From an optimization exercise on the open Yosys and OpenROAD flow, aimed at small area, a short achievable clock period and few clock cycles per item; shortcuts taken in it are not production practice.
RTL that was checked went through simulation tests only; none was proved equivalent to the original.
The series may have gaps, and a smaller design here may also do less where the tests do not look.
The RTL of run 10 was laid out without a check of its function.

**flow/flow/run.sh**
```bash
#!/bin/bash
set -euo pipefail
cat >> config.mk <<'EOC'
export SETUP_SLACK_MARGIN = 5.6
EOC
bash standard.sh > standard_flow.log 2>&1
```
**flow/standard.sh**
```bash
#!/bin/bash
# synth_recipe.tcl (not shown) runs the flow's synth.tcl, then flattens the netlist and writes it again
# the make line also repeats each setting of config.mk as NAME=value (left out here)
make -C /OpenROAD-flow-scripts/flow DESIGN_CONFIG=/design/flow/config.mk WORK_HOME=/design/flow/orfs CLKGATE_MAP_FILE= SYNTH_SCRIPT=/design/flow/synth_recipe.tcl "${@:-finish}"
```
**flow/config.mk**
```make
export PLATFORM = sky130hd
export DESIGN_NAME = INV
export DESIGN_NICKNAME = INV
export VERILOG_FILES = /design/flow/design.v
export SDC_FILE = /design/flow/constraint.sdc
export NUM_CORES = 4
export LEC_CHECK = 0
export CAP_MARGIN = 20
export CORE_MARGIN = 2
export CORE_UTILIZATION = 40
export SLEW_MARGIN = 20
export SYNTH_HIERARCHICAL = 1
export SYNTH_MINIMUM_KEEP_SIZE = 0
export SETUP_SLACK_MARGIN = 5.6
```
**flow/constraint.sdc**
```tcl
create_clock -name core_clock -period 12.0 [get_ports {clk}]
set_input_delay 2.4000 -clock core_clock [delete_from_list [all_inputs] [get_ports {clk}]]
set_output_delay 2.4000 -clock core_clock [all_outputs]
set_load 0.01 [all_outputs]
```
**flow/design.v**
```verilog
module INV #(
    parameter DATA_W    = 32,
    parameter INT_BITS  = 8,
    parameter FRAC_BITS = 24,
    parameter N_ITER    = 3
)(
    input  wire                 clk,
    input  wire                 rstn,
    input  wire                 start,
    input  wire [DATA_W-1:0]    dd,      
    output wire [DATA_W-1:0]    q,       
    output reg                  done
);
    localparam [31:0] TWO = 32'h0200_0000;
    localparam [31:0] ONE = 32'h0100_0000;
    reg [2:0]  ph;      
    reg [31:0] a;       
    reg [15:0] b_one, b_two, b_neg;    
    reg        tstep;   
    wire [31:0] nb   = (ph == 3'd0) | (ph == 3'd2) ? dd :
                       (ph == 3'd4) | (ph == 3'd5) ? ONE : a;
    wire        nneg = (ph == 3'd0) | (ph == 3'd2);
    wire [32:0] nbw  = {nb, 1'b0};
    wire [15:0] e_one, e_two, e_neg;
    genvar k;
    generate for (k = 0; k < 16; k = k + 1) begin : enc
        assign e_one[k] = nbw[2*k+1] ^ nbw[2*k];
        assign e_two[k] = (nbw[2*k+2] & ~nbw[2*k+1] & ~nbw[2*k]) |
                          (~nbw[2*k+2] & nbw[2*k+1] & nbw[2*k]);
        assign e_neg[k] = nbw[2*k+2] ^ nneg;
    end endgenerate
    wire m1 = ((b_one[0] & a[0]) | (b_two[0] & 1'b0)) ^ b_neg[0];
    wire m2 = ((b_one[0] & a[1]) | (b_two[0] & a[0])) ^ b_neg[0];
    wire m3 = ((b_one[0] & a[2]) | (b_two[0] & a[1])) ^ b_neg[0];
    wire m4 = ((b_one[0] & a[3]) | (b_two[0] & a[2])) ^ b_neg[0];
    wire m5 = ((b_one[0] & a[4]) | (b_two[0] & a[3])) ^ b_neg[0];
    wire m6 = ((b_one[0] & a[5]) | (b_two[0] & a[4])) ^ b_neg[0];
    wire m7 = ((b_one[0] & a[6]) | (b_two[0] & a[5])) ^ b_neg[0];
    wire m8 = ((b_one[0] & a[7]) | (b_two[0] & a[6])) ^ b_neg[0];
    wire m9 = ((b_one[0] & a[8]) | (b_two[0] & a[7])) ^ b_neg[0];
    wire m10 = ((b_one[0] & a[9]) | (b_two[0] & a[8])) ^ b_neg[0];
    wire m11 = ((b_one[0] & a[10]) | (b_two[0] & a[9])) ^ b_neg[0];
    wire m12 = ((b_one[0] & a[11]) | (b_two[0] & a[10])) ^ b_neg[0];
    wire m13 = ((b_one[0] & a[12]) | (b_two[0] & a[11])) ^ b_neg[0];
    wire m14 = ((b_one[0] & a[13]) | (b_two[0] & a[12])) ^ b_neg[0];
    wire m15 = ((b_one[0] & a[14]) | (b_two[0] & a[13])) ^ b_neg[0];
    wire m16 = ((b_one[0] & a[15]) | (b_two[0] & a[14])) ^ b_neg[0];
    wire m17 = ((b_one[0] & a[16]) | (b_two[0] & a[15])) ^ b_neg[0];
    wire m18 = ((b_one[0] & a[17]) | (b_two[0] & a[16])) ^ b_neg[0];
    wire m19 = ((b_one[0] & a[18]) | (b_two[0] & a[17])) ^ b_neg[0];
    wire m20 = ((b_one[0] & a[19]) | (b_two[0] & a[18])) ^ b_neg[0];
    wire m21 = ((b_one[0] & a[20]) | (b_two[0] & a[19])) ^ b_neg[0];
    wire m22 = ((b_one[0] & a[21]) | (b_two[0] & a[20])) ^ b_neg[0];
    wire m23 = ((b_one[0] & a[22]) | (b_two[0] & a[21])) ^ b_neg[0];
    wire m24 = ((b_one[0] & a[23]) | (b_two[0] & a[22])) ^ b_neg[0];
    wire m25 = ((b_one[0] & a[24]) | (b_two[0] & a[23])) ^ b_neg[0];
    wire m26 = ((b_one[0] & a[25]) | (b_two[0] & a[24])) ^ b_neg[0];
    wire m27 = ((b_one[0] & a[26]) | (b_two[0] & a[25])) ^ b_neg[0];
    wire m28 = ((b_one[0] & a[27]) | (b_two[0] & a[26])) ^ b_neg[0];
    wire m29 = ((b_one[0] & a[28]) | (b_two[0] & a[27])) ^ b_neg[0];
    wire m30 = ((b_one[0] & a[29]) | (b_two[0] & a[28])) ^ b_neg[0];
    wire m31 = ((b_one[0] & a[30]) | (b_two[0] & a[29])) ^ b_neg[0];
    wire m32 = ((b_one[0] & a[31]) | (b_two[0] & a[30])) ^ b_neg[0];
    wire m33 = ((b_one[0] & a[31]) | (b_two[0] & a[31])) ^ b_neg[0];
    wire m34 = ~m33;
    wire m35 = ((b_one[1] & a[0]) | (b_two[1] & 1'b0)) ^ b_neg[1];
    wire m36 = ((b_one[1] & a[1]) | (b_two[1] & a[0])) ^ b_neg[1];
    wire m37 = ((b_one[1] & a[2]) | (b_two[1] & a[1])) ^ b_neg[1];
    wire m38 = ((b_one[1] & a[3]) | (b_two[1] & a[2])) ^ b_neg[1];
    wire m39 = ((b_one[1] & a[4]) | (b_two[1] & a[3])) ^ b_neg[1];
    wire m40 = ((b_one[1] & a[5]) | (b_two[1] & a[4])) ^ b_neg[1];
    wire m41 = ((b_one[1] & a[6]) | (b_two[1] & a[5])) ^ b_neg[1];
    wire m42 = ((b_one[1] & a[7]) | (b_two[1] & a[6])) ^ b_neg[1];
    wire m43 = ((b_one[1] & a[8]) | (b_two[1] & a[7])) ^ b_neg[1];
    wire m44 = ((b_one[1] & a[9]) | (b_two[1] & a[8])) ^ b_neg[1];
    wire m45 = ((b_one[1] & a[10]) | (b_two[1] & a[9])) ^ b_neg[1];
    wire m46 = ((b_one[1] & a[11]) | (b_two[1] & a[10])) ^ b_neg[1];
    wire m47 = ((b_one[1] & a[12]) | (b_two[1] & a[11])) ^ b_neg[1];
    wire m48 = ((b_one[1] & a[13]) | (b_two[1] & a[12])) ^ b_neg[1];
    wire m49 = ((b_one[1] & a[14]) | (b_two[1] & a[13])) ^ b_neg[1];
    wire m50 = ((b_one[1] & a[15]) | (b_two[1] & a[14])) ^ b_neg[1];
    wire m51 = ((b_one[1] & a[16]) | (b_two[1] & a[15])) ^ b_neg[1];
    wire m52 = ((b_one[1] & a[17]) | (b_two[1] & a[16])) ^ b_neg[1];
    wire m53 = ((b_one[1] & a[18]) | (b_two[1] & a[17])) ^ b_neg[1];
    wire m54 = ((b_one[1] & a[19]) | (b_two[1] & a[18])) ^ b_neg[1];
    wire m55 = ((b_one[1] & a[20]) | (b_two[1] & a[19])) ^ b_neg[1];
    wire m56 = ((b_one[1] & a[21]) | (b_two[1] & a[20])) ^ b_neg[1];
    wire m57 = ((b_one[1] & a[22]) | (b_two[1] & a[21])) ^ b_neg[1];
    wire m58 = ((b_one[1] & a[23]) | (b_two[1] & a[22])) ^ b_neg[1];
    wire m59 = ((b_one[1] & a[24]) | (b_two[1] & a[23])) ^ b_neg[1];
    wire m60 = ((b_one[1] & a[25]) | (b_two[1] & a[24])) ^ b_neg[1];
    wire m61 = ((b_one[1] & a[26]) | (b_two[1] & a[25])) ^ b_neg[1];
    wire m62 = ((b_one[1] & a[27]) | (b_two[1] & a[26])) ^ b_neg[1];
    wire m63 = ((b_one[1] & a[28]) | (b_two[1] & a[27])) ^ b_neg[1];
    wire m64 = ((b_one[1] & a[29]) | (b_two[1] & a[28])) ^ b_neg[1];
    wire m65 = ((b_one[1] & a[30]) | (b_two[1] & a[29])) ^ b_neg[1];
    wire m66 = ((b_one[1] & a[31]) | (b_two[1] & a[30])) ^ b_neg[1];
    wire m67 = ((b_one[1] & a[31]) | (b_two[1] & a[31])) ^ b_neg[1];
    wire m68 = ~m67;
    wire m69 = ((b_one[2] & a[0]) | (b_two[2] & 1'b0)) ^ b_neg[2];
    wire m70 = ((b_one[2] & a[1]) | (b_two[2] & a[0])) ^ b_neg[2];
    wire m71 = ((b_one[2] & a[2]) | (b_two[2] & a[1])) ^ b_neg[2];
    wire m72 = ((b_one[2] & a[3]) | (b_two[2] & a[2])) ^ b_neg[2];
    wire m73 = ((b_one[2] & a[4]) | (b_two[2] & a[3])) ^ b_neg[2];
    wire m74 = ((b_one[2] & a[5]) | (b_two[2] & a[4])) ^ b_neg[2];
    wire m75 = ((b_one[2] & a[6]) | (b_two[2] & a[5])) ^ b_neg[2];
    wire m76 = ((b_one[2] & a[7]) | (b_two[2] & a[6])) ^ b_neg[2];
    wire m77 = ((b_one[2] & a[8]) | (b_two[2] & a[7])) ^ b_neg[2];
    wire m78 = ((b_one[2] & a[9]) | (b_two[2] & a[8])) ^ b_neg[2];
    wire m79 = ((b_one[2] & a[10]) | (b_two[2] & a[9])) ^ b_neg[2];
    wire m80 = ((b_one[2] & a[11]) | (b_two[2] & a[10])) ^ b_neg[2];
    wire m81 = ((b_one[2] & a[12]) | (b_two[2] & a[11])) ^ b_neg[2];
    wire m82 = ((b_one[2] & a[13]) | (b_two[2] & a[12])) ^ b_neg[2];
    wire m83 = ((b_one[2] & a[14]) | (b_two[2] & a[13])) ^ b_neg[2];
    wire m84 = ((b_one[2] & a[15]) | (b_two[2] & a[14])) ^ b_neg[2];
    wire m85 = ((b_one[2] & a[16]) | (b_two[2] & a[15])) ^ b_neg[2];
    wire m86 = ((b_one[2] & a[17]) | (b_two[2] & a[16])) ^ b_neg[2];
    wire m87 = ((b_one[2] & a[18]) | (b_two[2] & a[17])) ^ b_neg[2];
    wire m88 = ((b_one[2] & a[19]) | (b_two[2] & a[18])) ^ b_neg[2];
    wire m89 = ((b_one[2] & a[20]) | (b_two[2] & a[19])) ^ b_neg[2];
    wire m90 = ((b_one[2] & a[21]) | (b_two[2] & a[20])) ^ b_neg[2];
    wire m91 = ((b_one[2] & a[22]) | (b_two[2] & a[21])) ^ b_neg[2];
    wire m92 = ((b_one[2] & a[23]) | (b_two[2] & a[22])) ^ b_neg[2];
    wire m93 = ((b_one[2] & a[24]) | (b_two[2] & a[23])) ^ b_neg[2];
    wire m94 = ((b_one[2] & a[25]) | (b_two[2] & a[24])) ^ b_neg[2];
    wire m95 = ((b_one[2] & a[26]) | (b_two[2] & a[25])) ^ b_neg[2];
    wire m96 = ((b_one[2] & a[27]) | (b_two[2] & a[26])) ^ b_neg[2];
    wire m97 = ((b_one[2] & a[28]) | (b_two[2] & a[27])) ^ b_neg[2];
    wire m98 = ((b_one[2] & a[29]) | (b_two[2] & a[28])) ^ b_neg[2];
    wire m99 = ((b_one[2] & a[30]) | (b_two[2] & a[29])) ^ b_neg[2];
    wire m100 = ((b_one[2] & a[31]) | (b_two[2] & a[30])) ^ b_neg[2];
    wire m101 = ((b_one[2] & a[31]) | (b_two[2] & a[31])) ^ b_neg[2];
    wire m102 = ~m101;
    wire m103 = ((b_one[3] & a[0]) | (b_two[3] & 1'b0)) ^ b_neg[3];
    wire m104 = ((b_one[3] & a[1]) | (b_two[3] & a[0])) ^ b_neg[3];
    wire m105 = ((b_one[3] & a[2]) | (b_two[3] & a[1])) ^ b_neg[3];
    wire m106 = ((b_one[3] & a[3]) | (b_two[3] & a[2])) ^ b_neg[3];
    wire m107 = ((b_one[3] & a[4]) | (b_two[3] & a[3])) ^ b_neg[3];
    wire m108 = ((b_one[3] & a[5]) | (b_two[3] & a[4])) ^ b_neg[3];
    wire m109 = ((b_one[3] & a[6]) | (b_two[3] & a[5])) ^ b_neg[3];
    wire m110 = ((b_one[3] & a[7]) | (b_two[3] & a[6])) ^ b_neg[3];
    wire m111 = ((b_one[3] & a[8]) | (b_two[3] & a[7])) ^ b_neg[3];
    wire m112 = ((b_one[3] & a[9]) | (b_two[3] & a[8])) ^ b_neg[3];
    wire m113 = ((b_one[3] & a[10]) | (b_two[3] & a[9])) ^ b_neg[3];
    wire m114 = ((b_one[3] & a[11]) | (b_two[3] & a[10])) ^ b_neg[3];
    wire m115 = ((b_one[3] & a[12]) | (b_two[3] & a[11])) ^ b_neg[3];
    wire m116 = ((b_one[3] & a[13]) | (b_two[3] & a[12])) ^ b_neg[3];
    wire m117 = ((b_one[3] & a[14]) | (b_two[3] & a[13])) ^ b_neg[3];
    wire m118 = ((b_one[3] & a[15]) | (b_two[3] & a[14])) ^ b_neg[3];
    wire m119 = ((b_one[3] & a[16]) | (b_two[3] & a[15])) ^ b_neg[3];
    wire m120 = ((b_one[3] & a[17]) | (b_two[3] & a[16])) ^ b_neg[3];
    wire m121 = ((b_one[3] & a[18]) | (b_two[3] & a[17])) ^ b_neg[3];
    wire m122 = ((b_one[3] & a[19]) | (b_two[3] & a[18])) ^ b_neg[3];
    wire m123 = ((b_one[3] & a[20]) | (b_two[3] & a[19])) ^ b_neg[3];
    wire m124 = ((b_one[3] & a[21]) | (b_two[3] & a[20])) ^ b_neg[3];
    wire m125 = ((b_one[3] & a[22]) | (b_two[3] & a[21])) ^ b_neg[3];
    wire m126 = ((b_one[3] & a[23]) | (b_two[3] & a[22])) ^ b_neg[3];
    wire m127 = ((b_one[3] & a[24]) | (b_two[3] & a[23])) ^ b_neg[3];
    wire m128 = ((b_one[3] & a[25]) | (b_two[3] & a[24])) ^ b_neg[3];
    wire m129 = ((b_one[3] & a[26]) | (b_two[3] & a[25])) ^ b_neg[3];
    wire m130 = ((b_one[3] & a[27]) | (b_two[3] & a[26])) ^ b_neg[3];
    wire m131 = ((b_one[3] & a[28]) | (b_two[3] & a[27])) ^ b_neg[3];
    wire m132 = ((b_one[3] & a[29]) | (b_two[3] & a[28])) ^ b_neg[3];
    wire m133 = ((b_one[3] & a[30]) | (b_two[3] & a[29])) ^ b_neg[3];
    wire m134 = ((b_one[3] & a[31]) | (b_two[3] & a[30])) ^ b_neg[3];
    wire m135 = ((b_one[3] & a[31]) | (b_two[3] & a[31])) ^ b_neg[3];
    wire m136 = ~m135;
    wire m137 = ((b_one[4] & a[0]) | (b_two[4] & 1'b0)) ^ b_neg[4];
    wire m138 = ((b_one[4] & a[1]) | (b_two[4] & a[0])) ^ b_neg[4];
    wire m139 = ((b_one[4] & a[2]) | (b_two[4] & a[1])) ^ b_neg[4];
    wire m140 = ((b_one[4] & a[3]) | (b_two[4] & a[2])) ^ b_neg[4];
    wire m141 = ((b_one[4] & a[4]) | (b_two[4] & a[3])) ^ b_neg[4];
    wire m142 = ((b_one[4] & a[5]) | (b_two[4] & a[4])) ^ b_neg[4];
    wire m143 = ((b_one[4] & a[6]) | (b_two[4] & a[5])) ^ b_neg[4];
    wire m144 = ((b_one[4] & a[7]) | (b_two[4] & a[6])) ^ b_neg[4];
    wire m145 = ((b_one[4] & a[8]) | (b_two[4] & a[7])) ^ b_neg[4];
    wire m146 = ((b_one[4] & a[9]) | (b_two[4] & a[8])) ^ b_neg[4];
    wire m147 = ((b_one[4] & a[10]) | (b_two[4] & a[9])) ^ b_neg[4];
    wire m148 = ((b_one[4] & a[11]) | (b_two[4] & a[10])) ^ b_neg[4];
    wire m149 = ((b_one[4] & a[12]) | (b_two[4] & a[11])) ^ b_neg[4];
    wire m150 = ((b_one[4] & a[13]) | (b_two[4] & a[12])) ^ b_neg[4];
    wire m151 = ((b_one[4] & a[14]) | (b_two[4] & a[13])) ^ b_neg[4];
    wire m152 = ((b_one[4] & a[15]) | (b_two[4] & a[14])) ^ b_neg[4];
    wire m153 = ((b_one[4] & a[16]) | (b_two[4] & a[15])) ^ b_neg[4];
    wire m154 = ((b_one[4] & a[17]) | (b_two[4] & a[16])) ^ b_neg[4];
    wire m155 = ((b_one[4] & a[18]) | (b_two[4] & a[17])) ^ b_neg[4];
    wire m156 = ((b_one[4] & a[19]) | (b_two[4] & a[18])) ^ b_neg[4];
    wire m157 = ((b_one[4] & a[20]) | (b_two[4] & a[19])) ^ b_neg[4];
    wire m158 = ((b_one[4] & a[21]) | (b_two[4] & a[20])) ^ b_neg[4];
    wire m159 = ((b_one[4] & a[22]) | (b_two[4] & a[21])) ^ b_neg[4];
    wire m160 = ((b_one[4] & a[23]) | (b_two[4] & a[22])) ^ b_neg[4];
    wire m161 = ((b_one[4] & a[24]) | (b_two[4] & a[23])) ^ b_neg[4];
    wire m162 = ((b_one[4] & a[25]) | (b_two[4] & a[24])) ^ b_neg[4];
    wire m163 = ((b_one[4] & a[26]) | (b_two[4] & a[25])) ^ b_neg[4];
    wire m164 = ((b_one[4] & a[27]) | (b_two[4] & a[26])) ^ b_neg[4];
    wire m165 = ((b_one[4] & a[28]) | (b_two[4] & a[27])) ^ b_neg[4];
    wire m166 = ((b_one[4] & a[29]) | (b_two[4] & a[28])) ^ b_neg[4];
    wire m167 = ((b_one[4] & a[30]) | (b_two[4] & a[29])) ^ b_neg[4];
    wire m168 = ((b_one[4] & a[31]) | (b_two[4] & a[30])) ^ b_neg[4];
    wire m169 = ((b_one[4] & a[31]) | (b_two[4] & a[31])) ^ b_neg[4];
    wire m170 = ~m169;
    wire m171 = ((b_one[5] & a[0]) | (b_two[5] & 1'b0)) ^ b_neg[5];
    wire m172 = ((b_one[5] & a[1]) | (b_two[5] & a[0])) ^ b_neg[5];
    wire m173 = ((b_one[5] & a[2]) | (b_two[5] & a[1])) ^ b_neg[5];
    wire m174 = ((b_one[5] & a[3]) | (b_two[5] & a[2])) ^ b_neg[5];
    wire m175 = ((b_one[5] & a[4]) | (b_two[5] & a[3])) ^ b_neg[5];
    wire m176 = ((b_one[5] & a[5]) | (b_two[5] & a[4])) ^ b_neg[5];
    wire m177 = ((b_one[5] & a[6]) | (b_two[5] & a[5])) ^ b_neg[5];
    wire m178 = ((b_one[5] & a[7]) | (b_two[5] & a[6])) ^ b_neg[5];
    wire m179 = ((b_one[5] & a[8]) | (b_two[5] & a[7])) ^ b_neg[5];
    wire m180 = ((b_one[5] & a[9]) | (b_two[5] & a[8])) ^ b_neg[5];
    wire m181 = ((b_one[5] & a[10]) | (b_two[5] & a[9])) ^ b_neg[5];
    wire m182 = ((b_one[5] & a[11]) | (b_two[5] & a[10])) ^ b_neg[5];
    wire m183 = ((b_one[5] & a[12]) | (b_two[5] & a[11])) ^ b_neg[5];
    wire m184 = ((b_one[5] & a[13]) | (b_two[5] & a[12])) ^ b_neg[5];
    wire m185 = ((b_one[5] & a[14]) | (b_two[5] & a[13])) ^ b_neg[5];
    wire m186 = ((b_one[5] & a[15]) | (b_two[5] & a[14])) ^ b_neg[5];
    wire m187 = ((b_one[5] & a[16]) | (b_two[5] & a[15])) ^ b_neg[5];
    wire m188 = ((b_one[5] & a[17]) | (b_two[5] & a[16])) ^ b_neg[5];
    wire m189 = ((b_one[5] & a[18]) | (b_two[5] & a[17])) ^ b_neg[5];
    wire m190 = ((b_one[5] & a[19]) | (b_two[5] & a[18])) ^ b_neg[5];
    wire m191 = ((b_one[5] & a[20]) | (b_two[5] & a[19])) ^ b_neg[5];
    wire m192 = ((b_one[5] & a[21]) | (b_two[5] & a[20])) ^ b_neg[5];
    wire m193 = ((b_one[5] & a[22]) | (b_two[5] & a[21])) ^ b_neg[5];
    wire m194 = ((b_one[5] & a[23]) | (b_two[5] & a[22])) ^ b_neg[5];
    wire m195 = ((b_one[5] & a[24]) | (b_two[5] & a[23])) ^ b_neg[5];
    wire m196 = ((b_one[5] & a[25]) | (b_two[5] & a[24])) ^ b_neg[5];
    wire m197 = ((b_one[5] & a[26]) | (b_two[5] & a[25])) ^ b_neg[5];
    wire m198 = ((b_one[5] & a[27]) | (b_two[5] & a[26])) ^ b_neg[5];
    wire m199 = ((b_one[5] & a[28]) | (b_two[5] & a[27])) ^ b_neg[5];
    wire m200 = ((b_one[5] & a[29]) | (b_two[5] & a[28])) ^ b_neg[5];
    wire m201 = ((b_one[5] & a[30]) | (b_two[5] & a[29])) ^ b_neg[5];
    wire m202 = ((b_one[5] & a[31]) | (b_two[5] & a[30])) ^ b_neg[5];
    wire m203 = ((b_one[5] & a[31]) | (b_two[5] & a[31])) ^ b_neg[5];
    wire m204 = ~m203;
    wire m205 = ((b_one[6] & a[0]) | (b_two[6] & 1'b0)) ^ b_neg[6];
    wire m206 = ((b_one[6] & a[1]) | (b_two[6] & a[0])) ^ b_neg[6];
    wire m207 = ((b_one[6] & a[2]) | (b_two[6] & a[1])) ^ b_neg[6];
    wire m208 = ((b_one[6] & a[3]) | (b_two[6] & a[2])) ^ b_neg[6];
    wire m209 = ((b_one[6] & a[4]) | (b_two[6] & a[3])) ^ b_neg[6];
    wire m210 = ((b_one[6] & a[5]) | (b_two[6] & a[4])) ^ b_neg[6];
    wire m211 = ((b_one[6] & a[6]) | (b_two[6] & a[5])) ^ b_neg[6];
    wire m212 = ((b_one[6] & a[7]) | (b_two[6] & a[6])) ^ b_neg[6];
    wire m213 = ((b_one[6] & a[8]) | (b_two[6] & a[7])) ^ b_neg[6];
    wire m214 = ((b_one[6] & a[9]) | (b_two[6] & a[8])) ^ b_neg[6];
    wire m215 = ((b_one[6] & a[10]) | (b_two[6] & a[9])) ^ b_neg[6];
    wire m216 = ((b_one[6] & a[11]) | (b_two[6] & a[10])) ^ b_neg[6];
    wire m217 = ((b_one[6] & a[12]) | (b_two[6] & a[11])) ^ b_neg[6];
    wire m218 = ((b_one[6] & a[13]) | (b_two[6] & a[12])) ^ b_neg[6];
    wire m219 = ((b_one[6] & a[14]) | (b_two[6] & a[13])) ^ b_neg[6];
    wire m220 = ((b_one[6] & a[15]) | (b_two[6] & a[14])) ^ b_neg[6];
    wire m221 = ((b_one[6] & a[16]) | (b_two[6] & a[15])) ^ b_neg[6];
    wire m222 = ((b_one[6] & a[17]) | (b_two[6] & a[16])) ^ b_neg[6];
    wire m223 = ((b_one[6] & a[18]) | (b_two[6] & a[17])) ^ b_neg[6];
    wire m224 = ((b_one[6] & a[19]) | (b_two[6] & a[18])) ^ b_neg[6];
    wire m225 = ((b_one[6] & a[20]) | (b_two[6] & a[19])) ^ b_neg[6];
    wire m226 = ((b_one[6] & a[21]) | (b_two[6] & a[20])) ^ b_neg[6];
    wire m227 = ((b_one[6] & a[22]) | (b_two[6] & a[21])) ^ b_neg[6];
    wire m228 = ((b_one[6] & a[23]) | (b_two[6] & a[22])) ^ b_neg[6];
    wire m229 = ((b_one[6] & a[24]) | (b_two[6] & a[23])) ^ b_neg[6];
    wire m230 = ((b_one[6] & a[25]) | (b_two[6] & a[24])) ^ b_neg[6];
    wire m231 = ((b_one[6] & a[26]) | (b_two[6] & a[25])) ^ b_neg[6];
    wire m232 = ((b_one[6] & a[27]) | (b_two[6] & a[26])) ^ b_neg[6];
    wire m233 = ((b_one[6] & a[28]) | (b_two[6] & a[27])) ^ b_neg[6];
    wire m234 = ((b_one[6] & a[29]) | (b_two[6] & a[28])) ^ b_neg[6];
    wire m235 = ((b_one[6] & a[30]) | (b_two[6] & a[29])) ^ b_neg[6];
    wire m236 = ((b_one[6] & a[31]) | (b_two[6] & a[30])) ^ b_neg[6];
    wire m237 = ((b_one[6] & a[31]) | (b_two[6] & a[31])) ^ b_neg[6];
    wire m238 = ~m237;
    wire m239 = ((b_one[7] & a[0]) | (b_two[7] & 1'b0)) ^ b_neg[7];
    wire m240 = ((b_one[7] & a[1]) | (b_two[7] & a[0])) ^ b_neg[7];
    wire m241 = ((b_one[7] & a[2]) | (b_two[7] & a[1])) ^ b_neg[7];
    wire m242 = ((b_one[7] & a[3]) | (b_two[7] & a[2])) ^ b_neg[7];
    wire m243 = ((b_one[7] & a[4]) | (b_two[7] & a[3])) ^ b_neg[7];
    wire m244 = ((b_one[7] & a[5]) | (b_two[7] & a[4])) ^ b_neg[7];
    wire m245 = ((b_one[7] & a[6]) | (b_two[7] & a[5])) ^ b_neg[7];
    wire m246 = ((b_one[7] & a[7]) | (b_two[7] & a[6])) ^ b_neg[7];
    wire m247 = ((b_one[7] & a[8]) | (b_two[7] & a[7])) ^ b_neg[7];
    wire m248 = ((b_one[7] & a[9]) | (b_two[7] & a[8])) ^ b_neg[7];
    wire m249 = ((b_one[7] & a[10]) | (b_two[7] & a[9])) ^ b_neg[7];
    wire m250 = ((b_one[7] & a[11]) | (b_two[7] & a[10])) ^ b_neg[7];
    wire m251 = ((b_one[7] & a[12]) | (b_two[7] & a[11])) ^ b_neg[7];
    wire m252 = ((b_one[7] & a[13]) | (b_two[7] & a[12])) ^ b_neg[7];
    wire m253 = ((b_one[7] & a[14]) | (b_two[7] & a[13])) ^ b_neg[7];
    wire m254 = ((b_one[7] & a[15]) | (b_two[7] & a[14])) ^ b_neg[7];
    wire m255 = ((b_one[7] & a[16]) | (b_two[7] & a[15])) ^ b_neg[7];
    wire m256 = ((b_one[7] & a[17]) | (b_two[7] & a[16])) ^ b_neg[7];
    wire m257 = ((b_one[7] & a[18]) | (b_two[7] & a[17])) ^ b_neg[7];
    wire m258 = ((b_one[7] & a[19]) | (b_two[7] & a[18])) ^ b_neg[7];
    wire m259 = ((b_one[7] & a[20]) | (b_two[7] & a[19])) ^ b_neg[7];
    wire m260 = ((b_one[7] & a[21]) | (b_two[7] & a[20])) ^ b_neg[7];
    wire m261 = ((b_one[7] & a[22]) | (b_two[7] & a[21])) ^ b_neg[7];
    wire m262 = ((b_one[7] & a[23]) | (b_two[7] & a[22])) ^ b_neg[7];
    wire m263 = ((b_one[7] & a[24]) | (b_two[7] & a[23])) ^ b_neg[7];
    wire m264 = ((b_one[7] & a[25]) | (b_two[7] & a[24])) ^ b_neg[7];
    wire m265 = ((b_one[7] & a[26]) | (b_two[7] & a[25])) ^ b_neg[7];
    wire m266 = ((b_one[7] & a[27]) | (b_two[7] & a[26])) ^ b_neg[7];
    wire m267 = ((b_one[7] & a[28]) | (b_two[7] & a[27])) ^ b_neg[7];
    wire m268 = ((b_one[7] & a[29]) | (b_two[7] & a[28])) ^ b_neg[7];
    wire m269 = ((b_one[7] & a[30]) | (b_two[7] & a[29])) ^ b_neg[7];
    wire m270 = ((b_one[7] & a[31]) | (b_two[7] & a[30])) ^ b_neg[7];
    wire m271 = ((b_one[7] & a[31]) | (b_two[7] & a[31])) ^ b_neg[7];
    wire m272 = ~m271;
    wire m273 = ((b_one[8] & a[0]) | (b_two[8] & 1'b0)) ^ b_neg[8];
    wire m274 = ((b_one[8] & a[1]) | (b_two[8] & a[0])) ^ b_neg[8];
    wire m275 = ((b_one[8] & a[2]) | (b_two[8] & a[1])) ^ b_neg[8];
    wire m276 = ((b_one[8] & a[3]) | (b_two[8] & a[2])) ^ b_neg[8];
    wire m277 = ((b_one[8] & a[4]) | (b_two[8] & a[3])) ^ b_neg[8];
    wire m278 = ((b_one[8] & a[5]) | (b_two[8] & a[4])) ^ b_neg[8];
    wire m279 = ((b_one[8] & a[6]) | (b_two[8] & a[5])) ^ b_neg[8];
    wire m280 = ((b_one[8] & a[7]) | (b_two[8] & a[6])) ^ b_neg[8];
    wire m281 = ((b_one[8] & a[8]) | (b_two[8] & a[7])) ^ b_neg[8];
    wire m282 = ((b_one[8] & a[9]) | (b_two[8] & a[8])) ^ b_neg[8];
    wire m283 = ((b_one[8] & a[10]) | (b_two[8] & a[9])) ^ b_neg[8];
    wire m284 = ((b_one[8] & a[11]) | (b_two[8] & a[10])) ^ b_neg[8];
    wire m285 = ((b_one[8] & a[12]) | (b_two[8] & a[11])) ^ b_neg[8];
    wire m286 = ((b_one[8] & a[13]) | (b_two[8] & a[12])) ^ b_neg[8];
    wire m287 = ((b_one[8] & a[14]) | (b_two[8] & a[13])) ^ b_neg[8];
    wire m288 = ((b_one[8] & a[15]) | (b_two[8] & a[14])) ^ b_neg[8];
    wire m289 = ((b_one[8] & a[16]) | (b_two[8] & a[15])) ^ b_neg[8];
    wire m290 = ((b_one[8] & a[17]) | (b_two[8] & a[16])) ^ b_neg[8];
    wire m291 = ((b_one[8] & a[18]) | (b_two[8] & a[17])) ^ b_neg[8];
    wire m292 = ((b_one[8] & a[19]) | (b_two[8] & a[18])) ^ b_neg[8];
    wire m293 = ((b_one[8] & a[20]) | (b_two[8] & a[19])) ^ b_neg[8];
    wire m294 = ((b_one[8] & a[21]) | (b_two[8] & a[20])) ^ b_neg[8];
    wire m295 = ((b_one[8] & a[22]) | (b_two[8] & a[21])) ^ b_neg[8];
    wire m296 = ((b_one[8] & a[23]) | (b_two[8] & a[22])) ^ b_neg[8];
    wire m297 = ((b_one[8] & a[24]) | (b_two[8] & a[23])) ^ b_neg[8];
    wire m298 = ((b_one[8] & a[25]) | (b_two[8] & a[24])) ^ b_neg[8];
    wire m299 = ((b_one[8] & a[26]) | (b_two[8] & a[25])) ^ b_neg[8];
    wire m300 = ((b_one[8] & a[27]) | (b_two[8] & a[26])) ^ b_neg[8];
    wire m301 = ((b_one[8] & a[28]) | (b_two[8] & a[27])) ^ b_neg[8];
    wire m302 = ((b_one[8] & a[29]) | (b_two[8] & a[28])) ^ b_neg[8];
    wire m303 = ((b_one[8] & a[30]) | (b_two[8] & a[29])) ^ b_neg[8];
    wire m304 = ((b_one[8] & a[31]) | (b_two[8] & a[30])) ^ b_neg[8];
    wire m305 = ((b_one[8] & a[31]) | (b_two[8] & a[31])) ^ b_neg[8];
    wire m306 = ~m305;
    wire m307 = ((b_one[9] & a[0]) | (b_two[9] & 1'b0)) ^ b_neg[9];
    wire m308 = ((b_one[9] & a[1]) | (b_two[9] & a[0])) ^ b_neg[9];
    wire m309 = ((b_one[9] & a[2]) | (b_two[9] & a[1])) ^ b_neg[9];
    wire m310 = ((b_one[9] & a[3]) | (b_two[9] & a[2])) ^ b_neg[9];
    wire m311 = ((b_one[9] & a[4]) | (b_two[9] & a[3])) ^ b_neg[9];
    wire m312 = ((b_one[9] & a[5]) | (b_two[9] & a[4])) ^ b_neg[9];
    wire m313 = ((b_one[9] & a[6]) | (b_two[9] & a[5])) ^ b_neg[9];
    wire m314 = ((b_one[9] & a[7]) | (b_two[9] & a[6])) ^ b_neg[9];
    wire m315 = ((b_one[9] & a[8]) | (b_two[9] & a[7])) ^ b_neg[9];
    wire m316 = ((b_one[9] & a[9]) | (b_two[9] & a[8])) ^ b_neg[9];
    wire m317 = ((b_one[9] & a[10]) | (b_two[9] & a[9])) ^ b_neg[9];
    wire m318 = ((b_one[9] & a[11]) | (b_two[9] & a[10])) ^ b_neg[9];
    wire m319 = ((b_one[9] & a[12]) | (b_two[9] & a[11])) ^ b_neg[9];
    wire m320 = ((b_one[9] & a[13]) | (b_two[9] & a[12])) ^ b_neg[9];
    wire m321 = ((b_one[9] & a[14]) | (b_two[9] & a[13])) ^ b_neg[9];
    wire m322 = ((b_one[9] & a[15]) | (b_two[9] & a[14])) ^ b_neg[9];
    wire m323 = ((b_one[9] & a[16]) | (b_two[9] & a[15])) ^ b_neg[9];
    wire m324 = ((b_one[9] & a[17]) | (b_two[9] & a[16])) ^ b_neg[9];
    wire m325 = ((b_one[9] & a[18]) | (b_two[9] & a[17])) ^ b_neg[9];
    wire m326 = ((b_one[9] & a[19]) | (b_two[9] & a[18])) ^ b_neg[9];
    wire m327 = ((b_one[9] & a[20]) | (b_two[9] & a[19])) ^ b_neg[9];
    wire m328 = ((b_one[9] & a[21]) | (b_two[9] & a[20])) ^ b_neg[9];
    wire m329 = ((b_one[9] & a[22]) | (b_two[9] & a[21])) ^ b_neg[9];
    wire m330 = ((b_one[9] & a[23]) | (b_two[9] & a[22])) ^ b_neg[9];
    wire m331 = ((b_one[9] & a[24]) | (b_two[9] & a[23])) ^ b_neg[9];
    wire m332 = ((b_one[9] & a[25]) | (b_two[9] & a[24])) ^ b_neg[9];
    wire m333 = ((b_one[9] & a[26]) | (b_two[9] & a[25])) ^ b_neg[9];
    wire m334 = ((b_one[9] & a[27]) | (b_two[9] & a[26])) ^ b_neg[9];
    wire m335 = ((b_one[9] & a[28]) | (b_two[9] & a[27])) ^ b_neg[9];
    wire m336 = ((b_one[9] & a[29]) | (b_two[9] & a[28])) ^ b_neg[9];
    wire m337 = ((b_one[9] & a[30]) | (b_two[9] & a[29])) ^ b_neg[9];
    wire m338 = ((b_one[9] & a[31]) | (b_two[9] & a[30])) ^ b_neg[9];
    wire m339 = ((b_one[9] & a[31]) | (b_two[9] & a[31])) ^ b_neg[9];
    wire m340 = ~m339;
    wire m341 = ((b_one[10] & a[0]) | (b_two[10] & 1'b0)) ^ b_neg[10];
    wire m342 = ((b_one[10] & a[1]) | (b_two[10] & a[0])) ^ b_neg[10];
    wire m343 = ((b_one[10] & a[2]) | (b_two[10] & a[1])) ^ b_neg[10];
    wire m344 = ((b_one[10] & a[3]) | (b_two[10] & a[2])) ^ b_neg[10];
    wire m345 = ((b_one[10] & a[4]) | (b_two[10] & a[3])) ^ b_neg[10];
    wire m346 = ((b_one[10] & a[5]) | (b_two[10] & a[4])) ^ b_neg[10];
    wire m347 = ((b_one[10] & a[6]) | (b_two[10] & a[5])) ^ b_neg[10];
    wire m348 = ((b_one[10] & a[7]) | (b_two[10] & a[6])) ^ b_neg[10];
    wire m349 = ((b_one[10] & a[8]) | (b_two[10] & a[7])) ^ b_neg[10];
    wire m350 = ((b_one[10] & a[9]) | (b_two[10] & a[8])) ^ b_neg[10];
    wire m351 = ((b_one[10] & a[10]) | (b_two[10] & a[9])) ^ b_neg[10];
    wire m352 = ((b_one[10] & a[11]) | (b_two[10] & a[10])) ^ b_neg[10];
    wire m353 = ((b_one[10] & a[12]) | (b_two[10] & a[11])) ^ b_neg[10];
    wire m354 = ((b_one[10] & a[13]) | (b_two[10] & a[12])) ^ b_neg[10];
    wire m355 = ((b_one[10] & a[14]) | (b_two[10] & a[13])) ^ b_neg[10];
    wire m356 = ((b_one[10] & a[15]) | (b_two[10] & a[14])) ^ b_neg[10];
    wire m357 = ((b_one[10] & a[16]) | (b_two[10] & a[15])) ^ b_neg[10];
    wire m358 = ((b_one[10] & a[17]) | (b_two[10] & a[16])) ^ b_neg[10];
    wire m359 = ((b_one[10] & a[18]) | (b_two[10] & a[17])) ^ b_neg[10];
    wire m360 = ((b_one[10] & a[19]) | (b_two[10] & a[18])) ^ b_neg[10];
    wire m361 = ((b_one[10] & a[20]) | (b_two[10] & a[19])) ^ b_neg[10];
    wire m362 = ((b_one[10] & a[21]) | (b_two[10] & a[20])) ^ b_neg[10];
    wire m363 = ((b_one[10] & a[22]) | (b_two[10] & a[21])) ^ b_neg[10];
    wire m364 = ((b_one[10] & a[23]) | (b_two[10] & a[22])) ^ b_neg[10];
    wire m365 = ((b_one[10] & a[24]) | (b_two[10] & a[23])) ^ b_neg[10];
    wire m366 = ((b_one[10] & a[25]) | (b_two[10] & a[24])) ^ b_neg[10];
    wire m367 = ((b_one[10] & a[26]) | (b_two[10] & a[25])) ^ b_neg[10];
    wire m368 = ((b_one[10] & a[27]) | (b_two[10] & a[26])) ^ b_neg[10];
    wire m369 = ((b_one[10] & a[28]) | (b_two[10] & a[27])) ^ b_neg[10];
    wire m370 = ((b_one[10] & a[29]) | (b_two[10] & a[28])) ^ b_neg[10];
    wire m371 = ((b_one[10] & a[30]) | (b_two[10] & a[29])) ^ b_neg[10];
    wire m372 = ((b_one[10] & a[31]) | (b_two[10] & a[30])) ^ b_neg[10];
    wire m373 = ((b_one[10] & a[31]) | (b_two[10] & a[31])) ^ b_neg[10];
    wire m374 = ~m373;
    wire m375 = ((b_one[11] & a[0]) | (b_two[11] & 1'b0)) ^ b_neg[11];
    wire m376 = ((b_one[11] & a[1]) | (b_two[11] & a[0])) ^ b_neg[11];
    wire m377 = ((b_one[11] & a[2]) | (b_two[11] & a[1])) ^ b_neg[11];
    wire m378 = ((b_one[11] & a[3]) | (b_two[11] & a[2])) ^ b_neg[11];
    wire m379 = ((b_one[11] & a[4]) | (b_two[11] & a[3])) ^ b_neg[11];
    wire m380 = ((b_one[11] & a[5]) | (b_two[11] & a[4])) ^ b_neg[11];
    wire m381 = ((b_one[11] & a[6]) | (b_two[11] & a[5])) ^ b_neg[11];
    wire m382 = ((b_one[11] & a[7]) | (b_two[11] & a[6])) ^ b_neg[11];
    wire m383 = ((b_one[11] & a[8]) | (b_two[11] & a[7])) ^ b_neg[11];
    wire m384 = ((b_one[11] & a[9]) | (b_two[11] & a[8])) ^ b_neg[11];
    wire m385 = ((b_one[11] & a[10]) | (b_two[11] & a[9])) ^ b_neg[11];
    wire m386 = ((b_one[11] & a[11]) | (b_two[11] & a[10])) ^ b_neg[11];
    wire m387 = ((b_one[11] & a[12]) | (b_two[11] & a[11])) ^ b_neg[11];
    wire m388 = ((b_one[11] & a[13]) | (b_two[11] & a[12])) ^ b_neg[11];
    wire m389 = ((b_one[11] & a[14]) | (b_two[11] & a[13])) ^ b_neg[11];
    wire m390 = ((b_one[11] & a[15]) | (b_two[11] & a[14])) ^ b_neg[11];
    wire m391 = ((b_one[11] & a[16]) | (b_two[11] & a[15])) ^ b_neg[11];
    wire m392 = ((b_one[11] & a[17]) | (b_two[11] & a[16])) ^ b_neg[11];
    wire m393 = ((b_one[11] & a[18]) | (b_two[11] & a[17])) ^ b_neg[11];
    wire m394 = ((b_one[11] & a[19]) | (b_two[11] & a[18])) ^ b_neg[11];
    wire m395 = ((b_one[11] & a[20]) | (b_two[11] & a[19])) ^ b_neg[11];
    wire m396 = ((b_one[11] & a[21]) | (b_two[11] & a[20])) ^ b_neg[11];
    wire m397 = ((b_one[11] & a[22]) | (b_two[11] & a[21])) ^ b_neg[11];
    wire m398 = ((b_one[11] & a[23]) | (b_two[11] & a[22])) ^ b_neg[11];
    wire m399 = ((b_one[11] & a[24]) | (b_two[11] & a[23])) ^ b_neg[11];
    wire m400 = ((b_one[11] & a[25]) | (b_two[11] & a[24])) ^ b_neg[11];
    wire m401 = ((b_one[11] & a[26]) | (b_two[11] & a[25])) ^ b_neg[11];
    wire m402 = ((b_one[11] & a[27]) | (b_two[11] & a[26])) ^ b_neg[11];
    wire m403 = ((b_one[11] & a[28]) | (b_two[11] & a[27])) ^ b_neg[11];
    wire m404 = ((b_one[11] & a[29]) | (b_two[11] & a[28])) ^ b_neg[11];
    wire m405 = ((b_one[11] & a[30]) | (b_two[11] & a[29])) ^ b_neg[11];
    wire m406 = ((b_one[11] & a[31]) | (b_two[11] & a[30])) ^ b_neg[11];
    wire m407 = ((b_one[11] & a[31]) | (b_two[11] & a[31])) ^ b_neg[11];
    wire m408 = ~m407;
    wire m409 = ((b_one[12] & a[0]) | (b_two[12] & 1'b0)) ^ b_neg[12];
    wire m410 = ((b_one[12] & a[1]) | (b_two[12] & a[0])) ^ b_neg[12];
    wire m411 = ((b_one[12] & a[2]) | (b_two[12] & a[1])) ^ b_neg[12];
    wire m412 = ((b_one[12] & a[3]) | (b_two[12] & a[2])) ^ b_neg[12];
    wire m413 = ((b_one[12] & a[4]) | (b_two[12] & a[3])) ^ b_neg[12];
    wire m414 = ((b_one[12] & a[5]) | (b_two[12] & a[4])) ^ b_neg[12];
    wire m415 = ((b_one[12] & a[6]) | (b_two[12] & a[5])) ^ b_neg[12];
    wire m416 = ((b_one[12] & a[7]) | (b_two[12] & a[6])) ^ b_neg[12];
    wire m417 = ((b_one[12] & a[8]) | (b_two[12] & a[7])) ^ b_neg[12];
    wire m418 = ((b_one[12] & a[9]) | (b_two[12] & a[8])) ^ b_neg[12];
    wire m419 = ((b_one[12] & a[10]) | (b_two[12] & a[9])) ^ b_neg[12];
    wire m420 = ((b_one[12] & a[11]) | (b_two[12] & a[10])) ^ b_neg[12];
    wire m421 = ((b_one[12] & a[12]) | (b_two[12] & a[11])) ^ b_neg[12];
    wire m422 = ((b_one[12] & a[13]) | (b_two[12] & a[12])) ^ b_neg[12];
    wire m423 = ((b_one[12] & a[14]) | (b_two[12] & a[13])) ^ b_neg[12];
    wire m424 = ((b_one[12] & a[15]) | (b_two[12] & a[14])) ^ b_neg[12];
    wire m425 = ((b_one[12] & a[16]) | (b_two[12] & a[15])) ^ b_neg[12];
    wire m426 = ((b_one[12] & a[17]) | (b_two[12] & a[16])) ^ b_neg[12];
    wire m427 = ((b_one[12] & a[18]) | (b_two[12] & a[17])) ^ b_neg[12];
    wire m428 = ((b_one[12] & a[19]) | (b_two[12] & a[18])) ^ b_neg[12];
    wire m429 = ((b_one[12] & a[20]) | (b_two[12] & a[19])) ^ b_neg[12];
    wire m430 = ((b_one[12] & a[21]) | (b_two[12] & a[20])) ^ b_neg[12];
    wire m431 = ((b_one[12] & a[22]) | (b_two[12] & a[21])) ^ b_neg[12];
    wire m432 = ((b_one[12] & a[23]) | (b_two[12] & a[22])) ^ b_neg[12];
    wire m433 = ((b_one[12] & a[24]) | (b_two[12] & a[23])) ^ b_neg[12];
    wire m434 = ((b_one[12] & a[25]) | (b_two[12] & a[24])) ^ b_neg[12];
    wire m435 = ((b_one[12] & a[26]) | (b_two[12] & a[25])) ^ b_neg[12];
    wire m436 = ((b_one[12] & a[27]) | (b_two[12] & a[26])) ^ b_neg[12];
    wire m437 = ((b_one[12] & a[28]) | (b_two[12] & a[27])) ^ b_neg[12];
    wire m438 = ((b_one[12] & a[29]) | (b_two[12] & a[28])) ^ b_neg[12];
    wire m439 = ((b_one[12] & a[30]) | (b_two[12] & a[29])) ^ b_neg[12];
    wire m440 = ((b_one[12] & a[31]) | (b_two[12] & a[30])) ^ b_neg[12];
    wire m441 = ((b_one[13] & a[0]) | (b_two[13] & 1'b0)) ^ b_neg[13];
    wire m442 = ((b_one[13] & a[1]) | (b_two[13] & a[0])) ^ b_neg[13];
    wire m443 = ((b_one[13] & a[2]) | (b_two[13] & a[1])) ^ b_neg[13];
    wire m444 = ((b_one[13] & a[3]) | (b_two[13] & a[2])) ^ b_neg[13];
    wire m445 = ((b_one[13] & a[4]) | (b_two[13] & a[3])) ^ b_neg[13];
    wire m446 = ((b_one[13] & a[5]) | (b_two[13] & a[4])) ^ b_neg[13];
    wire m447 = ((b_one[13] & a[6]) | (b_two[13] & a[5])) ^ b_neg[13];
    wire m448 = ((b_one[13] & a[7]) | (b_two[13] & a[6])) ^ b_neg[13];
    wire m449 = ((b_one[13] & a[8]) | (b_two[13] & a[7])) ^ b_neg[13];
    wire m450 = ((b_one[13] & a[9]) | (b_two[13] & a[8])) ^ b_neg[13];
    wire m451 = ((b_one[13] & a[10]) | (b_two[13] & a[9])) ^ b_neg[13];
    wire m452 = ((b_one[13] & a[11]) | (b_two[13] & a[10])) ^ b_neg[13];
    wire m453 = ((b_one[13] & a[12]) | (b_two[13] & a[11])) ^ b_neg[13];
    wire m454 = ((b_one[13] & a[13]) | (b_two[13] & a[12])) ^ b_neg[13];
    wire m455 = ((b_one[13] & a[14]) | (b_two[13] & a[13])) ^ b_neg[13];
    wire m456 = ((b_one[13] & a[15]) | (b_two[13] & a[14])) ^ b_neg[13];
    wire m457 = ((b_one[13] & a[16]) | (b_two[13] & a[15])) ^ b_neg[13];
    wire m458 = ((b_one[13] & a[17]) | (b_two[13] & a[16])) ^ b_neg[13];
    wire m459 = ((b_one[13] & a[18]) | (b_two[13] & a[17])) ^ b_neg[13];
    wire m460 = ((b_one[13] & a[19]) | (b_two[13] & a[18])) ^ b_neg[13];
    wire m461 = ((b_one[13] & a[20]) | (b_two[13] & a[19])) ^ b_neg[13];
    wire m462 = ((b_one[13] & a[21]) | (b_two[13] & a[20])) ^ b_neg[13];
    wire m463 = ((b_one[13] & a[22]) | (b_two[13] & a[21])) ^ b_neg[13];
    wire m464 = ((b_one[13] & a[23]) | (b_two[13] & a[22])) ^ b_neg[13];
    wire m465 = ((b_one[13] & a[24]) | (b_two[13] & a[23])) ^ b_neg[13];
    wire m466 = ((b_one[13] & a[25]) | (b_two[13] & a[24])) ^ b_neg[13];
    wire m467 = ((b_one[13] & a[26]) | (b_two[13] & a[25])) ^ b_neg[13];
    wire m468 = ((b_one[13] & a[27]) | (b_two[13] & a[26])) ^ b_neg[13];
    wire m469 = ((b_one[13] & a[28]) | (b_two[13] & a[27])) ^ b_neg[13];
    wire m470 = ((b_one[13] & a[29]) | (b_two[13] & a[28])) ^ b_neg[13];
    wire m471 = ((b_one[14] & a[0]) | (b_two[14] & 1'b0)) ^ b_neg[14];
    wire m472 = ((b_one[14] & a[1]) | (b_two[14] & a[0])) ^ b_neg[14];
    wire m473 = ((b_one[14] & a[2]) | (b_two[14] & a[1])) ^ b_neg[14];
    wire m474 = ((b_one[14] & a[3]) | (b_two[14] & a[2])) ^ b_neg[14];
    wire m475 = ((b_one[14] & a[4]) | (b_two[14] & a[3])) ^ b_neg[14];
    wire m476 = ((b_one[14] & a[5]) | (b_two[14] & a[4])) ^ b_neg[14];
    wire m477 = ((b_one[14] & a[6]) | (b_two[14] & a[5])) ^ b_neg[14];
    wire m478 = ((b_one[14] & a[7]) | (b_two[14] & a[6])) ^ b_neg[14];
    wire m479 = ((b_one[14] & a[8]) | (b_two[14] & a[7])) ^ b_neg[14];
    wire m480 = ((b_one[14] & a[9]) | (b_two[14] & a[8])) ^ b_neg[14];
    wire m481 = ((b_one[14] & a[10]) | (b_two[14] & a[9])) ^ b_neg[14];
    wire m482 = ((b_one[14] & a[11]) | (b_two[14] & a[10])) ^ b_neg[14];
    wire m483 = ((b_one[14] & a[12]) | (b_two[14] & a[11])) ^ b_neg[14];
    wire m484 = ((b_one[14] & a[13]) | (b_two[14] & a[12])) ^ b_neg[14];
    wire m485 = ((b_one[14] & a[14]) | (b_two[14] & a[13])) ^ b_neg[14];
    wire m486 = ((b_one[14] & a[15]) | (b_two[14] & a[14])) ^ b_neg[14];
    wire m487 = ((b_one[14] & a[16]) | (b_two[14] & a[15])) ^ b_neg[14];
    wire m488 = ((b_one[14] & a[17]) | (b_two[14] & a[16])) ^ b_neg[14];
    wire m489 = ((b_one[14] & a[18]) | (b_two[14] & a[17])) ^ b_neg[14];
    wire m490 = ((b_one[14] & a[19]) | (b_two[14] & a[18])) ^ b_neg[14];
    wire m491 = ((b_one[14] & a[20]) | (b_two[14] & a[19])) ^ b_neg[14];
    wire m492 = ((b_one[14] & a[21]) | (b_two[14] & a[20])) ^ b_neg[14];
    wire m493 = ((b_one[14] & a[22]) | (b_two[14] & a[21])) ^ b_neg[14];
    wire m494 = ((b_one[14] & a[23]) | (b_two[14] & a[22])) ^ b_neg[14];
    wire m495 = ((b_one[14] & a[24]) | (b_two[14] & a[23])) ^ b_neg[14];
    wire m496 = ((b_one[14] & a[25]) | (b_two[14] & a[24])) ^ b_neg[14];
    wire m497 = ((b_one[14] & a[26]) | (b_two[14] & a[25])) ^ b_neg[14];
    wire m498 = ((b_one[14] & a[27]) | (b_two[14] & a[26])) ^ b_neg[14];
    wire m499 = ((b_one[15] & a[0]) | (b_two[15] & 1'b0)) ^ b_neg[15];
    wire m500 = ((b_one[15] & a[1]) | (b_two[15] & a[0])) ^ b_neg[15];
    wire m501 = ((b_one[15] & a[2]) | (b_two[15] & a[1])) ^ b_neg[15];
    wire m502 = ((b_one[15] & a[3]) | (b_two[15] & a[2])) ^ b_neg[15];
    wire m503 = ((b_one[15] & a[4]) | (b_two[15] & a[3])) ^ b_neg[15];
    wire m504 = ((b_one[15] & a[5]) | (b_two[15] & a[4])) ^ b_neg[15];
    wire m505 = ((b_one[15] & a[6]) | (b_two[15] & a[5])) ^ b_neg[15];
    wire m506 = ((b_one[15] & a[7]) | (b_two[15] & a[6])) ^ b_neg[15];
    wire m507 = ((b_one[15] & a[8]) | (b_two[15] & a[7])) ^ b_neg[15];
    wire m508 = ((b_one[15] & a[9]) | (b_two[15] & a[8])) ^ b_neg[15];
    wire m509 = ((b_one[15] & a[10]) | (b_two[15] & a[9])) ^ b_neg[15];
    wire m510 = ((b_one[15] & a[11]) | (b_two[15] & a[10])) ^ b_neg[15];
    wire m511 = ((b_one[15] & a[12]) | (b_two[15] & a[11])) ^ b_neg[15];
    wire m512 = ((b_one[15] & a[13]) | (b_two[15] & a[12])) ^ b_neg[15];
    wire m513 = ((b_one[15] & a[14]) | (b_two[15] & a[13])) ^ b_neg[15];
    wire m514 = ((b_one[15] & a[15]) | (b_two[15] & a[14])) ^ b_neg[15];
    wire m515 = ((b_one[15] & a[16]) | (b_two[15] & a[15])) ^ b_neg[15];
    wire m516 = ((b_one[15] & a[17]) | (b_two[15] & a[16])) ^ b_neg[15];
    wire m517 = ((b_one[15] & a[18]) | (b_two[15] & a[17])) ^ b_neg[15];
    wire m518 = ((b_one[15] & a[19]) | (b_two[15] & a[18])) ^ b_neg[15];
    wire m519 = ((b_one[15] & a[20]) | (b_two[15] & a[19])) ^ b_neg[15];
    wire m520 = ((b_one[15] & a[21]) | (b_two[15] & a[20])) ^ b_neg[15];
    wire m521 = ((b_one[15] & a[22]) | (b_two[15] & a[21])) ^ b_neg[15];
    wire m522 = ((b_one[15] & a[23]) | (b_two[15] & a[22])) ^ b_neg[15];
    wire m523 = ((b_one[15] & a[24]) | (b_two[15] & a[23])) ^ b_neg[15];
    wire m524 = ((b_one[15] & a[25]) | (b_two[15] & a[24])) ^ b_neg[15];
    wire m525, m526;
    HA u_m525 (.a(m23), .b(m55), .s(m525), .co(m526));
    wire m527, m528;
    HA u_m527 (.a(m24), .b(m56), .s(m527), .co(m528));
    wire m529, m530;
    FA u_m529 (.a(m25), .b(m57), .c(m89), .s(m529), .co(m530));
    wire m531, m532;
    HA u_m531 (.a(m26), .b(m58), .s(m531), .co(m532));
    wire m533, m534;
    FA u_m533 (.a(m27), .b(m59), .c(m91), .s(m533), .co(m534));
    wire m535, m536;
    HA u_m535 (.a(m123), .b(m155), .s(m535), .co(m536));
    wire m537, m538;
    FA u_m537 (.a(m28), .b(m60), .c(m92), .s(m537), .co(m538));
    wire m539, m540;
    HA u_m539 (.a(m124), .b(m156), .s(m539), .co(m540));
    wire m541, m542;
    FA u_m541 (.a(m29), .b(m61), .c(m93), .s(m541), .co(m542));
    wire m543, m544;
    FA u_m543 (.a(m125), .b(m157), .c(m189), .s(m543), .co(m544));
    wire m545, m546;
    HA u_m545 (.a(m221), .b(m253), .s(m545), .co(m546));
    wire m547, m548;
    FA u_m547 (.a(m30), .b(m62), .c(m94), .s(m547), .co(m548));
    wire m549, m550;
    FA u_m549 (.a(m126), .b(m158), .c(m190), .s(m549), .co(m550));
    wire m551, m552;
    HA u_m551 (.a(m222), .b(m254), .s(m551), .co(m552));
    wire m553, m554;
    FA u_m553 (.a(m31), .b(m63), .c(m95), .s(m553), .co(m554));
    wire m555, m556;
    FA u_m555 (.a(m127), .b(m159), .c(m191), .s(m555), .co(m556));
    wire m557, m558;
    FA u_m557 (.a(m223), .b(m255), .c(m287), .s(m557), .co(m558));
    wire m559, m560;
    HA u_m559 (.a(m319), .b(m351), .s(m559), .co(m560));
    wire m561, m562;
    FA u_m561 (.a(m32), .b(m64), .c(m96), .s(m561), .co(m562));
    wire m563, m564;
    FA u_m563 (.a(m128), .b(m160), .c(m192), .s(m563), .co(m564));
    wire m565, m566;
    FA u_m565 (.a(m224), .b(m256), .c(m288), .s(m565), .co(m566));
    wire m567, m568;
    HA u_m567 (.a(m320), .b(m352), .s(m567), .co(m568));
    wire m569, m570;
    FA u_m569 (.a(m34), .b(m65), .c(m97), .s(m569), .co(m570));
    wire m571, m572;
    FA u_m571 (.a(m129), .b(m161), .c(m193), .s(m571), .co(m572));
    wire m573, m574;
    FA u_m573 (.a(m225), .b(m257), .c(m289), .s(m573), .co(m574));
    wire m575, m576;
    FA u_m575 (.a(m321), .b(m353), .c(m385), .s(m575), .co(m576));
    wire m577, m578;
    FA u_m577 (.a(m66), .b(m98), .c(m130), .s(m577), .co(m578));
    wire m579, m580;
    FA u_m579 (.a(m162), .b(m194), .c(m226), .s(m579), .co(m580));
    wire m581, m582;
    FA u_m581 (.a(m258), .b(m290), .c(m322), .s(m581), .co(m582));
    wire m583, m584;
    HA u_m583 (.a(m354), .b(m386), .s(m583), .co(m584));
    wire m585, m586;
    FA u_m585 (.a(m68), .b(m99), .c(m131), .s(m585), .co(m586));
    wire m587, m588;
    FA u_m587 (.a(m163), .b(m195), .c(m227), .s(m587), .co(m588));
    wire m589, m590;
    FA u_m589 (.a(m259), .b(m291), .c(m323), .s(m589), .co(m590));
    wire m591, m592;
    FA u_m591 (.a(m100), .b(m132), .c(m164), .s(m591), .co(m592));
    wire m593, m594;
    FA u_m593 (.a(m196), .b(m228), .c(m260), .s(m593), .co(m594));
    wire m595, m596;
    HA u_m595 (.a(m292), .b(m324), .s(m595), .co(m596));
    wire m597, m598;
    FA u_m597 (.a(m102), .b(m133), .c(m165), .s(m597), .co(m598));
    wire m599, m600;
    FA u_m599 (.a(m197), .b(m229), .c(m261), .s(m599), .co(m600));
    wire m601, m602;
    FA u_m601 (.a(m134), .b(m166), .c(m198), .s(m601), .co(m602));
    wire m603, m604;
    HA u_m603 (.a(m230), .b(m262), .s(m603), .co(m604));
    wire m605, m606;
    FA u_m605 (.a(m136), .b(m167), .c(m199), .s(m605), .co(m606));
    wire m607, m608;
    HA u_m607 (.a(m168), .b(m200), .s(m607), .co(m608));
    wire m609, m610;
    HA u_m609 (.a(m15), .b(m47), .s(m609), .co(m610));
    wire m611, m612;
    HA u_m611 (.a(m16), .b(m48), .s(m611), .co(m612));
    wire m613, m614;
    FA u_m613 (.a(m17), .b(m49), .c(m81), .s(m613), .co(m614));
    wire m615, m616;
    HA u_m615 (.a(m113), .b(m145), .s(m615), .co(m616));
    wire m617, m618;
    FA u_m617 (.a(m18), .b(m50), .c(m82), .s(m617), .co(m618));
    wire m619, m620;
    HA u_m619 (.a(m114), .b(m146), .s(m619), .co(m620));
    wire m621, m622;
    FA u_m621 (.a(m19), .b(m51), .c(m83), .s(m621), .co(m622));
    wire m623, m624;
    FA u_m623 (.a(m115), .b(m147), .c(m179), .s(m623), .co(m624));
    wire m625, m626;
    HA u_m625 (.a(m211), .b(m243), .s(m625), .co(m626));
    wire m627, m628;
    FA u_m627 (.a(m20), .b(m52), .c(m84), .s(m627), .co(m628));
    wire m629, m630;
    FA u_m629 (.a(m116), .b(m148), .c(m180), .s(m629), .co(m630));
    wire m631, m632;
    HA u_m631 (.a(m212), .b(m244), .s(m631), .co(m632));
    wire m633, m634;
    FA u_m633 (.a(m21), .b(m53), .c(m85), .s(m633), .co(m634));
    wire m635, m636;
    FA u_m635 (.a(m117), .b(m149), .c(m181), .s(m635), .co(m636));
    wire m637, m638;
    FA u_m637 (.a(m213), .b(m245), .c(m277), .s(m637), .co(m638));
    wire m639, m640;
    HA u_m639 (.a(m309), .b(m341), .s(m639), .co(m640));
    wire m641, m642;
    FA u_m641 (.a(m22), .b(m54), .c(m86), .s(m641), .co(m642));
    wire m643, m644;
    FA u_m643 (.a(m118), .b(m150), .c(m182), .s(m643), .co(m644));
    wire m645, m646;
    FA u_m645 (.a(m214), .b(m246), .c(m278), .s(m645), .co(m646));
    wire m647, m648;
    HA u_m647 (.a(m310), .b(m342), .s(m647), .co(m648));
    wire m649, m650;
    FA u_m649 (.a(m87), .b(m119), .c(m151), .s(m649), .co(m650));
    wire m651, m652;
    FA u_m651 (.a(m183), .b(m215), .c(m247), .s(m651), .co(m652));
    wire m653, m654;
    FA u_m653 (.a(m279), .b(m311), .c(m343), .s(m653), .co(m654));
    wire m655, m656;
    FA u_m655 (.a(m375), .b(b_neg[11]), .c(tstep), .s(m655), .co(m656));
    wire m657, m658;
    FA u_m657 (.a(m88), .b(m120), .c(m152), .s(m657), .co(m658));
    wire m659, m660;
    FA u_m659 (.a(m184), .b(m216), .c(m248), .s(m659), .co(m660));
    wire m661, m662;
    FA u_m661 (.a(m280), .b(m312), .c(m344), .s(m661), .co(m662));
    wire m663, m664;
    FA u_m663 (.a(m376), .b(tstep), .c(m527), .s(m663), .co(m664));
    wire m665, m666;
    FA u_m665 (.a(m121), .b(m153), .c(m185), .s(m665), .co(m666));
    wire m667, m668;
    FA u_m667 (.a(m217), .b(m249), .c(m281), .s(m667), .co(m668));
    wire m669, m670;
    FA u_m669 (.a(m313), .b(m345), .c(m377), .s(m669), .co(m670));
    wire m671, m672;
    FA u_m671 (.a(m409), .b(b_neg[12]), .c(m529), .s(m671), .co(m672));
    wire m673, m674;
    FA u_m673 (.a(m90), .b(m122), .c(m154), .s(m673), .co(m674));
    wire m675, m676;
    FA u_m675 (.a(m186), .b(m218), .c(m250), .s(m675), .co(m676));
    wire m677, m678;
    FA u_m677 (.a(m282), .b(m314), .c(m346), .s(m677), .co(m678));
    wire m679, m680;
    FA u_m679 (.a(m378), .b(m410), .c(m531), .s(m679), .co(m680));
    wire m681, m682;
    FA u_m681 (.a(m187), .b(m219), .c(m251), .s(m681), .co(m682));
    wire m683, m684;
    FA u_m683 (.a(m283), .b(m315), .c(m347), .s(m683), .co(m684));
    wire m685, m686;
    FA u_m685 (.a(m379), .b(m411), .c(m441), .s(m685), .co(m686));
    wire m687, m688;
    FA u_m687 (.a(b_neg[13]), .b(m533), .c(m535), .s(m687), .co(m688));
    wire m689, m690;
    FA u_m689 (.a(m188), .b(m220), .c(m252), .s(m689), .co(m690));
    wire m691, m692;
    FA u_m691 (.a(m284), .b(m316), .c(m348), .s(m691), .co(m692));
    wire m693, m694;
    FA u_m693 (.a(m380), .b(m412), .c(m442), .s(m693), .co(m694));
    wire m695, m696;
    FA u_m695 (.a(m537), .b(m539), .c(m534), .s(m695), .co(m696));
    wire m697, m698;
    FA u_m697 (.a(m285), .b(m317), .c(m349), .s(m697), .co(m698));
    wire m699, m700;
    FA u_m699 (.a(m381), .b(m413), .c(m443), .s(m699), .co(m700));
    wire m701, m702;
    FA u_m701 (.a(m471), .b(b_neg[14]), .c(m541), .s(m701), .co(m702));
    wire m703, m704;
    FA u_m703 (.a(m543), .b(m545), .c(m538), .s(m703), .co(m704));
    wire m705, m706;
    FA u_m705 (.a(m286), .b(m318), .c(m350), .s(m705), .co(m706));
    wire m707, m708;
    FA u_m707 (.a(m382), .b(m414), .c(m444), .s(m707), .co(m708));
    wire m709, m710;
    FA u_m709 (.a(m472), .b(m547), .c(m549), .s(m709), .co(m710));
    wire m711, m712;
    FA u_m711 (.a(m551), .b(m542), .c(m544), .s(m711), .co(m712));
    wire m713, m714;
    FA u_m713 (.a(m383), .b(m415), .c(m445), .s(m713), .co(m714));
    wire m715, m716;
    FA u_m715 (.a(m473), .b(m499), .c(b_neg[15]), .s(m715), .co(m716));
    wire m717, m718;
    FA u_m717 (.a(m553), .b(m555), .c(m557), .s(m717), .co(m718));
    wire m719, m720;
    FA u_m719 (.a(m559), .b(m548), .c(m550), .s(m719), .co(m720));
    wire m721, m722;
    FA u_m721 (.a(m384), .b(m416), .c(m446), .s(m721), .co(m722));
    wire m723, m724;
    FA u_m723 (.a(m474), .b(m500), .c(m561), .s(m723), .co(m724));
    wire m725, m726;
    FA u_m725 (.a(m563), .b(m565), .c(m567), .s(m725), .co(m726));
    wire m727, m728;
    FA u_m727 (.a(m554), .b(m556), .c(m558), .s(m727), .co(m728));
    wire m729, m730;
    FA u_m729 (.a(m417), .b(m447), .c(m475), .s(m729), .co(m730));
    wire m731, m732;
    FA u_m731 (.a(m501), .b(1'b1), .c(m569), .s(m731), .co(m732));
    wire m733, m734;
    FA u_m733 (.a(m571), .b(m573), .c(m575), .s(m733), .co(m734));
    wire m735, m736;
    FA u_m735 (.a(m562), .b(m564), .c(m566), .s(m735), .co(m736));
    wire m737, m738;
    FA u_m737 (.a(m418), .b(m448), .c(m476), .s(m737), .co(m738));
    wire m739, m740;
    FA u_m739 (.a(m502), .b(1'b1), .c(m577), .s(m739), .co(m740));
    wire m741, m742;
    FA u_m741 (.a(m579), .b(m581), .c(m583), .s(m741), .co(m742));
    wire m743, m744;
    FA u_m743 (.a(m570), .b(m572), .c(m574), .s(m743), .co(m744));
    wire m745, m746;
    FA u_m745 (.a(m355), .b(m387), .c(m419), .s(m745), .co(m746));
    wire m747, m748;
    FA u_m747 (.a(m449), .b(m477), .c(m503), .s(m747), .co(m748));
    wire m749, m750;
    FA u_m749 (.a(m585), .b(m587), .c(m589), .s(m749), .co(m750));
    wire m751, m752;
    FA u_m751 (.a(m578), .b(m580), .c(m582), .s(m751), .co(m752));
    wire m753, m754;
    FA u_m753 (.a(m356), .b(m388), .c(m420), .s(m753), .co(m754));
    wire m755, m756;
    FA u_m755 (.a(m450), .b(m478), .c(m504), .s(m755), .co(m756));
    wire m757, m758;
    FA u_m757 (.a(1'b1), .b(m591), .c(m593), .s(m757), .co(m758));
    wire m759, m760;
    FA u_m759 (.a(m595), .b(m586), .c(m588), .s(m759), .co(m760));
    wire m761, m762;
    FA u_m761 (.a(m293), .b(m325), .c(m357), .s(m761), .co(m762));
    wire m763, m764;
    FA u_m763 (.a(m389), .b(m421), .c(m451), .s(m763), .co(m764));
    wire m765, m766;
    FA u_m765 (.a(m479), .b(m505), .c(m597), .s(m765), .co(m766));
    wire m767, m768;
    FA u_m767 (.a(m599), .b(m592), .c(m594), .s(m767), .co(m768));
    wire m769, m770;
    FA u_m769 (.a(m294), .b(m326), .c(m358), .s(m769), .co(m770));
    wire m771, m772;
    FA u_m771 (.a(m390), .b(m422), .c(m452), .s(m771), .co(m772));
    wire m773, m774;
    FA u_m773 (.a(m480), .b(m506), .c(1'b1), .s(m773), .co(m774));
    wire m775, m776;
    FA u_m775 (.a(m601), .b(m603), .c(m598), .s(m775), .co(m776));
    wire m777, m778;
    FA u_m777 (.a(m231), .b(m263), .c(m295), .s(m777), .co(m778));
    wire m779, m780;
    FA u_m779 (.a(m327), .b(m359), .c(m391), .s(m779), .co(m780));
    wire m781, m782;
    FA u_m781 (.a(m423), .b(m453), .c(m481), .s(m781), .co(m782));
    wire m783, m784;
    FA u_m783 (.a(m507), .b(m605), .c(m602), .s(m783), .co(m784));
    wire m785, m786;
    FA u_m785 (.a(m232), .b(m264), .c(m296), .s(m785), .co(m786));
    wire m787, m788;
    FA u_m787 (.a(m328), .b(m360), .c(m392), .s(m787), .co(m788));
    wire m789, m790;
    FA u_m789 (.a(m424), .b(m454), .c(m482), .s(m789), .co(m790));
    wire m791, m792;
    FA u_m791 (.a(m508), .b(1'b1), .c(m607), .s(m791), .co(m792));
    wire m793, m794;
    FA u_m793 (.a(m170), .b(m201), .c(m233), .s(m793), .co(m794));
    wire m795, m796;
    FA u_m795 (.a(m265), .b(m297), .c(m329), .s(m795), .co(m796));
    wire m797, m798;
    FA u_m797 (.a(m361), .b(m393), .c(m425), .s(m797), .co(m798));
    wire m799, m800;
    FA u_m799 (.a(m455), .b(m483), .c(m509), .s(m799), .co(m800));
    wire m801, m802;
    FA u_m801 (.a(m202), .b(m234), .c(m266), .s(m801), .co(m802));
    wire m803, m804;
    FA u_m803 (.a(m298), .b(m330), .c(m362), .s(m803), .co(m804));
    wire m805, m806;
    FA u_m805 (.a(m394), .b(m426), .c(m456), .s(m805), .co(m806));
    wire m807, m808;
    HA u_m807 (.a(m484), .b(m510), .s(m807), .co(m808));
    wire m809, m810;
    FA u_m809 (.a(m204), .b(m235), .c(m267), .s(m809), .co(m810));
    wire m811, m812;
    FA u_m811 (.a(m299), .b(m331), .c(m363), .s(m811), .co(m812));
    wire m813, m814;
    FA u_m813 (.a(m395), .b(m427), .c(m457), .s(m813), .co(m814));
    wire m815, m816;
    FA u_m815 (.a(m236), .b(m268), .c(m300), .s(m815), .co(m816));
    wire m817, m818;
    FA u_m817 (.a(m332), .b(m364), .c(m396), .s(m817), .co(m818));
    wire m819, m820;
    HA u_m819 (.a(m428), .b(m458), .s(m819), .co(m820));
    wire m821, m822;
    FA u_m821 (.a(m238), .b(m269), .c(m301), .s(m821), .co(m822));
    wire m823, m824;
    FA u_m823 (.a(m333), .b(m365), .c(m397), .s(m823), .co(m824));
    wire m825, m826;
    FA u_m825 (.a(m270), .b(m302), .c(m334), .s(m825), .co(m826));
    wire m827, m828;
    HA u_m827 (.a(m366), .b(m398), .s(m827), .co(m828));
    wire m829, m830;
    FA u_m829 (.a(m272), .b(m303), .c(m335), .s(m829), .co(m830));
    wire m831, m832;
    HA u_m831 (.a(m304), .b(m336), .s(m831), .co(m832));
    wire m833, m834;
    HA u_m833 (.a(m9), .b(m41), .s(m833), .co(m834));
    wire m835, m836;
    HA u_m835 (.a(m10), .b(m42), .s(m835), .co(m836));
    wire m837, m838;
    FA u_m837 (.a(m11), .b(m43), .c(m75), .s(m837), .co(m838));
    wire m839, m840;
    HA u_m839 (.a(m107), .b(m139), .s(m839), .co(m840));
    wire m841, m842;
    FA u_m841 (.a(m12), .b(m44), .c(m76), .s(m841), .co(m842));
    wire m843, m844;
    HA u_m843 (.a(m108), .b(m140), .s(m843), .co(m844));
    wire m845, m846;
    FA u_m845 (.a(m13), .b(m45), .c(m77), .s(m845), .co(m846));
    wire m847, m848;
    FA u_m847 (.a(m109), .b(m141), .c(m173), .s(m847), .co(m848));
    wire m849, m850;
    HA u_m849 (.a(m205), .b(b_neg[6]), .s(m849), .co(m850));
    wire m851, m852;
    FA u_m851 (.a(m14), .b(m46), .c(m78), .s(m851), .co(m852));
    wire m853, m854;
    FA u_m853 (.a(m110), .b(m142), .c(m174), .s(m853), .co(m854));
    wire m855, m856;
    HA u_m855 (.a(m206), .b(tstep), .s(m855), .co(m856));
    wire m857, m858;
    FA u_m857 (.a(m79), .b(m111), .c(m143), .s(m857), .co(m858));
    wire m859, m860;
    FA u_m859 (.a(m175), .b(m207), .c(m239), .s(m859), .co(m860));
    wire m861, m862;
    FA u_m861 (.a(b_neg[7]), .b(tstep), .c(m609), .s(m861), .co(m862));
    wire m863, m864;
    FA u_m863 (.a(m80), .b(m112), .c(m144), .s(m863), .co(m864));
    wire m865, m866;
    FA u_m865 (.a(m176), .b(m208), .c(m240), .s(m865), .co(m866));
    wire m867, m868;
    FA u_m867 (.a(tstep), .b(m611), .c(m610), .s(m867), .co(m868));
    wire m869, m870;
    FA u_m869 (.a(m177), .b(m209), .c(m241), .s(m869), .co(m870));
    wire m871, m872;
    FA u_m871 (.a(m273), .b(b_neg[8]), .c(tstep), .s(m871), .co(m872));
    wire m873, m874;
    FA u_m873 (.a(m613), .b(m615), .c(m612), .s(m873), .co(m874));
    wire m875, m876;
    FA u_m875 (.a(m178), .b(m210), .c(m242), .s(m875), .co(m876));
    wire m877, m878;
    FA u_m877 (.a(m274), .b(tstep), .c(m617), .s(m877), .co(m878));
    wire m879, m880;
    FA u_m879 (.a(m619), .b(m614), .c(m616), .s(m879), .co(m880));
    wire m881, m882;
    FA u_m881 (.a(m275), .b(m307), .c(b_neg[9]), .s(m881), .co(m882));
    wire m883, m884;
    FA u_m883 (.a(tstep), .b(m621), .c(m623), .s(m883), .co(m884));
    wire m885, m886;
    FA u_m885 (.a(m625), .b(m618), .c(m620), .s(m885), .co(m886));
    wire m887, m888;
    FA u_m887 (.a(m276), .b(m308), .c(tstep), .s(m887), .co(m888));
    wire m889, m890;
    FA u_m889 (.a(m627), .b(m629), .c(m631), .s(m889), .co(m890));
    wire m891, m892;
    FA u_m891 (.a(m622), .b(m624), .c(m626), .s(m891), .co(m892));
    wire m893, m894;
    FA u_m893 (.a(b_neg[10]), .b(tstep), .c(m633), .s(m893), .co(m894));
    wire m895, m896;
    FA u_m895 (.a(m635), .b(m637), .c(m639), .s(m895), .co(m896));
    wire m897, m898;
    FA u_m897 (.a(m628), .b(m630), .c(m632), .s(m897), .co(m898));
    wire m899, m900;
    FA u_m899 (.a(tstep), .b(m641), .c(m643), .s(m899), .co(m900));
    wire m901, m902;
    FA u_m901 (.a(m645), .b(m647), .c(m634), .s(m901), .co(m902));
    wire m903, m904;
    FA u_m903 (.a(m636), .b(m638), .c(m640), .s(m903), .co(m904));
    wire m905, m906;
    FA u_m905 (.a(m525), .b(m649), .c(m651), .s(m905), .co(m906));
    wire m907, m908;
    FA u_m907 (.a(m653), .b(m655), .c(m642), .s(m907), .co(m908));
    wire m909, m910;
    FA u_m909 (.a(m644), .b(m646), .c(m648), .s(m909), .co(m910));
    wire m911, m912;
    FA u_m911 (.a(m526), .b(m657), .c(m659), .s(m911), .co(m912));
    wire m913, m914;
    FA u_m913 (.a(m661), .b(m663), .c(m650), .s(m913), .co(m914));
    wire m915, m916;
    FA u_m915 (.a(m652), .b(m654), .c(m656), .s(m915), .co(m916));
    wire m917, m918;
    FA u_m917 (.a(m528), .b(m665), .c(m667), .s(m917), .co(m918));
    wire m919, m920;
    FA u_m919 (.a(m669), .b(m671), .c(m658), .s(m919), .co(m920));
    wire m921, m922;
    FA u_m921 (.a(m660), .b(m662), .c(m664), .s(m921), .co(m922));
    wire m923, m924;
    FA u_m923 (.a(m530), .b(m673), .c(m675), .s(m923), .co(m924));
    wire m925, m926;
    FA u_m925 (.a(m677), .b(m679), .c(m666), .s(m925), .co(m926));
    wire m927, m928;
    FA u_m927 (.a(m668), .b(m670), .c(m672), .s(m927), .co(m928));
    wire m929, m930;
    FA u_m929 (.a(m532), .b(m681), .c(m683), .s(m929), .co(m930));
    wire m931, m932;
    FA u_m931 (.a(m685), .b(m687), .c(m674), .s(m931), .co(m932));
    wire m933, m934;
    FA u_m933 (.a(m676), .b(m678), .c(m680), .s(m933), .co(m934));
    wire m935, m936;
    FA u_m935 (.a(m536), .b(m689), .c(m691), .s(m935), .co(m936));
    wire m937, m938;
    FA u_m937 (.a(m693), .b(m695), .c(m682), .s(m937), .co(m938));
    wire m939, m940;
    FA u_m939 (.a(m684), .b(m686), .c(m688), .s(m939), .co(m940));
    wire m941, m942;
    FA u_m941 (.a(m540), .b(m697), .c(m699), .s(m941), .co(m942));
    wire m943, m944;
    FA u_m943 (.a(m701), .b(m703), .c(m690), .s(m943), .co(m944));
    wire m945, m946;
    FA u_m945 (.a(m692), .b(m694), .c(m696), .s(m945), .co(m946));
    wire m947, m948;
    FA u_m947 (.a(m546), .b(m705), .c(m707), .s(m947), .co(m948));
    wire m949, m950;
    FA u_m949 (.a(m709), .b(m711), .c(m698), .s(m949), .co(m950));
    wire m951, m952;
    FA u_m951 (.a(m700), .b(m702), .c(m704), .s(m951), .co(m952));
    wire m953, m954;
    FA u_m953 (.a(m552), .b(m713), .c(m715), .s(m953), .co(m954));
    wire m955, m956;
    FA u_m955 (.a(m717), .b(m719), .c(m706), .s(m955), .co(m956));
    wire m957, m958;
    FA u_m957 (.a(m708), .b(m710), .c(m712), .s(m957), .co(m958));
    wire m959, m960;
    FA u_m959 (.a(m560), .b(m721), .c(m723), .s(m959), .co(m960));
    wire m961, m962;
    FA u_m961 (.a(m725), .b(m727), .c(m714), .s(m961), .co(m962));
    wire m963, m964;
    FA u_m963 (.a(m716), .b(m718), .c(m720), .s(m963), .co(m964));
    wire m965, m966;
    FA u_m965 (.a(m568), .b(m729), .c(m731), .s(m965), .co(m966));
    wire m967, m968;
    FA u_m967 (.a(m733), .b(m735), .c(m722), .s(m967), .co(m968));
    wire m969, m970;
    FA u_m969 (.a(m724), .b(m726), .c(m728), .s(m969), .co(m970));
    wire m971, m972;
    FA u_m971 (.a(m576), .b(m737), .c(m739), .s(m971), .co(m972));
    wire m973, m974;
    FA u_m973 (.a(m741), .b(m743), .c(m730), .s(m973), .co(m974));
    wire m975, m976;
    FA u_m975 (.a(m732), .b(m734), .c(m736), .s(m975), .co(m976));
    wire m977, m978;
    FA u_m977 (.a(m584), .b(m745), .c(m747), .s(m977), .co(m978));
    wire m979, m980;
    FA u_m979 (.a(m749), .b(m751), .c(m738), .s(m979), .co(m980));
    wire m981, m982;
    FA u_m981 (.a(m740), .b(m742), .c(m744), .s(m981), .co(m982));
    wire m983, m984;
    FA u_m983 (.a(m590), .b(m753), .c(m755), .s(m983), .co(m984));
    wire m985, m986;
    FA u_m985 (.a(m757), .b(m759), .c(m746), .s(m985), .co(m986));
    wire m987, m988;
    FA u_m987 (.a(m748), .b(m750), .c(m752), .s(m987), .co(m988));
    wire m989, m990;
    FA u_m989 (.a(m596), .b(m761), .c(m763), .s(m989), .co(m990));
    wire m991, m992;
    FA u_m991 (.a(m765), .b(m767), .c(m754), .s(m991), .co(m992));
    wire m993, m994;
    FA u_m993 (.a(m756), .b(m758), .c(m760), .s(m993), .co(m994));
    wire m995, m996;
    FA u_m995 (.a(m600), .b(m769), .c(m771), .s(m995), .co(m996));
    wire m997, m998;
    FA u_m997 (.a(m773), .b(m775), .c(m762), .s(m997), .co(m998));
    wire m999, m1000;
    FA u_m999 (.a(m764), .b(m766), .c(m768), .s(m999), .co(m1000));
    wire m1001, m1002;
    FA u_m1001 (.a(m604), .b(m777), .c(m779), .s(m1001), .co(m1002));
    wire m1003, m1004;
    FA u_m1003 (.a(m781), .b(m783), .c(m770), .s(m1003), .co(m1004));
    wire m1005, m1006;
    FA u_m1005 (.a(m772), .b(m774), .c(m776), .s(m1005), .co(m1006));
    wire m1007, m1008;
    FA u_m1007 (.a(m606), .b(m785), .c(m787), .s(m1007), .co(m1008));
    wire m1009, m1010;
    FA u_m1009 (.a(m789), .b(m791), .c(m778), .s(m1009), .co(m1010));
    wire m1011, m1012;
    FA u_m1011 (.a(m780), .b(m782), .c(m784), .s(m1011), .co(m1012));
    wire m1013, m1014;
    FA u_m1013 (.a(m608), .b(m793), .c(m795), .s(m1013), .co(m1014));
    wire m1015, m1016;
    FA u_m1015 (.a(m797), .b(m799), .c(m786), .s(m1015), .co(m1016));
    wire m1017, m1018;
    FA u_m1017 (.a(m788), .b(m790), .c(m792), .s(m1017), .co(m1018));
    wire m1019, m1020;
    FA u_m1019 (.a(1'b1), .b(m801), .c(m803), .s(m1019), .co(m1020));
    wire m1021, m1022;
    FA u_m1021 (.a(m805), .b(m807), .c(m794), .s(m1021), .co(m1022));
    wire m1023, m1024;
    FA u_m1023 (.a(m796), .b(m798), .c(m800), .s(m1023), .co(m1024));
    wire m1025, m1026;
    FA u_m1025 (.a(m485), .b(m511), .c(m809), .s(m1025), .co(m1026));
    wire m1027, m1028;
    FA u_m1027 (.a(m811), .b(m813), .c(m802), .s(m1027), .co(m1028));
    wire m1029, m1030;
    FA u_m1029 (.a(m804), .b(m806), .c(m808), .s(m1029), .co(m1030));
    wire m1031, m1032;
    FA u_m1031 (.a(m486), .b(m512), .c(1'b1), .s(m1031), .co(m1032));
    wire m1033, m1034;
    FA u_m1033 (.a(m815), .b(m817), .c(m819), .s(m1033), .co(m1034));
    wire m1035, m1036;
    FA u_m1035 (.a(m810), .b(m812), .c(m814), .s(m1035), .co(m1036));
    wire m1037, m1038;
    FA u_m1037 (.a(m429), .b(m459), .c(m487), .s(m1037), .co(m1038));
    wire m1039, m1040;
    FA u_m1039 (.a(m513), .b(m821), .c(m823), .s(m1039), .co(m1040));
    wire m1041, m1042;
    FA u_m1041 (.a(m816), .b(m818), .c(m820), .s(m1041), .co(m1042));
    wire m1043, m1044;
    FA u_m1043 (.a(m430), .b(m460), .c(m488), .s(m1043), .co(m1044));
    wire m1045, m1046;
    FA u_m1045 (.a(m514), .b(1'b1), .c(m825), .s(m1045), .co(m1046));
    wire m1047, m1048;
    FA u_m1047 (.a(m827), .b(m822), .c(m824), .s(m1047), .co(m1048));
    wire m1049, m1050;
    FA u_m1049 (.a(m367), .b(m399), .c(m431), .s(m1049), .co(m1050));
    wire m1051, m1052;
    FA u_m1051 (.a(m461), .b(m489), .c(m515), .s(m1051), .co(m1052));
    wire m1053, m1054;
    FA u_m1053 (.a(m829), .b(m826), .c(m828), .s(m1053), .co(m1054));
    wire m1055, m1056;
    FA u_m1055 (.a(m368), .b(m400), .c(m432), .s(m1055), .co(m1056));
    wire m1057, m1058;
    FA u_m1057 (.a(m462), .b(m490), .c(m516), .s(m1057), .co(m1058));
    wire m1059, m1060;
    FA u_m1059 (.a(1'b1), .b(m831), .c(m830), .s(m1059), .co(m1060));
    wire m1061, m1062;
    FA u_m1061 (.a(m306), .b(m337), .c(m369), .s(m1061), .co(m1062));
    wire m1063, m1064;
    FA u_m1063 (.a(m401), .b(m433), .c(m463), .s(m1063), .co(m1064));
    wire m1065, m1066;
    FA u_m1065 (.a(m491), .b(m517), .c(m832), .s(m1065), .co(m1066));
    wire m1067, m1068;
    FA u_m1067 (.a(m338), .b(m370), .c(m402), .s(m1067), .co(m1068));
    wire m1069, m1070;
    FA u_m1069 (.a(m434), .b(m464), .c(m492), .s(m1069), .co(m1070));
    wire m1071, m1072;
    FA u_m1071 (.a(m518), .b(1'b1), .c(tstep), .s(m1071), .co(m1072));
    wire m1073, m1074;
    FA u_m1073 (.a(m340), .b(m371), .c(m403), .s(m1073), .co(m1074));
    wire m1075, m1076;
    FA u_m1075 (.a(m435), .b(m465), .c(m493), .s(m1075), .co(m1076));
    wire m1077, m1078;
    FA u_m1077 (.a(m372), .b(m404), .c(m436), .s(m1077), .co(m1078));
    wire m1079, m1080;
    HA u_m1079 (.a(m466), .b(m494), .s(m1079), .co(m1080));
    wire m1081, m1082;
    FA u_m1081 (.a(m374), .b(m405), .c(m437), .s(m1081), .co(m1082));
    wire m1083, m1084;
    HA u_m1083 (.a(m406), .b(m438), .s(m1083), .co(m1084));
    wire m1085, m1086;
    HA u_m1085 (.a(m5), .b(m37), .s(m1085), .co(m1086));
    wire m1087, m1088;
    HA u_m1087 (.a(m6), .b(m38), .s(m1087), .co(m1088));
    wire m1089, m1090;
    FA u_m1089 (.a(m7), .b(m39), .c(m71), .s(m1089), .co(m1090));
    wire m1091, m1092;
    HA u_m1091 (.a(m103), .b(b_neg[3]), .s(m1091), .co(m1092));
    wire m1093, m1094;
    FA u_m1093 (.a(m8), .b(m40), .c(m72), .s(m1093), .co(m1094));
    wire m1095, m1096;
    HA u_m1095 (.a(m104), .b(tstep), .s(m1095), .co(m1096));
    wire m1097, m1098;
    FA u_m1097 (.a(m73), .b(m105), .c(m137), .s(m1097), .co(m1098));
    wire m1099, m1100;
    FA u_m1099 (.a(b_neg[4]), .b(tstep), .c(m833), .s(m1099), .co(m1100));
    wire m1101, m1102;
    FA u_m1101 (.a(m74), .b(m106), .c(m138), .s(m1101), .co(m1102));
    wire m1103, m1104;
    FA u_m1103 (.a(tstep), .b(m835), .c(m834), .s(m1103), .co(m1104));
    wire m1105, m1106;
    FA u_m1105 (.a(m171), .b(b_neg[5]), .c(tstep), .s(m1105), .co(m1106));
    wire m1107, m1108;
    FA u_m1107 (.a(m837), .b(m839), .c(m836), .s(m1107), .co(m1108));
    wire m1109, m1110;
    FA u_m1109 (.a(m172), .b(tstep), .c(m841), .s(m1109), .co(m1110));
    wire m1111, m1112;
    FA u_m1111 (.a(m843), .b(m838), .c(m840), .s(m1111), .co(m1112));
    wire m1113, m1114;
    FA u_m1113 (.a(tstep), .b(m845), .c(m847), .s(m1113), .co(m1114));
    wire m1115, m1116;
    FA u_m1115 (.a(m849), .b(m842), .c(m844), .s(m1115), .co(m1116));
    wire m1117, m1118;
    FA u_m1117 (.a(m851), .b(m853), .c(m855), .s(m1117), .co(m1118));
    wire m1119, m1120;
    FA u_m1119 (.a(m846), .b(m848), .c(m850), .s(m1119), .co(m1120));
    wire m1121, m1122;
    FA u_m1121 (.a(m857), .b(m859), .c(m861), .s(m1121), .co(m1122));
    wire m1123, m1124;
    FA u_m1123 (.a(m852), .b(m854), .c(m856), .s(m1123), .co(m1124));
    wire m1125, m1126;
    FA u_m1125 (.a(m863), .b(m865), .c(m867), .s(m1125), .co(m1126));
    wire m1127, m1128;
    FA u_m1127 (.a(m858), .b(m860), .c(m862), .s(m1127), .co(m1128));
    wire m1129, m1130;
    FA u_m1129 (.a(m869), .b(m871), .c(m873), .s(m1129), .co(m1130));
    wire m1131, m1132;
    FA u_m1131 (.a(m864), .b(m866), .c(m868), .s(m1131), .co(m1132));
    wire m1133, m1134;
    FA u_m1133 (.a(m875), .b(m877), .c(m879), .s(m1133), .co(m1134));
    wire m1135, m1136;
    FA u_m1135 (.a(m870), .b(m872), .c(m874), .s(m1135), .co(m1136));
    wire m1137, m1138;
    FA u_m1137 (.a(m881), .b(m883), .c(m885), .s(m1137), .co(m1138));
    wire m1139, m1140;
    FA u_m1139 (.a(m876), .b(m878), .c(m880), .s(m1139), .co(m1140));
    wire m1141, m1142;
    FA u_m1141 (.a(m887), .b(m889), .c(m891), .s(m1141), .co(m1142));
    wire m1143, m1144;
    FA u_m1143 (.a(m882), .b(m884), .c(m886), .s(m1143), .co(m1144));
    wire m1145, m1146;
    FA u_m1145 (.a(m893), .b(m895), .c(m897), .s(m1145), .co(m1146));
    wire m1147, m1148;
    FA u_m1147 (.a(m888), .b(m890), .c(m892), .s(m1147), .co(m1148));
    wire m1149, m1150;
    FA u_m1149 (.a(m899), .b(m901), .c(m903), .s(m1149), .co(m1150));
    wire m1151, m1152;
    FA u_m1151 (.a(m894), .b(m896), .c(m898), .s(m1151), .co(m1152));
    wire m1153, m1154;
    FA u_m1153 (.a(m905), .b(m907), .c(m909), .s(m1153), .co(m1154));
    wire m1155, m1156;
    FA u_m1155 (.a(m900), .b(m902), .c(m904), .s(m1155), .co(m1156));
    wire m1157, m1158;
    FA u_m1157 (.a(m911), .b(m913), .c(m915), .s(m1157), .co(m1158));
    wire m1159, m1160;
    FA u_m1159 (.a(m906), .b(m908), .c(m910), .s(m1159), .co(m1160));
    wire m1161, m1162;
    FA u_m1161 (.a(m917), .b(m919), .c(m921), .s(m1161), .co(m1162));
    wire m1163, m1164;
    FA u_m1163 (.a(m912), .b(m914), .c(m916), .s(m1163), .co(m1164));
    wire m1165, m1166;
    FA u_m1165 (.a(m923), .b(m925), .c(m927), .s(m1165), .co(m1166));
    wire m1167, m1168;
    FA u_m1167 (.a(m918), .b(m920), .c(m922), .s(m1167), .co(m1168));
    wire m1169, m1170;
    FA u_m1169 (.a(m929), .b(m931), .c(m933), .s(m1169), .co(m1170));
    wire m1171, m1172;
    FA u_m1171 (.a(m924), .b(m926), .c(m928), .s(m1171), .co(m1172));
    wire m1173, m1174;
    FA u_m1173 (.a(m935), .b(m937), .c(m939), .s(m1173), .co(m1174));
    wire m1175, m1176;
    FA u_m1175 (.a(m930), .b(m932), .c(m934), .s(m1175), .co(m1176));
    wire m1177, m1178;
    FA u_m1177 (.a(m941), .b(m943), .c(m945), .s(m1177), .co(m1178));
    wire m1179, m1180;
    FA u_m1179 (.a(m936), .b(m938), .c(m940), .s(m1179), .co(m1180));
    wire m1181, m1182;
    FA u_m1181 (.a(m947), .b(m949), .c(m951), .s(m1181), .co(m1182));
    wire m1183, m1184;
    FA u_m1183 (.a(m942), .b(m944), .c(m946), .s(m1183), .co(m1184));
    wire m1185, m1186;
    FA u_m1185 (.a(m953), .b(m955), .c(m957), .s(m1185), .co(m1186));
    wire m1187, m1188;
    FA u_m1187 (.a(m948), .b(m950), .c(m952), .s(m1187), .co(m1188));
    wire m1189, m1190;
    FA u_m1189 (.a(m959), .b(m961), .c(m963), .s(m1189), .co(m1190));
    wire m1191, m1192;
    FA u_m1191 (.a(m954), .b(m956), .c(m958), .s(m1191), .co(m1192));
    wire m1193, m1194;
    FA u_m1193 (.a(m965), .b(m967), .c(m969), .s(m1193), .co(m1194));
    wire m1195, m1196;
    FA u_m1195 (.a(m960), .b(m962), .c(m964), .s(m1195), .co(m1196));
    wire m1197, m1198;
    FA u_m1197 (.a(m971), .b(m973), .c(m975), .s(m1197), .co(m1198));
    wire m1199, m1200;
    FA u_m1199 (.a(m966), .b(m968), .c(m970), .s(m1199), .co(m1200));
    wire m1201, m1202;
    FA u_m1201 (.a(m977), .b(m979), .c(m981), .s(m1201), .co(m1202));
    wire m1203, m1204;
    FA u_m1203 (.a(m972), .b(m974), .c(m976), .s(m1203), .co(m1204));
    wire m1205, m1206;
    FA u_m1205 (.a(m983), .b(m985), .c(m987), .s(m1205), .co(m1206));
    wire m1207, m1208;
    FA u_m1207 (.a(m978), .b(m980), .c(m982), .s(m1207), .co(m1208));
    wire m1209, m1210;
    FA u_m1209 (.a(m989), .b(m991), .c(m993), .s(m1209), .co(m1210));
    wire m1211, m1212;
    FA u_m1211 (.a(m984), .b(m986), .c(m988), .s(m1211), .co(m1212));
    wire m1213, m1214;
    FA u_m1213 (.a(m995), .b(m997), .c(m999), .s(m1213), .co(m1214));
    wire m1215, m1216;
    FA u_m1215 (.a(m990), .b(m992), .c(m994), .s(m1215), .co(m1216));
    wire m1217, m1218;
    FA u_m1217 (.a(m1001), .b(m1003), .c(m1005), .s(m1217), .co(m1218));
    wire m1219, m1220;
    FA u_m1219 (.a(m996), .b(m998), .c(m1000), .s(m1219), .co(m1220));
    wire m1221, m1222;
    FA u_m1221 (.a(m1007), .b(m1009), .c(m1011), .s(m1221), .co(m1222));
    wire m1223, m1224;
    FA u_m1223 (.a(m1002), .b(m1004), .c(m1006), .s(m1223), .co(m1224));
    wire m1225, m1226;
    FA u_m1225 (.a(m1013), .b(m1015), .c(m1017), .s(m1225), .co(m1226));
    wire m1227, m1228;
    FA u_m1227 (.a(m1008), .b(m1010), .c(m1012), .s(m1227), .co(m1228));
    wire m1229, m1230;
    FA u_m1229 (.a(m1019), .b(m1021), .c(m1023), .s(m1229), .co(m1230));
    wire m1231, m1232;
    FA u_m1231 (.a(m1014), .b(m1016), .c(m1018), .s(m1231), .co(m1232));
    wire m1233, m1234;
    FA u_m1233 (.a(m1025), .b(m1027), .c(m1029), .s(m1233), .co(m1234));
    wire m1235, m1236;
    FA u_m1235 (.a(m1020), .b(m1022), .c(m1024), .s(m1235), .co(m1236));
    wire m1237, m1238;
    FA u_m1237 (.a(m1031), .b(m1033), .c(m1035), .s(m1237), .co(m1238));
    wire m1239, m1240;
    FA u_m1239 (.a(m1026), .b(m1028), .c(m1030), .s(m1239), .co(m1240));
    wire m1241, m1242;
    FA u_m1241 (.a(m1037), .b(m1039), .c(m1041), .s(m1241), .co(m1242));
    wire m1243, m1244;
    FA u_m1243 (.a(m1032), .b(m1034), .c(m1036), .s(m1243), .co(m1244));
    wire m1245, m1246;
    FA u_m1245 (.a(m1043), .b(m1045), .c(m1047), .s(m1245), .co(m1246));
    wire m1247, m1248;
    FA u_m1247 (.a(m1038), .b(m1040), .c(m1042), .s(m1247), .co(m1248));
    wire m1249, m1250;
    FA u_m1249 (.a(m1049), .b(m1051), .c(m1053), .s(m1249), .co(m1250));
    wire m1251, m1252;
    FA u_m1251 (.a(m1044), .b(m1046), .c(m1048), .s(m1251), .co(m1252));
    wire m1253, m1254;
    FA u_m1253 (.a(m1055), .b(m1057), .c(m1059), .s(m1253), .co(m1254));
    wire m1255, m1256;
    FA u_m1255 (.a(m1050), .b(m1052), .c(m1054), .s(m1255), .co(m1256));
    wire m1257, m1258;
    FA u_m1257 (.a(m1061), .b(m1063), .c(m1065), .s(m1257), .co(m1258));
    wire m1259, m1260;
    FA u_m1259 (.a(m1056), .b(m1058), .c(m1060), .s(m1259), .co(m1260));
    wire m1261, m1262;
    FA u_m1261 (.a(m1067), .b(m1069), .c(m1071), .s(m1261), .co(m1262));
    wire m1263, m1264;
    FA u_m1263 (.a(m1062), .b(m1064), .c(m1066), .s(m1263), .co(m1264));
    wire m1265, m1266;
    FA u_m1265 (.a(m519), .b(m1073), .c(m1075), .s(m1265), .co(m1266));
    wire m1267, m1268;
    FA u_m1267 (.a(m1068), .b(m1070), .c(m1072), .s(m1267), .co(m1268));
    wire m1269, m1270;
    FA u_m1269 (.a(m520), .b(1'b1), .c(m1077), .s(m1269), .co(m1270));
    wire m1271, m1272;
    FA u_m1271 (.a(m1079), .b(m1074), .c(m1076), .s(m1271), .co(m1272));
    wire m1273, m1274;
    FA u_m1273 (.a(m467), .b(m495), .c(m521), .s(m1273), .co(m1274));
    wire m1275, m1276;
    FA u_m1275 (.a(m1081), .b(m1078), .c(m1080), .s(m1275), .co(m1276));
    wire m1277, m1278;
    FA u_m1277 (.a(m468), .b(m496), .c(m522), .s(m1277), .co(m1278));
    wire m1279, m1280;
    FA u_m1279 (.a(1'b1), .b(m1083), .c(m1082), .s(m1279), .co(m1280));
    wire m1281, m1282;
    FA u_m1281 (.a(m408), .b(m439), .c(m469), .s(m1281), .co(m1282));
    wire m1283, m1284;
    FA u_m1283 (.a(m497), .b(m523), .c(m1084), .s(m1283), .co(m1284));
    wire m1285, m1286;
    FA u_m1285 (.a(m440), .b(m470), .c(m498), .s(m1285), .co(m1286));
    wire m1287, m1288;
    HA u_m1287 (.a(m524), .b(1'b1), .s(m1287), .co(m1288));
    wire m1289, m1290;
    HA u_m1289 (.a(m3), .b(m35), .s(m1289), .co(m1290));
    wire m1291, m1292;
    HA u_m1291 (.a(m4), .b(m36), .s(m1291), .co(m1292));
    wire m1293, m1294;
    FA u_m1293 (.a(m69), .b(b_neg[2]), .c(tstep), .s(m1293), .co(m1294));
    wire m1295, m1296;
    FA u_m1295 (.a(m70), .b(tstep), .c(m1087), .s(m1295), .co(m1296));
    wire m1297, m1298;
    FA u_m1297 (.a(tstep), .b(m1089), .c(m1091), .s(m1297), .co(m1298));
    wire m1299, m1300;
    FA u_m1299 (.a(m1093), .b(m1095), .c(m1090), .s(m1299), .co(m1300));
    wire m1301, m1302;
    FA u_m1301 (.a(m1097), .b(m1099), .c(m1094), .s(m1301), .co(m1302));
    wire m1303, m1304;
    FA u_m1303 (.a(m1101), .b(m1103), .c(m1098), .s(m1303), .co(m1304));
    wire m1305, m1306;
    FA u_m1305 (.a(m1105), .b(m1107), .c(m1102), .s(m1305), .co(m1306));
    wire m1307, m1308;
    FA u_m1307 (.a(m1109), .b(m1111), .c(m1106), .s(m1307), .co(m1308));
    wire m1309, m1310;
    FA u_m1309 (.a(m1113), .b(m1115), .c(m1110), .s(m1309), .co(m1310));
    wire m1311, m1312;
    FA u_m1311 (.a(m1117), .b(m1119), .c(m1114), .s(m1311), .co(m1312));
    wire m1313, m1314;
    FA u_m1313 (.a(m1121), .b(m1123), .c(m1118), .s(m1313), .co(m1314));
    wire m1315, m1316;
    FA u_m1315 (.a(m1125), .b(m1127), .c(m1122), .s(m1315), .co(m1316));
    wire m1317, m1318;
    FA u_m1317 (.a(m1129), .b(m1131), .c(m1126), .s(m1317), .co(m1318));
    wire m1319, m1320;
    FA u_m1319 (.a(m1133), .b(m1135), .c(m1130), .s(m1319), .co(m1320));
    wire m1321, m1322;
    FA u_m1321 (.a(m1137), .b(m1139), .c(m1134), .s(m1321), .co(m1322));
    wire m1323, m1324;
    FA u_m1323 (.a(m1141), .b(m1143), .c(m1138), .s(m1323), .co(m1324));
    wire m1325, m1326;
    FA u_m1325 (.a(m1145), .b(m1147), .c(m1142), .s(m1325), .co(m1326));
    wire m1327, m1328;
    FA u_m1327 (.a(m1149), .b(m1151), .c(m1146), .s(m1327), .co(m1328));
    wire m1329, m1330;
    FA u_m1329 (.a(m1153), .b(m1155), .c(m1150), .s(m1329), .co(m1330));
    wire m1331, m1332;
    FA u_m1331 (.a(m1157), .b(m1159), .c(m1154), .s(m1331), .co(m1332));
    wire m1333, m1334;
    FA u_m1333 (.a(m1161), .b(m1163), .c(m1158), .s(m1333), .co(m1334));
    wire m1335, m1336;
    FA u_m1335 (.a(m1165), .b(m1167), .c(m1162), .s(m1335), .co(m1336));
    wire m1337, m1338;
    FA u_m1337 (.a(m1169), .b(m1171), .c(m1166), .s(m1337), .co(m1338));
    wire m1339, m1340;
    FA u_m1339 (.a(m1173), .b(m1175), .c(m1170), .s(m1339), .co(m1340));
    wire m1341, m1342;
    FA u_m1341 (.a(m1177), .b(m1179), .c(m1174), .s(m1341), .co(m1342));
    wire m1343, m1344;
    FA u_m1343 (.a(m1181), .b(m1183), .c(m1178), .s(m1343), .co(m1344));
    wire m1345, m1346;
    FA u_m1345 (.a(m1185), .b(m1187), .c(m1182), .s(m1345), .co(m1346));
    wire m1347, m1348;
    FA u_m1347 (.a(m1189), .b(m1191), .c(m1186), .s(m1347), .co(m1348));
    wire m1349, m1350;
    FA u_m1349 (.a(m1193), .b(m1195), .c(m1190), .s(m1349), .co(m1350));
    wire m1351, m1352;
    FA u_m1351 (.a(m1197), .b(m1199), .c(m1194), .s(m1351), .co(m1352));
    wire m1353, m1354;
    FA u_m1353 (.a(m1201), .b(m1203), .c(m1198), .s(m1353), .co(m1354));
    wire m1355, m1356;
    FA u_m1355 (.a(m1205), .b(m1207), .c(m1202), .s(m1355), .co(m1356));
    wire m1357, m1358;
    FA u_m1357 (.a(m1209), .b(m1211), .c(m1206), .s(m1357), .co(m1358));
    wire m1359, m1360;
    FA u_m1359 (.a(m1213), .b(m1215), .c(m1210), .s(m1359), .co(m1360));
    wire m1361, m1362;
    FA u_m1361 (.a(m1217), .b(m1219), .c(m1214), .s(m1361), .co(m1362));
    wire m1363, m1364;
    FA u_m1363 (.a(m1221), .b(m1223), .c(m1218), .s(m1363), .co(m1364));
    wire m1365, m1366;
    FA u_m1365 (.a(m1225), .b(m1227), .c(m1222), .s(m1365), .co(m1366));
    wire m1367, m1368;
    FA u_m1367 (.a(m1229), .b(m1231), .c(m1226), .s(m1367), .co(m1368));
    wire m1369, m1370;
    FA u_m1369 (.a(m1233), .b(m1235), .c(m1230), .s(m1369), .co(m1370));
    wire m1371, m1372;
    FA u_m1371 (.a(m1237), .b(m1239), .c(m1234), .s(m1371), .co(m1372));
    wire m1373, m1374;
    FA u_m1373 (.a(m1241), .b(m1243), .c(m1238), .s(m1373), .co(m1374));
    wire m1375, m1376;
    FA u_m1375 (.a(m1245), .b(m1247), .c(m1242), .s(m1375), .co(m1376));
    wire m1377, m1378;
    FA u_m1377 (.a(m1249), .b(m1251), .c(m1246), .s(m1377), .co(m1378));
    wire m1379, m1380;
    FA u_m1379 (.a(m1253), .b(m1255), .c(m1250), .s(m1379), .co(m1380));
    wire m1381, m1382;
    FA u_m1381 (.a(m1257), .b(m1259), .c(m1254), .s(m1381), .co(m1382));
    wire m1383, m1384;
    FA u_m1383 (.a(m1261), .b(m1263), .c(m1258), .s(m1383), .co(m1384));
    wire m1385, m1386;
    FA u_m1385 (.a(m1265), .b(m1267), .c(m1262), .s(m1385), .co(m1386));
    wire m1387, m1388;
    FA u_m1387 (.a(m1269), .b(m1271), .c(m1266), .s(m1387), .co(m1388));
    wire m1389, m1390;
    FA u_m1389 (.a(m1273), .b(m1275), .c(m1270), .s(m1389), .co(m1390));
    wire m1391, m1392;
    FA u_m1391 (.a(m1277), .b(m1279), .c(m1274), .s(m1391), .co(m1392));
    wire m1393, m1394;
    FA u_m1393 (.a(m1281), .b(m1283), .c(m1278), .s(m1393), .co(m1394));
    wire m1395, m1396;
    FA u_m1395 (.a(m1285), .b(m1287), .c(m1282), .s(m1395), .co(m1396));
    wire m1397, m1398;
    HA u_m1397 (.a(m1), .b(b_neg[0]), .s(m1397), .co(m1398));
    wire m1399, m1400;
    HA u_m1399 (.a(m2), .b(tstep), .s(m1399), .co(m1400));
    wire m1401, m1402;
    FA u_m1401 (.a(b_neg[1]), .b(tstep), .c(m1289), .s(m1401), .co(m1402));
    wire m1403, m1404;
    FA u_m1403 (.a(tstep), .b(m1291), .c(m1290), .s(m1403), .co(m1404));
    wire m1405, m1406;
    FA u_m1405 (.a(m1085), .b(m1293), .c(m1292), .s(m1405), .co(m1406));
    wire m1407, m1408;
    FA u_m1407 (.a(m1086), .b(m1295), .c(m1294), .s(m1407), .co(m1408));
    wire m1409, m1410;
    FA u_m1409 (.a(m1088), .b(m1297), .c(m1296), .s(m1409), .co(m1410));
    wire m1411, m1412;
    FA u_m1411 (.a(m1092), .b(m1299), .c(m1298), .s(m1411), .co(m1412));
    wire m1413, m1414;
    FA u_m1413 (.a(m1096), .b(m1301), .c(m1300), .s(m1413), .co(m1414));
    wire m1415, m1416;
    FA u_m1415 (.a(m1100), .b(m1303), .c(m1302), .s(m1415), .co(m1416));
    wire m1417, m1418;
    FA u_m1417 (.a(m1104), .b(m1305), .c(m1304), .s(m1417), .co(m1418));
    wire m1419, m1420;
    FA u_m1419 (.a(m1108), .b(m1307), .c(m1306), .s(m1419), .co(m1420));
    wire m1421, m1422;
    FA u_m1421 (.a(m1112), .b(m1309), .c(m1308), .s(m1421), .co(m1422));
    wire m1423, m1424;
    FA u_m1423 (.a(m1116), .b(m1311), .c(m1310), .s(m1423), .co(m1424));
    wire m1425, m1426;
    FA u_m1425 (.a(m1120), .b(m1313), .c(m1312), .s(m1425), .co(m1426));
    wire m1427, m1428;
    FA u_m1427 (.a(m1124), .b(m1315), .c(m1314), .s(m1427), .co(m1428));
    wire m1429, m1430;
    FA u_m1429 (.a(m1128), .b(m1317), .c(m1316), .s(m1429), .co(m1430));
    wire m1431, m1432;
    FA u_m1431 (.a(m1132), .b(m1319), .c(m1318), .s(m1431), .co(m1432));
    wire m1433, m1434;
    FA u_m1433 (.a(m1136), .b(m1321), .c(m1320), .s(m1433), .co(m1434));
    wire m1435, m1436;
    FA u_m1435 (.a(m1140), .b(m1323), .c(m1322), .s(m1435), .co(m1436));
    wire m1437, m1438;
    FA u_m1437 (.a(m1144), .b(m1325), .c(m1324), .s(m1437), .co(m1438));
    wire m1439, m1440;
    FA u_m1439 (.a(m1148), .b(m1327), .c(m1326), .s(m1439), .co(m1440));
    wire m1441, m1442;
    FA u_m1441 (.a(m1152), .b(m1329), .c(m1328), .s(m1441), .co(m1442));
    wire m1443, m1444;
    FA u_m1443 (.a(m1156), .b(m1331), .c(m1330), .s(m1443), .co(m1444));
    wire m1445, m1446;
    FA u_m1445 (.a(m1160), .b(m1333), .c(m1332), .s(m1445), .co(m1446));
    wire m1447, m1448;
    FA u_m1447 (.a(m1164), .b(m1335), .c(m1334), .s(m1447), .co(m1448));
    wire m1449, m1450;
    FA u_m1449 (.a(m1168), .b(m1337), .c(m1336), .s(m1449), .co(m1450));
    wire m1451, m1452;
    FA u_m1451 (.a(m1172), .b(m1339), .c(m1338), .s(m1451), .co(m1452));
    wire m1453, m1454;
    FA u_m1453 (.a(m1176), .b(m1341), .c(m1340), .s(m1453), .co(m1454));
    wire m1455, m1456;
    FA u_m1455 (.a(m1180), .b(m1343), .c(m1342), .s(m1455), .co(m1456));
    wire m1457, m1458;
    FA u_m1457 (.a(m1184), .b(m1345), .c(m1344), .s(m1457), .co(m1458));
    wire m1459, m1460;
    FA u_m1459 (.a(m1188), .b(m1347), .c(m1346), .s(m1459), .co(m1460));
    wire m1461, m1462;
    FA u_m1461 (.a(m1192), .b(m1349), .c(m1348), .s(m1461), .co(m1462));
    wire m1463, m1464;
    FA u_m1463 (.a(m1196), .b(m1351), .c(m1350), .s(m1463), .co(m1464));
    wire m1465, m1466;
    FA u_m1465 (.a(m1200), .b(m1353), .c(m1352), .s(m1465), .co(m1466));
    wire m1467, m1468;
    FA u_m1467 (.a(m1204), .b(m1355), .c(m1354), .s(m1467), .co(m1468));
    wire m1469, m1470;
    FA u_m1469 (.a(m1208), .b(m1357), .c(m1356), .s(m1469), .co(m1470));
    wire m1471, m1472;
    FA u_m1471 (.a(m1212), .b(m1359), .c(m1358), .s(m1471), .co(m1472));
    wire m1473, m1474;
    FA u_m1473 (.a(m1216), .b(m1361), .c(m1360), .s(m1473), .co(m1474));
    wire m1475, m1476;
    FA u_m1475 (.a(m1220), .b(m1363), .c(m1362), .s(m1475), .co(m1476));
    wire m1477, m1478;
    FA u_m1477 (.a(m1224), .b(m1365), .c(m1364), .s(m1477), .co(m1478));
    wire m1479, m1480;
    FA u_m1479 (.a(m1228), .b(m1367), .c(m1366), .s(m1479), .co(m1480));
    wire m1481, m1482;
    FA u_m1481 (.a(m1232), .b(m1369), .c(m1368), .s(m1481), .co(m1482));
    wire m1483, m1484;
    FA u_m1483 (.a(m1236), .b(m1371), .c(m1370), .s(m1483), .co(m1484));
    wire m1485, m1486;
    FA u_m1485 (.a(m1240), .b(m1373), .c(m1372), .s(m1485), .co(m1486));
    wire m1487, m1488;
    FA u_m1487 (.a(m1244), .b(m1375), .c(m1374), .s(m1487), .co(m1488));
    wire m1489, m1490;
    FA u_m1489 (.a(m1248), .b(m1377), .c(m1376), .s(m1489), .co(m1490));
    wire m1491, m1492;
    FA u_m1491 (.a(m1252), .b(m1379), .c(m1378), .s(m1491), .co(m1492));
    wire m1493, m1494;
    FA u_m1493 (.a(m1256), .b(m1381), .c(m1380), .s(m1493), .co(m1494));
    wire m1495, m1496;
    FA u_m1495 (.a(m1260), .b(m1383), .c(m1382), .s(m1495), .co(m1496));
    wire m1497, m1498;
    FA u_m1497 (.a(m1264), .b(m1385), .c(m1384), .s(m1497), .co(m1498));
    wire m1499, m1500;
    FA u_m1499 (.a(m1268), .b(m1387), .c(m1386), .s(m1499), .co(m1500));
    wire m1501, m1502;
    FA u_m1501 (.a(m1272), .b(m1389), .c(m1388), .s(m1501), .co(m1502));
    wire m1503, m1504;
    FA u_m1503 (.a(m1276), .b(m1391), .c(m1390), .s(m1503), .co(m1504));
    wire m1505, m1506;
    FA u_m1505 (.a(m1280), .b(m1393), .c(m1392), .s(m1505), .co(m1506));
    wire m1507, m1508;
    FA u_m1507 (.a(m1284), .b(m1395), .c(m1394), .s(m1507), .co(m1508));
    wire [55:0] s0 = {m1507, m1505, m1503, m1501, m1499, m1497, m1495, m1493, m1491, m1489, m1487, m1485, m1483, m1481, m1479, m1477, m1475, m1473, m1471, m1469, m1467, m1465, m1463, m1461, m1459, m1457, m1455, m1453, m1451, m1449, m1447, m1445, m1443, m1441, m1439, m1437, m1435, m1433, m1431, m1429, m1427, m1425, m1423, m1421, m1419, m1417, m1415, m1413, m1411, m1409, m1407, m1405, m1403, m1401, m1399, tstep};
    wire [55:0] s1 = {m1506, m1504, m1502, m1500, m1498, m1496, m1494, m1492, m1490, m1488, m1486, m1484, m1482, m1480, m1478, m1476, m1474, m1472, m1470, m1468, m1466, m1464, m1462, m1460, m1458, m1456, m1454, m1452, m1450, m1448, m1446, m1444, m1442, m1440, m1438, m1436, m1434, m1432, m1430, m1428, m1426, m1424, m1422, m1420, m1418, m1416, m1414, m1412, m1410, m1408, m1406, m1404, m1402, m1400, m1398, m1397};
    wire [55:0] p  = s0 + s1;
    wire [31:0] r  = p[55:24];
    assign q = a;
    always @(posedge clk or negedge rstn) begin
        if (!rstn) begin
            ph   <= 3'd0;
            done <= 1'b0;
        end else begin
            case (ph)
                3'd0: if (start) ph <= 3'd1;
                3'd4: begin ph <= 3'd5; done <= 1'b1; end
                3'd5: if (!start) begin ph <= 3'd0; done <= 1'b0; end
                default: ph <= ph + 3'd1;
            endcase
        end
    end
    always @(posedge clk) begin
        b_one <= e_one;
        b_two <= e_two;
        b_neg <= e_neg;
        tstep <= nneg;
        a     <= (ph == 3'd0) ? TWO - dd : r;
    end
endmodule
module FA (input a, input b, input c, output s, output co);
    assign s  = a ^ b ^ c;
    assign co = (a & b) | (a & c) | (b & c);
endmodule
module FAX (input a, input b, input c, output s, output co);
    wire t;
    XOR2 u_x0 (.a(a), .b(b), .y(t));
    XOR2 u_x1 (.a(t), .b(c), .y(s));
    MAJ3 u_m (.a(a), .b(b), .c(c), .y(co));
endmodule
module XOR2 (input a, input b, output y);
    assign y = a ^ b;
endmodule
module MAJ3 (input a, input b, input c, output y);
    assign y = (a & b) | (a & c) | (b & c);
endmodule
module HA (input a, input b, output s, output co);
    assign s  = a ^ b;
    assign co = a & b;
endmodule
```
### M1 wires, run 1

Scale bar: 100 um. Supply wires on this layer in gray.
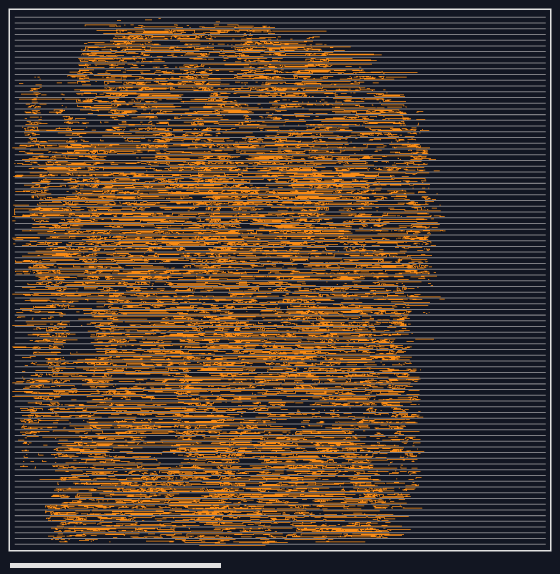
2797 nets have wire on it. The layer carries 39.8 mm of wire. The longest straight run is 77.0 um. The layer holds 37% of the routed length. The wires run mostly horizontal.

### Metal 2, run 1

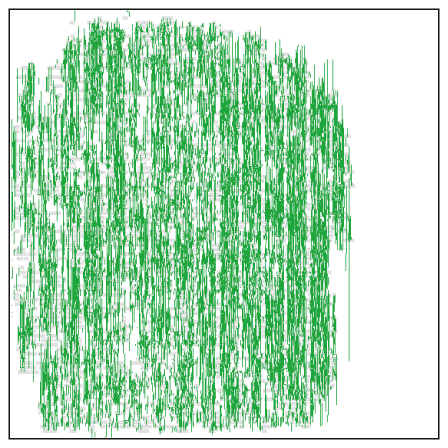
The longest straight run is 110 um. The layer carries 45.7 mm of wire. The layer holds 42% of the routed length. 2722 nets have wire on it. The wires run mostly vertical.
DRT Wirelength: 108000 um
GR Util met2: 46.6%
total vias in the final route: 23341

### Signal wires on met4, run 1

Supply wires on this layer in gray.
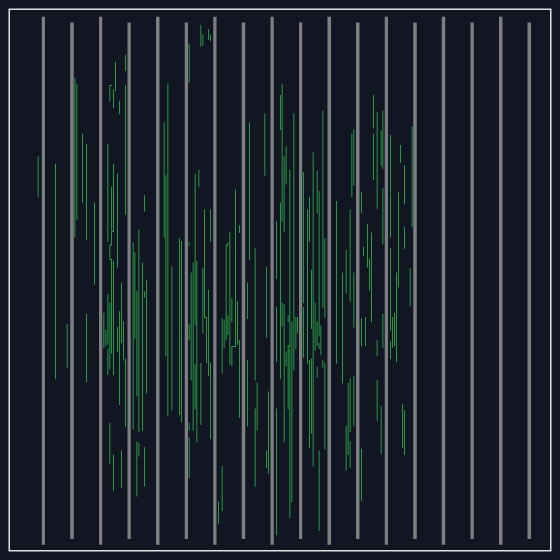
The wires run mostly vertical. The layer carries 6120 um of wire. 106 nets have wire on it. The longest straight run is 158 um. The layer holds 5.7% of the routed length.

### Met3 routing, run 1

Scale bar: 100 um.
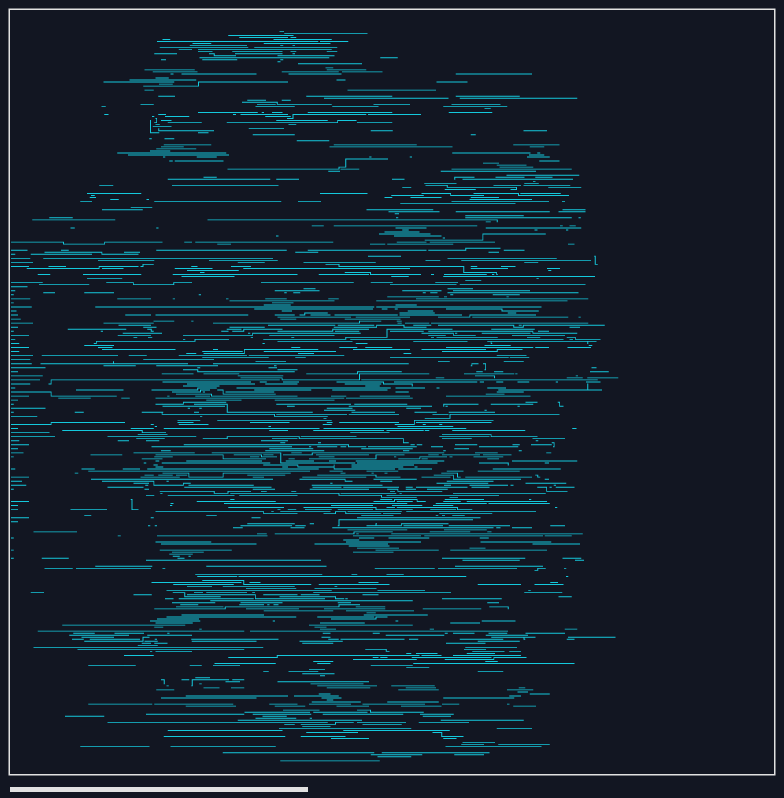
The layer holds 15% of the routed length. The layer carries 16200 um of wire. The wires run mostly horizontal. 380 nets have wire on it.
grt met3 use: 9.08%

==> qor.txt, run 1 <==
final hold viol count: 0
ClkCell Share: 1.04%
wire per inst: 31.2 um
Setup CP Type: reg2reg
clock tree buffer depth: 2
Worst path top cell family by delay: adder cells
Multi-input gate area: 22700 um^2
Synth area leader: fa_1
metal3 WL: 16200 um
Port Buffers: 67
CP max FO: 15
clock-pin slew on the worst setup and hold paths: 0.08 ns
synthesized instance count: 2697
most frequent CP cell: fa_1
worst path cell trace: a22oi_1, xnor2_1, fa_1, fa_1, fa_1, fa_1, fa_1, fa_1, ha_2, a21o_1, a21oi_1, nor2_1, nor2_1, a211oi_4, or2_4, a311o_1, a32o_1
setup TNS: 0 ns
CP startpoint: a[23]
area of the core: 63100 um^2
Yosys warnings: 7
Fin Hold WS: 0.571 ns
post-synthesis adder-cell area fraction: 40.3%
ys flop type: dfxtp_1
Iter 0 DRT Violations: 3351
FFs & Latches: 85
Initial DRT Pass Iterations: 6
Final #Nets: 3191
CP peak stage delay: 0.58 ns
Hold Path Depth: 2
CTS tree: done
Worst Tran Pin Value: 0.901 ns
buffers outside the clock class: 213
grt total ovfl: 0
largest family of logic cells by synthesized area: adder cells
commonest non-fill, non-tap cell in the layout: xnor2_1
cell with the most instances after synthesis: xnor2_1
Syn Area/Cell: 9.45 um^2
reg2reg setup slack: 5.71 ns
tap cells: 846
Root Buffer: clkbuf_16
hold path endpoint: b_neg[15]
post-route ant nets: 0
Synth Area in XOR/XNOR: 19.8%
asr flop ratio synth: 4.71%
count of state elements after synthesis: 85
Post-CTS Setup Bufs: 6
CTS Hold Buffers Added: 0
Antenna diodes: 0
Seq/Total Area, Yosys: 6.76%
status: no timing/DRC/antenna violations
hold path start: a[31]
cell depth of the worst setup path: 17
RSZ-0062 raised after global routing: yes
Num CTS Buffers: 9
Initial Utilization: 40.4%
Max Clk Rate: 159 MHz
# DRC: 0
multi-input combinational area share: 79.1%
most frequent cells in the layout: 535 x xnor2_1, 493 x a22oi_1, 448 x fa_1
final core occ: 45.5%
fin area: 28700 um^2
first-pass GRT wire length: 156000 um
final setup margin: 5.71 ns
Area contributors post-synth: fa_1 35%, xnor2_1 18%, a22oi_1 15%
Buf/Inv on CP: 0
share of the synthesized area in the top cell type: 35.4%
Largest Register: a
FILL cells: 6051
routed length on met2: 45700 um
vias in the first global route: 24373
initial antenna violation count: 0
Post-Synth Simple-Gate Area: 6.36%
Reg-to-Reg End: a[19]
Testbench counts for the RTL of run 1, summed over its fixed seeds: cycles 9,600, items 1,600.
### Final layout, run 1

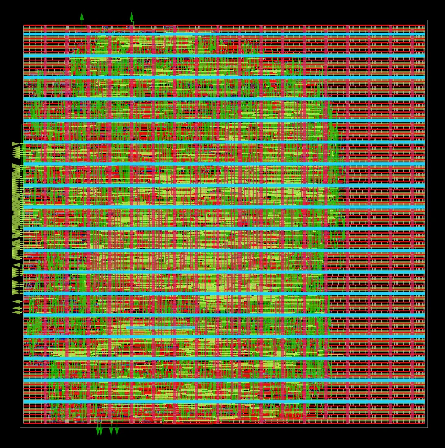

## Run 2: what changed since run 1
--- a/flow/design.v
+++ b/flow/design.v
@@ -759,16 +759,16 @@
     FA u_m727 (.a(m554), .b(m556), .c(m558), .s(m727), .co(m728));
     wire m729, m730;
     FA u_m729 (.a(m417), .b(m447), .c(m475), .s(m729), .co(m730));
-    wire m731, m732;
-    FA u_m731 (.a(m501), .b(1'b1), .c(m569), .s(m731), .co(m732));
+    wire m731 = ~(m501 ^ m569);
+    wire m732 = m501 | m569;
     wire m733, m734;
     FA u_m733 (.a(m571), .b(m573), .c(m575), .s(m733), .co(m734));
     wire m735, m736;
     FA u_m735 (.a(m562), .b(m564), .c(m566), .s(m735), .co(m736));
     wire m737, m738;
     FA u_m737 (.a(m418), .b(m448), .c(m476), .s(m737), .co(m738));
-    wire m739, m740;
-    FA u_m739 (.a(m502), .b(1'b1), .c(m577), .s(m739), .co(m740));
+    wire m739 = ~(m502 ^ m577);
+    wire m740 = m502 | m577;
     wire m741, m742;
     FA u_m741 (.a(m579), .b(m581), .c(m583), .s(m741), .co(m742));
     wire m743, m744;
@@ -785,8 +785,8 @@
     FA u_m753 (.a(m356), .b(m388), .c(m420), .s(m753), .co(m754));
     wire m755, m756;
     FA u_m755 (.a(m450), .b(m478), .c(m504), .s(m755), .co(m756));
-    wire m757, m758;
-    FA u_m757 (.a(1'b1), .b(m591), .c(m593), .s(m757), .co(m758));
+    wire m757 = ~(m591 ^ m593);
+    wire m758 = m591 | m593;
     wire m759, m760;
     FA u_m759 (.a(m595), .b(m586), .c(m588), .s(m759), .co(m760));
     wire m761, m762;
@@ -801,8 +801,8 @@
     FA u_m769 (.a(m294), .b(m326), .c(m358), .s(m769), .co(m770));
     wire m771, m772;
     FA u_m771 (.a(m390), .b(m422), .c(m452), .s(m771), .co(m772));
-    wire m773, m774;
-    FA u_m773 (.a(m480), .b(m506), .c(1'b1), .s(m773), .co(m774));
+    wire m773 = ~(m480 ^ m506);
+    wire m774 = m480 | m506;
     wire m775, m776;
     FA u_m775 (.a(m601), .b(m603), .c(m598), .s(m775), .co(m776));
     wire m777, m778;
@@ -819,8 +819,8 @@
     FA u_m787 (.a(m328), .b(m360), .c(m392), .s(m787), .co(m788));
     wire m789, m790;
     FA u_m789 (.a(m424), .b(m454), .c(m482), .s(m789), .co(m790));
-    wire m791, m792;
-    FA u_m791 (.a(m508), .b(1'b1), .c(m607), .s(m791), .co(m792));
+    wire m791 = ~(m508 ^ m607);
+    wire m792 = m508 | m607;
     wire m793, m794;
     FA u_m793 (.a(m170), .b(m201), .c(m233), .s(m793), .co(m794));
     wire m795, m796;
@@ -1047,8 +1047,8 @@
     FA u_m1015 (.a(m797), .b(m799), .c(m786), .s(m1015), .co(m1016));
     wire m1017, m1018;
     FA u_m1017 (.a(m788), .b(m790), .c(m792), .s(m1017), .co(m1018));
-    wire m1019, m1020;
-    FA u_m1019 (.a(1'b1), .b(m801), .c(m803), .s(m1019), .co(m1020));
+    wire m1019 = ~(m801 ^ m803);
+    wire m1020 = m801 | m803;
     wire m1021, m1022;
     FA u_m1021 (.a(m805), .b(m807), .c(m794), .s(m1021), .co(m1022));
     wire m1023, m1024;
@@ -1059,8 +1059,8 @@
     FA u_m1027 (.a(m811), .b(m813), .c(m802), .s(m1027), .co(m1028));
     wire m1029, m1030;
     FA u_m1029 (.a(m804), .b(m806), .c(m808), .s(m1029), .co(m1030));
-    wire m1031, m1032;
-    FA u_m1031 (.a(m486), .b(m512), .c(1'b1), .s(m1031), .co(m1032));
+    wire m1031 = ~(m486 ^ m512);
+    wire m1032 = m486 | m512;
     wire m1033, m1034;
     FA u_m1033 (.a(m815), .b(m817), .c(m819), .s(m1033), .co(m1034));
     wire m1035, m1036;
@@ -1073,8 +1073,8 @@
     FA u_m1041 (.a(m816), .b(m818), .c(m820), .s(m1041), .co(m1042));
     wire m1043, m1044;
     FA u_m1043 (.a(m430), .b(m460), .c(m488), .s(m1043), .co(m1044));
-    wire m1045, m1046;
-    FA u_m1045 (.a(m514), .b(1'b1), .c(m825), .s(m1045), .co(m1046));
+    wire m1045 = ~(m514 ^ m825);
+    wire m1046 = m514 | m825;
     wire m1047, m1048;
     FA u_m1047 (.a(m827), .b(m822), .c(m824), .s(m1047), .co(m1048));
     wire m1049, m1050;
@@ -1087,8 +1087,8 @@
     FA u_m1055 (.a(m368), .b(m400), .c(m432), .s(m1055), .co(m1056));
     wire m1057, m1058;
     FA u_m1057 (.a(m462), .b(m490), .c(m516), .s(m1057), .co(m1058));
-    wire m1059, m1060;
-    FA u_m1059 (.a(1'b1), .b(m831), .c(m830), .s(m1059), .co(m1060));
+    wire m1059 = ~(m831 ^ m830);
+    wire m1060 = m831 | m830;
     wire m1061, m1062;
     FA u_m1061 (.a(m306), .b(m337), .c(m369), .s(m1061), .co(m1062));
     wire m1063, m1064;
@@ -1099,8 +1099,8 @@
     FA u_m1067 (.a(m338), .b(m370), .c(m402), .s(m1067), .co(m1068));
     wire m1069, m1070;
     FA u_m1069 (.a(m434), .b(m464), .c(m492), .s(m1069), .co(m1070));
-    wire m1071, m1072;
-    FA u_m1071 (.a(m518), .b(1'b1), .c(tstep), .s(m1071), .co(m1072));
+    wire m1071 = ~(m518 ^ tstep);
+    wire m1072 = m518 | tstep;
     wire m1073, m1074;
     FA u_m1073 (.a(m340), .b(m371), .c(m403), .s(m1073), .co(m1074));
     wire m1075, m1076;
@@ -1297,8 +1297,8 @@
     FA u_m1265 (.a(m519), .b(m1073), .c(m1075), .s(m1265), .co(m1266));
     wire m1267, m1268;
     FA u_m1267 (.a(m1068), .b(m1070), .c(m1072), .s(m1267), .co(m1268));
-    wire m1269, m1270;
-    FA u_m1269 (.a(m520), .b(1'b1), .c(m1077), .s(m1269), .co(m1270));
+    wire m1269 = ~(m520 ^ m1077);
+    wire m1270 = m520 | m1077;
     wire m1271, m1272;
     FA u_m1271 (.a(m1079), .b(m1074), .c(m1076), .s(m1271), .co(m1272));
     wire m1273, m1274;
@@ -1307,8 +1307,8 @@
     FA u_m1275 (.a(m1081), .b(m1078), .c(m1080), .s(m1275), .co(m1276));
     wire m1277, m1278;
     FA u_m1277 (.a(m468), .b(m496), .c(m522), .s(m1277), .co(m1278));
-    wire m1279, m1280;
-    FA u_m1279 (.a(1'b1), .b(m1083), .c(m1082), .s(m1279), .co(m1280));
+    wire m1279 = ~(m1083 ^ m1082);
+    wire m1280 = m1083 | m1082;
     wire m1281, m1282;
     FA u_m1281 (.a(m408), .b(m439), .c(m469), .s(m1281), .co(m1282));
     wire m1283, m1284;
@@ -1539,8 +1539,447 @@
     FA u_m1507 (.a(m1284), .b(m1395), .c(m1394), .s(m1507), .co(m1508));
     wire [55:0] s0 = {m1507, m1505, m1503, m1501, m1499, m1497, m1495, m1493, m1491, m1489, m1487, m1485, m1483, m1481, m1479, m1477, m1475, m1473, m1471, m1469, m1467, m1465, m1463, m1461, m1459, m1457, m1455, m1453, m1451, m1449, m1447, m1445, m1443, m1441, m1439, m1437, m1435, m1433, m1431, m1429, m1427, m1425, m1423, m1421, m1419, m1417, m1415, m1413, m1411, m1409, m1407, m1405, m1403, m1401, m1399, tstep};
     wire [55:0] s1 = {m1506, m1504, m1502, m1500, m1498, m1496, m1494, m1492, m1490, m1488, m1486, m1484, m1482, m1480, m1478, m1476, m1474, m1472, m1470, m1468, m1466, m1464, m1462, m1460, m1458, m1456, m1454, m1452, m1450, m1448, m1446, m1444, m1442, m1440, m1438, m1436, m1434, m1432, m1430, m1428, m1426, m1424, m1422, m1420, m1418, m1416, m1414, m1412, m1410, m1408, m1406, m1404, m1402, m1400, m1398, m1397};
-    wire [55:0] p  = s0 + s1;
-    wire [31:0] r  = p[55:24];
+    wire m1509 = s0[0] ^ s1[0];
+    wire m1510 = s0[0] & s1[0];
+    wire m1511 = s0[1] ^ s1[1];
+    wire m1512 = s0[1] & s1[1];
+    wire m1513 = s0[2] ^ s1[2];
+    wire m1514 = s0[2] & s1[2];
+    wire m1515 = s0[3] ^ s1[3];
+    wire m1516 = s0[3] & s1[3];
+    wire m1517 = s0[4] ^ s1[4];
+    wire m1518 = s0[4] & s1[4];
+    wire m1519 = s0[5] ^ s1[5];
+    wire m1520 = s0[5] & s1[5];
+    wire m1521 = s0[6] ^ s1[6];
+    wire m1522 = s0[6] & s1[6];
+    wire m1523 = s0[7] ^ s1[7];
+    wire m1524 = s0[7] & s1[7];
+    wire m1525 = s0[8] ^ s1[8];
+    wire m1526 = s0[8] & s1[8];
+    wire m1527 = s0[9] ^ s1[9];
+    wire m1528 = s0[9] & s1[9];
+    wire m1529 = s0[10] ^ s1[10];
+    wire m1530 = s0[10] & s1[10];
+    wire m1531 = s0[11] ^ s1[11];
+    wire m1532 = s0[11] & s1[11];
+    wire m1533 = s0[12] ^ s1[12];
+    wire m1534 = s0[12] & s1[12];
+    wire m1535 = s0[13] ^ s1[13];
+    wire m1536 = s0[13] & s1[13];
+    wire m1537 = s0[14] ^ s1[14];
+    wire m1538 = s0[14] & s1[14];
+    wire m1539 = s0[15] ^ s1[15];
+    wire m1540 = s0[15] & s1[15];
+    wire m1541 = s0[16] ^ s1[16];
+    wire m1542 = s0[16] & s1[16];
+    wire m1543 = s0[17] ^ s1[17];
+    wire m1544 = s0[17] & s1[17];
+    wire m1545 = s0[18] ^ s1[18];
+    wire m1546 = s0[18] & s1[18];
+    wire m1547 = s0[19] ^ s1[19];
+    wire m1548 = s0[19] & s1[19];
+    wire m1549 = s0[20] ^ s1[20];
+    wire m1550 = s0[20] & s1[20];
+    wire m1551 = s0[21] ^ s1[21];
+    wire m1552 = s0[21] & s1[21];
+    wire m1553 = s0[22] ^ s1[22];
+    wire m1554 = s0[22] & s1[22];
+    wire m1555 = s0[23] ^ s1[23];
+    wire m1556 = s0[23] & s1[23];
+    wire m1557 = s0[24] ^ s1[24];
+    wire m1558 = s0[24] & s1[24];
+    wire m1559 = s0[25] ^ s1[25];
+    wire m1560 = s0[25] & s1[25];
+    wire m1561 = s0[26] ^ s1[26];
+    wire m1562 = s0[26] & s1[26];
+    wire m1563 = s0[27] ^ s1[27];
+    wire m1564 = s0[27] & s1[27];
+    wire m1565 = s0[28] ^ s1[28];
+    wire m1566 = s0[28] & s1[28];
+    wire m1567 = s0[29] ^ s1[29];
+    wire m1568 = s0[29] & s1[29];
+    wire m1569 = s0[30] ^ s1[30];
+    wire m1570 = s0[30] & s1[30];
+    wire m1571 = s0[31] ^ s1[31];
+    wire m1572 = s0[31] & s1[31];
+    wire m1573 = s0[32] ^ s1[32];
+    wire m1574 = s0[32] & s1[32];
+    wire m1575 = s0[33] ^ s1[33];
+    wire m1576 = s0[33] & s1[33];
+    wire m1577 = s0[34] ^ s1[34];
+    wire m1578 = s0[34] & s1[34];
+    wire m1579 = s0[35] ^ s1[35];
+    wire m1580 = s0[35] & s1[35];
+    wire m1581 = s0[36] ^ s1[36];
+    wire m1582 = s0[36] & s1[36];
+    wire m1583 = s0[37] ^ s1[37];
+    wire m1584 = s0[37] & s1[37];
+    wire m1585 = s0[38] ^ s1[38];
+    wire m1586 = s0[38] & s1[38];
+    wire m1587 = s0[39] ^ s1[39];
+    wire m1588 = s0[39] & s1[39];
+    wire m1589 = s0[40] ^ s1[40];
+    wire m1590 = s0[40] & s1[40];
+    wire m1591 = s0[41] ^ s1[41];
+    wire m1592 = s0[41] & s1[41];
+    wire m1593 = s0[42] ^ s1[42];
+    wire m1594 = s0[42] & s1[42];
+    wire m1595 = s0[43] ^ s1[43];
+    wire m1596 = s0[43] & s1[43];
+    wire m1597 = s0[44] ^ s1[44];
+    wire m1598 = s0[44] & s1[44];
+    wire m1599 = s0[45] ^ s1[45];
+    wire m1600 = s0[45] & s1[45];
+    wire m1601 = s0[46] ^ s1[46];
+    wire m1602 = s0[46] & s1[46];
+    wire m1603 = s0[47] ^ s1[47];
+    wire m1604 = s0[47] & s1[47];
+    wire m1605 = s0[48] ^ s1[48];
+    wire m1606 = s0[48] & s1[48];
+    wire m1607 = s0[49] ^ s1[49];
+    wire m1608 = s0[49] & s1[49];
+    wire m1609 = s0[50] ^ s1[50];
+    wire m1610 = s0[50] & s1[50];
+    wire m1611 = s0[51] ^ s1[51];
+    wire m1612 = s0[51] & s1[51];
+    wire m1613 = s0[52] ^ s1[52];
+    wire m1614 = s0[52] & s1[52];
+    wire m1615 = s0[53] ^ s1[53];
+    wire m1616 = s0[53] & s1[53];
+    wire m1617 = s0[54] ^ s1[54];
+    wire m1618 = s0[54] & s1[54];
+    wire m1619 = s0[55] ^ s1[55];
+    wire m1620 = s0[55] & s1[55];
+    wire m1621;
+    GC u_m1621 (.gh(m1512), .ph(m1511), .gl(m1510), .g(m1621));
+    wire m1622, m1623;
+    BC u_m1622 (.gh(m1516), .ph(m1515), .gl(m1514), .pl(m1513), .g(m1622), .p(m1623));
+    wire m1624, m1625;
+    BC u_m1624 (.gh(m1520), .ph(m1519), .gl(m1518), .pl(m1517), .g(m1624), .p(m1625));
+    wire m1626, m1627;
+    BC u_m1626 (.gh(m1524), .ph(m1523), .gl(m1522), .pl(m1521), .g(m1626), .p(m1627));
+    wire m1628, m1629;
+    BC u_m1628 (.gh(m1528), .ph(m1527), .gl(m1526), .pl(m1525), .g(m1628), .p(m1629));
+    wire m1630, m1631;
+    BC u_m1630 (.gh(m1532), .ph(m1531), .gl(m1530), .pl(m1529), .g(m1630), .p(m1631));
+    wire m1632, m1633;
+    BC u_m1632 (.gh(m1536), .ph(m1535), .gl(m1534), .pl(m1533), .g(m1632), .p(m1633));
+    wire m1634, m1635;
+    BC u_m1634 (.gh(m1540), .ph(m1539), .gl(m1538), .pl(m1537), .g(m1634), .p(m1635));
+    wire m1636, m1637;
+    BC u_m1636 (.gh(m1544), .ph(m1543), .gl(m1542), .pl(m1541), .g(m1636), .p(m1637));
+    wire m1638, m1639;
+    BC u_m1638 (.gh(m1548), .ph(m1547), .gl(m1546), .pl(m1545), .g(m1638), .p(m1639));
+    wire m1640, m1641;
+    BC u_m1640 (.gh(m1552), .ph(m1551), .gl(m1550), .pl(m1549), .g(m1640), .p(m1641));
+    wire m1642, m1643;
+    BC u_m1642 (.gh(m1556), .ph(m1555), .gl(m1554), .pl(m1553), .g(m1642), .p(m1643));
+    wire m1644, m1645;
+    BC u_m1644 (.gh(m1560), .ph(m1559), .gl(m1558), .pl(m1557), .g(m1644), .p(m1645));
+    wire m1646, m1647;
+    BC u_m1646 (.gh(m1564), .ph(m1563), .gl(m1562), .pl(m1561), .g(m1646), .p(m1647));
+    wire m1648, m1649;
+    BC u_m1648 (.gh(m1568), .ph(m1567), .gl(m1566), .pl(m1565), .g(m1648), .p(m1649));
+    wire m1650, m1651;
+    BC u_m1650 (.gh(m1572), .ph(m1571), .gl(m1570), .pl(m1569), .g(m1650), .p(m1651));
+    wire m1652, m1653;
+    BC u_m1652 (.gh(m1576), .ph(m1575), .gl(m1574), .pl(m1573), .g(m1652), .p(m1653));
+    wire m1654, m1655;
+    BC u_m1654 (.gh(m1580), .ph(m1579), .gl(m1578), .pl(m1577), .g(m1654), .p(m1655));
+    wire m1656, m1657;
+    BC u_m1656 (.gh(m1584), .ph(m1583), .gl(m1582), .pl(m1581), .g(m1656), .p(m1657));
+    wire m1658, m1659;
+    BC u_m1658 (.gh(m1588), .ph(m1587), .gl(m1586), .pl(m1585), .g(m1658), .p(m1659));
+    wire m1660, m1661;
+    BC u_m1660 (.gh(m1592), .ph(m1591), .gl(m1590), .pl(m1589), .g(m1660), .p(m1661));
+    wire m1662, m1663;
+    BC u_m1662 (.gh(m1596), .ph(m1595), .gl(m1594), .pl(m1593), .g(m1662), .p(m1663));
+    wire m1664, m1665;
+    BC u_m1664 (.gh(m1600), .ph(m1599), .gl(m1598), .pl(m1597), .g(m1664), .p(m1665));
+    wire m1666, m1667;
+    BC u_m1666 (.gh(m1604), .ph(m1603), .gl(m1602), .pl(m1601), .g(m1666), .p(m1667));
+    wire m1668, m1669;
+    BC u_m1668 (.gh(m1608), .ph(m1607), .gl(m1606), .pl(m1605), .g(m1668), .p(m1669));
+    wire m1670, m1671;
+    BC u_m1670 (.gh(m1612), .ph(m1611), .gl(m1610), .pl(m1609), .g(m1670), .p(m1671));
+    wire m1672, m1673;
+    BC u_m1672 (.gh(m1616), .ph(m1615), .gl(m1614), .pl(m1613), .g(m1672), .p(m1673));
+    wire m1674, m1675;
+    BC u_m1674 (.gh(m1620), .ph(m1619), .gl(m1618), .pl(m1617), .g(m1674), .p(m1675));
+    wire m1676, m1677;
+    BC u_m1676 (.gh(m1674), .ph(m1675), .gl(m1672), .pl(m1673), .g(m1676), .p(m1677));
+    wire m1678, m1679;
+    BC u_m1678 (.gh(m1672), .ph(m1673), .gl(m1670), .pl(m1671), .g(m1678), .p(m1679));
+    wire m1680, m1681;
+    BC u_m1680 (.gh(m1670), .ph(m1671), .gl(m1668), .pl(m1669), .g(m1680), .p(m1681));
+    wire m1682, m1683;
+    BC u_m1682 (.gh(m1668), .ph(m1669), .gl(m1666), .pl(m1667), .g(m1682), .p(m1683));
+    wire m1684, m1685;
+    BC u_m1684 (.gh(m1666), .ph(m1667), .gl(m1664), .pl(m1665), .g(m1684), .p(m1685));
+    wire m1686, m1687;
+    BC u_m1686 (.gh(m1664), .ph(m1665), .gl(m1662), .pl(m1663), .g(m1686), .p(m1687));
+    wire m1688, m1689;
+    BC u_m1688 (.gh(m1662), .ph(m1663), .gl(m1660), .pl(m1661), .g(m1688), .p(m1689));
+    wire m1690, m1691;
+    BC u_m1690 (.gh(m1660), .ph(m1661), .gl(m1658), .pl(m1659), .g(m1690), .p(m1691));
+    wire m1692, m1693;
+    BC u_m1692 (.gh(m1658), .ph(m1659), .gl(m1656), .pl(m1657), .g(m1692), .p(m1693));
+    wire m1694, m1695;
+    BC u_m1694 (.gh(m1656), .ph(m1657), .gl(m1654), .pl(m1655), .g(m1694), .p(m1695));
+    wire m1696, m1697;
+    BC u_m1696 (.gh(m1654), .ph(m1655), .gl(m1652), .pl(m1653), .g(m1696), .p(m1697));
+    wire m1698, m1699;
+    BC u_m1698 (.gh(m1652), .ph(m1653), .gl(m1650), .pl(m1651), .g(m1698), .p(m1699));
+    wire m1700, m1701;
+    BC u_m1700 (.gh(m1650), .ph(m1651), .gl(m1648), .pl(m1649), .g(m1700), .p(m1701));
+    wire m1702, m1703;
+    BC u_m1702 (.gh(m1648), .ph(m1649), .gl(m1646), .pl(m1647), .g(m1702), .p(m1703));
+    wire m1704, m1705;
+    BC u_m1704 (.gh(m1646), .ph(m1647), .gl(m1644), .pl(m1645), .g(m1704), .p(m1705));
+    wire m1706, m1707;
+    BC u_m1706 (.gh(m1644), .ph(m1645), .gl(m1642), .pl(m1643), .g(m1706), .p(m1707));
+    wire m1708, m1709;
+    BC u_m1708 (.gh(m1642), .ph(m1643), .gl(m1640), .pl(m1641), .g(m1708), .p(m1709));
+    wire m1710, m1711;
+    BC u_m1710 (.gh(m1640), .ph(m1641), .gl(m1638), .pl(m1639), .g(m1710), .p(m1711));
+    wire m1712, m1713;
+    BC u_m1712 (.gh(m1638), .ph(m1639), .gl(m1636), .pl(m1637), .g(m1712), .p(m1713));
+    wire m1714, m1715;
+    BC u_m1714 (.gh(m1636), .ph(m1637), .gl(m1634), .pl(m1635), .g(m1714), .p(m1715));
+    wire m1716, m1717;
+    BC u_m1716 (.gh(m1634), .ph(m1635), .gl(m1632), .pl(m1633), .g(m1716), .p(m1717));
+    wire m1718, m1719;
+    BC u_m1718 (.gh(m1632), .ph(m1633), .gl(m1630), .pl(m1631), .g(m1718), .p(m1719));
+    wire m1720, m1721;
+    BC u_m1720 (.gh(m1630), .ph(m1631), .gl(m1628), .pl(m1629), .g(m1720), .p(m1721));
+    wire m1722, m1723;
+    BC u_m1722 (.gh(m1628), .ph(m1629), .gl(m1626), .pl(m1627), .g(m1722), .p(m1723));
+    wire m1724, m1725;
+    BC u_m1724 (.gh(m1626), .ph(m1627), .gl(m1624), .pl(m1625), .g(m1724), .p(m1725));
+    wire m1726, m1727;
+    BC u_m1726 (.gh(m1624), .ph(m1625), .gl(m1622), .pl(m1623), .g(m1726), .p(m1727));
+    wire m1728;
+    GC u_m1728 (.gh(m1622), .ph(m1623), .gl(m1621), .g(m1728));
+    wire m1729, m1730;
+    BC u_m1729 (.gh(m1676), .ph(m1677), .gl(m1680), .pl(m1681), .g(m1729), .p(m1730));
+    wire m1731, m1732;
+    BC u_m1731 (.gh(m1678), .ph(m1679), .gl(m1682), .pl(m1683), .g(m1731), .p(m1732));
+    wire m1733, m1734;
+    BC u_m1733 (.gh(m1680), .ph(m1681), .gl(m1684), .pl(m1685), .g(m1733), .p(m1734));
+    wire m1735, m1736;
+    BC u_m1735 (.gh(m1682), .ph(m1683), .gl(m1686), .pl(m1687), .g(m1735), .p(m1736));
+    wire m1737, m1738;
+    BC u_m1737 (.gh(m1684), .ph(m1685), .gl(m1688), .pl(m1689), .g(m1737), .p(m1738));
+    wire m1739, m1740;
+    BC u_m1739 (.gh(m1686), .ph(m1687), .gl(m1690), .pl(m1691), .g(m1739), .p(m1740));
+    wire m1741, m1742;
+    BC u_m1741 (.gh(m1688), .ph(m1689), .gl(m1692), .pl(m1693), .g(m1741), .p(m1742));
+    wire m1743, m1744;
+    BC u_m1743 (.gh(m1690), .ph(m1691), .gl(m1694), .pl(m1695), .g(m1743), .p(m1744));
+    wire m1745, m1746;
+    BC u_m1745 (.gh(m1692), .ph(m1693), .gl(m1696), .pl(m1697), .g(m1745), .p(m1746));
+    wire m1747, m1748;
+    BC u_m1747 (.gh(m1694), .ph(m1695), .gl(m1698), .pl(m1699), .g(m1747), .p(m1748));
+    wire m1749, m1750;
+    BC u_m1749 (.gh(m1696), .ph(m1697), .gl(m1700), .pl(m1701), .g(m1749), .p(m1750));
+    wire m1751, m1752;
+    BC u_m1751 (.gh(m1698), .ph(m1699), .gl(m1702), .pl(m1703), .g(m1751), .p(m1752));
+    wire m1753, m1754;
+    BC u_m1753 (.gh(m1700), .ph(m1701), .gl(m1704), .pl(m1705), .g(m1753), .p(m1754));
+    wire m1755, m1756;
+    BC u_m1755 (.gh(m1702), .ph(m1703), .gl(m1706), .pl(m1707), .g(m1755), .p(m1756));
+    wire m1757, m1758;
+    BC u_m1757 (.gh(m1704), .ph(m1705), .gl(m1708), .pl(m1709), .g(m1757), .p(m1758));
+    wire m1759, m1760;
+    BC u_m1759 (.gh(m1706), .ph(m1707), .gl(m1710), .pl(m1711), .g(m1759), .p(m1760));
+    wire m1761, m1762;
+    BC u_m1761 (.gh(m1708), .ph(m1709), .gl(m1712), .pl(m1713), .g(m1761), .p(m1762));
+    wire m1763, m1764;
+    BC u_m1763 (.gh(m1710), .ph(m1711), .gl(m1714), .pl(m1715), .g(m1763), .p(m1764));
+    wire m1765, m1766;
+    BC u_m1765 (.gh(m1712), .ph(m1713), .gl(m1716), .pl(m1717), .g(m1765), .p(m1766));
+    wire m1767, m1768;
+    BC u_m1767 (.gh(m1714), .ph(m1715), .gl(m1718), .pl(m1719), .g(m1767), .p(m1768));
+    wire m1769, m1770;
+    BC u_m1769 (.gh(m1716), .ph(m1717), .gl(m1720), .pl(m1721), .g(m1769), .p(m1770));
+    wire m1771, m1772;
+    BC u_m1771 (.gh(m1718), .ph(m1719), .gl(m1722), .pl(m1723), .g(m1771), .p(m1772));
+    wire m1773, m1774;
+    BC u_m1773 (.gh(m1720), .ph(m1721), .gl(m1724), .pl(m1725), .g(m1773), .p(m1774));
+    wire m1775, m1776;
+    BC u_m1775 (.gh(m1722), .ph(m1723), .gl(m1726), .pl(m1727), .g(m1775), .p(m1776));
+    wire m1777;
+    GC u_m1777 (.gh(m1724), .ph(m1725), .gl(m1728), .g(m1777));
+    wire m1778;
+    GC u_m1778 (.gh(m1726), .ph(m1727), .gl(m1621), .g(m1778));
+    wire m1779, m1780;
+    BC u_m1779 (.gh(m1729), .ph(m1730), .gl(m1737), .pl(m1738), .g(m1779), .p(m1780));
+    wire m1781, m1782;
+    BC u_m1781 (.gh(m1731), .ph(m1732), .gl(m1739), .pl(m1740), .g(m1781), .p(m1782));
+    wire m1783, m1784;
+    BC u_m1783 (.gh(m1733), .ph(m1734), .gl(m1741), .pl(m1742), .g(m1783), .p(m1784));
+    wire m1785, m1786;
+    BC u_m1785 (.gh(m1735), .ph(m1736), .gl(m1743), .pl(m1744), .g(m1785), .p(m1786));
+    wire m1787, m1788;
+    BC u_m1787 (.gh(m1737), .ph(m1738), .gl(m1745), .pl(m1746), .g(m1787), .p(m1788));
+    wire m1789, m1790;
+    BC u_m1789 (.gh(m1739), .ph(m1740), .gl(m1747), .pl(m1748), .g(m1789), .p(m1790));
+    wire m1791, m1792;
+    BC u_m1791 (.gh(m1741), .ph(m1742), .gl(m1749), .pl(m1750), .g(m1791), .p(m1792));
+    wire m1793, m1794;
+    BC u_m1793 (.gh(m1743), .ph(m1744), .gl(m1751), .pl(m1752), .g(m1793), .p(m1794));
+    wire m1795, m1796;
+    BC u_m1795 (.gh(m1745), .ph(m1746), .gl(m1753), .pl(m1754), .g(m1795), .p(m1796));
+    wire m1797, m1798;
+    BC u_m1797 (.gh(m1747), .ph(m1748), .gl(m1755), .pl(m1756), .g(m1797), .p(m1798));
+    wire m1799, m1800;
+    BC u_m1799 (.gh(m1749), .ph(m1750), .gl(m1757), .pl(m1758), .g(m1799), .p(m1800));
+    wire m1801, m1802;
+    BC u_m1801 (.gh(m1751), .ph(m1752), .gl(m1759), .pl(m1760), .g(m1801), .p(m1802));
+    wire m1803, m1804;
+    BC u_m1803 (.gh(m1753), .ph(m1754), .gl(m1761), .pl(m1762), .g(m1803), .p(m1804));
+    wire m1805, m1806;
+    BC u_m1805 (.gh(m1755), .ph(m1756), .gl(m1763), .pl(m1764), .g(m1805), .p(m1806));
+    wire m1807, m1808;
+    BC u_m1807 (.gh(m1757), .ph(m1758), .gl(m1765), .pl(m1766), .g(m1807), .p(m1808));
+    wire m1809, m1810;
+    BC u_m1809 (.gh(m1759), .ph(m1760), .gl(m1767), .pl(m1768), .g(m1809), .p(m1810));
+    wire m1811, m1812;
+    BC u_m1811 (.gh(m1761), .ph(m1762), .gl(m1769), .pl(m1770), .g(m1811), .p(m1812));
+    wire m1813, m1814;
+    BC u_m1813 (.gh(m1763), .ph(m1764), .gl(m1771), .pl(m1772), .g(m1813), .p(m1814));
+    wire m1815, m1816;
+    BC u_m1815 (.gh(m1765), .ph(m1766), .gl(m1773), .pl(m1774), .g(m1815), .p(m1816));
+    wire m1817, m1818;
+    BC u_m1817 (.gh(m1767), .ph(m1768), .gl(m1775), .pl(m1776), .g(m1817), .p(m1818));
+    wire m1819;
+    GC u_m1819 (.gh(m1769), .ph(m1770), .gl(m1777), .g(m1819));
+    wire m1820;
+    GC u_m1820 (.gh(m1771), .ph(m1772), .gl(m1778), .g(m1820));
+    wire m1821;
+    GC u_m1821 (.gh(m1773), .ph(m1774), .gl(m1728), .g(m1821));
+    wire m1822;
+    GC u_m1822 (.gh(m1775), .ph(m1776), .gl(m1621), .g(m1822));
+    wire m1823, m1824;
+    BC u_m1823 (.gh(m1779), .ph(m1780), .gl(m1795), .pl(m1796), .g(m1823), .p(m1824));
+    wire m1825, m1826;
+    BC u_m1825 (.gh(m1781), .ph(m1782), .gl(m1797), .pl(m1798), .g(m1825), .p(m1826));
+    wire m1827, m1828;
+    BC u_m1827 (.gh(m1783), .ph(m1784), .gl(m1799), .pl(m1800), .g(m1827), .p(m1828));
+    wire m1829, m1830;
+    BC u_m1829 (.gh(m1785), .ph(m1786), .gl(m1801), .pl(m1802), .g(m1829), .p(m1830));
+    wire m1831, m1832;
+    BC u_m1831 (.gh(m1787), .ph(m1788), .gl(m1803), .pl(m1804), .g(m1831), .p(m1832));
+    wire m1833, m1834;
+    BC u_m1833 (.gh(m1789), .ph(m1790), .gl(m1805), .pl(m1806), .g(m1833), .p(m1834));
+    wire m1835, m1836;
+    BC u_m1835 (.gh(m1791), .ph(m1792), .gl(m1807), .pl(m1808), .g(m1835), .p(m1836));
+    wire m1837, m1838;
+    BC u_m1837 (.gh(m1793), .ph(m1794), .gl(m1809), .pl(m1810), .g(m1837), .p(m1838));
+    wire m1839, m1840;
+    BC u_m1839 (.gh(m1795), .ph(m1796), .gl(m1811), .pl(m1812), .g(m1839), .p(m1840));
+    wire m1841, m1842;
+    BC u_m1841 (.gh(m1797), .ph(m1798), .gl(m1813), .pl(m1814), .g(m1841), .p(m1842));
+    wire m1843, m1844;
+    BC u_m1843 (.gh(m1799), .ph(m1800), .gl(m1815), .pl(m1816), .g(m1843), .p(m1844));
+    wire m1845, m1846;
+    BC u_m1845 (.gh(m1801), .ph(m1802), .gl(m1817), .pl(m1818), .g(m1845), .p(m1846));
+    wire m1847;
+    GC u_m1847 (.gh(m1803), .ph(m1804), .gl(m1819), .g(m1847));
+    wire m1848;
+    GC u_m1848 (.gh(m1805), .ph(m1806), .gl(m1820), .g(m1848));
+    wire m1849;
+    GC u_m1849 (.gh(m1807), .ph(m1808), .gl(m1821), .g(m1849));
+    wire m1850;
+    GC u_m1850 (.gh(m1809), .ph(m1810), .gl(m1822), .g(m1850));
+    wire m1851;
+    GC u_m1851 (.gh(m1811), .ph(m1812), .gl(m1777), .g(m1851));
+    wire m1852;
+    GC u_m1852 (.gh(m1813), .ph(m1814), .gl(m1778), .g(m1852));
+    wire m1853;
+    GC u_m1853 (.gh(m1815), .ph(m1816), .gl(m1728), .g(m1853));
+    wire m1854;
+    GC u_m1854 (.gh(m1817), .ph(m1818), .gl(m1621), .g(m1854));
+    wire m1855;
+    GC u_m1855 (.gh(m1823), .ph(m1824), .gl(m1851), .g(m1855));
+    wire m1856;
+    GC u_m1856 (.gh(m1825), .ph(m1826), .gl(m1852), .g(m1856));
+    wire m1857;
+    GC u_m1857 (.gh(m1827), .ph(m1828), .gl(m1853), .g(m1857));
+    wire m1858;
+    GC u_m1858 (.gh(m1829), .ph(m1830), .gl(m1854), .g(m1858));
+    wire m1859;
+    GC u_m1859 (.gh(m1831), .ph(m1832), .gl(m1819), .g(m1859));
+    wire m1860;
+    GC u_m1860 (.gh(m1833), .ph(m1834), .gl(m1820), .g(m1860));
+    wire m1861;
+    GC u_m1861 (.gh(m1835), .ph(m1836), .gl(m1821), .g(m1861));
+    wire m1862;
+    GC u_m1862 (.gh(m1837), .ph(m1838), .gl(m1822), .g(m1862));
+    wire m1863;
+    GC u_m1863 (.gh(m1839), .ph(m1840), .gl(m1777), .g(m1863));
+    wire m1864;
+    GC u_m1864 (.gh(m1841), .ph(m1842), .gl(m1778), .g(m1864));
+    wire m1865;
+    GC u_m1865 (.gh(m1843), .ph(m1844), .gl(m1728), .g(m1865));
+    wire m1866;
+    GC u_m1866 (.gh(m1845), .ph(m1846), .gl(m1621), .g(m1866));
+    wire m1867;
+    GC u_m1867 (.gh(m1514), .ph(m1513), .gl(m1621), .g(m1867));
+    wire m1868;
+    GC u_m1868 (.gh(m1518), .ph(m1517), .gl(m1728), .g(m1868));
+    wire m1869;
+    GC u_m1869 (.gh(m1522), .ph(m1521), .gl(m1778), .g(m1869));
+    wire m1870;
+    GC u_m1870 (.gh(m1526), .ph(m1525), .gl(m1777), .g(m1870));
+    wire m1871;
+    GC u_m1871 (.gh(m1530), .ph(m1529), .gl(m1822), .g(m1871));
+    wire m1872;
+    GC u_m1872 (.gh(m1534), .ph(m1533), .gl(m1821), .g(m1872));
+    wire m1873;
+    GC u_m1873 (.gh(m1538), .ph(m1537), .gl(m1820), .g(m1873));
+    wire m1874;
+    GC u_m1874 (.gh(m1542), .ph(m1541), .gl(m1819), .g(m1874));
+    wire m1875;
+    GC u_m1875 (.gh(m1546), .ph(m1545), .gl(m1854), .g(m1875));
+    wire m1876;
+    GC u_m1876 (.gh(m1550), .ph(m1549), .gl(m1853), .g(m1876));
+    wire m1877;
+    GC u_m1877 (.gh(m1554), .ph(m1553), .gl(m1852), .g(m1877));
+    wire m1878;
+    GC u_m1878 (.gh(m1558), .ph(m1557), .gl(m1851), .g(m1878));
+    wire m1879;
+    GC u_m1879 (.gh(m1562), .ph(m1561), .gl(m1850), .g(m1879));
+    wire m1880;
+    GC u_m1880 (.gh(m1566), .ph(m1565), .gl(m1849), .g(m1880));
+    wire m1881;
+    GC u_m1881 (.gh(m1570), .ph(m1569), .gl(m1848), .g(m1881));
+    wire m1882;
+    GC u_m1882 (.gh(m1574), .ph(m1573), .gl(m1847), .g(m1882));
+    wire m1883;
+    GC u_m1883 (.gh(m1578), .ph(m1577), .gl(m1866), .g(m1883));
+    wire m1884;
+    GC u_m1884 (.gh(m1582), .ph(m1581), .gl(m1865), .g(m1884));
+    wire m1885;
+    GC u_m1885 (.gh(m1586), .ph(m1585), .gl(m1864), .g(m1885));
+    wire m1886;
+    GC u_m1886 (.gh(m1590), .ph(m1589), .gl(m1863), .g(m1886));
+    wire m1887;
+    GC u_m1887 (.gh(m1594), .ph(m1593), .gl(m1862), .g(m1887));
+    wire m1888;
+    GC u_m1888 (.gh(m1598), .ph(m1597), .gl(m1861), .g(m1888));
+    wire m1889;
+    GC u_m1889 (.gh(m1602), .ph(m1601), .gl(m1860), .g(m1889));
+    wire m1890;
+    GC u_m1890 (.gh(m1606), .ph(m1605), .gl(m1859), .g(m1890));
+    wire m1891;
+    GC u_m1891 (.gh(m1610), .ph(m1609), .gl(m1858), .g(m1891));
+    wire m1892;
+    GC u_m1892 (.gh(m1614), .ph(m1613), .gl(m1857), .g(m1892));
+    wire m1893;
+    GC u_m1893 (.gh(m1618), .ph(m1617), .gl(m1856), .g(m1893));
+    wire [31:0] r = {m1619 ^ m1893, m1617 ^ m1856, m1615 ^ m1892, m1613 ^ m1857, m1611 ^ m1891, m1609 ^ m1858, m1607 ^ m1890, m1605 ^ m1859, m1603 ^ m1889, m1601 ^ m1860, m1599 ^ m1888, m1597 ^ m1861, m1595 ^ m1887, m1593 ^ m1862, m1591 ^ m1886, m1589 ^ m1863, m1587 ^ m1885, m1585 ^ m1864, m1583 ^ m1884, m1581 ^ m1865, m1579 ^ m1883, m1577 ^ m1866, m1575 ^ m1882, m1573 ^ m1847, m1571 ^ m1881, m1569 ^ m1848, m1567 ^ m1880, m1565 ^ m1849, m1563 ^ m1879, m1561 ^ m1850, m1559 ^ m1878, m1557 ^ m1851};
     assign q = a;
     always @(posedge clk or negedge rstn) begin
         if (!rstn) begin
@@ -1583,3 +2022,10 @@
     assign s  = a ^ b;
     assign co = a & b;
 endmodule
+module GC (input gh, input ph, input gl, output g);
+    assign g = gh | (ph & gl);
+endmodule
+module BC (input gh, input ph, input gl, input pl, output g, output p);
+    assign g = gh | (ph & gl);
+    assign p = ph & pl;
+endmodule
==> flow/flow/run.sh (replaced) <==
#!/bin/bash
set -euo pipefail
cat >> config.mk <<'EOC'
export SETUP_SLACK_MARGIN = 6.0
EOC
bash standard.sh > standard_flow.log 2>&1
--- a/flow/config.mk
+++ b/flow/config.mk
@@ -11,4 +11,4 @@
 export SLEW_MARGIN = 20
 export SYNTH_HIERARCHICAL = 1
 export SYNTH_MINIMUM_KEEP_SIZE = 0
-export SETUP_SLACK_MARGIN = 5.6
+export SETUP_SLACK_MARGIN = 6.0
### Final layout, run 2

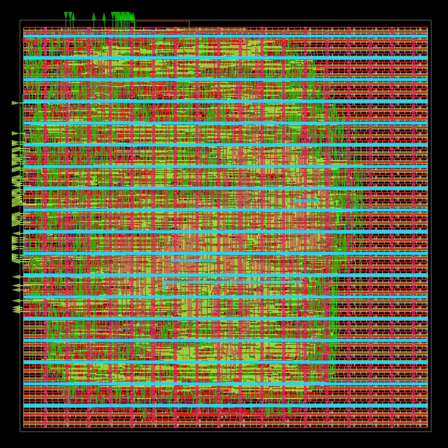
die area: 66300 um^2
Die Ht: 258 um
final core occ: 49.8%
DRT Wirelength: 121000 um

### Signal wires on met4, run 2

Supply wires on this layer in gray.
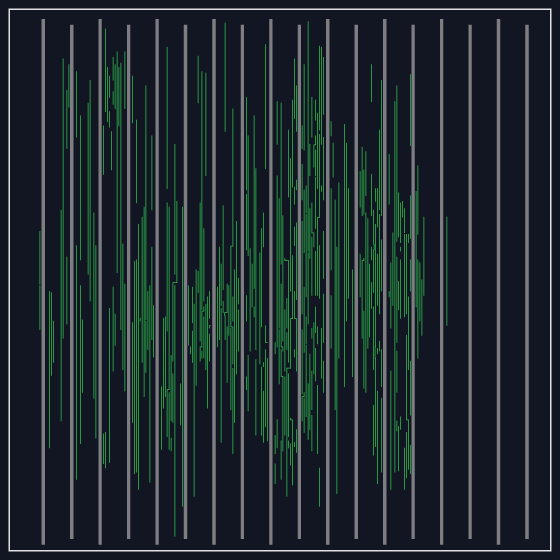
The longest straight run is 177 um. 181 nets have wire on it. The layer holds 9.2% of the routed length.
total vias in the final route: 24320

==> qor.txt, run 2 <==
Initial DRT Pass Iterations: 7 (+1)
buffers outside the clock class: 344 (+62%)
Routability Congestion: 0.983
CTS tree: done
final setup margin: 5.75 ns (+0.0324 ns)
GR Util met2: 50.2% (+3.6 points)
Initial Utilization: 40.6% (+0.22 points)
post-synthesis adder-cell area fraction: 39.6% (-0.72 points)
tap cells: 846 (unchanged)
final hold viol count: 0 (unchanged)
cell with the most instances after synthesis: xnor2_1
Buf/Inv on CP: 2 (+2)
crit path capture: a[31]
Seq/Total Area, Yosys: 6.70% (-0.061 points)
Syn Area/Cell: 9.60 um^2 (+1.6%)
most frequent CP cell: a21o_1
Synth Area in XOR/XNOR: 19.8% (+0.060 points)
Area contributors post-synth: fa_1 34%, xnor2_1 18%, a22oi_1 14%
Post-Synth Simple-Gate Area: 6.74% (+0.38 points)
first-pass GRT wire length: 173000 um (+11%)
largest net degree at the start of global routing: 61
cell depth of the worst setup path: 22 (+5)
Final setup viols: 0
CTS Hold Buffers Added: 0 (unchanged)
post-route ant nets: 0 (unchanged)
CP peak stage delay: 0.57 ns (about the same)
fraction of layout cells with a size suffix above 1: 19.0%
Iter 0 DRT Violations: 3968 (+18%)
multi-input combinational area share: 74.2% (-4.9 points)
Die X: 258 um
most frequent cells in the layout: 510 x xnor2_1, 429 x a22oi_1, 413 x fa_1
largest class: multi-input gates
grt total ovfl: 0 (unchanged)
WP data required: 12.27 ns
reg2reg setup slack: 5.75 ns (+0.03 ns)
FFs & Latches: 85 (unchanged)
Final #Nets: 3300 (+3.4%)
Hold Path Depth: 2 (unchanged)
ys flop type: dfxtp_1
status: no timing/DRC/antenna violations
hpwl dp: 64800 um
post-route clock skew: 0.0145 ns
slowest CP cell: fa_1
count of state elements after synthesis: 85 (unchanged)
Yosys warnings: 7 (unchanged)
Multi-input gate area: 23400 um^2 (+3.0%)
Setup CP Type: reg2reg
Largest Register: a
GRT Total Usage: 35.3%
FILL cells: 5694 (-5.9%)
commonest non-fill, non-tap cell in the layout: xnor2_1
Worst-Skew Late Latency: 0.35 ns
vias in the first global route: 25165 (+3.2%)
worst r2r src: b_one[5]
Finished Layout Cells: 3566
Worst path top cell family by delay: adder cells
Max Clk Rate: 160 MHz (+0.52%)
Worst Tran Pin Value: 0.834 ns (-0.0669 ns)
Post-DP Area: 26900 um^2
RSZ-0062 raised after global routing: yes
CP startpoint: b_one[5]
# DRC: 0 (unchanged)
clock tree buffer depth: 2 (unchanged)
max-slew violations: 0
Fin Hold WS: 0.559 ns (-0.0117 ns)
CP max FO: 6 (-9)
fin area: 31500 um^2 (+9.8%)
area of the core: 63300 um^2 (+0.36%)
Reg-to-Reg End: a[31]
largest family of logic cells by synthesized area: adder cells
Synth area leader: fa_1
Num CTS Buffers: 9 (unchanged)
share of the synthesized area in the top cell type: 34.1% (-1.3 points)
worst path cell trace: buf_8, buf_12, a22oi_2, xnor2_2, fa_2, fa_1, fa_1, fa_1, fa_1, fa_1, ha_4, a21o_1, a21o_1, a21o_1, a21o_1, a21o_1, a21o_1, a21o_1, xnor2_2, xnor2_1, nand2_1, o21ai_1
asr flop ratio synth: 4.71% (unchanged)
setup TNS: 0 ns (unchanged)
Port Buffers: 67 (unchanged)
hold path start: done
initial antenna violation count: 1 (+1)
Antenna diodes: 2 (+2)
routed length on met2: 48200 um (+5.5%)
clock-pin slew on the worst setup and hold paths: 0.07 ns (about the same)
wire per inst: 34.0 um (+8.9%)
metal3 WL: 19800 um (+22%)
Final min period: 6.25 ns
Root Buffer: clkbuf_16
Final period util: 52.1%
FF/Latch Area: 1900 um^2
hold path endpoint: done
Post-CTS Setup Bufs: 126 (+120)
grt met3 use: 12.4% (+3.4 points)
ClkCell Share: 0.901% (-0.14 points)
synthesized instance count: 2680 (-0.63%)
clock buffers: 11
Testbench counts for the RTL of run 2, summed over its fixed seeds: cycles 9,600, items 1,600.
### Met3 routing, run 2

Scale bar: 100 um.
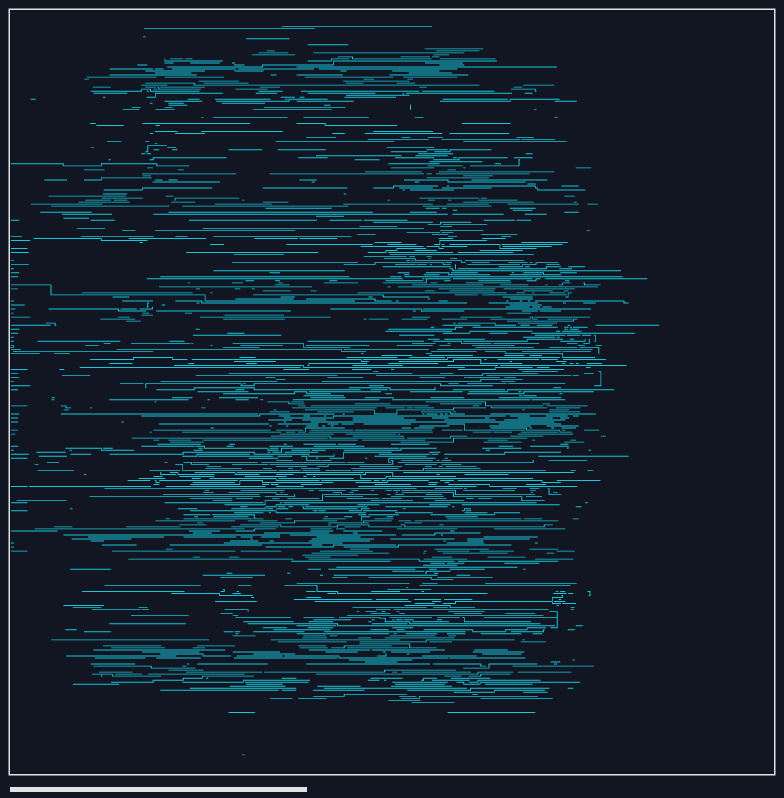

## Run 3: what changed since run 2
==> flow/run.sh (new file) <==
#!/bin/bash
# synth_recipe.tcl (not shown) runs the flow's synth.tcl, then flattens the netlist and writes it again
# the make line also repeats each setting of config.mk as NAME=value (left out here)
make -C /OpenROAD-flow-scripts/flow DESIGN_CONFIG=/design/flow/config.mk WORK_HOME=/design/flow/orfs CLKGATE_MAP_FILE= SYNTH_SCRIPT=/design/flow/synth_recipe.tcl finish
--- a/flow/config.mk
+++ b/flow/config.mk
@@ -8,7 +8,7 @@
 export CAP_MARGIN = 20
 export CORE_MARGIN = 2
 export CORE_UTILIZATION = 40
+export SETUP_SLACK_MARGIN = 5
 export SLEW_MARGIN = 20
 export SYNTH_HIERARCHICAL = 1
 export SYNTH_MINIMUM_KEEP_SIZE = 0
-export SETUP_SLACK_MARGIN = 6.0
removed: flow/flow/run.sh
removed: flow/standard.sh
### Met3 routing, run 3

Scale bar: 100 um.
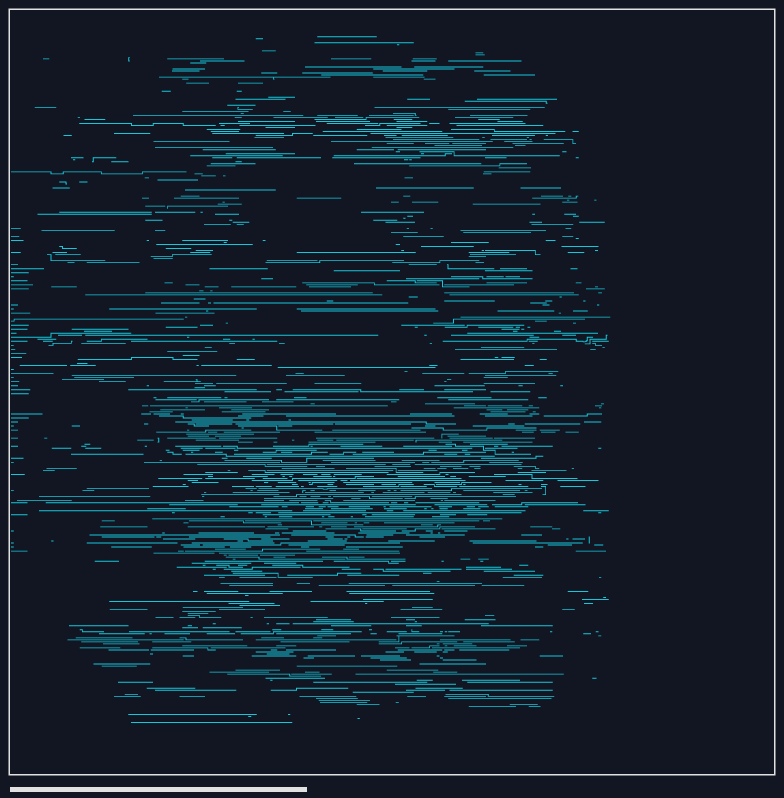
The layer carries 14400 um of wire. The layer holds 13% of the routed length. The longest straight run is 118 um.
total vias in the final route: 22489
grt met3 use: 10.2%
DRT Wirelength: 107000 um

### Metal 2, run 3

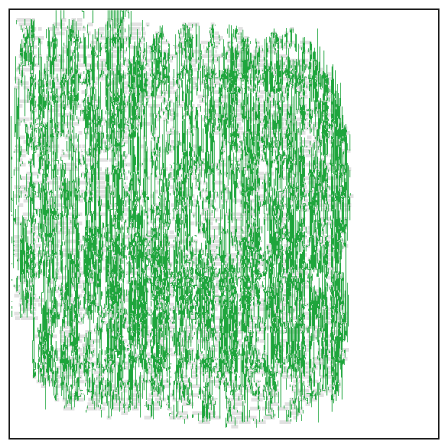
The layer carries 45.7 mm of wire. The layer holds 43% of the routed length. The longest straight run is 76.0 um. 2636 nets have wire on it. The wires run mostly vertical.
GR Util met2: 48.7%

==> qor.txt, run 3 <==
status: no timing/DRC/antenna violations
clock-pin slew on the worst setup and hold paths: 0.07 ns (about the same)
Port Buffers: 67 (unchanged)
multi-input combinational area share: 83.0% (+8.8 points)
Fin Hold WS: 0.529 ns (-0.0300 ns)
cell with the most instances after synthesis: xnor2_1
Post-CTS Setup Bufs: 0 (-100%)
buffers outside the clock class: 146 (-58%)
WP data required: 12.29 ns (+0.02 ns)
Final min period: 6.94 ns (+0.686 ns)
FFs & Latches: 85 (unchanged)
CP max FO: 27 (+21)
Setup CP Type: reg2reg
max-slew violations: 0 (unchanged)
largest family of logic cells by synthesized area: adder cells
Worst path top cell family by delay: adder cells
clock buffers: 10 (-1)
Syn Area/Cell: 9.60 um^2 (unchanged)
asr flop ratio synth: 4.71% (unchanged)
Reg-to-Reg End: a[27]
Worst Tran Pin Value: 0.929 ns (+0.0958 ns)
Area contributors post-synth: fa_1 34%, xnor2_1 18%, a22oi_1 14%
Seq/Total Area, Yosys: 6.70% (unchanged)
# DRC: 0 (unchanged)
final setup margin: 5.06 ns (-0.686 ns)
Max Clk Rate: 144 MHz (-9.9%)
Die X: 258 um (unchanged)
Initial DRT Pass Iterations: 7 (unchanged)
wire per inst: 31.7 um (-6.8%)
Largest Register: a
FILL cells: 6132 (+7.7%)
Hold Path Depth: 2 (unchanged)
number of synthesized flops with an enable pin: 0
Root Buffer: clkbuf_16
metal3 WL: 14400 um (-27%)
share of the synthesized area in the top cell type: 34.1% (unchanged)
tap cells: 846 (unchanged)
Final period util: 57.8% (+5.7 points)
post-synthesis adder-cell area fraction: 39.6% (unchanged)
routed length on met2: 45700 um (-5.2%)
fraction of layout cells with a size suffix above 1: 5.95% (-13 points)
slowest CP cell: dfxtp_1
final core occ: 43.1% (-6.7 points)
Post-Synth Simple-Gate Area: 6.74% (unchanged)
worst r2r src: a[9]
initial antenna violation count: 1 (unchanged)
GRT Total Usage: 32.1% (-3.2 points)
Worst-Skew Late Latency: 0.37 ns (+0.02 ns)
post-route ant nets: 0 (unchanged)
Startpoint Class: register
setup TNS: 0 ns (unchanged)
hold path start: a[23]
Die Ht: 258 um (unchanged)
Antenna diodes: 1 (-1)
Initial Utilization: 40.6% (unchanged)
CP peak stage delay: 0.67 ns (+0.10 ns)
CP startpoint: a[9]
cell depth of the worst setup path: 19 (-14%)
Iter 0 DRT Violations: 3009 (-24%)
hpwl dp: 64900 um (+0.18%)
clock tree buffer depth: 2 (unchanged)
Final #Nets: 3102 (-6.0%)
ClkCell Share: 1.18% (+0.28 points)
Post-DP Area: 26900 um^2 (about the same)
Multi-input gate area: 22600 um^2 (-3.2%)
first-pass GRT wire length: 159000 um (-8.0%)
RSZ-0062 raised after global routing: no
grt total ovfl: 0 (unchanged)
Signal buf overhead: 4.77%
Finished Layout Cells: 3368 (-5.6%)
reg2reg setup slack: 5.06 ns (-0.69 ns)
most frequent CP cell: a21o_1
Num CTS Buffers: 9 (unchanged)
CTS tree: done
largest net degree at the start of global routing: 61 (unchanged)
post-synthesis cell type count: 54
count of state elements after synthesis: 85 (unchanged)
ys flop type: dfxtp_1
Synth Area in XOR/XNOR: 19.8% (unchanged)
most frequent cells in the layout: 524 x xnor2_1, 484 x a22oi_1, 438 x fa_1
commonest non-fill, non-tap cell in the layout: xnor2_1
final hold viol count: 0 (unchanged)
Yosys warnings: 7 (unchanged)
worst path cell trace: buf_4, a22oi_1, xnor2_1, fa_1, fa_1, fa_1, fa_1, fa_1, ha_1, and2_1, a21o_1, a21o_1, a21o_1, a21o_1, a21o_1, a21o_1, xor2_1, a21oi_1, a21oi_1
vias in the first global route: 24371 (-3.2%)
post-route clock skew: 0.0178 ns (+0.00330 ns)
hold path endpoint: b_neg[11]
area of the core: 63300 um^2 (unchanged)
Buf/Inv on CP: 1 (-1)
Final setup viols: 0 (unchanged)
fin area: 27300 um^2 (-13%)
die area: 66300 um^2 (unchanged)
CTS Hold Buffers Added: 0 (unchanged)
synthesized instance count: 2680 (unchanged)
### Signal wires on met4, run 3

Supply wires on this layer in gray.
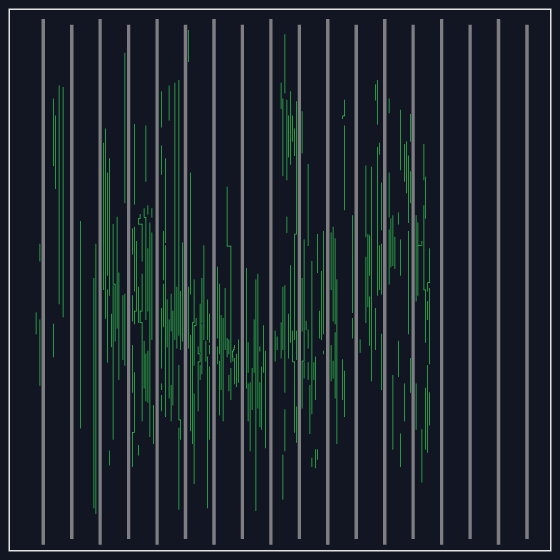

## Run 4: what changed since run 3
--- a/flow/config.mk
+++ b/flow/config.mk
@@ -5,6 +5,7 @@
 export SDC_FILE = /design/flow/constraint.sdc
 export NUM_CORES = 4
 export LEC_CHECK = 0
+export ABC_AREA = 1
 export CAP_MARGIN = 20
 export CORE_MARGIN = 2
 export CORE_UTILIZATION = 40
### Signal wires on met4, run 4

Supply wires on this layer in gray.
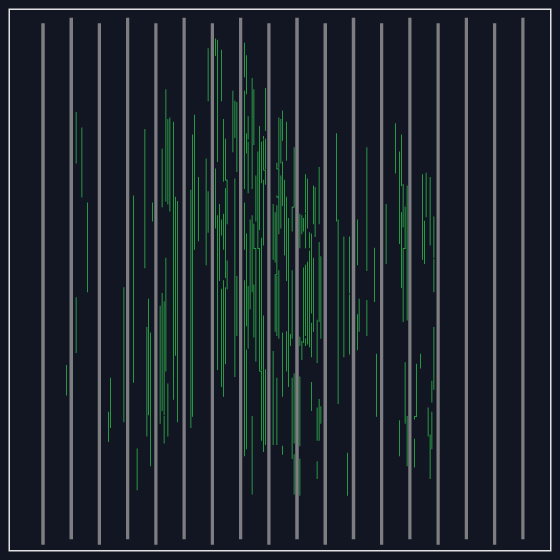
The wires run mostly vertical. The longest straight run is 135 um.

### Metal 2, run 4

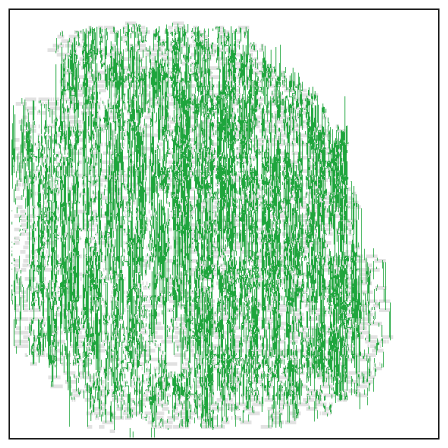
The wires run mostly vertical. The longest straight run is 75.1 um.

==> qor.txt, run 4 <==
tap cells: 855 (+1.1%)
clock tree buffer depth: 2 (unchanged)
post-route clock skew: 0.0109 ns (-0.00691 ns)
total vias in the final route: 23679 (+5.3%)
Initial DRT Pass Iterations: 6 (-1)
Initial Utilization: 40.5% (-0.14 points)
Die X: 260 um (+0.81%)
hold path start: a[0]
Antenna diodes: 0 (-1)
Syn Area/Cell: 8.13 um^2 (-15%)
CP startpoint: a[25]
Port Buffers: 67 (unchanged)
Signal buf overhead: 4.61% (-0.16 points)
wire per inst: 26.0 um (-18%)
multi-input combinational area share: 78.4% (-4.6 points)
Reg-to-Reg End: a[13]
buffers outside the clock class: 148 (+1.4%)
vias in the first global route: 24377 (+0.025%)
largest net degree at the start of global routing: 43 (-30%)
Max Clk Rate: 150 MHz (+3.8%)
ClkCell Share: 1.12% (-0.065 points)
post-synthesis cell type count: 35 (-35%)
Worst path top cell family by delay: adder cells
final core occ: 43.0% (-0.11 points)
grt met3 use: 8.90% (-1.3 points)
# DRC: 0 (unchanged)
Post-CTS Setup Bufs: 0 (unchanged)
Seq/Total Area, Yosys: 6.59% (-0.11 points)
Setup CP Type: reg2reg
metal3 WL: 12800 um (-11%)
Final period util: 55.7% (-2.1 points)
fin area: 27700 um^2 (+1.7%)
FFs & Latches: 85 (unchanged)
clock-pin slew on the worst setup and hold paths: 0.07 ns (about the same)
GRT Total Usage: 30.9% (-1.2 points)
Synth area leader: fa_1
reg2reg setup slack: 5.32 ns (+0.26 ns)
CP peak stage delay: 0.61 ns (-0.06 ns)
Final min period: 6.68 ns (-0.256 ns)
Worst-Skew Late Latency: 0.36 ns (about the same)
Post-Synth Simple-Gate Area: 10.7% (+3.9 points)
DRT Wirelength: 103000 um (-3.5%)
Multi-input gate area: 21800 um^2 (-3.9%)
Largest Register: a
Hold Path Depth: 2 (unchanged)
CP max FO: 29 (+7.4%)
share of the synthesized area in the top cell type: 33.5% (-0.55 points)
Finished Layout Cells: 3970 (+18%)
cell depth of the worst setup path: 28 (+9)
setup TNS: 0 ns (unchanged)
ys flop type: dfxtp_1
CTS tree: done
die area: 67400 um^2 (+1.6%)
Startpoint Class: register
GR Util met2: 46.9% (-1.7 points)
most frequent cells in the layout: 581 x nand2_1, 536 x xor2_1, 491 x o22ai_1
clock buffers: 11 (+1)
CTS Hold Buffers Added: 0 (unchanged)
Die Ht: 260 um (+0.81%)
RSZ-0062 raised after global routing: no
status: no timing/DRC/antenna violations
initial antenna violation count: 0 (-1)
post-synthesis adder-cell area fraction: 39.0% (-0.64 points)
final setup margin: 5.32 ns (+0.256 ns)
Yosys warnings: 7 (unchanged)
Final setup viols: 0 (unchanged)
commonest non-fill, non-tap cell in the layout: nand2_1
count of state elements after synthesis: 85 (unchanged)
Area contributors post-synth: fa_1 34%, xor2_1 18%, o22ai_1 12%
Final #Nets: 3696 (+19%)
final hold viol count: 0 (unchanged)
max-slew violations: 0 (unchanged)
asr flop ratio synth: 4.71% (unchanged)
largest family of logic cells by synthesized area: adder cells
Post-DP Area: 27400 um^2 (+2.1%)
first-pass GRT wire length: 156000 um (-2.0%)
Buf/Inv on CP: 7 (+6)
### Final layout, run 4

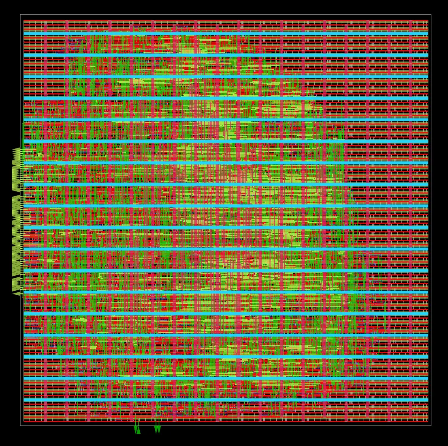

## Run 5: what changed since run 4
==> flow/flow/run.sh (new file) <==
#!/bin/bash
set -euo pipefail
cat >> config.mk <<'EOC'
export SETUP_SLACK_MARGIN = 6.1
EOC
bash standard.sh > standard_flow.log 2>&1
==> flow/standard.sh (new file) <==
#!/bin/bash
# synth_recipe.tcl (not shown) runs the flow's synth.tcl, then flattens the netlist and writes it again
# the make line also repeats each setting of config.mk as NAME=value (left out here)
make -C /OpenROAD-flow-scripts/flow DESIGN_CONFIG=/design/flow/config.mk WORK_HOME=/design/flow/orfs CLKGATE_MAP_FILE= SYNTH_SCRIPT=/design/flow/synth_recipe.tcl "${@:-finish}"
--- a/flow/config.mk
+++ b/flow/config.mk
@@ -9,7 +9,7 @@
 export CAP_MARGIN = 20
 export CORE_MARGIN = 2
 export CORE_UTILIZATION = 40
-export SETUP_SLACK_MARGIN = 5
 export SLEW_MARGIN = 20
 export SYNTH_HIERARCHICAL = 1
 export SYNTH_MINIMUM_KEEP_SIZE = 0
+export SETUP_SLACK_MARGIN = 6.1
removed: flow/run.sh
### Final layout, run 5

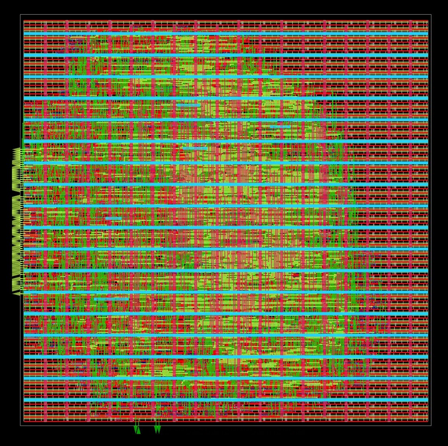
num rows: 93
DRT Wirelength: 112000 um
Die Ht: 260 um
# IOs: 68
final core occ: 47.4%

### Met3 routing, run 5

Scale bar: 100 um.
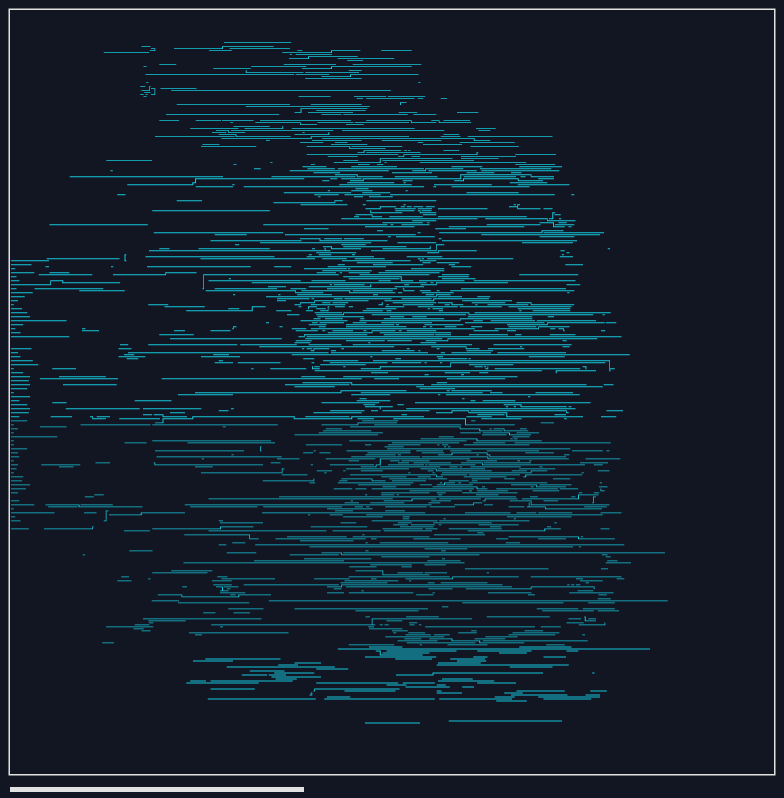
410 nets have wire on it. The wires run mostly horizontal.

==> qor.txt, run 5 <==
Finished Layout Cells: 4045 (+1.9%)
clock buffers: 11 (unchanged)
GRT Total Usage: 33.1% (+2.1 points)
first-pass GRT wire length: 164000 um (+5.6%)
Multi-input gate area: 22800 um^2 (+4.6%)
Routability Congestion: 1.04
Final period util: 50.5% (-5.2 points)
CP peak stage delay: 0.57 ns (-0.04 ns)
Final min period: 6.05 ns (-0.629 ns)
vias in the first global route: 24901 (+2.1%)
tap cells: 855 (unchanged)
Setup CP Type: reg2reg
most frequent cells in the layout: 556 x nand2_1, 507 x xor2_1, 448 x o22ai_1
ys flop type: dfxtp_1
Max Clk Rate: 165 MHz (+10%)
Yosys warnings: 7 (unchanged)
clock tree buffer depth: 2 (unchanged)
Largest Register: a
# DRC: 0 (unchanged)
CTS tree: done
most frequent CP cell: nand2_1
post-route clock skew: 0.0114 ns (+0.000477 ns)
post-route ant nets: 0
grt met3 use: 12.6% (+3.7 points)
FILL cells: 6170
total vias in the final route: 24699 (+4.3%)
hold path start: a[0]
Die X: 260 um (unchanged)
initial antenna violation count: 6 (+6)
Buf/Inv on CP: 7 (unchanged)
CTS Hold Buffers Added: 0 (unchanged)
ClkCell Share: 1.01% (-0.11 points)
Startpoint Class: register
Post-Synth Simple-Gate Area: 10.7% (unchanged)
Hold Path Depth: 2 (unchanged)
Synth area leader: fa_1
share of the synthesized area in the top cell type: 33.5% (unchanged)
max-slew violations: 0 (unchanged)
asr flop ratio synth: 4.71% (unchanged)
GR Util met2: 48.4% (+1.5 points)
FFs & Latches: 85 (unchanged)
max reg flops: 32
commonest non-fill, non-tap cell in the layout: nand2_1
die area: 67400 um^2 (unchanged)
routed length on met2: 47400 um
Worst path top cell family by delay: adder cells
CP startpoint: a[25]
Post-DP Area: 27400 um^2 (unchanged)
Seq/Total Area, Yosys: 6.59% (unchanged)
metal3 WL: 16100 um (+26%)
Signal buf overhead: 9.91% (+5.3 points)
Max-slew headroom: 35.2%
Initial DRT Pass Iterations: 8 (+2)
crit path capture: a[13]
Worst-Skew Late Latency: 0.37 ns (about the same)
setup TNS: 0 ns (unchanged)
largest net degree at the start of global routing: 43 (unchanged)
Port Buffers: 67 (unchanged)
buffers outside the clock class: 218 (+47%)
Reg-to-Reg End: a[13]
Final #Nets: 3766 (+1.9%)
cell depth of the worst setup path: 29 (+3.6%)
count of state elements after synthesis: 85 (unchanged)
Area contributors post-synth: fa_1 34%, xor2_1 18%, o22ai_1 12%
Final setup viols: 0 (unchanged)
final setup margin: 5.95 ns (+0.629 ns)
fin area: 30600 um^2 (+10%)
status: no timing/DRC/antenna violations
clock-pin slew on the worst setup and hold paths: 0.07 ns (about the same)
Initial Utilization: 40.5% (unchanged)
post-synthesis adder-cell area fraction: 39.0% (unchanged)
CP max FO: 9 (-69%)
Antenna diodes: 5 (+5)
reg2reg setup slack: 5.95 ns (+0.63 ns)
Worst R2R Path Depth: 29
largest family of logic cells by synthesized area: adder cells
Post-CTS Setup Bufs: 31 (+31)
post-synthesis cell type count: 35 (unchanged)
multi-input combinational area share: 74.3% (-4.1 points)
Syn Area/Cell: 8.13 um^2 (unchanged)
### M1 wires, run 5

Scale bar: 100 um. Supply wires on this layer in gray.
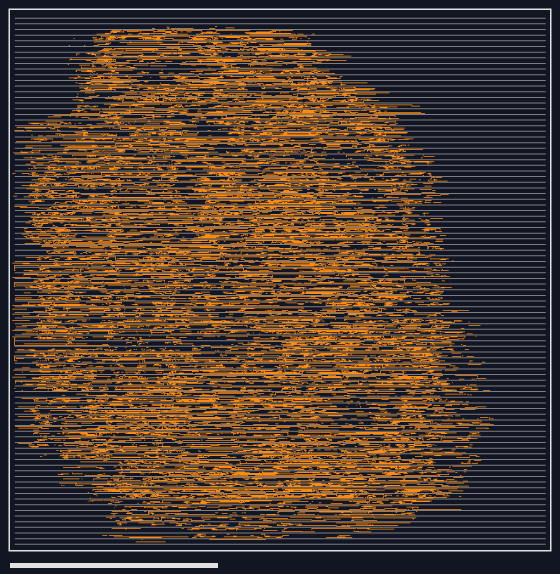

## Run 6: what changed since run 5
==> flow/flow/run.sh (replaced) <==
#!/bin/bash
set -euo pipefail
cat >> config.mk <<'EOC'
export SETUP_SLACK_MARGIN = 5.3
EOC
bash standard.sh > standard_flow.log 2>&1
--- a/flow/config.mk
+++ b/flow/config.mk
@@ -12,4 +12,4 @@
 export SLEW_MARGIN = 20
 export SYNTH_HIERARCHICAL = 1
 export SYNTH_MINIMUM_KEEP_SIZE = 0
-export SETUP_SLACK_MARGIN = 6.1
+export SETUP_SLACK_MARGIN = 5.3
### M1 wires, run 6

Scale bar: 100 um. Supply wires on this layer in gray.
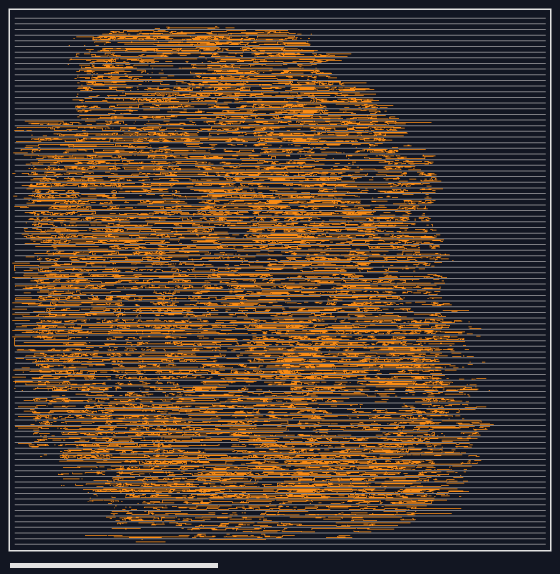
The layer carries 39.5 mm of wire. The longest straight run is 82.3 um. 3320 nets have wire on it. The wires run mostly horizontal.

==> qor.txt, run 6 <==
status: no timing/DRC/antenna violations
# DRC: 0 (unchanged)
GRT Total Usage: 30.9% (-2.1 points)
Hold Path Depth: 2 (unchanged)
tap cells: 855 (unchanged)
clock tree buffer depth: 2 (unchanged)
cell depth of the worst setup path: 26 (-10%)
first-pass GRT wire length: 156000 um (-5.3%)
hold path start: a[0]
buffers outside the clock class: 150 (-31%)
max reg flops: 32 (unchanged)
Iter 0 DRT Violations: 2803
post-synthesis adder-cell area fraction: 39.0% (unchanged)
initial antenna violation count: 0 (-6)
largest class: multi-input gates
Port Buffers: 67 (unchanged)
die area: 67400 um^2 (unchanged)
Worst path top cell family by delay: adder cells
WP data required: 12.29 ns
post-route clock skew: 0.0113 ns (-0.0000765 ns)
Multi-input gate area: 21800 um^2 (-4.3%)
routed length on met2: 44100 um (-7.0%)
Finished Layout Cells: 3972 (-1.8%)
Final #Nets: 3698 (-1.8%)
CP max FO: 17 (+8)
count of state elements after synthesis: 85 (unchanged)
ClkCell Share: 1.11% (+0.099 points)
vias in the first global route: 24382 (-2.1%)
Largest Register: a
clock-pin slew on the worst setup and hold paths: 0.07 ns (about the same)
Antenna diodes: 0 (-5)
Max-slew headroom: 23.0% (-12 points)
Syn Area/Cell: 8.13 um^2 (unchanged)
Fin Hold WS: 0.536 ns
post-synthesis cell type count: 35 (unchanged)
Routability Congestion: 1.04 (unchanged)
CP startpoint: a[3]
Initial DRT Pass Iterations: 5 (-3)
Worst R2R Path Depth: 26 (-10%)
final core occ: 43.2% (-4.2 points)
ys flop type: dfxtp_1
Seq/Total Area, Yosys: 6.59% (unchanged)
Post-CTS Setup Bufs: 0 (-100%)
num rows: 93 (unchanged)
Die Ht: 260 um (unchanged)
Reg-to-Reg End: a[13]
Die X: 260 um (unchanged)
Final period util: 53.8% (+3.3 points)
Initial Utilization: 40.5% (unchanged)
final setup margin: 5.55 ns (-0.400 ns)
Max Clk Rate: 155 MHz (-6.2%)
post-route ant nets: 0 (unchanged)
most frequent cells in the layout: 581 x nand2_1, 536 x xor2_1, 490 x o22ai_1
# IOs: 68 (unchanged)
largest net degree at the start of global routing: 43 (unchanged)
commonest non-fill, non-tap cell in the layout: nand2_1
crit path capture: a[13]
DRT Wirelength: 103000 um (-8.2%)
Post-DP Area: 27400 um^2 (unchanged)
multi-input combinational area share: 78.0% (+3.7 points)
largest family of logic cells by synthesized area: adder cells
metal3 WL: 13200 um (-18%)
most frequent CP cell: nand2_1
FILL cells: 6495 (+5.3%)
Synth area leader: fa_1
Post-Synth Simple-Gate Area: 10.7% (unchanged)
CTS tree: done
Area contributors post-synth: fa_1 34%, xor2_1 18%, o22ai_1 12%
Final min period: 6.45 ns (+0.400 ns)
clock buffers: 11 (unchanged)
asr flop ratio synth: 4.71% (unchanged)
Startpoint Class: register
CTS Hold Buffers Added: 0 (unchanged)
Setup CP Type: reg2reg
Final setup viols: 0 (unchanged)
fin area: 27900 um^2 (-8.9%)
### Met3 routing, run 6

Scale bar: 100 um.
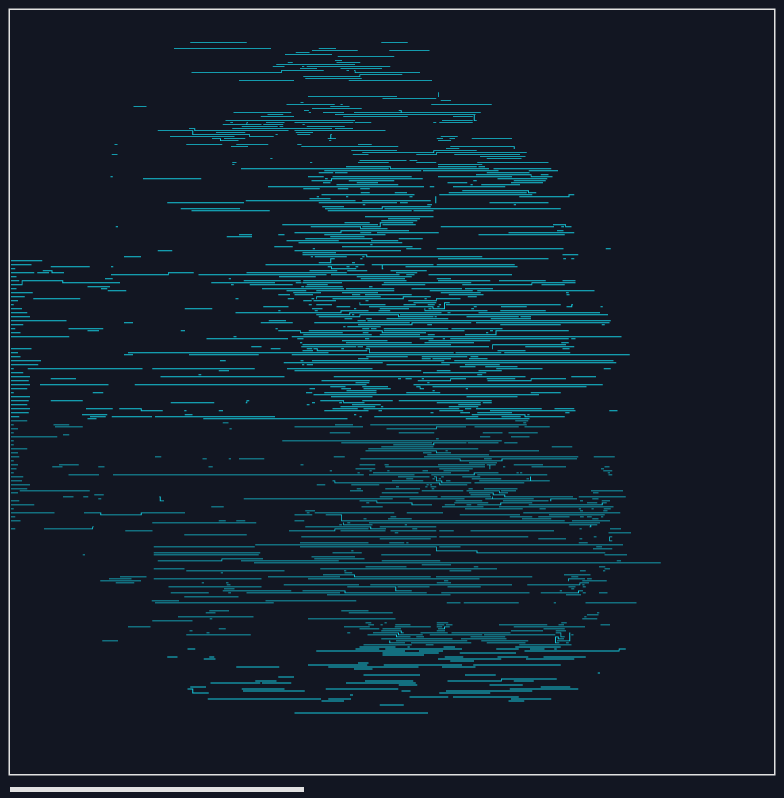
The layer carries 13200 um of wire. The wires run mostly horizontal. The longest straight run is 138 um.
grt met3 use: 8.99%
total vias in the final route: 23730

### Signal wires on met4, run 6

Supply wires on this layer in gray.
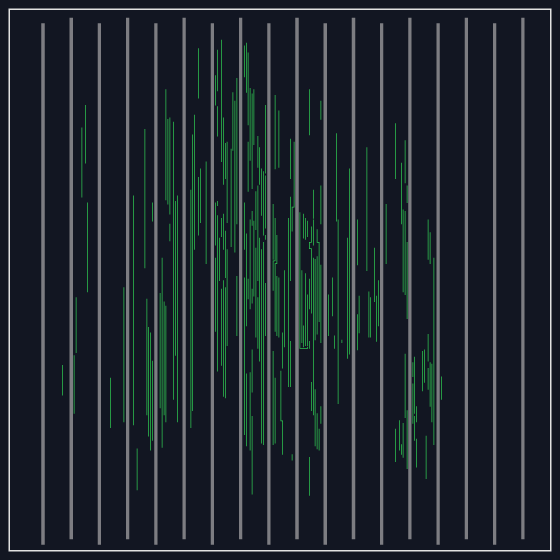

## Run 7: what changed since run 6
==> flow/flow/run.sh (replaced) <==
#!/bin/bash
set -euo pipefail
cat >> config.mk <<'EOC'
export SETUP_SLACK_MARGIN = 5.7
EOC
bash standard.sh > standard_flow.log 2>&1
--- a/flow/config.mk
+++ b/flow/config.mk
@@ -12,4 +12,4 @@
 export SLEW_MARGIN = 20
 export SYNTH_HIERARCHICAL = 1
 export SYNTH_MINIMUM_KEEP_SIZE = 0
-export SETUP_SLACK_MARGIN = 5.3
+export SETUP_SLACK_MARGIN = 5.7
### Signal wires on met4, run 7

Supply wires on this layer in gray.
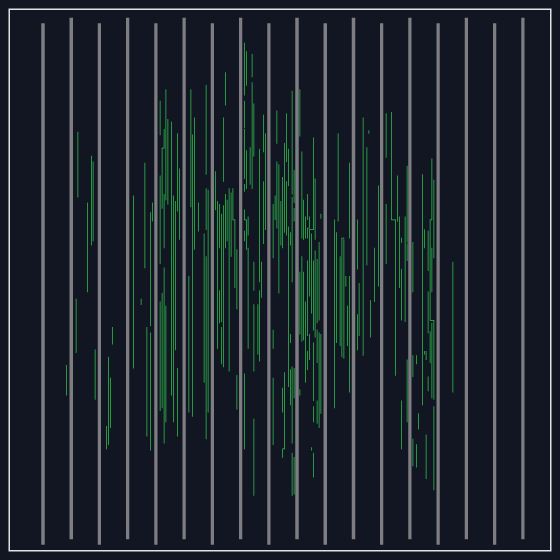
The wires run mostly vertical. 125 nets have wire on it. The layer carries 6640 um of wire. The longest straight run is 135 um.

==> qor.txt, run 7 <==
most frequent cells in the layout: 572 x nand2_1, 517 x xor2_1, 452 x o22ai_1
fin area: 29500 um^2 (+5.5%)
Final min period: 6.15 ns (-0.300 ns)
grt met3 use: 9.05% (+0.068 points)
post-synthesis cell type count: 35 (unchanged)
asr flop ratio synth: 4.71% (unchanged)
metal3 WL: 14600 um (+11%)
Multi-input gate area: 22400 um^2 (+3.1%)
Largest Register: a
Reg-to-Reg End: a[13]
Startpoint Class: register
routed length on met2: 46300 um (+5.0%)
Routability Congestion: 1.04 (unchanged)
CP startpoint: a[29]
max reg flops: 32 (unchanged)
Post-CTS Setup Bufs: 5 (+5)
final core occ: 45.6% (+2.4 points)
cell depth of the worst setup path: 28 (+7.7%)
clock tree buffer depth: 2 (unchanged)
commonest non-fill, non-tap cell in the layout: nand2_1
Setup CP Type: reg2reg
post-route ant nets: 0 (unchanged)
Seq/Total Area, Yosys: 6.59% (unchanged)
num rows: 93 (unchanged)
tap cells: 855 (unchanged)
Area contributors post-synth: fa_1 34%, xor2_1 18%, o22ai_1 12%
Antenna diodes: 1 (+1)
clock-pin slew on the worst setup and hold paths: 0.07 ns (about the same)
crit path capture: a[13]
CTS tree: done
ys flop type: dfxtp_1
hold path start: a[0]
# DRC: 0 (unchanged)
status: no timing/DRC/antenna violations
post-synthesis adder-cell area fraction: 39.0% (unchanged)
Initial Utilization: 40.5% (unchanged)
most frequent CP cell: nand2_1
Fin Hold WS: 0.532 ns (-0.00391 ns)
Syn Area/Cell: 8.13 um^2 (unchanged)
ClkCell Share: 1.05% (-0.058 points)
Finished Layout Cells: 3997 (+0.63%)
clock buffers: 11 (unchanged)
largest family of logic cells by synthesized area: adder cells
Iter 0 DRT Violations: 2954 (+5.4%)
### Metal 2, run 7

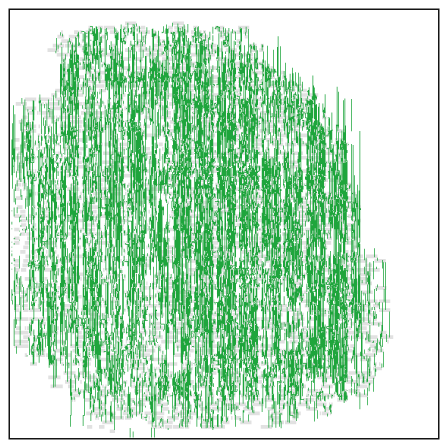
The layer carries 46.3 mm of wire. The longest straight run is 75.5 um. 2956 nets have wire on it.
total vias in the final route: 24144
GR Util met2: 47.1%

### Met3 routing, run 7

Scale bar: 100 um.
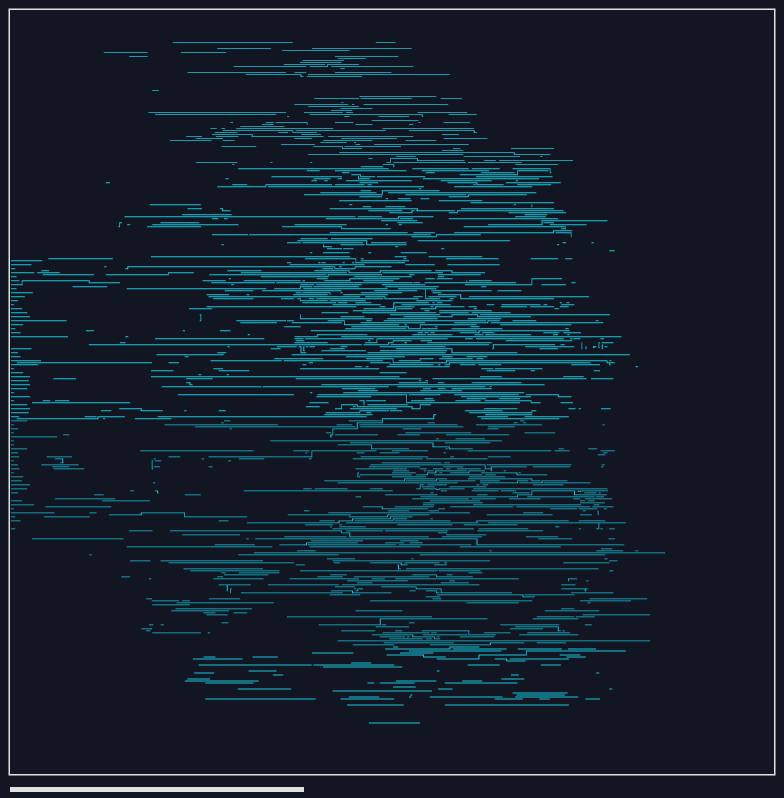

## Run 8: what changed since run 7
==> flow/flow/run.sh (replaced) <==
#!/bin/bash
set -euo pipefail
cat >> config.mk <<'EOC'
export SETUP_SLACK_MARGIN = 5.4
EOC
bash standard.sh > standard_flow.log 2>&1
--- a/flow/config.mk
+++ b/flow/config.mk
@@ -12,4 +12,4 @@
 export SLEW_MARGIN = 20
 export SYNTH_HIERARCHICAL = 1
 export SYNTH_MINIMUM_KEEP_SIZE = 0
-export SETUP_SLACK_MARGIN = 5.7
+export SETUP_SLACK_MARGIN = 5.4
### Met3 routing, run 8

Scale bar: 100 um.
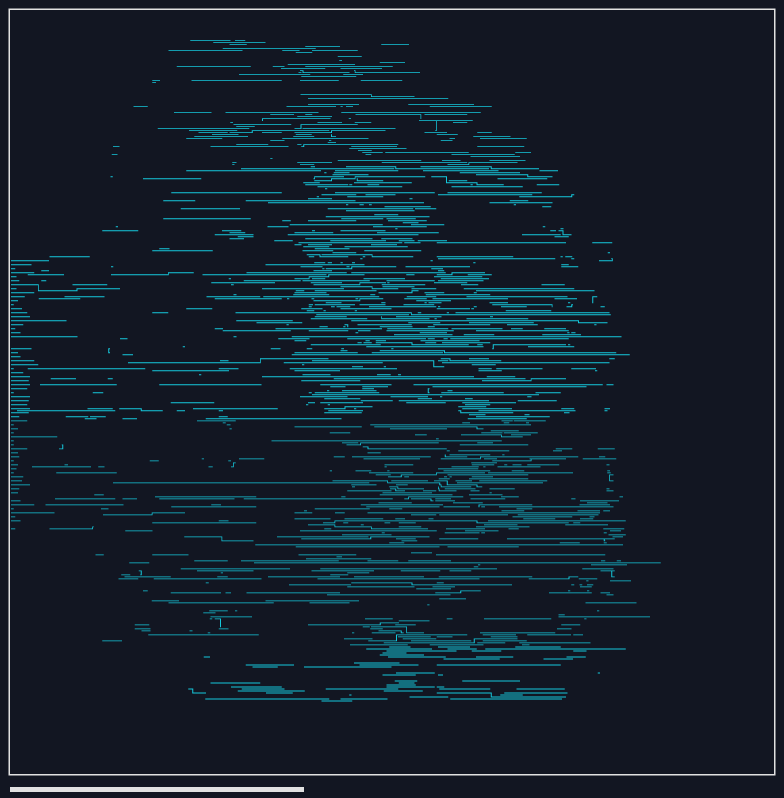
The wires run mostly horizontal. The layer carries 12900 um of wire. The layer holds 13% of the routed length. The longest straight run is 138 um.
total vias in the final route: 23643
DRT Wirelength: 103000 um

### Signal wires on met4, run 8

Supply wires on this layer in gray.
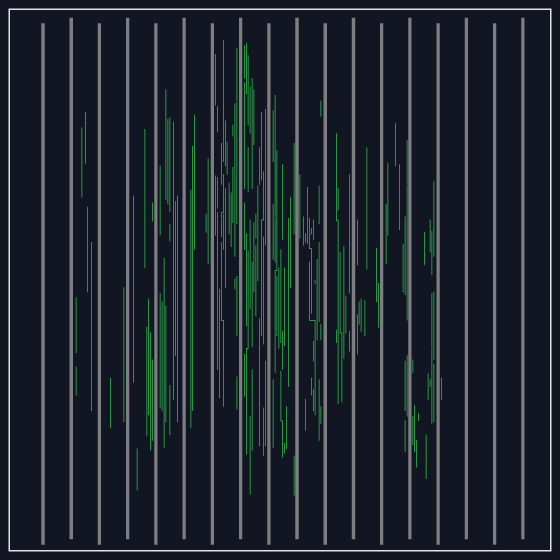
The layer holds 5.9% of the routed length. The wires run mostly vertical. 105 nets have wire on it. The layer carries 6040 um of wire.

==> qor.txt, run 8 <==
fin area: 28100 um^2 (-4.7%)
tap cells: 855 (unchanged)
Post-CTS Setup Bufs: 0 (-5)
cell depth of the worst setup path: 26 (-7.1%)
wire per inst: 25.9 um
crit path capture: a[29]
grt met3 use: 8.99% (-0.068 points)
status: no timing/DRC/antenna violations
# DRC: 0 (unchanged)
num rows: 93 (unchanged)
routed length on met2: 44400 um (-4.2%)
post-synthesis adder-cell area fraction: 39.0% (unchanged)
clock buffers: 11 (unchanged)
Largest Register: a
max reg flops: 32 (unchanged)
crit path DAT: 6.74 ns
FF/Latch Area: 1750 um^2
Routability Congestion: 1.04 (unchanged)
DR top layer: met4
largest net degree at the start of global routing: 43
Fin Hold WS: 0.533 ns (+0.00106 ns)
Setup CP Type: reg2reg
CTS tree: done
Area contributors post-synth: fa_1 34%, xor2_1 18%, o22ai_1 12%
Hold Path Depth: 2
first-pass GRT wire length: 156000 um
Initial Utilization: 40.5% (unchanged)
clock tree buffer depth: 2 (unchanged)
ys flop type: dfxtp_1
Startpoint Class: register
clock-pin slew on the worst setup and hold paths: 0.07 ns (about the same)
Finished Layout Cells: 3974 (-0.58%)
Buf/Inv on CP: 6
post-route ant nets: 0 (unchanged)
commonest non-fill, non-tap cell in the layout: nand2_1
Final min period: 6.44 ns (+0.282 ns)
asr flop ratio synth: 4.71% (unchanged)
Syn Area/Cell: 8.13 um^2 (unchanged)
Iter 0 DRT Violations: 2734 (-7.4%)
Seq/Total Area, Yosys: 6.59% (unchanged)
largest family of logic cells by synthesized area: adder cells
final core occ: 43.5% (-2.1 points)
ClkCell Share: 1.10% (+0.051 points)
GR Util met2: 46.9% (-0.16 points)
post-synthesis cell type count: 35 (unchanged)
CP startpoint: b_neg[3]
most frequent CP cell: nand2_1
Reg-to-Reg End: a[29]
### Metal 2, run 8

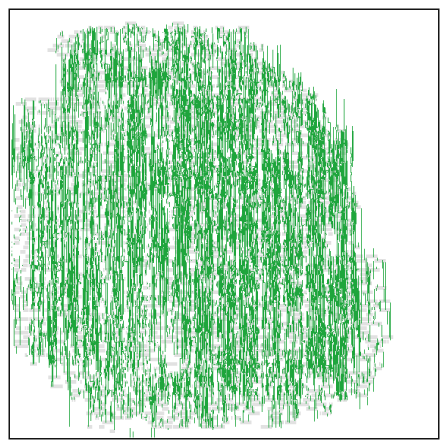

## Run 9: what changed since run 8
==> flow/flow/run.sh (replaced) <==
#!/bin/bash
set -euo pipefail
cat >> config.mk <<'EOC'
export SETUP_SLACK_MARGIN = 5.5
EOC
bash standard.sh > standard_flow.log 2>&1
--- a/flow/config.mk
+++ b/flow/config.mk
@@ -12,4 +12,4 @@
 export SLEW_MARGIN = 20
 export SYNTH_HIERARCHICAL = 1
 export SYNTH_MINIMUM_KEEP_SIZE = 0
-export SETUP_SLACK_MARGIN = 5.4
+export SETUP_SLACK_MARGIN = 5.5
### Metal 2, run 9

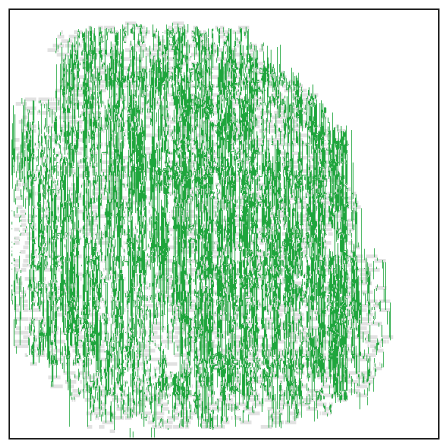
2889 nets have wire on it. The wires run mostly vertical. The layer holds 44% of the routed length.

### Final layout, run 9

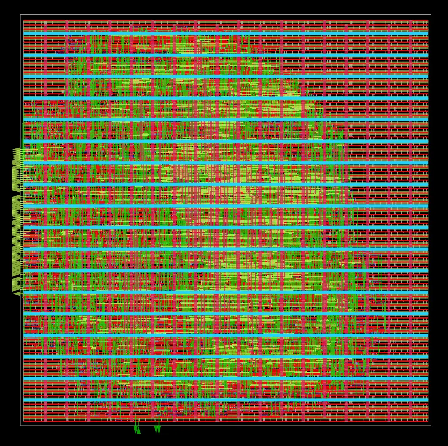
Die X: 260 um
Finished Layout Cells: 3976
DRT Wirelength: 103000 um
die area: 67400 um^2

==> qor.txt, run 9 <==
status: no timing/DRC/antenna violations
Area contributors post-synth: fa_1 34%, xor2_1 18%, o22ai_1 12%
total vias in the final route: 23767 (+0.52%)
FF/Latch Area: 1760 um^2 (+0.36%)
grt met3 use: 8.49% (-0.50 points)
post-synthesis cell type count: 35 (unchanged)
Setup CP Type: reg2reg
ys flop type: dfxtp_1
Post-CTS Setup Bufs: 0 (unchanged)
count of state elements after synthesis: 85
max reg flops: 32 (unchanged)
Synth Area in XOR/XNOR: 18.9%
largest net degree at the start of global routing: 43 (unchanged)
Max-slew headroom: 23.2%
Synth area leader: fa_1
clock tree buffer depth: 2 (unchanged)
clock-pin slew on the worst setup and hold paths: 0.07 ns (about the same)
Initial Utilization: 40.5% (unchanged)
Final setup viols: 0
most frequent CP cell: nand2_1
wire per inst: 26.0 um (+0.19%)
Port Buffers: 67
post-route ant nets: 0 (unchanged)
CTS tree: done
# DRC: 0 (unchanged)
crit path capture: a[13]
num rows: 93 (unchanged)
Routability Congestion: 1.04 (unchanged)
Seq/Total Area, Yosys: 6.59% (unchanged)
first-pass GRT wire length: 156000 um (about the same)
final core occ: 43.9% (+0.40 points)
Startpoint Class: register
ClkCell Share: 1.09% (-0.010 points)
Root Buffer: clkbuf_16
vias per cell: 5.98
Reg-to-Reg End: a[13]
post-route clock skew: 0.0113 ns
Largest Register: a
Buf/Inv on CP: 7 (+1)
GR Util met2: 47.3% (+0.36 points)
routed length on met2: 45000 um (+1.5%)
post-synthesis adder-cell area fraction: 39.0% (unchanged)
cell depth of the worst setup path: 28 (+7.7%)
clock buffers: 11 (unchanged)
DR top layer: met4
CP startpoint: a[22]
commonest non-fill, non-tap cell in the layout: nand2_1
Hold Path Depth: 2 (unchanged)
Iter 0 DRT Violations: 2764 (+1.1%)
asr flop ratio synth: 4.71% (unchanged)
Final min period: 6.28 ns (-0.160 ns)
fin area: 28300 um^2 (+0.91%)
area fraction in compound gates after synthesis: 14.6%
Fin Hold WS: 0.537 ns (+0.00406 ns)
Syn Area/Cell: 8.13 um^2 (unchanged)
tap cells: 855 (unchanged)
largest family of logic cells by synthesized area: adder cells
Most Crowded Layer GR: met2
multiplexer share of the synthesized area: 0%
crit path DAT: 6.57 ns (-0.17 ns)
### M1 wires, run 9

Scale bar: 100 um. Supply wires on this layer in gray.
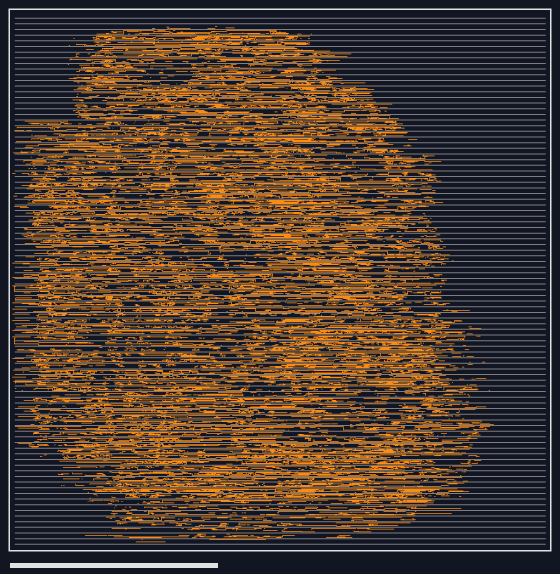

--- run 10: outline of the changes from run 9 ---
flow/design.v: 2031 -> 1587 lines; modules unchanged: 5
  INV: edited, 2004 -> 1567 lines
  removed: GC, BC
==> flow/run.sh (new file) <==
#!/bin/bash
# synth_recipe.tcl (not shown) runs the flow's synth.tcl, then flattens the netlist and writes it again
# the make line also repeats each setting of config.mk as NAME=value (left out here)
make -C /OpenROAD-flow-scripts/flow DESIGN_CONFIG=/design/flow/config.mk WORK_HOME=/design/flow/orfs CLKGATE_MAP_FILE= SYNTH_SCRIPT=/design/flow/synth_recipe.tcl finish
--- a/flow/config.mk
+++ b/flow/config.mk
@@ -6,10 +6,9 @@
 export NUM_CORES = 4
 export LEC_CHECK = 0
-export ABC_AREA = 1
 export CAP_MARGIN = 20
 export CORE_MARGIN = 2
 export CORE_UTILIZATION = 40
+export SETUP_SLACK_MARGIN = 5
 export SLEW_MARGIN = 20
 export SYNTH_HIERARCHICAL = 1
 export SYNTH_MINIMUM_KEEP_SIZE = 0
-export SETUP_SLACK_MARGIN = 5.5
removed: flow/flow/run.sh
removed: flow/standard.sh
### M1 wires, run 10

Scale bar: 100 um. Supply wires on this layer in gray.
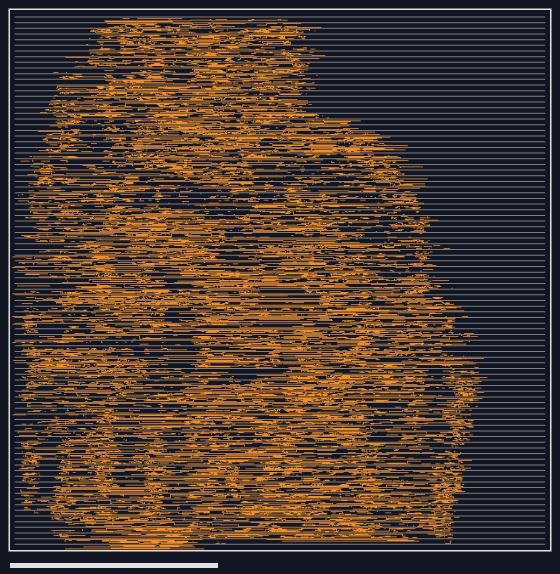
2841 nets have wire on it. The layer holds 38% of the routed length. The layer carries 39.0 mm of wire.

### Met3 routing, run 10

Scale bar: 100 um.
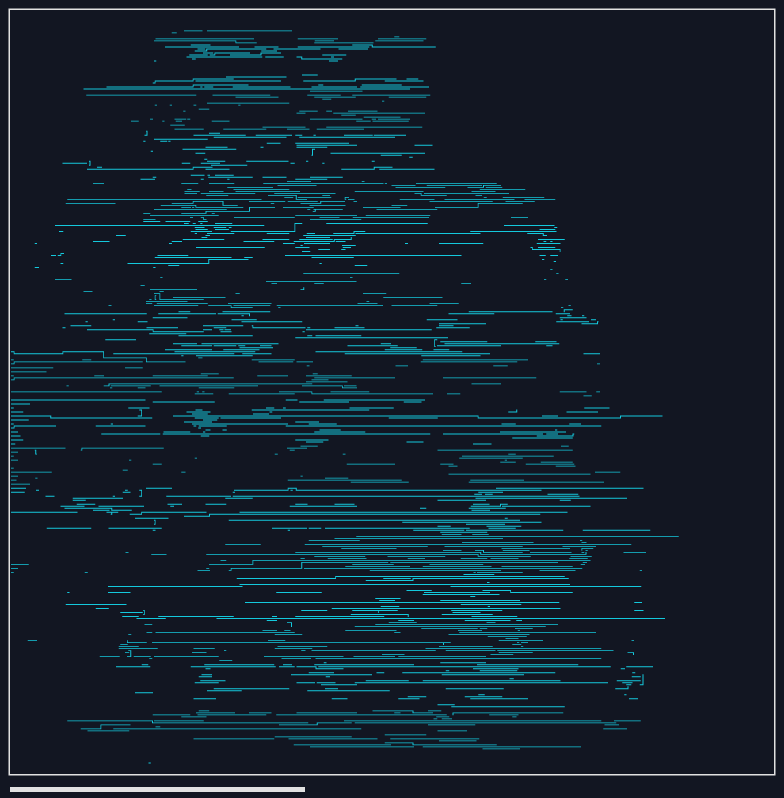
381 nets have wire on it. The layer holds 13% of the routed length. The layer carries 13500 um of wire.

==> qor.txt, run 10 <==
status: no timing/DRC/antenna violations
area fraction in compound gates after synthesis: 19.6% (+5.0 points)
Initial Utilization: 40.4% (-0.044 points)
largest net degree at the start of global routing: 53 (+23%)
Hold Path Depth: 2 (unchanged)
Final setup viols: 0 (unchanged)
Port Buffers: 67 (unchanged)
num rows: 93 (unchanged)
Post-DP Area: 27200 um^2
Synth Area in XOR/XNOR: 19.6% (+0.66 points)
GR Util met2: 46.9% (-0.35 points)
FF/Latch Area: 2420 um^2 (+38%)
Area growth syn-to-layout: 8.15%
CP startpoint: a_n[1]
die area: 67100 um^2 (-0.46%)
Finished Layout Cells: 3476 (-13%)
clock tree buffer depth: 2 (unchanged)
post-synthesis adder-cell area fraction: 39.1% (+0.18 points)
multiplexer share of the synthesized area: 1.10% (+1.1 points)
final hold viol count: 0
cell depth of the worst setup path: 18 (-36%)
tap cells: 855 (unchanged)
DRT Wirelength: 103000 um (about the same)
final core occ: 43.7% (-0.17 points)
Fin Hold WS: 0.556 ns (+0.0191 ns)
routed length on met2: 45400 um (+0.83%)
asr flop ratio synth: 3.42% (-1.3 points)
grt met3 use: 10.5% (+2.0 points)
most frequent CP cell: fa_1
CP peak stage delay: 0.97 ns
DR top layer: met5
Routability Congestion: 0.980 (-5.8%)
Setup CP Type: reg2reg
Area contributors post-synth: fa_1 34%, xnor2_1 11%, dfxtp_1 8.7%
Buf/Inv on CP: 0 (-7)
Root Buffer: clkbuf_16
largest family of logic cells by synthesized area: adder cells
clock buffers: 20 (+9)
ClkCell Share: 2.18% (+1.1 points)
first-pass GRT wire length: 154000 um (-0.75%)
total vias in the final route: 22683 (-4.6%)
Syn Area/Cell: 9.44 um^2 (+16%)
Inverters: 89
Reg-to-Reg End: a[26]
Worst path top cell family by delay: adder cells
wire per inst: 29.7 um (+14%)
crit path DAT: 7.28 ns (+0.71 ns)
post-route clock skew: 0.00744 ns (-0.00391 ns)
post-route ant nets: 0 (unchanged)
Seq/Total Area, Yosys: 9.08% (+2.5 points)
Final min period: 6.96 ns (+0.681 ns)
Die X: 259 um (-0.23%)
crit path capture: a[26]
fin area: 28100 um^2 (-0.75%)
vias per cell: 6.53 (+9.2%)
# DRC: 0 (unchanged)
Signal buf overhead: 5.27%
clock-pin slew on the worst setup and hold paths: 0.06 ns (about the same)
Most Crowded Layer GR: met2

==> notes/layouts.md <==
Pictures saved along the way, in no particular order.

Final layout.
shot_01.png
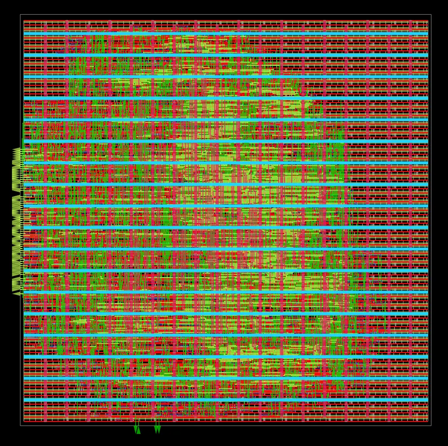
shot_02.png
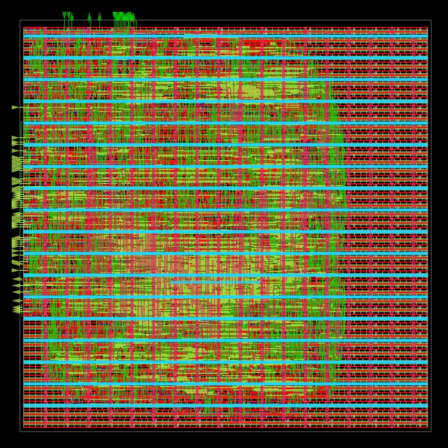
Run 6 is shot_01.png.
Run 3 is shot_02.png.
- most cells: shot_01.png


==> notes/layouts.md <==
Pictures saved along the way, in no particular order.

Signal wires on met4.
Supply wires on this layer in gray.
(a)
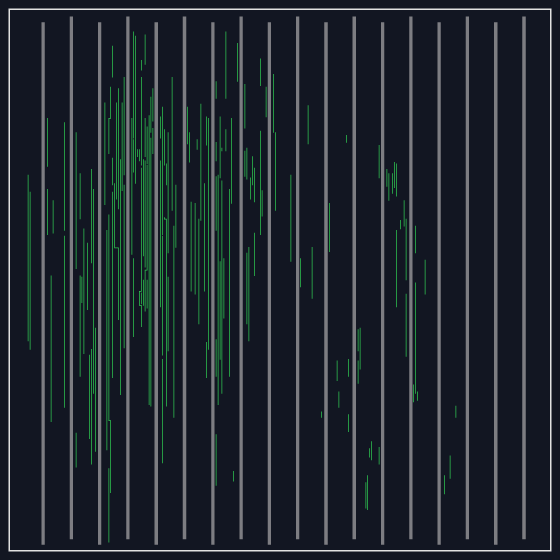
(b)
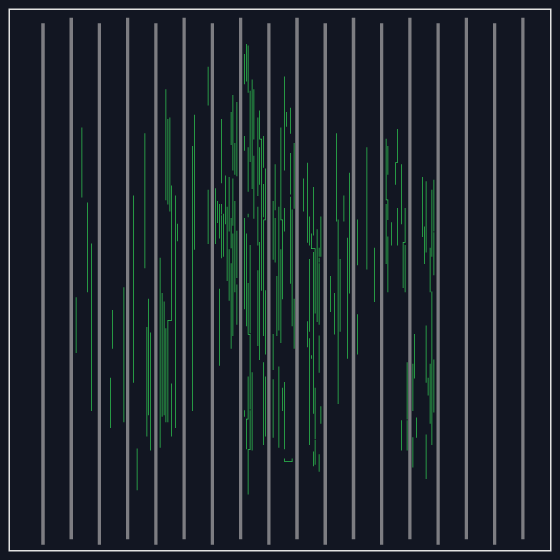
(c)
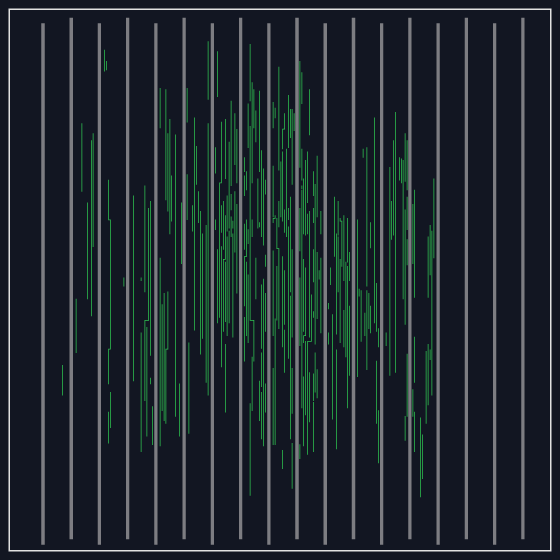
(b) -> run 9
(a) -> run 10
(c) -> run 5

==> re-timing with driven ports <==
No port has a modelled driver above. Below, the same layouts with a new extraction and two added sets of constraints. Step 1: set_driving_cell puts a clkbuf_16 on clk and a buf_2 on each other input, an assumption about the parent block. Step 2 adds t to the input delays and takes it off the output delays; t is the mean of the earliest and latest rising clock arrival at the registers after step 1. Input paths then give back, and output paths get back, about the clock's delay inside the block. a / b / c = ideal / step 1 / step 2; a / b = the first two.
run	t (ns)	setup slack, ns	worst hold slack (ns)	worst register clock-pin slew, ns
run 1	0.394	5.714 / 5.714 / 5.714	0.571 / 0.571 / 0.571	0.08 / 0.08
run 2	0.390	5.747 / 5.747 / 5.747	0.559 / 0.559 / 0.559	0.08 / 0.08
run 3	0.401	5.061 / 5.061 / 5.061	0.529 / 0.529 / 0.529	0.08 / 0.08
run 4	0.396	5.316 / 5.316 / 5.316	0.536 / 0.536 / 0.536	0.07 / 0.07
run 5	0.401	5.946 / 5.946 / 5.946	0.533 / 0.533 / 0.533	0.07 / 0.07
run 6	0.400	5.545 / 5.545 / 5.545	0.536 / 0.536 / 0.536	0.07 / 0.07
run 7	0.398	5.846 / 5.846 / 5.846	0.532 / 0.532 / 0.532	0.07 / 0.07
run 8	0.397	5.564 / 5.564 / 5.564	0.533 / 0.533 / 0.533	0.07 / 0.07
run 9	0.395	5.724 / 5.724 / 5.724	0.537 / 0.537 / 0.537	0.07 / 0.07
run 10	0.460	5.043 / 5.043 / 5.043	0.556 / 0.556 / 0.556	0.06 / 0.06
After both steps setup and hold are still met in every run listed.
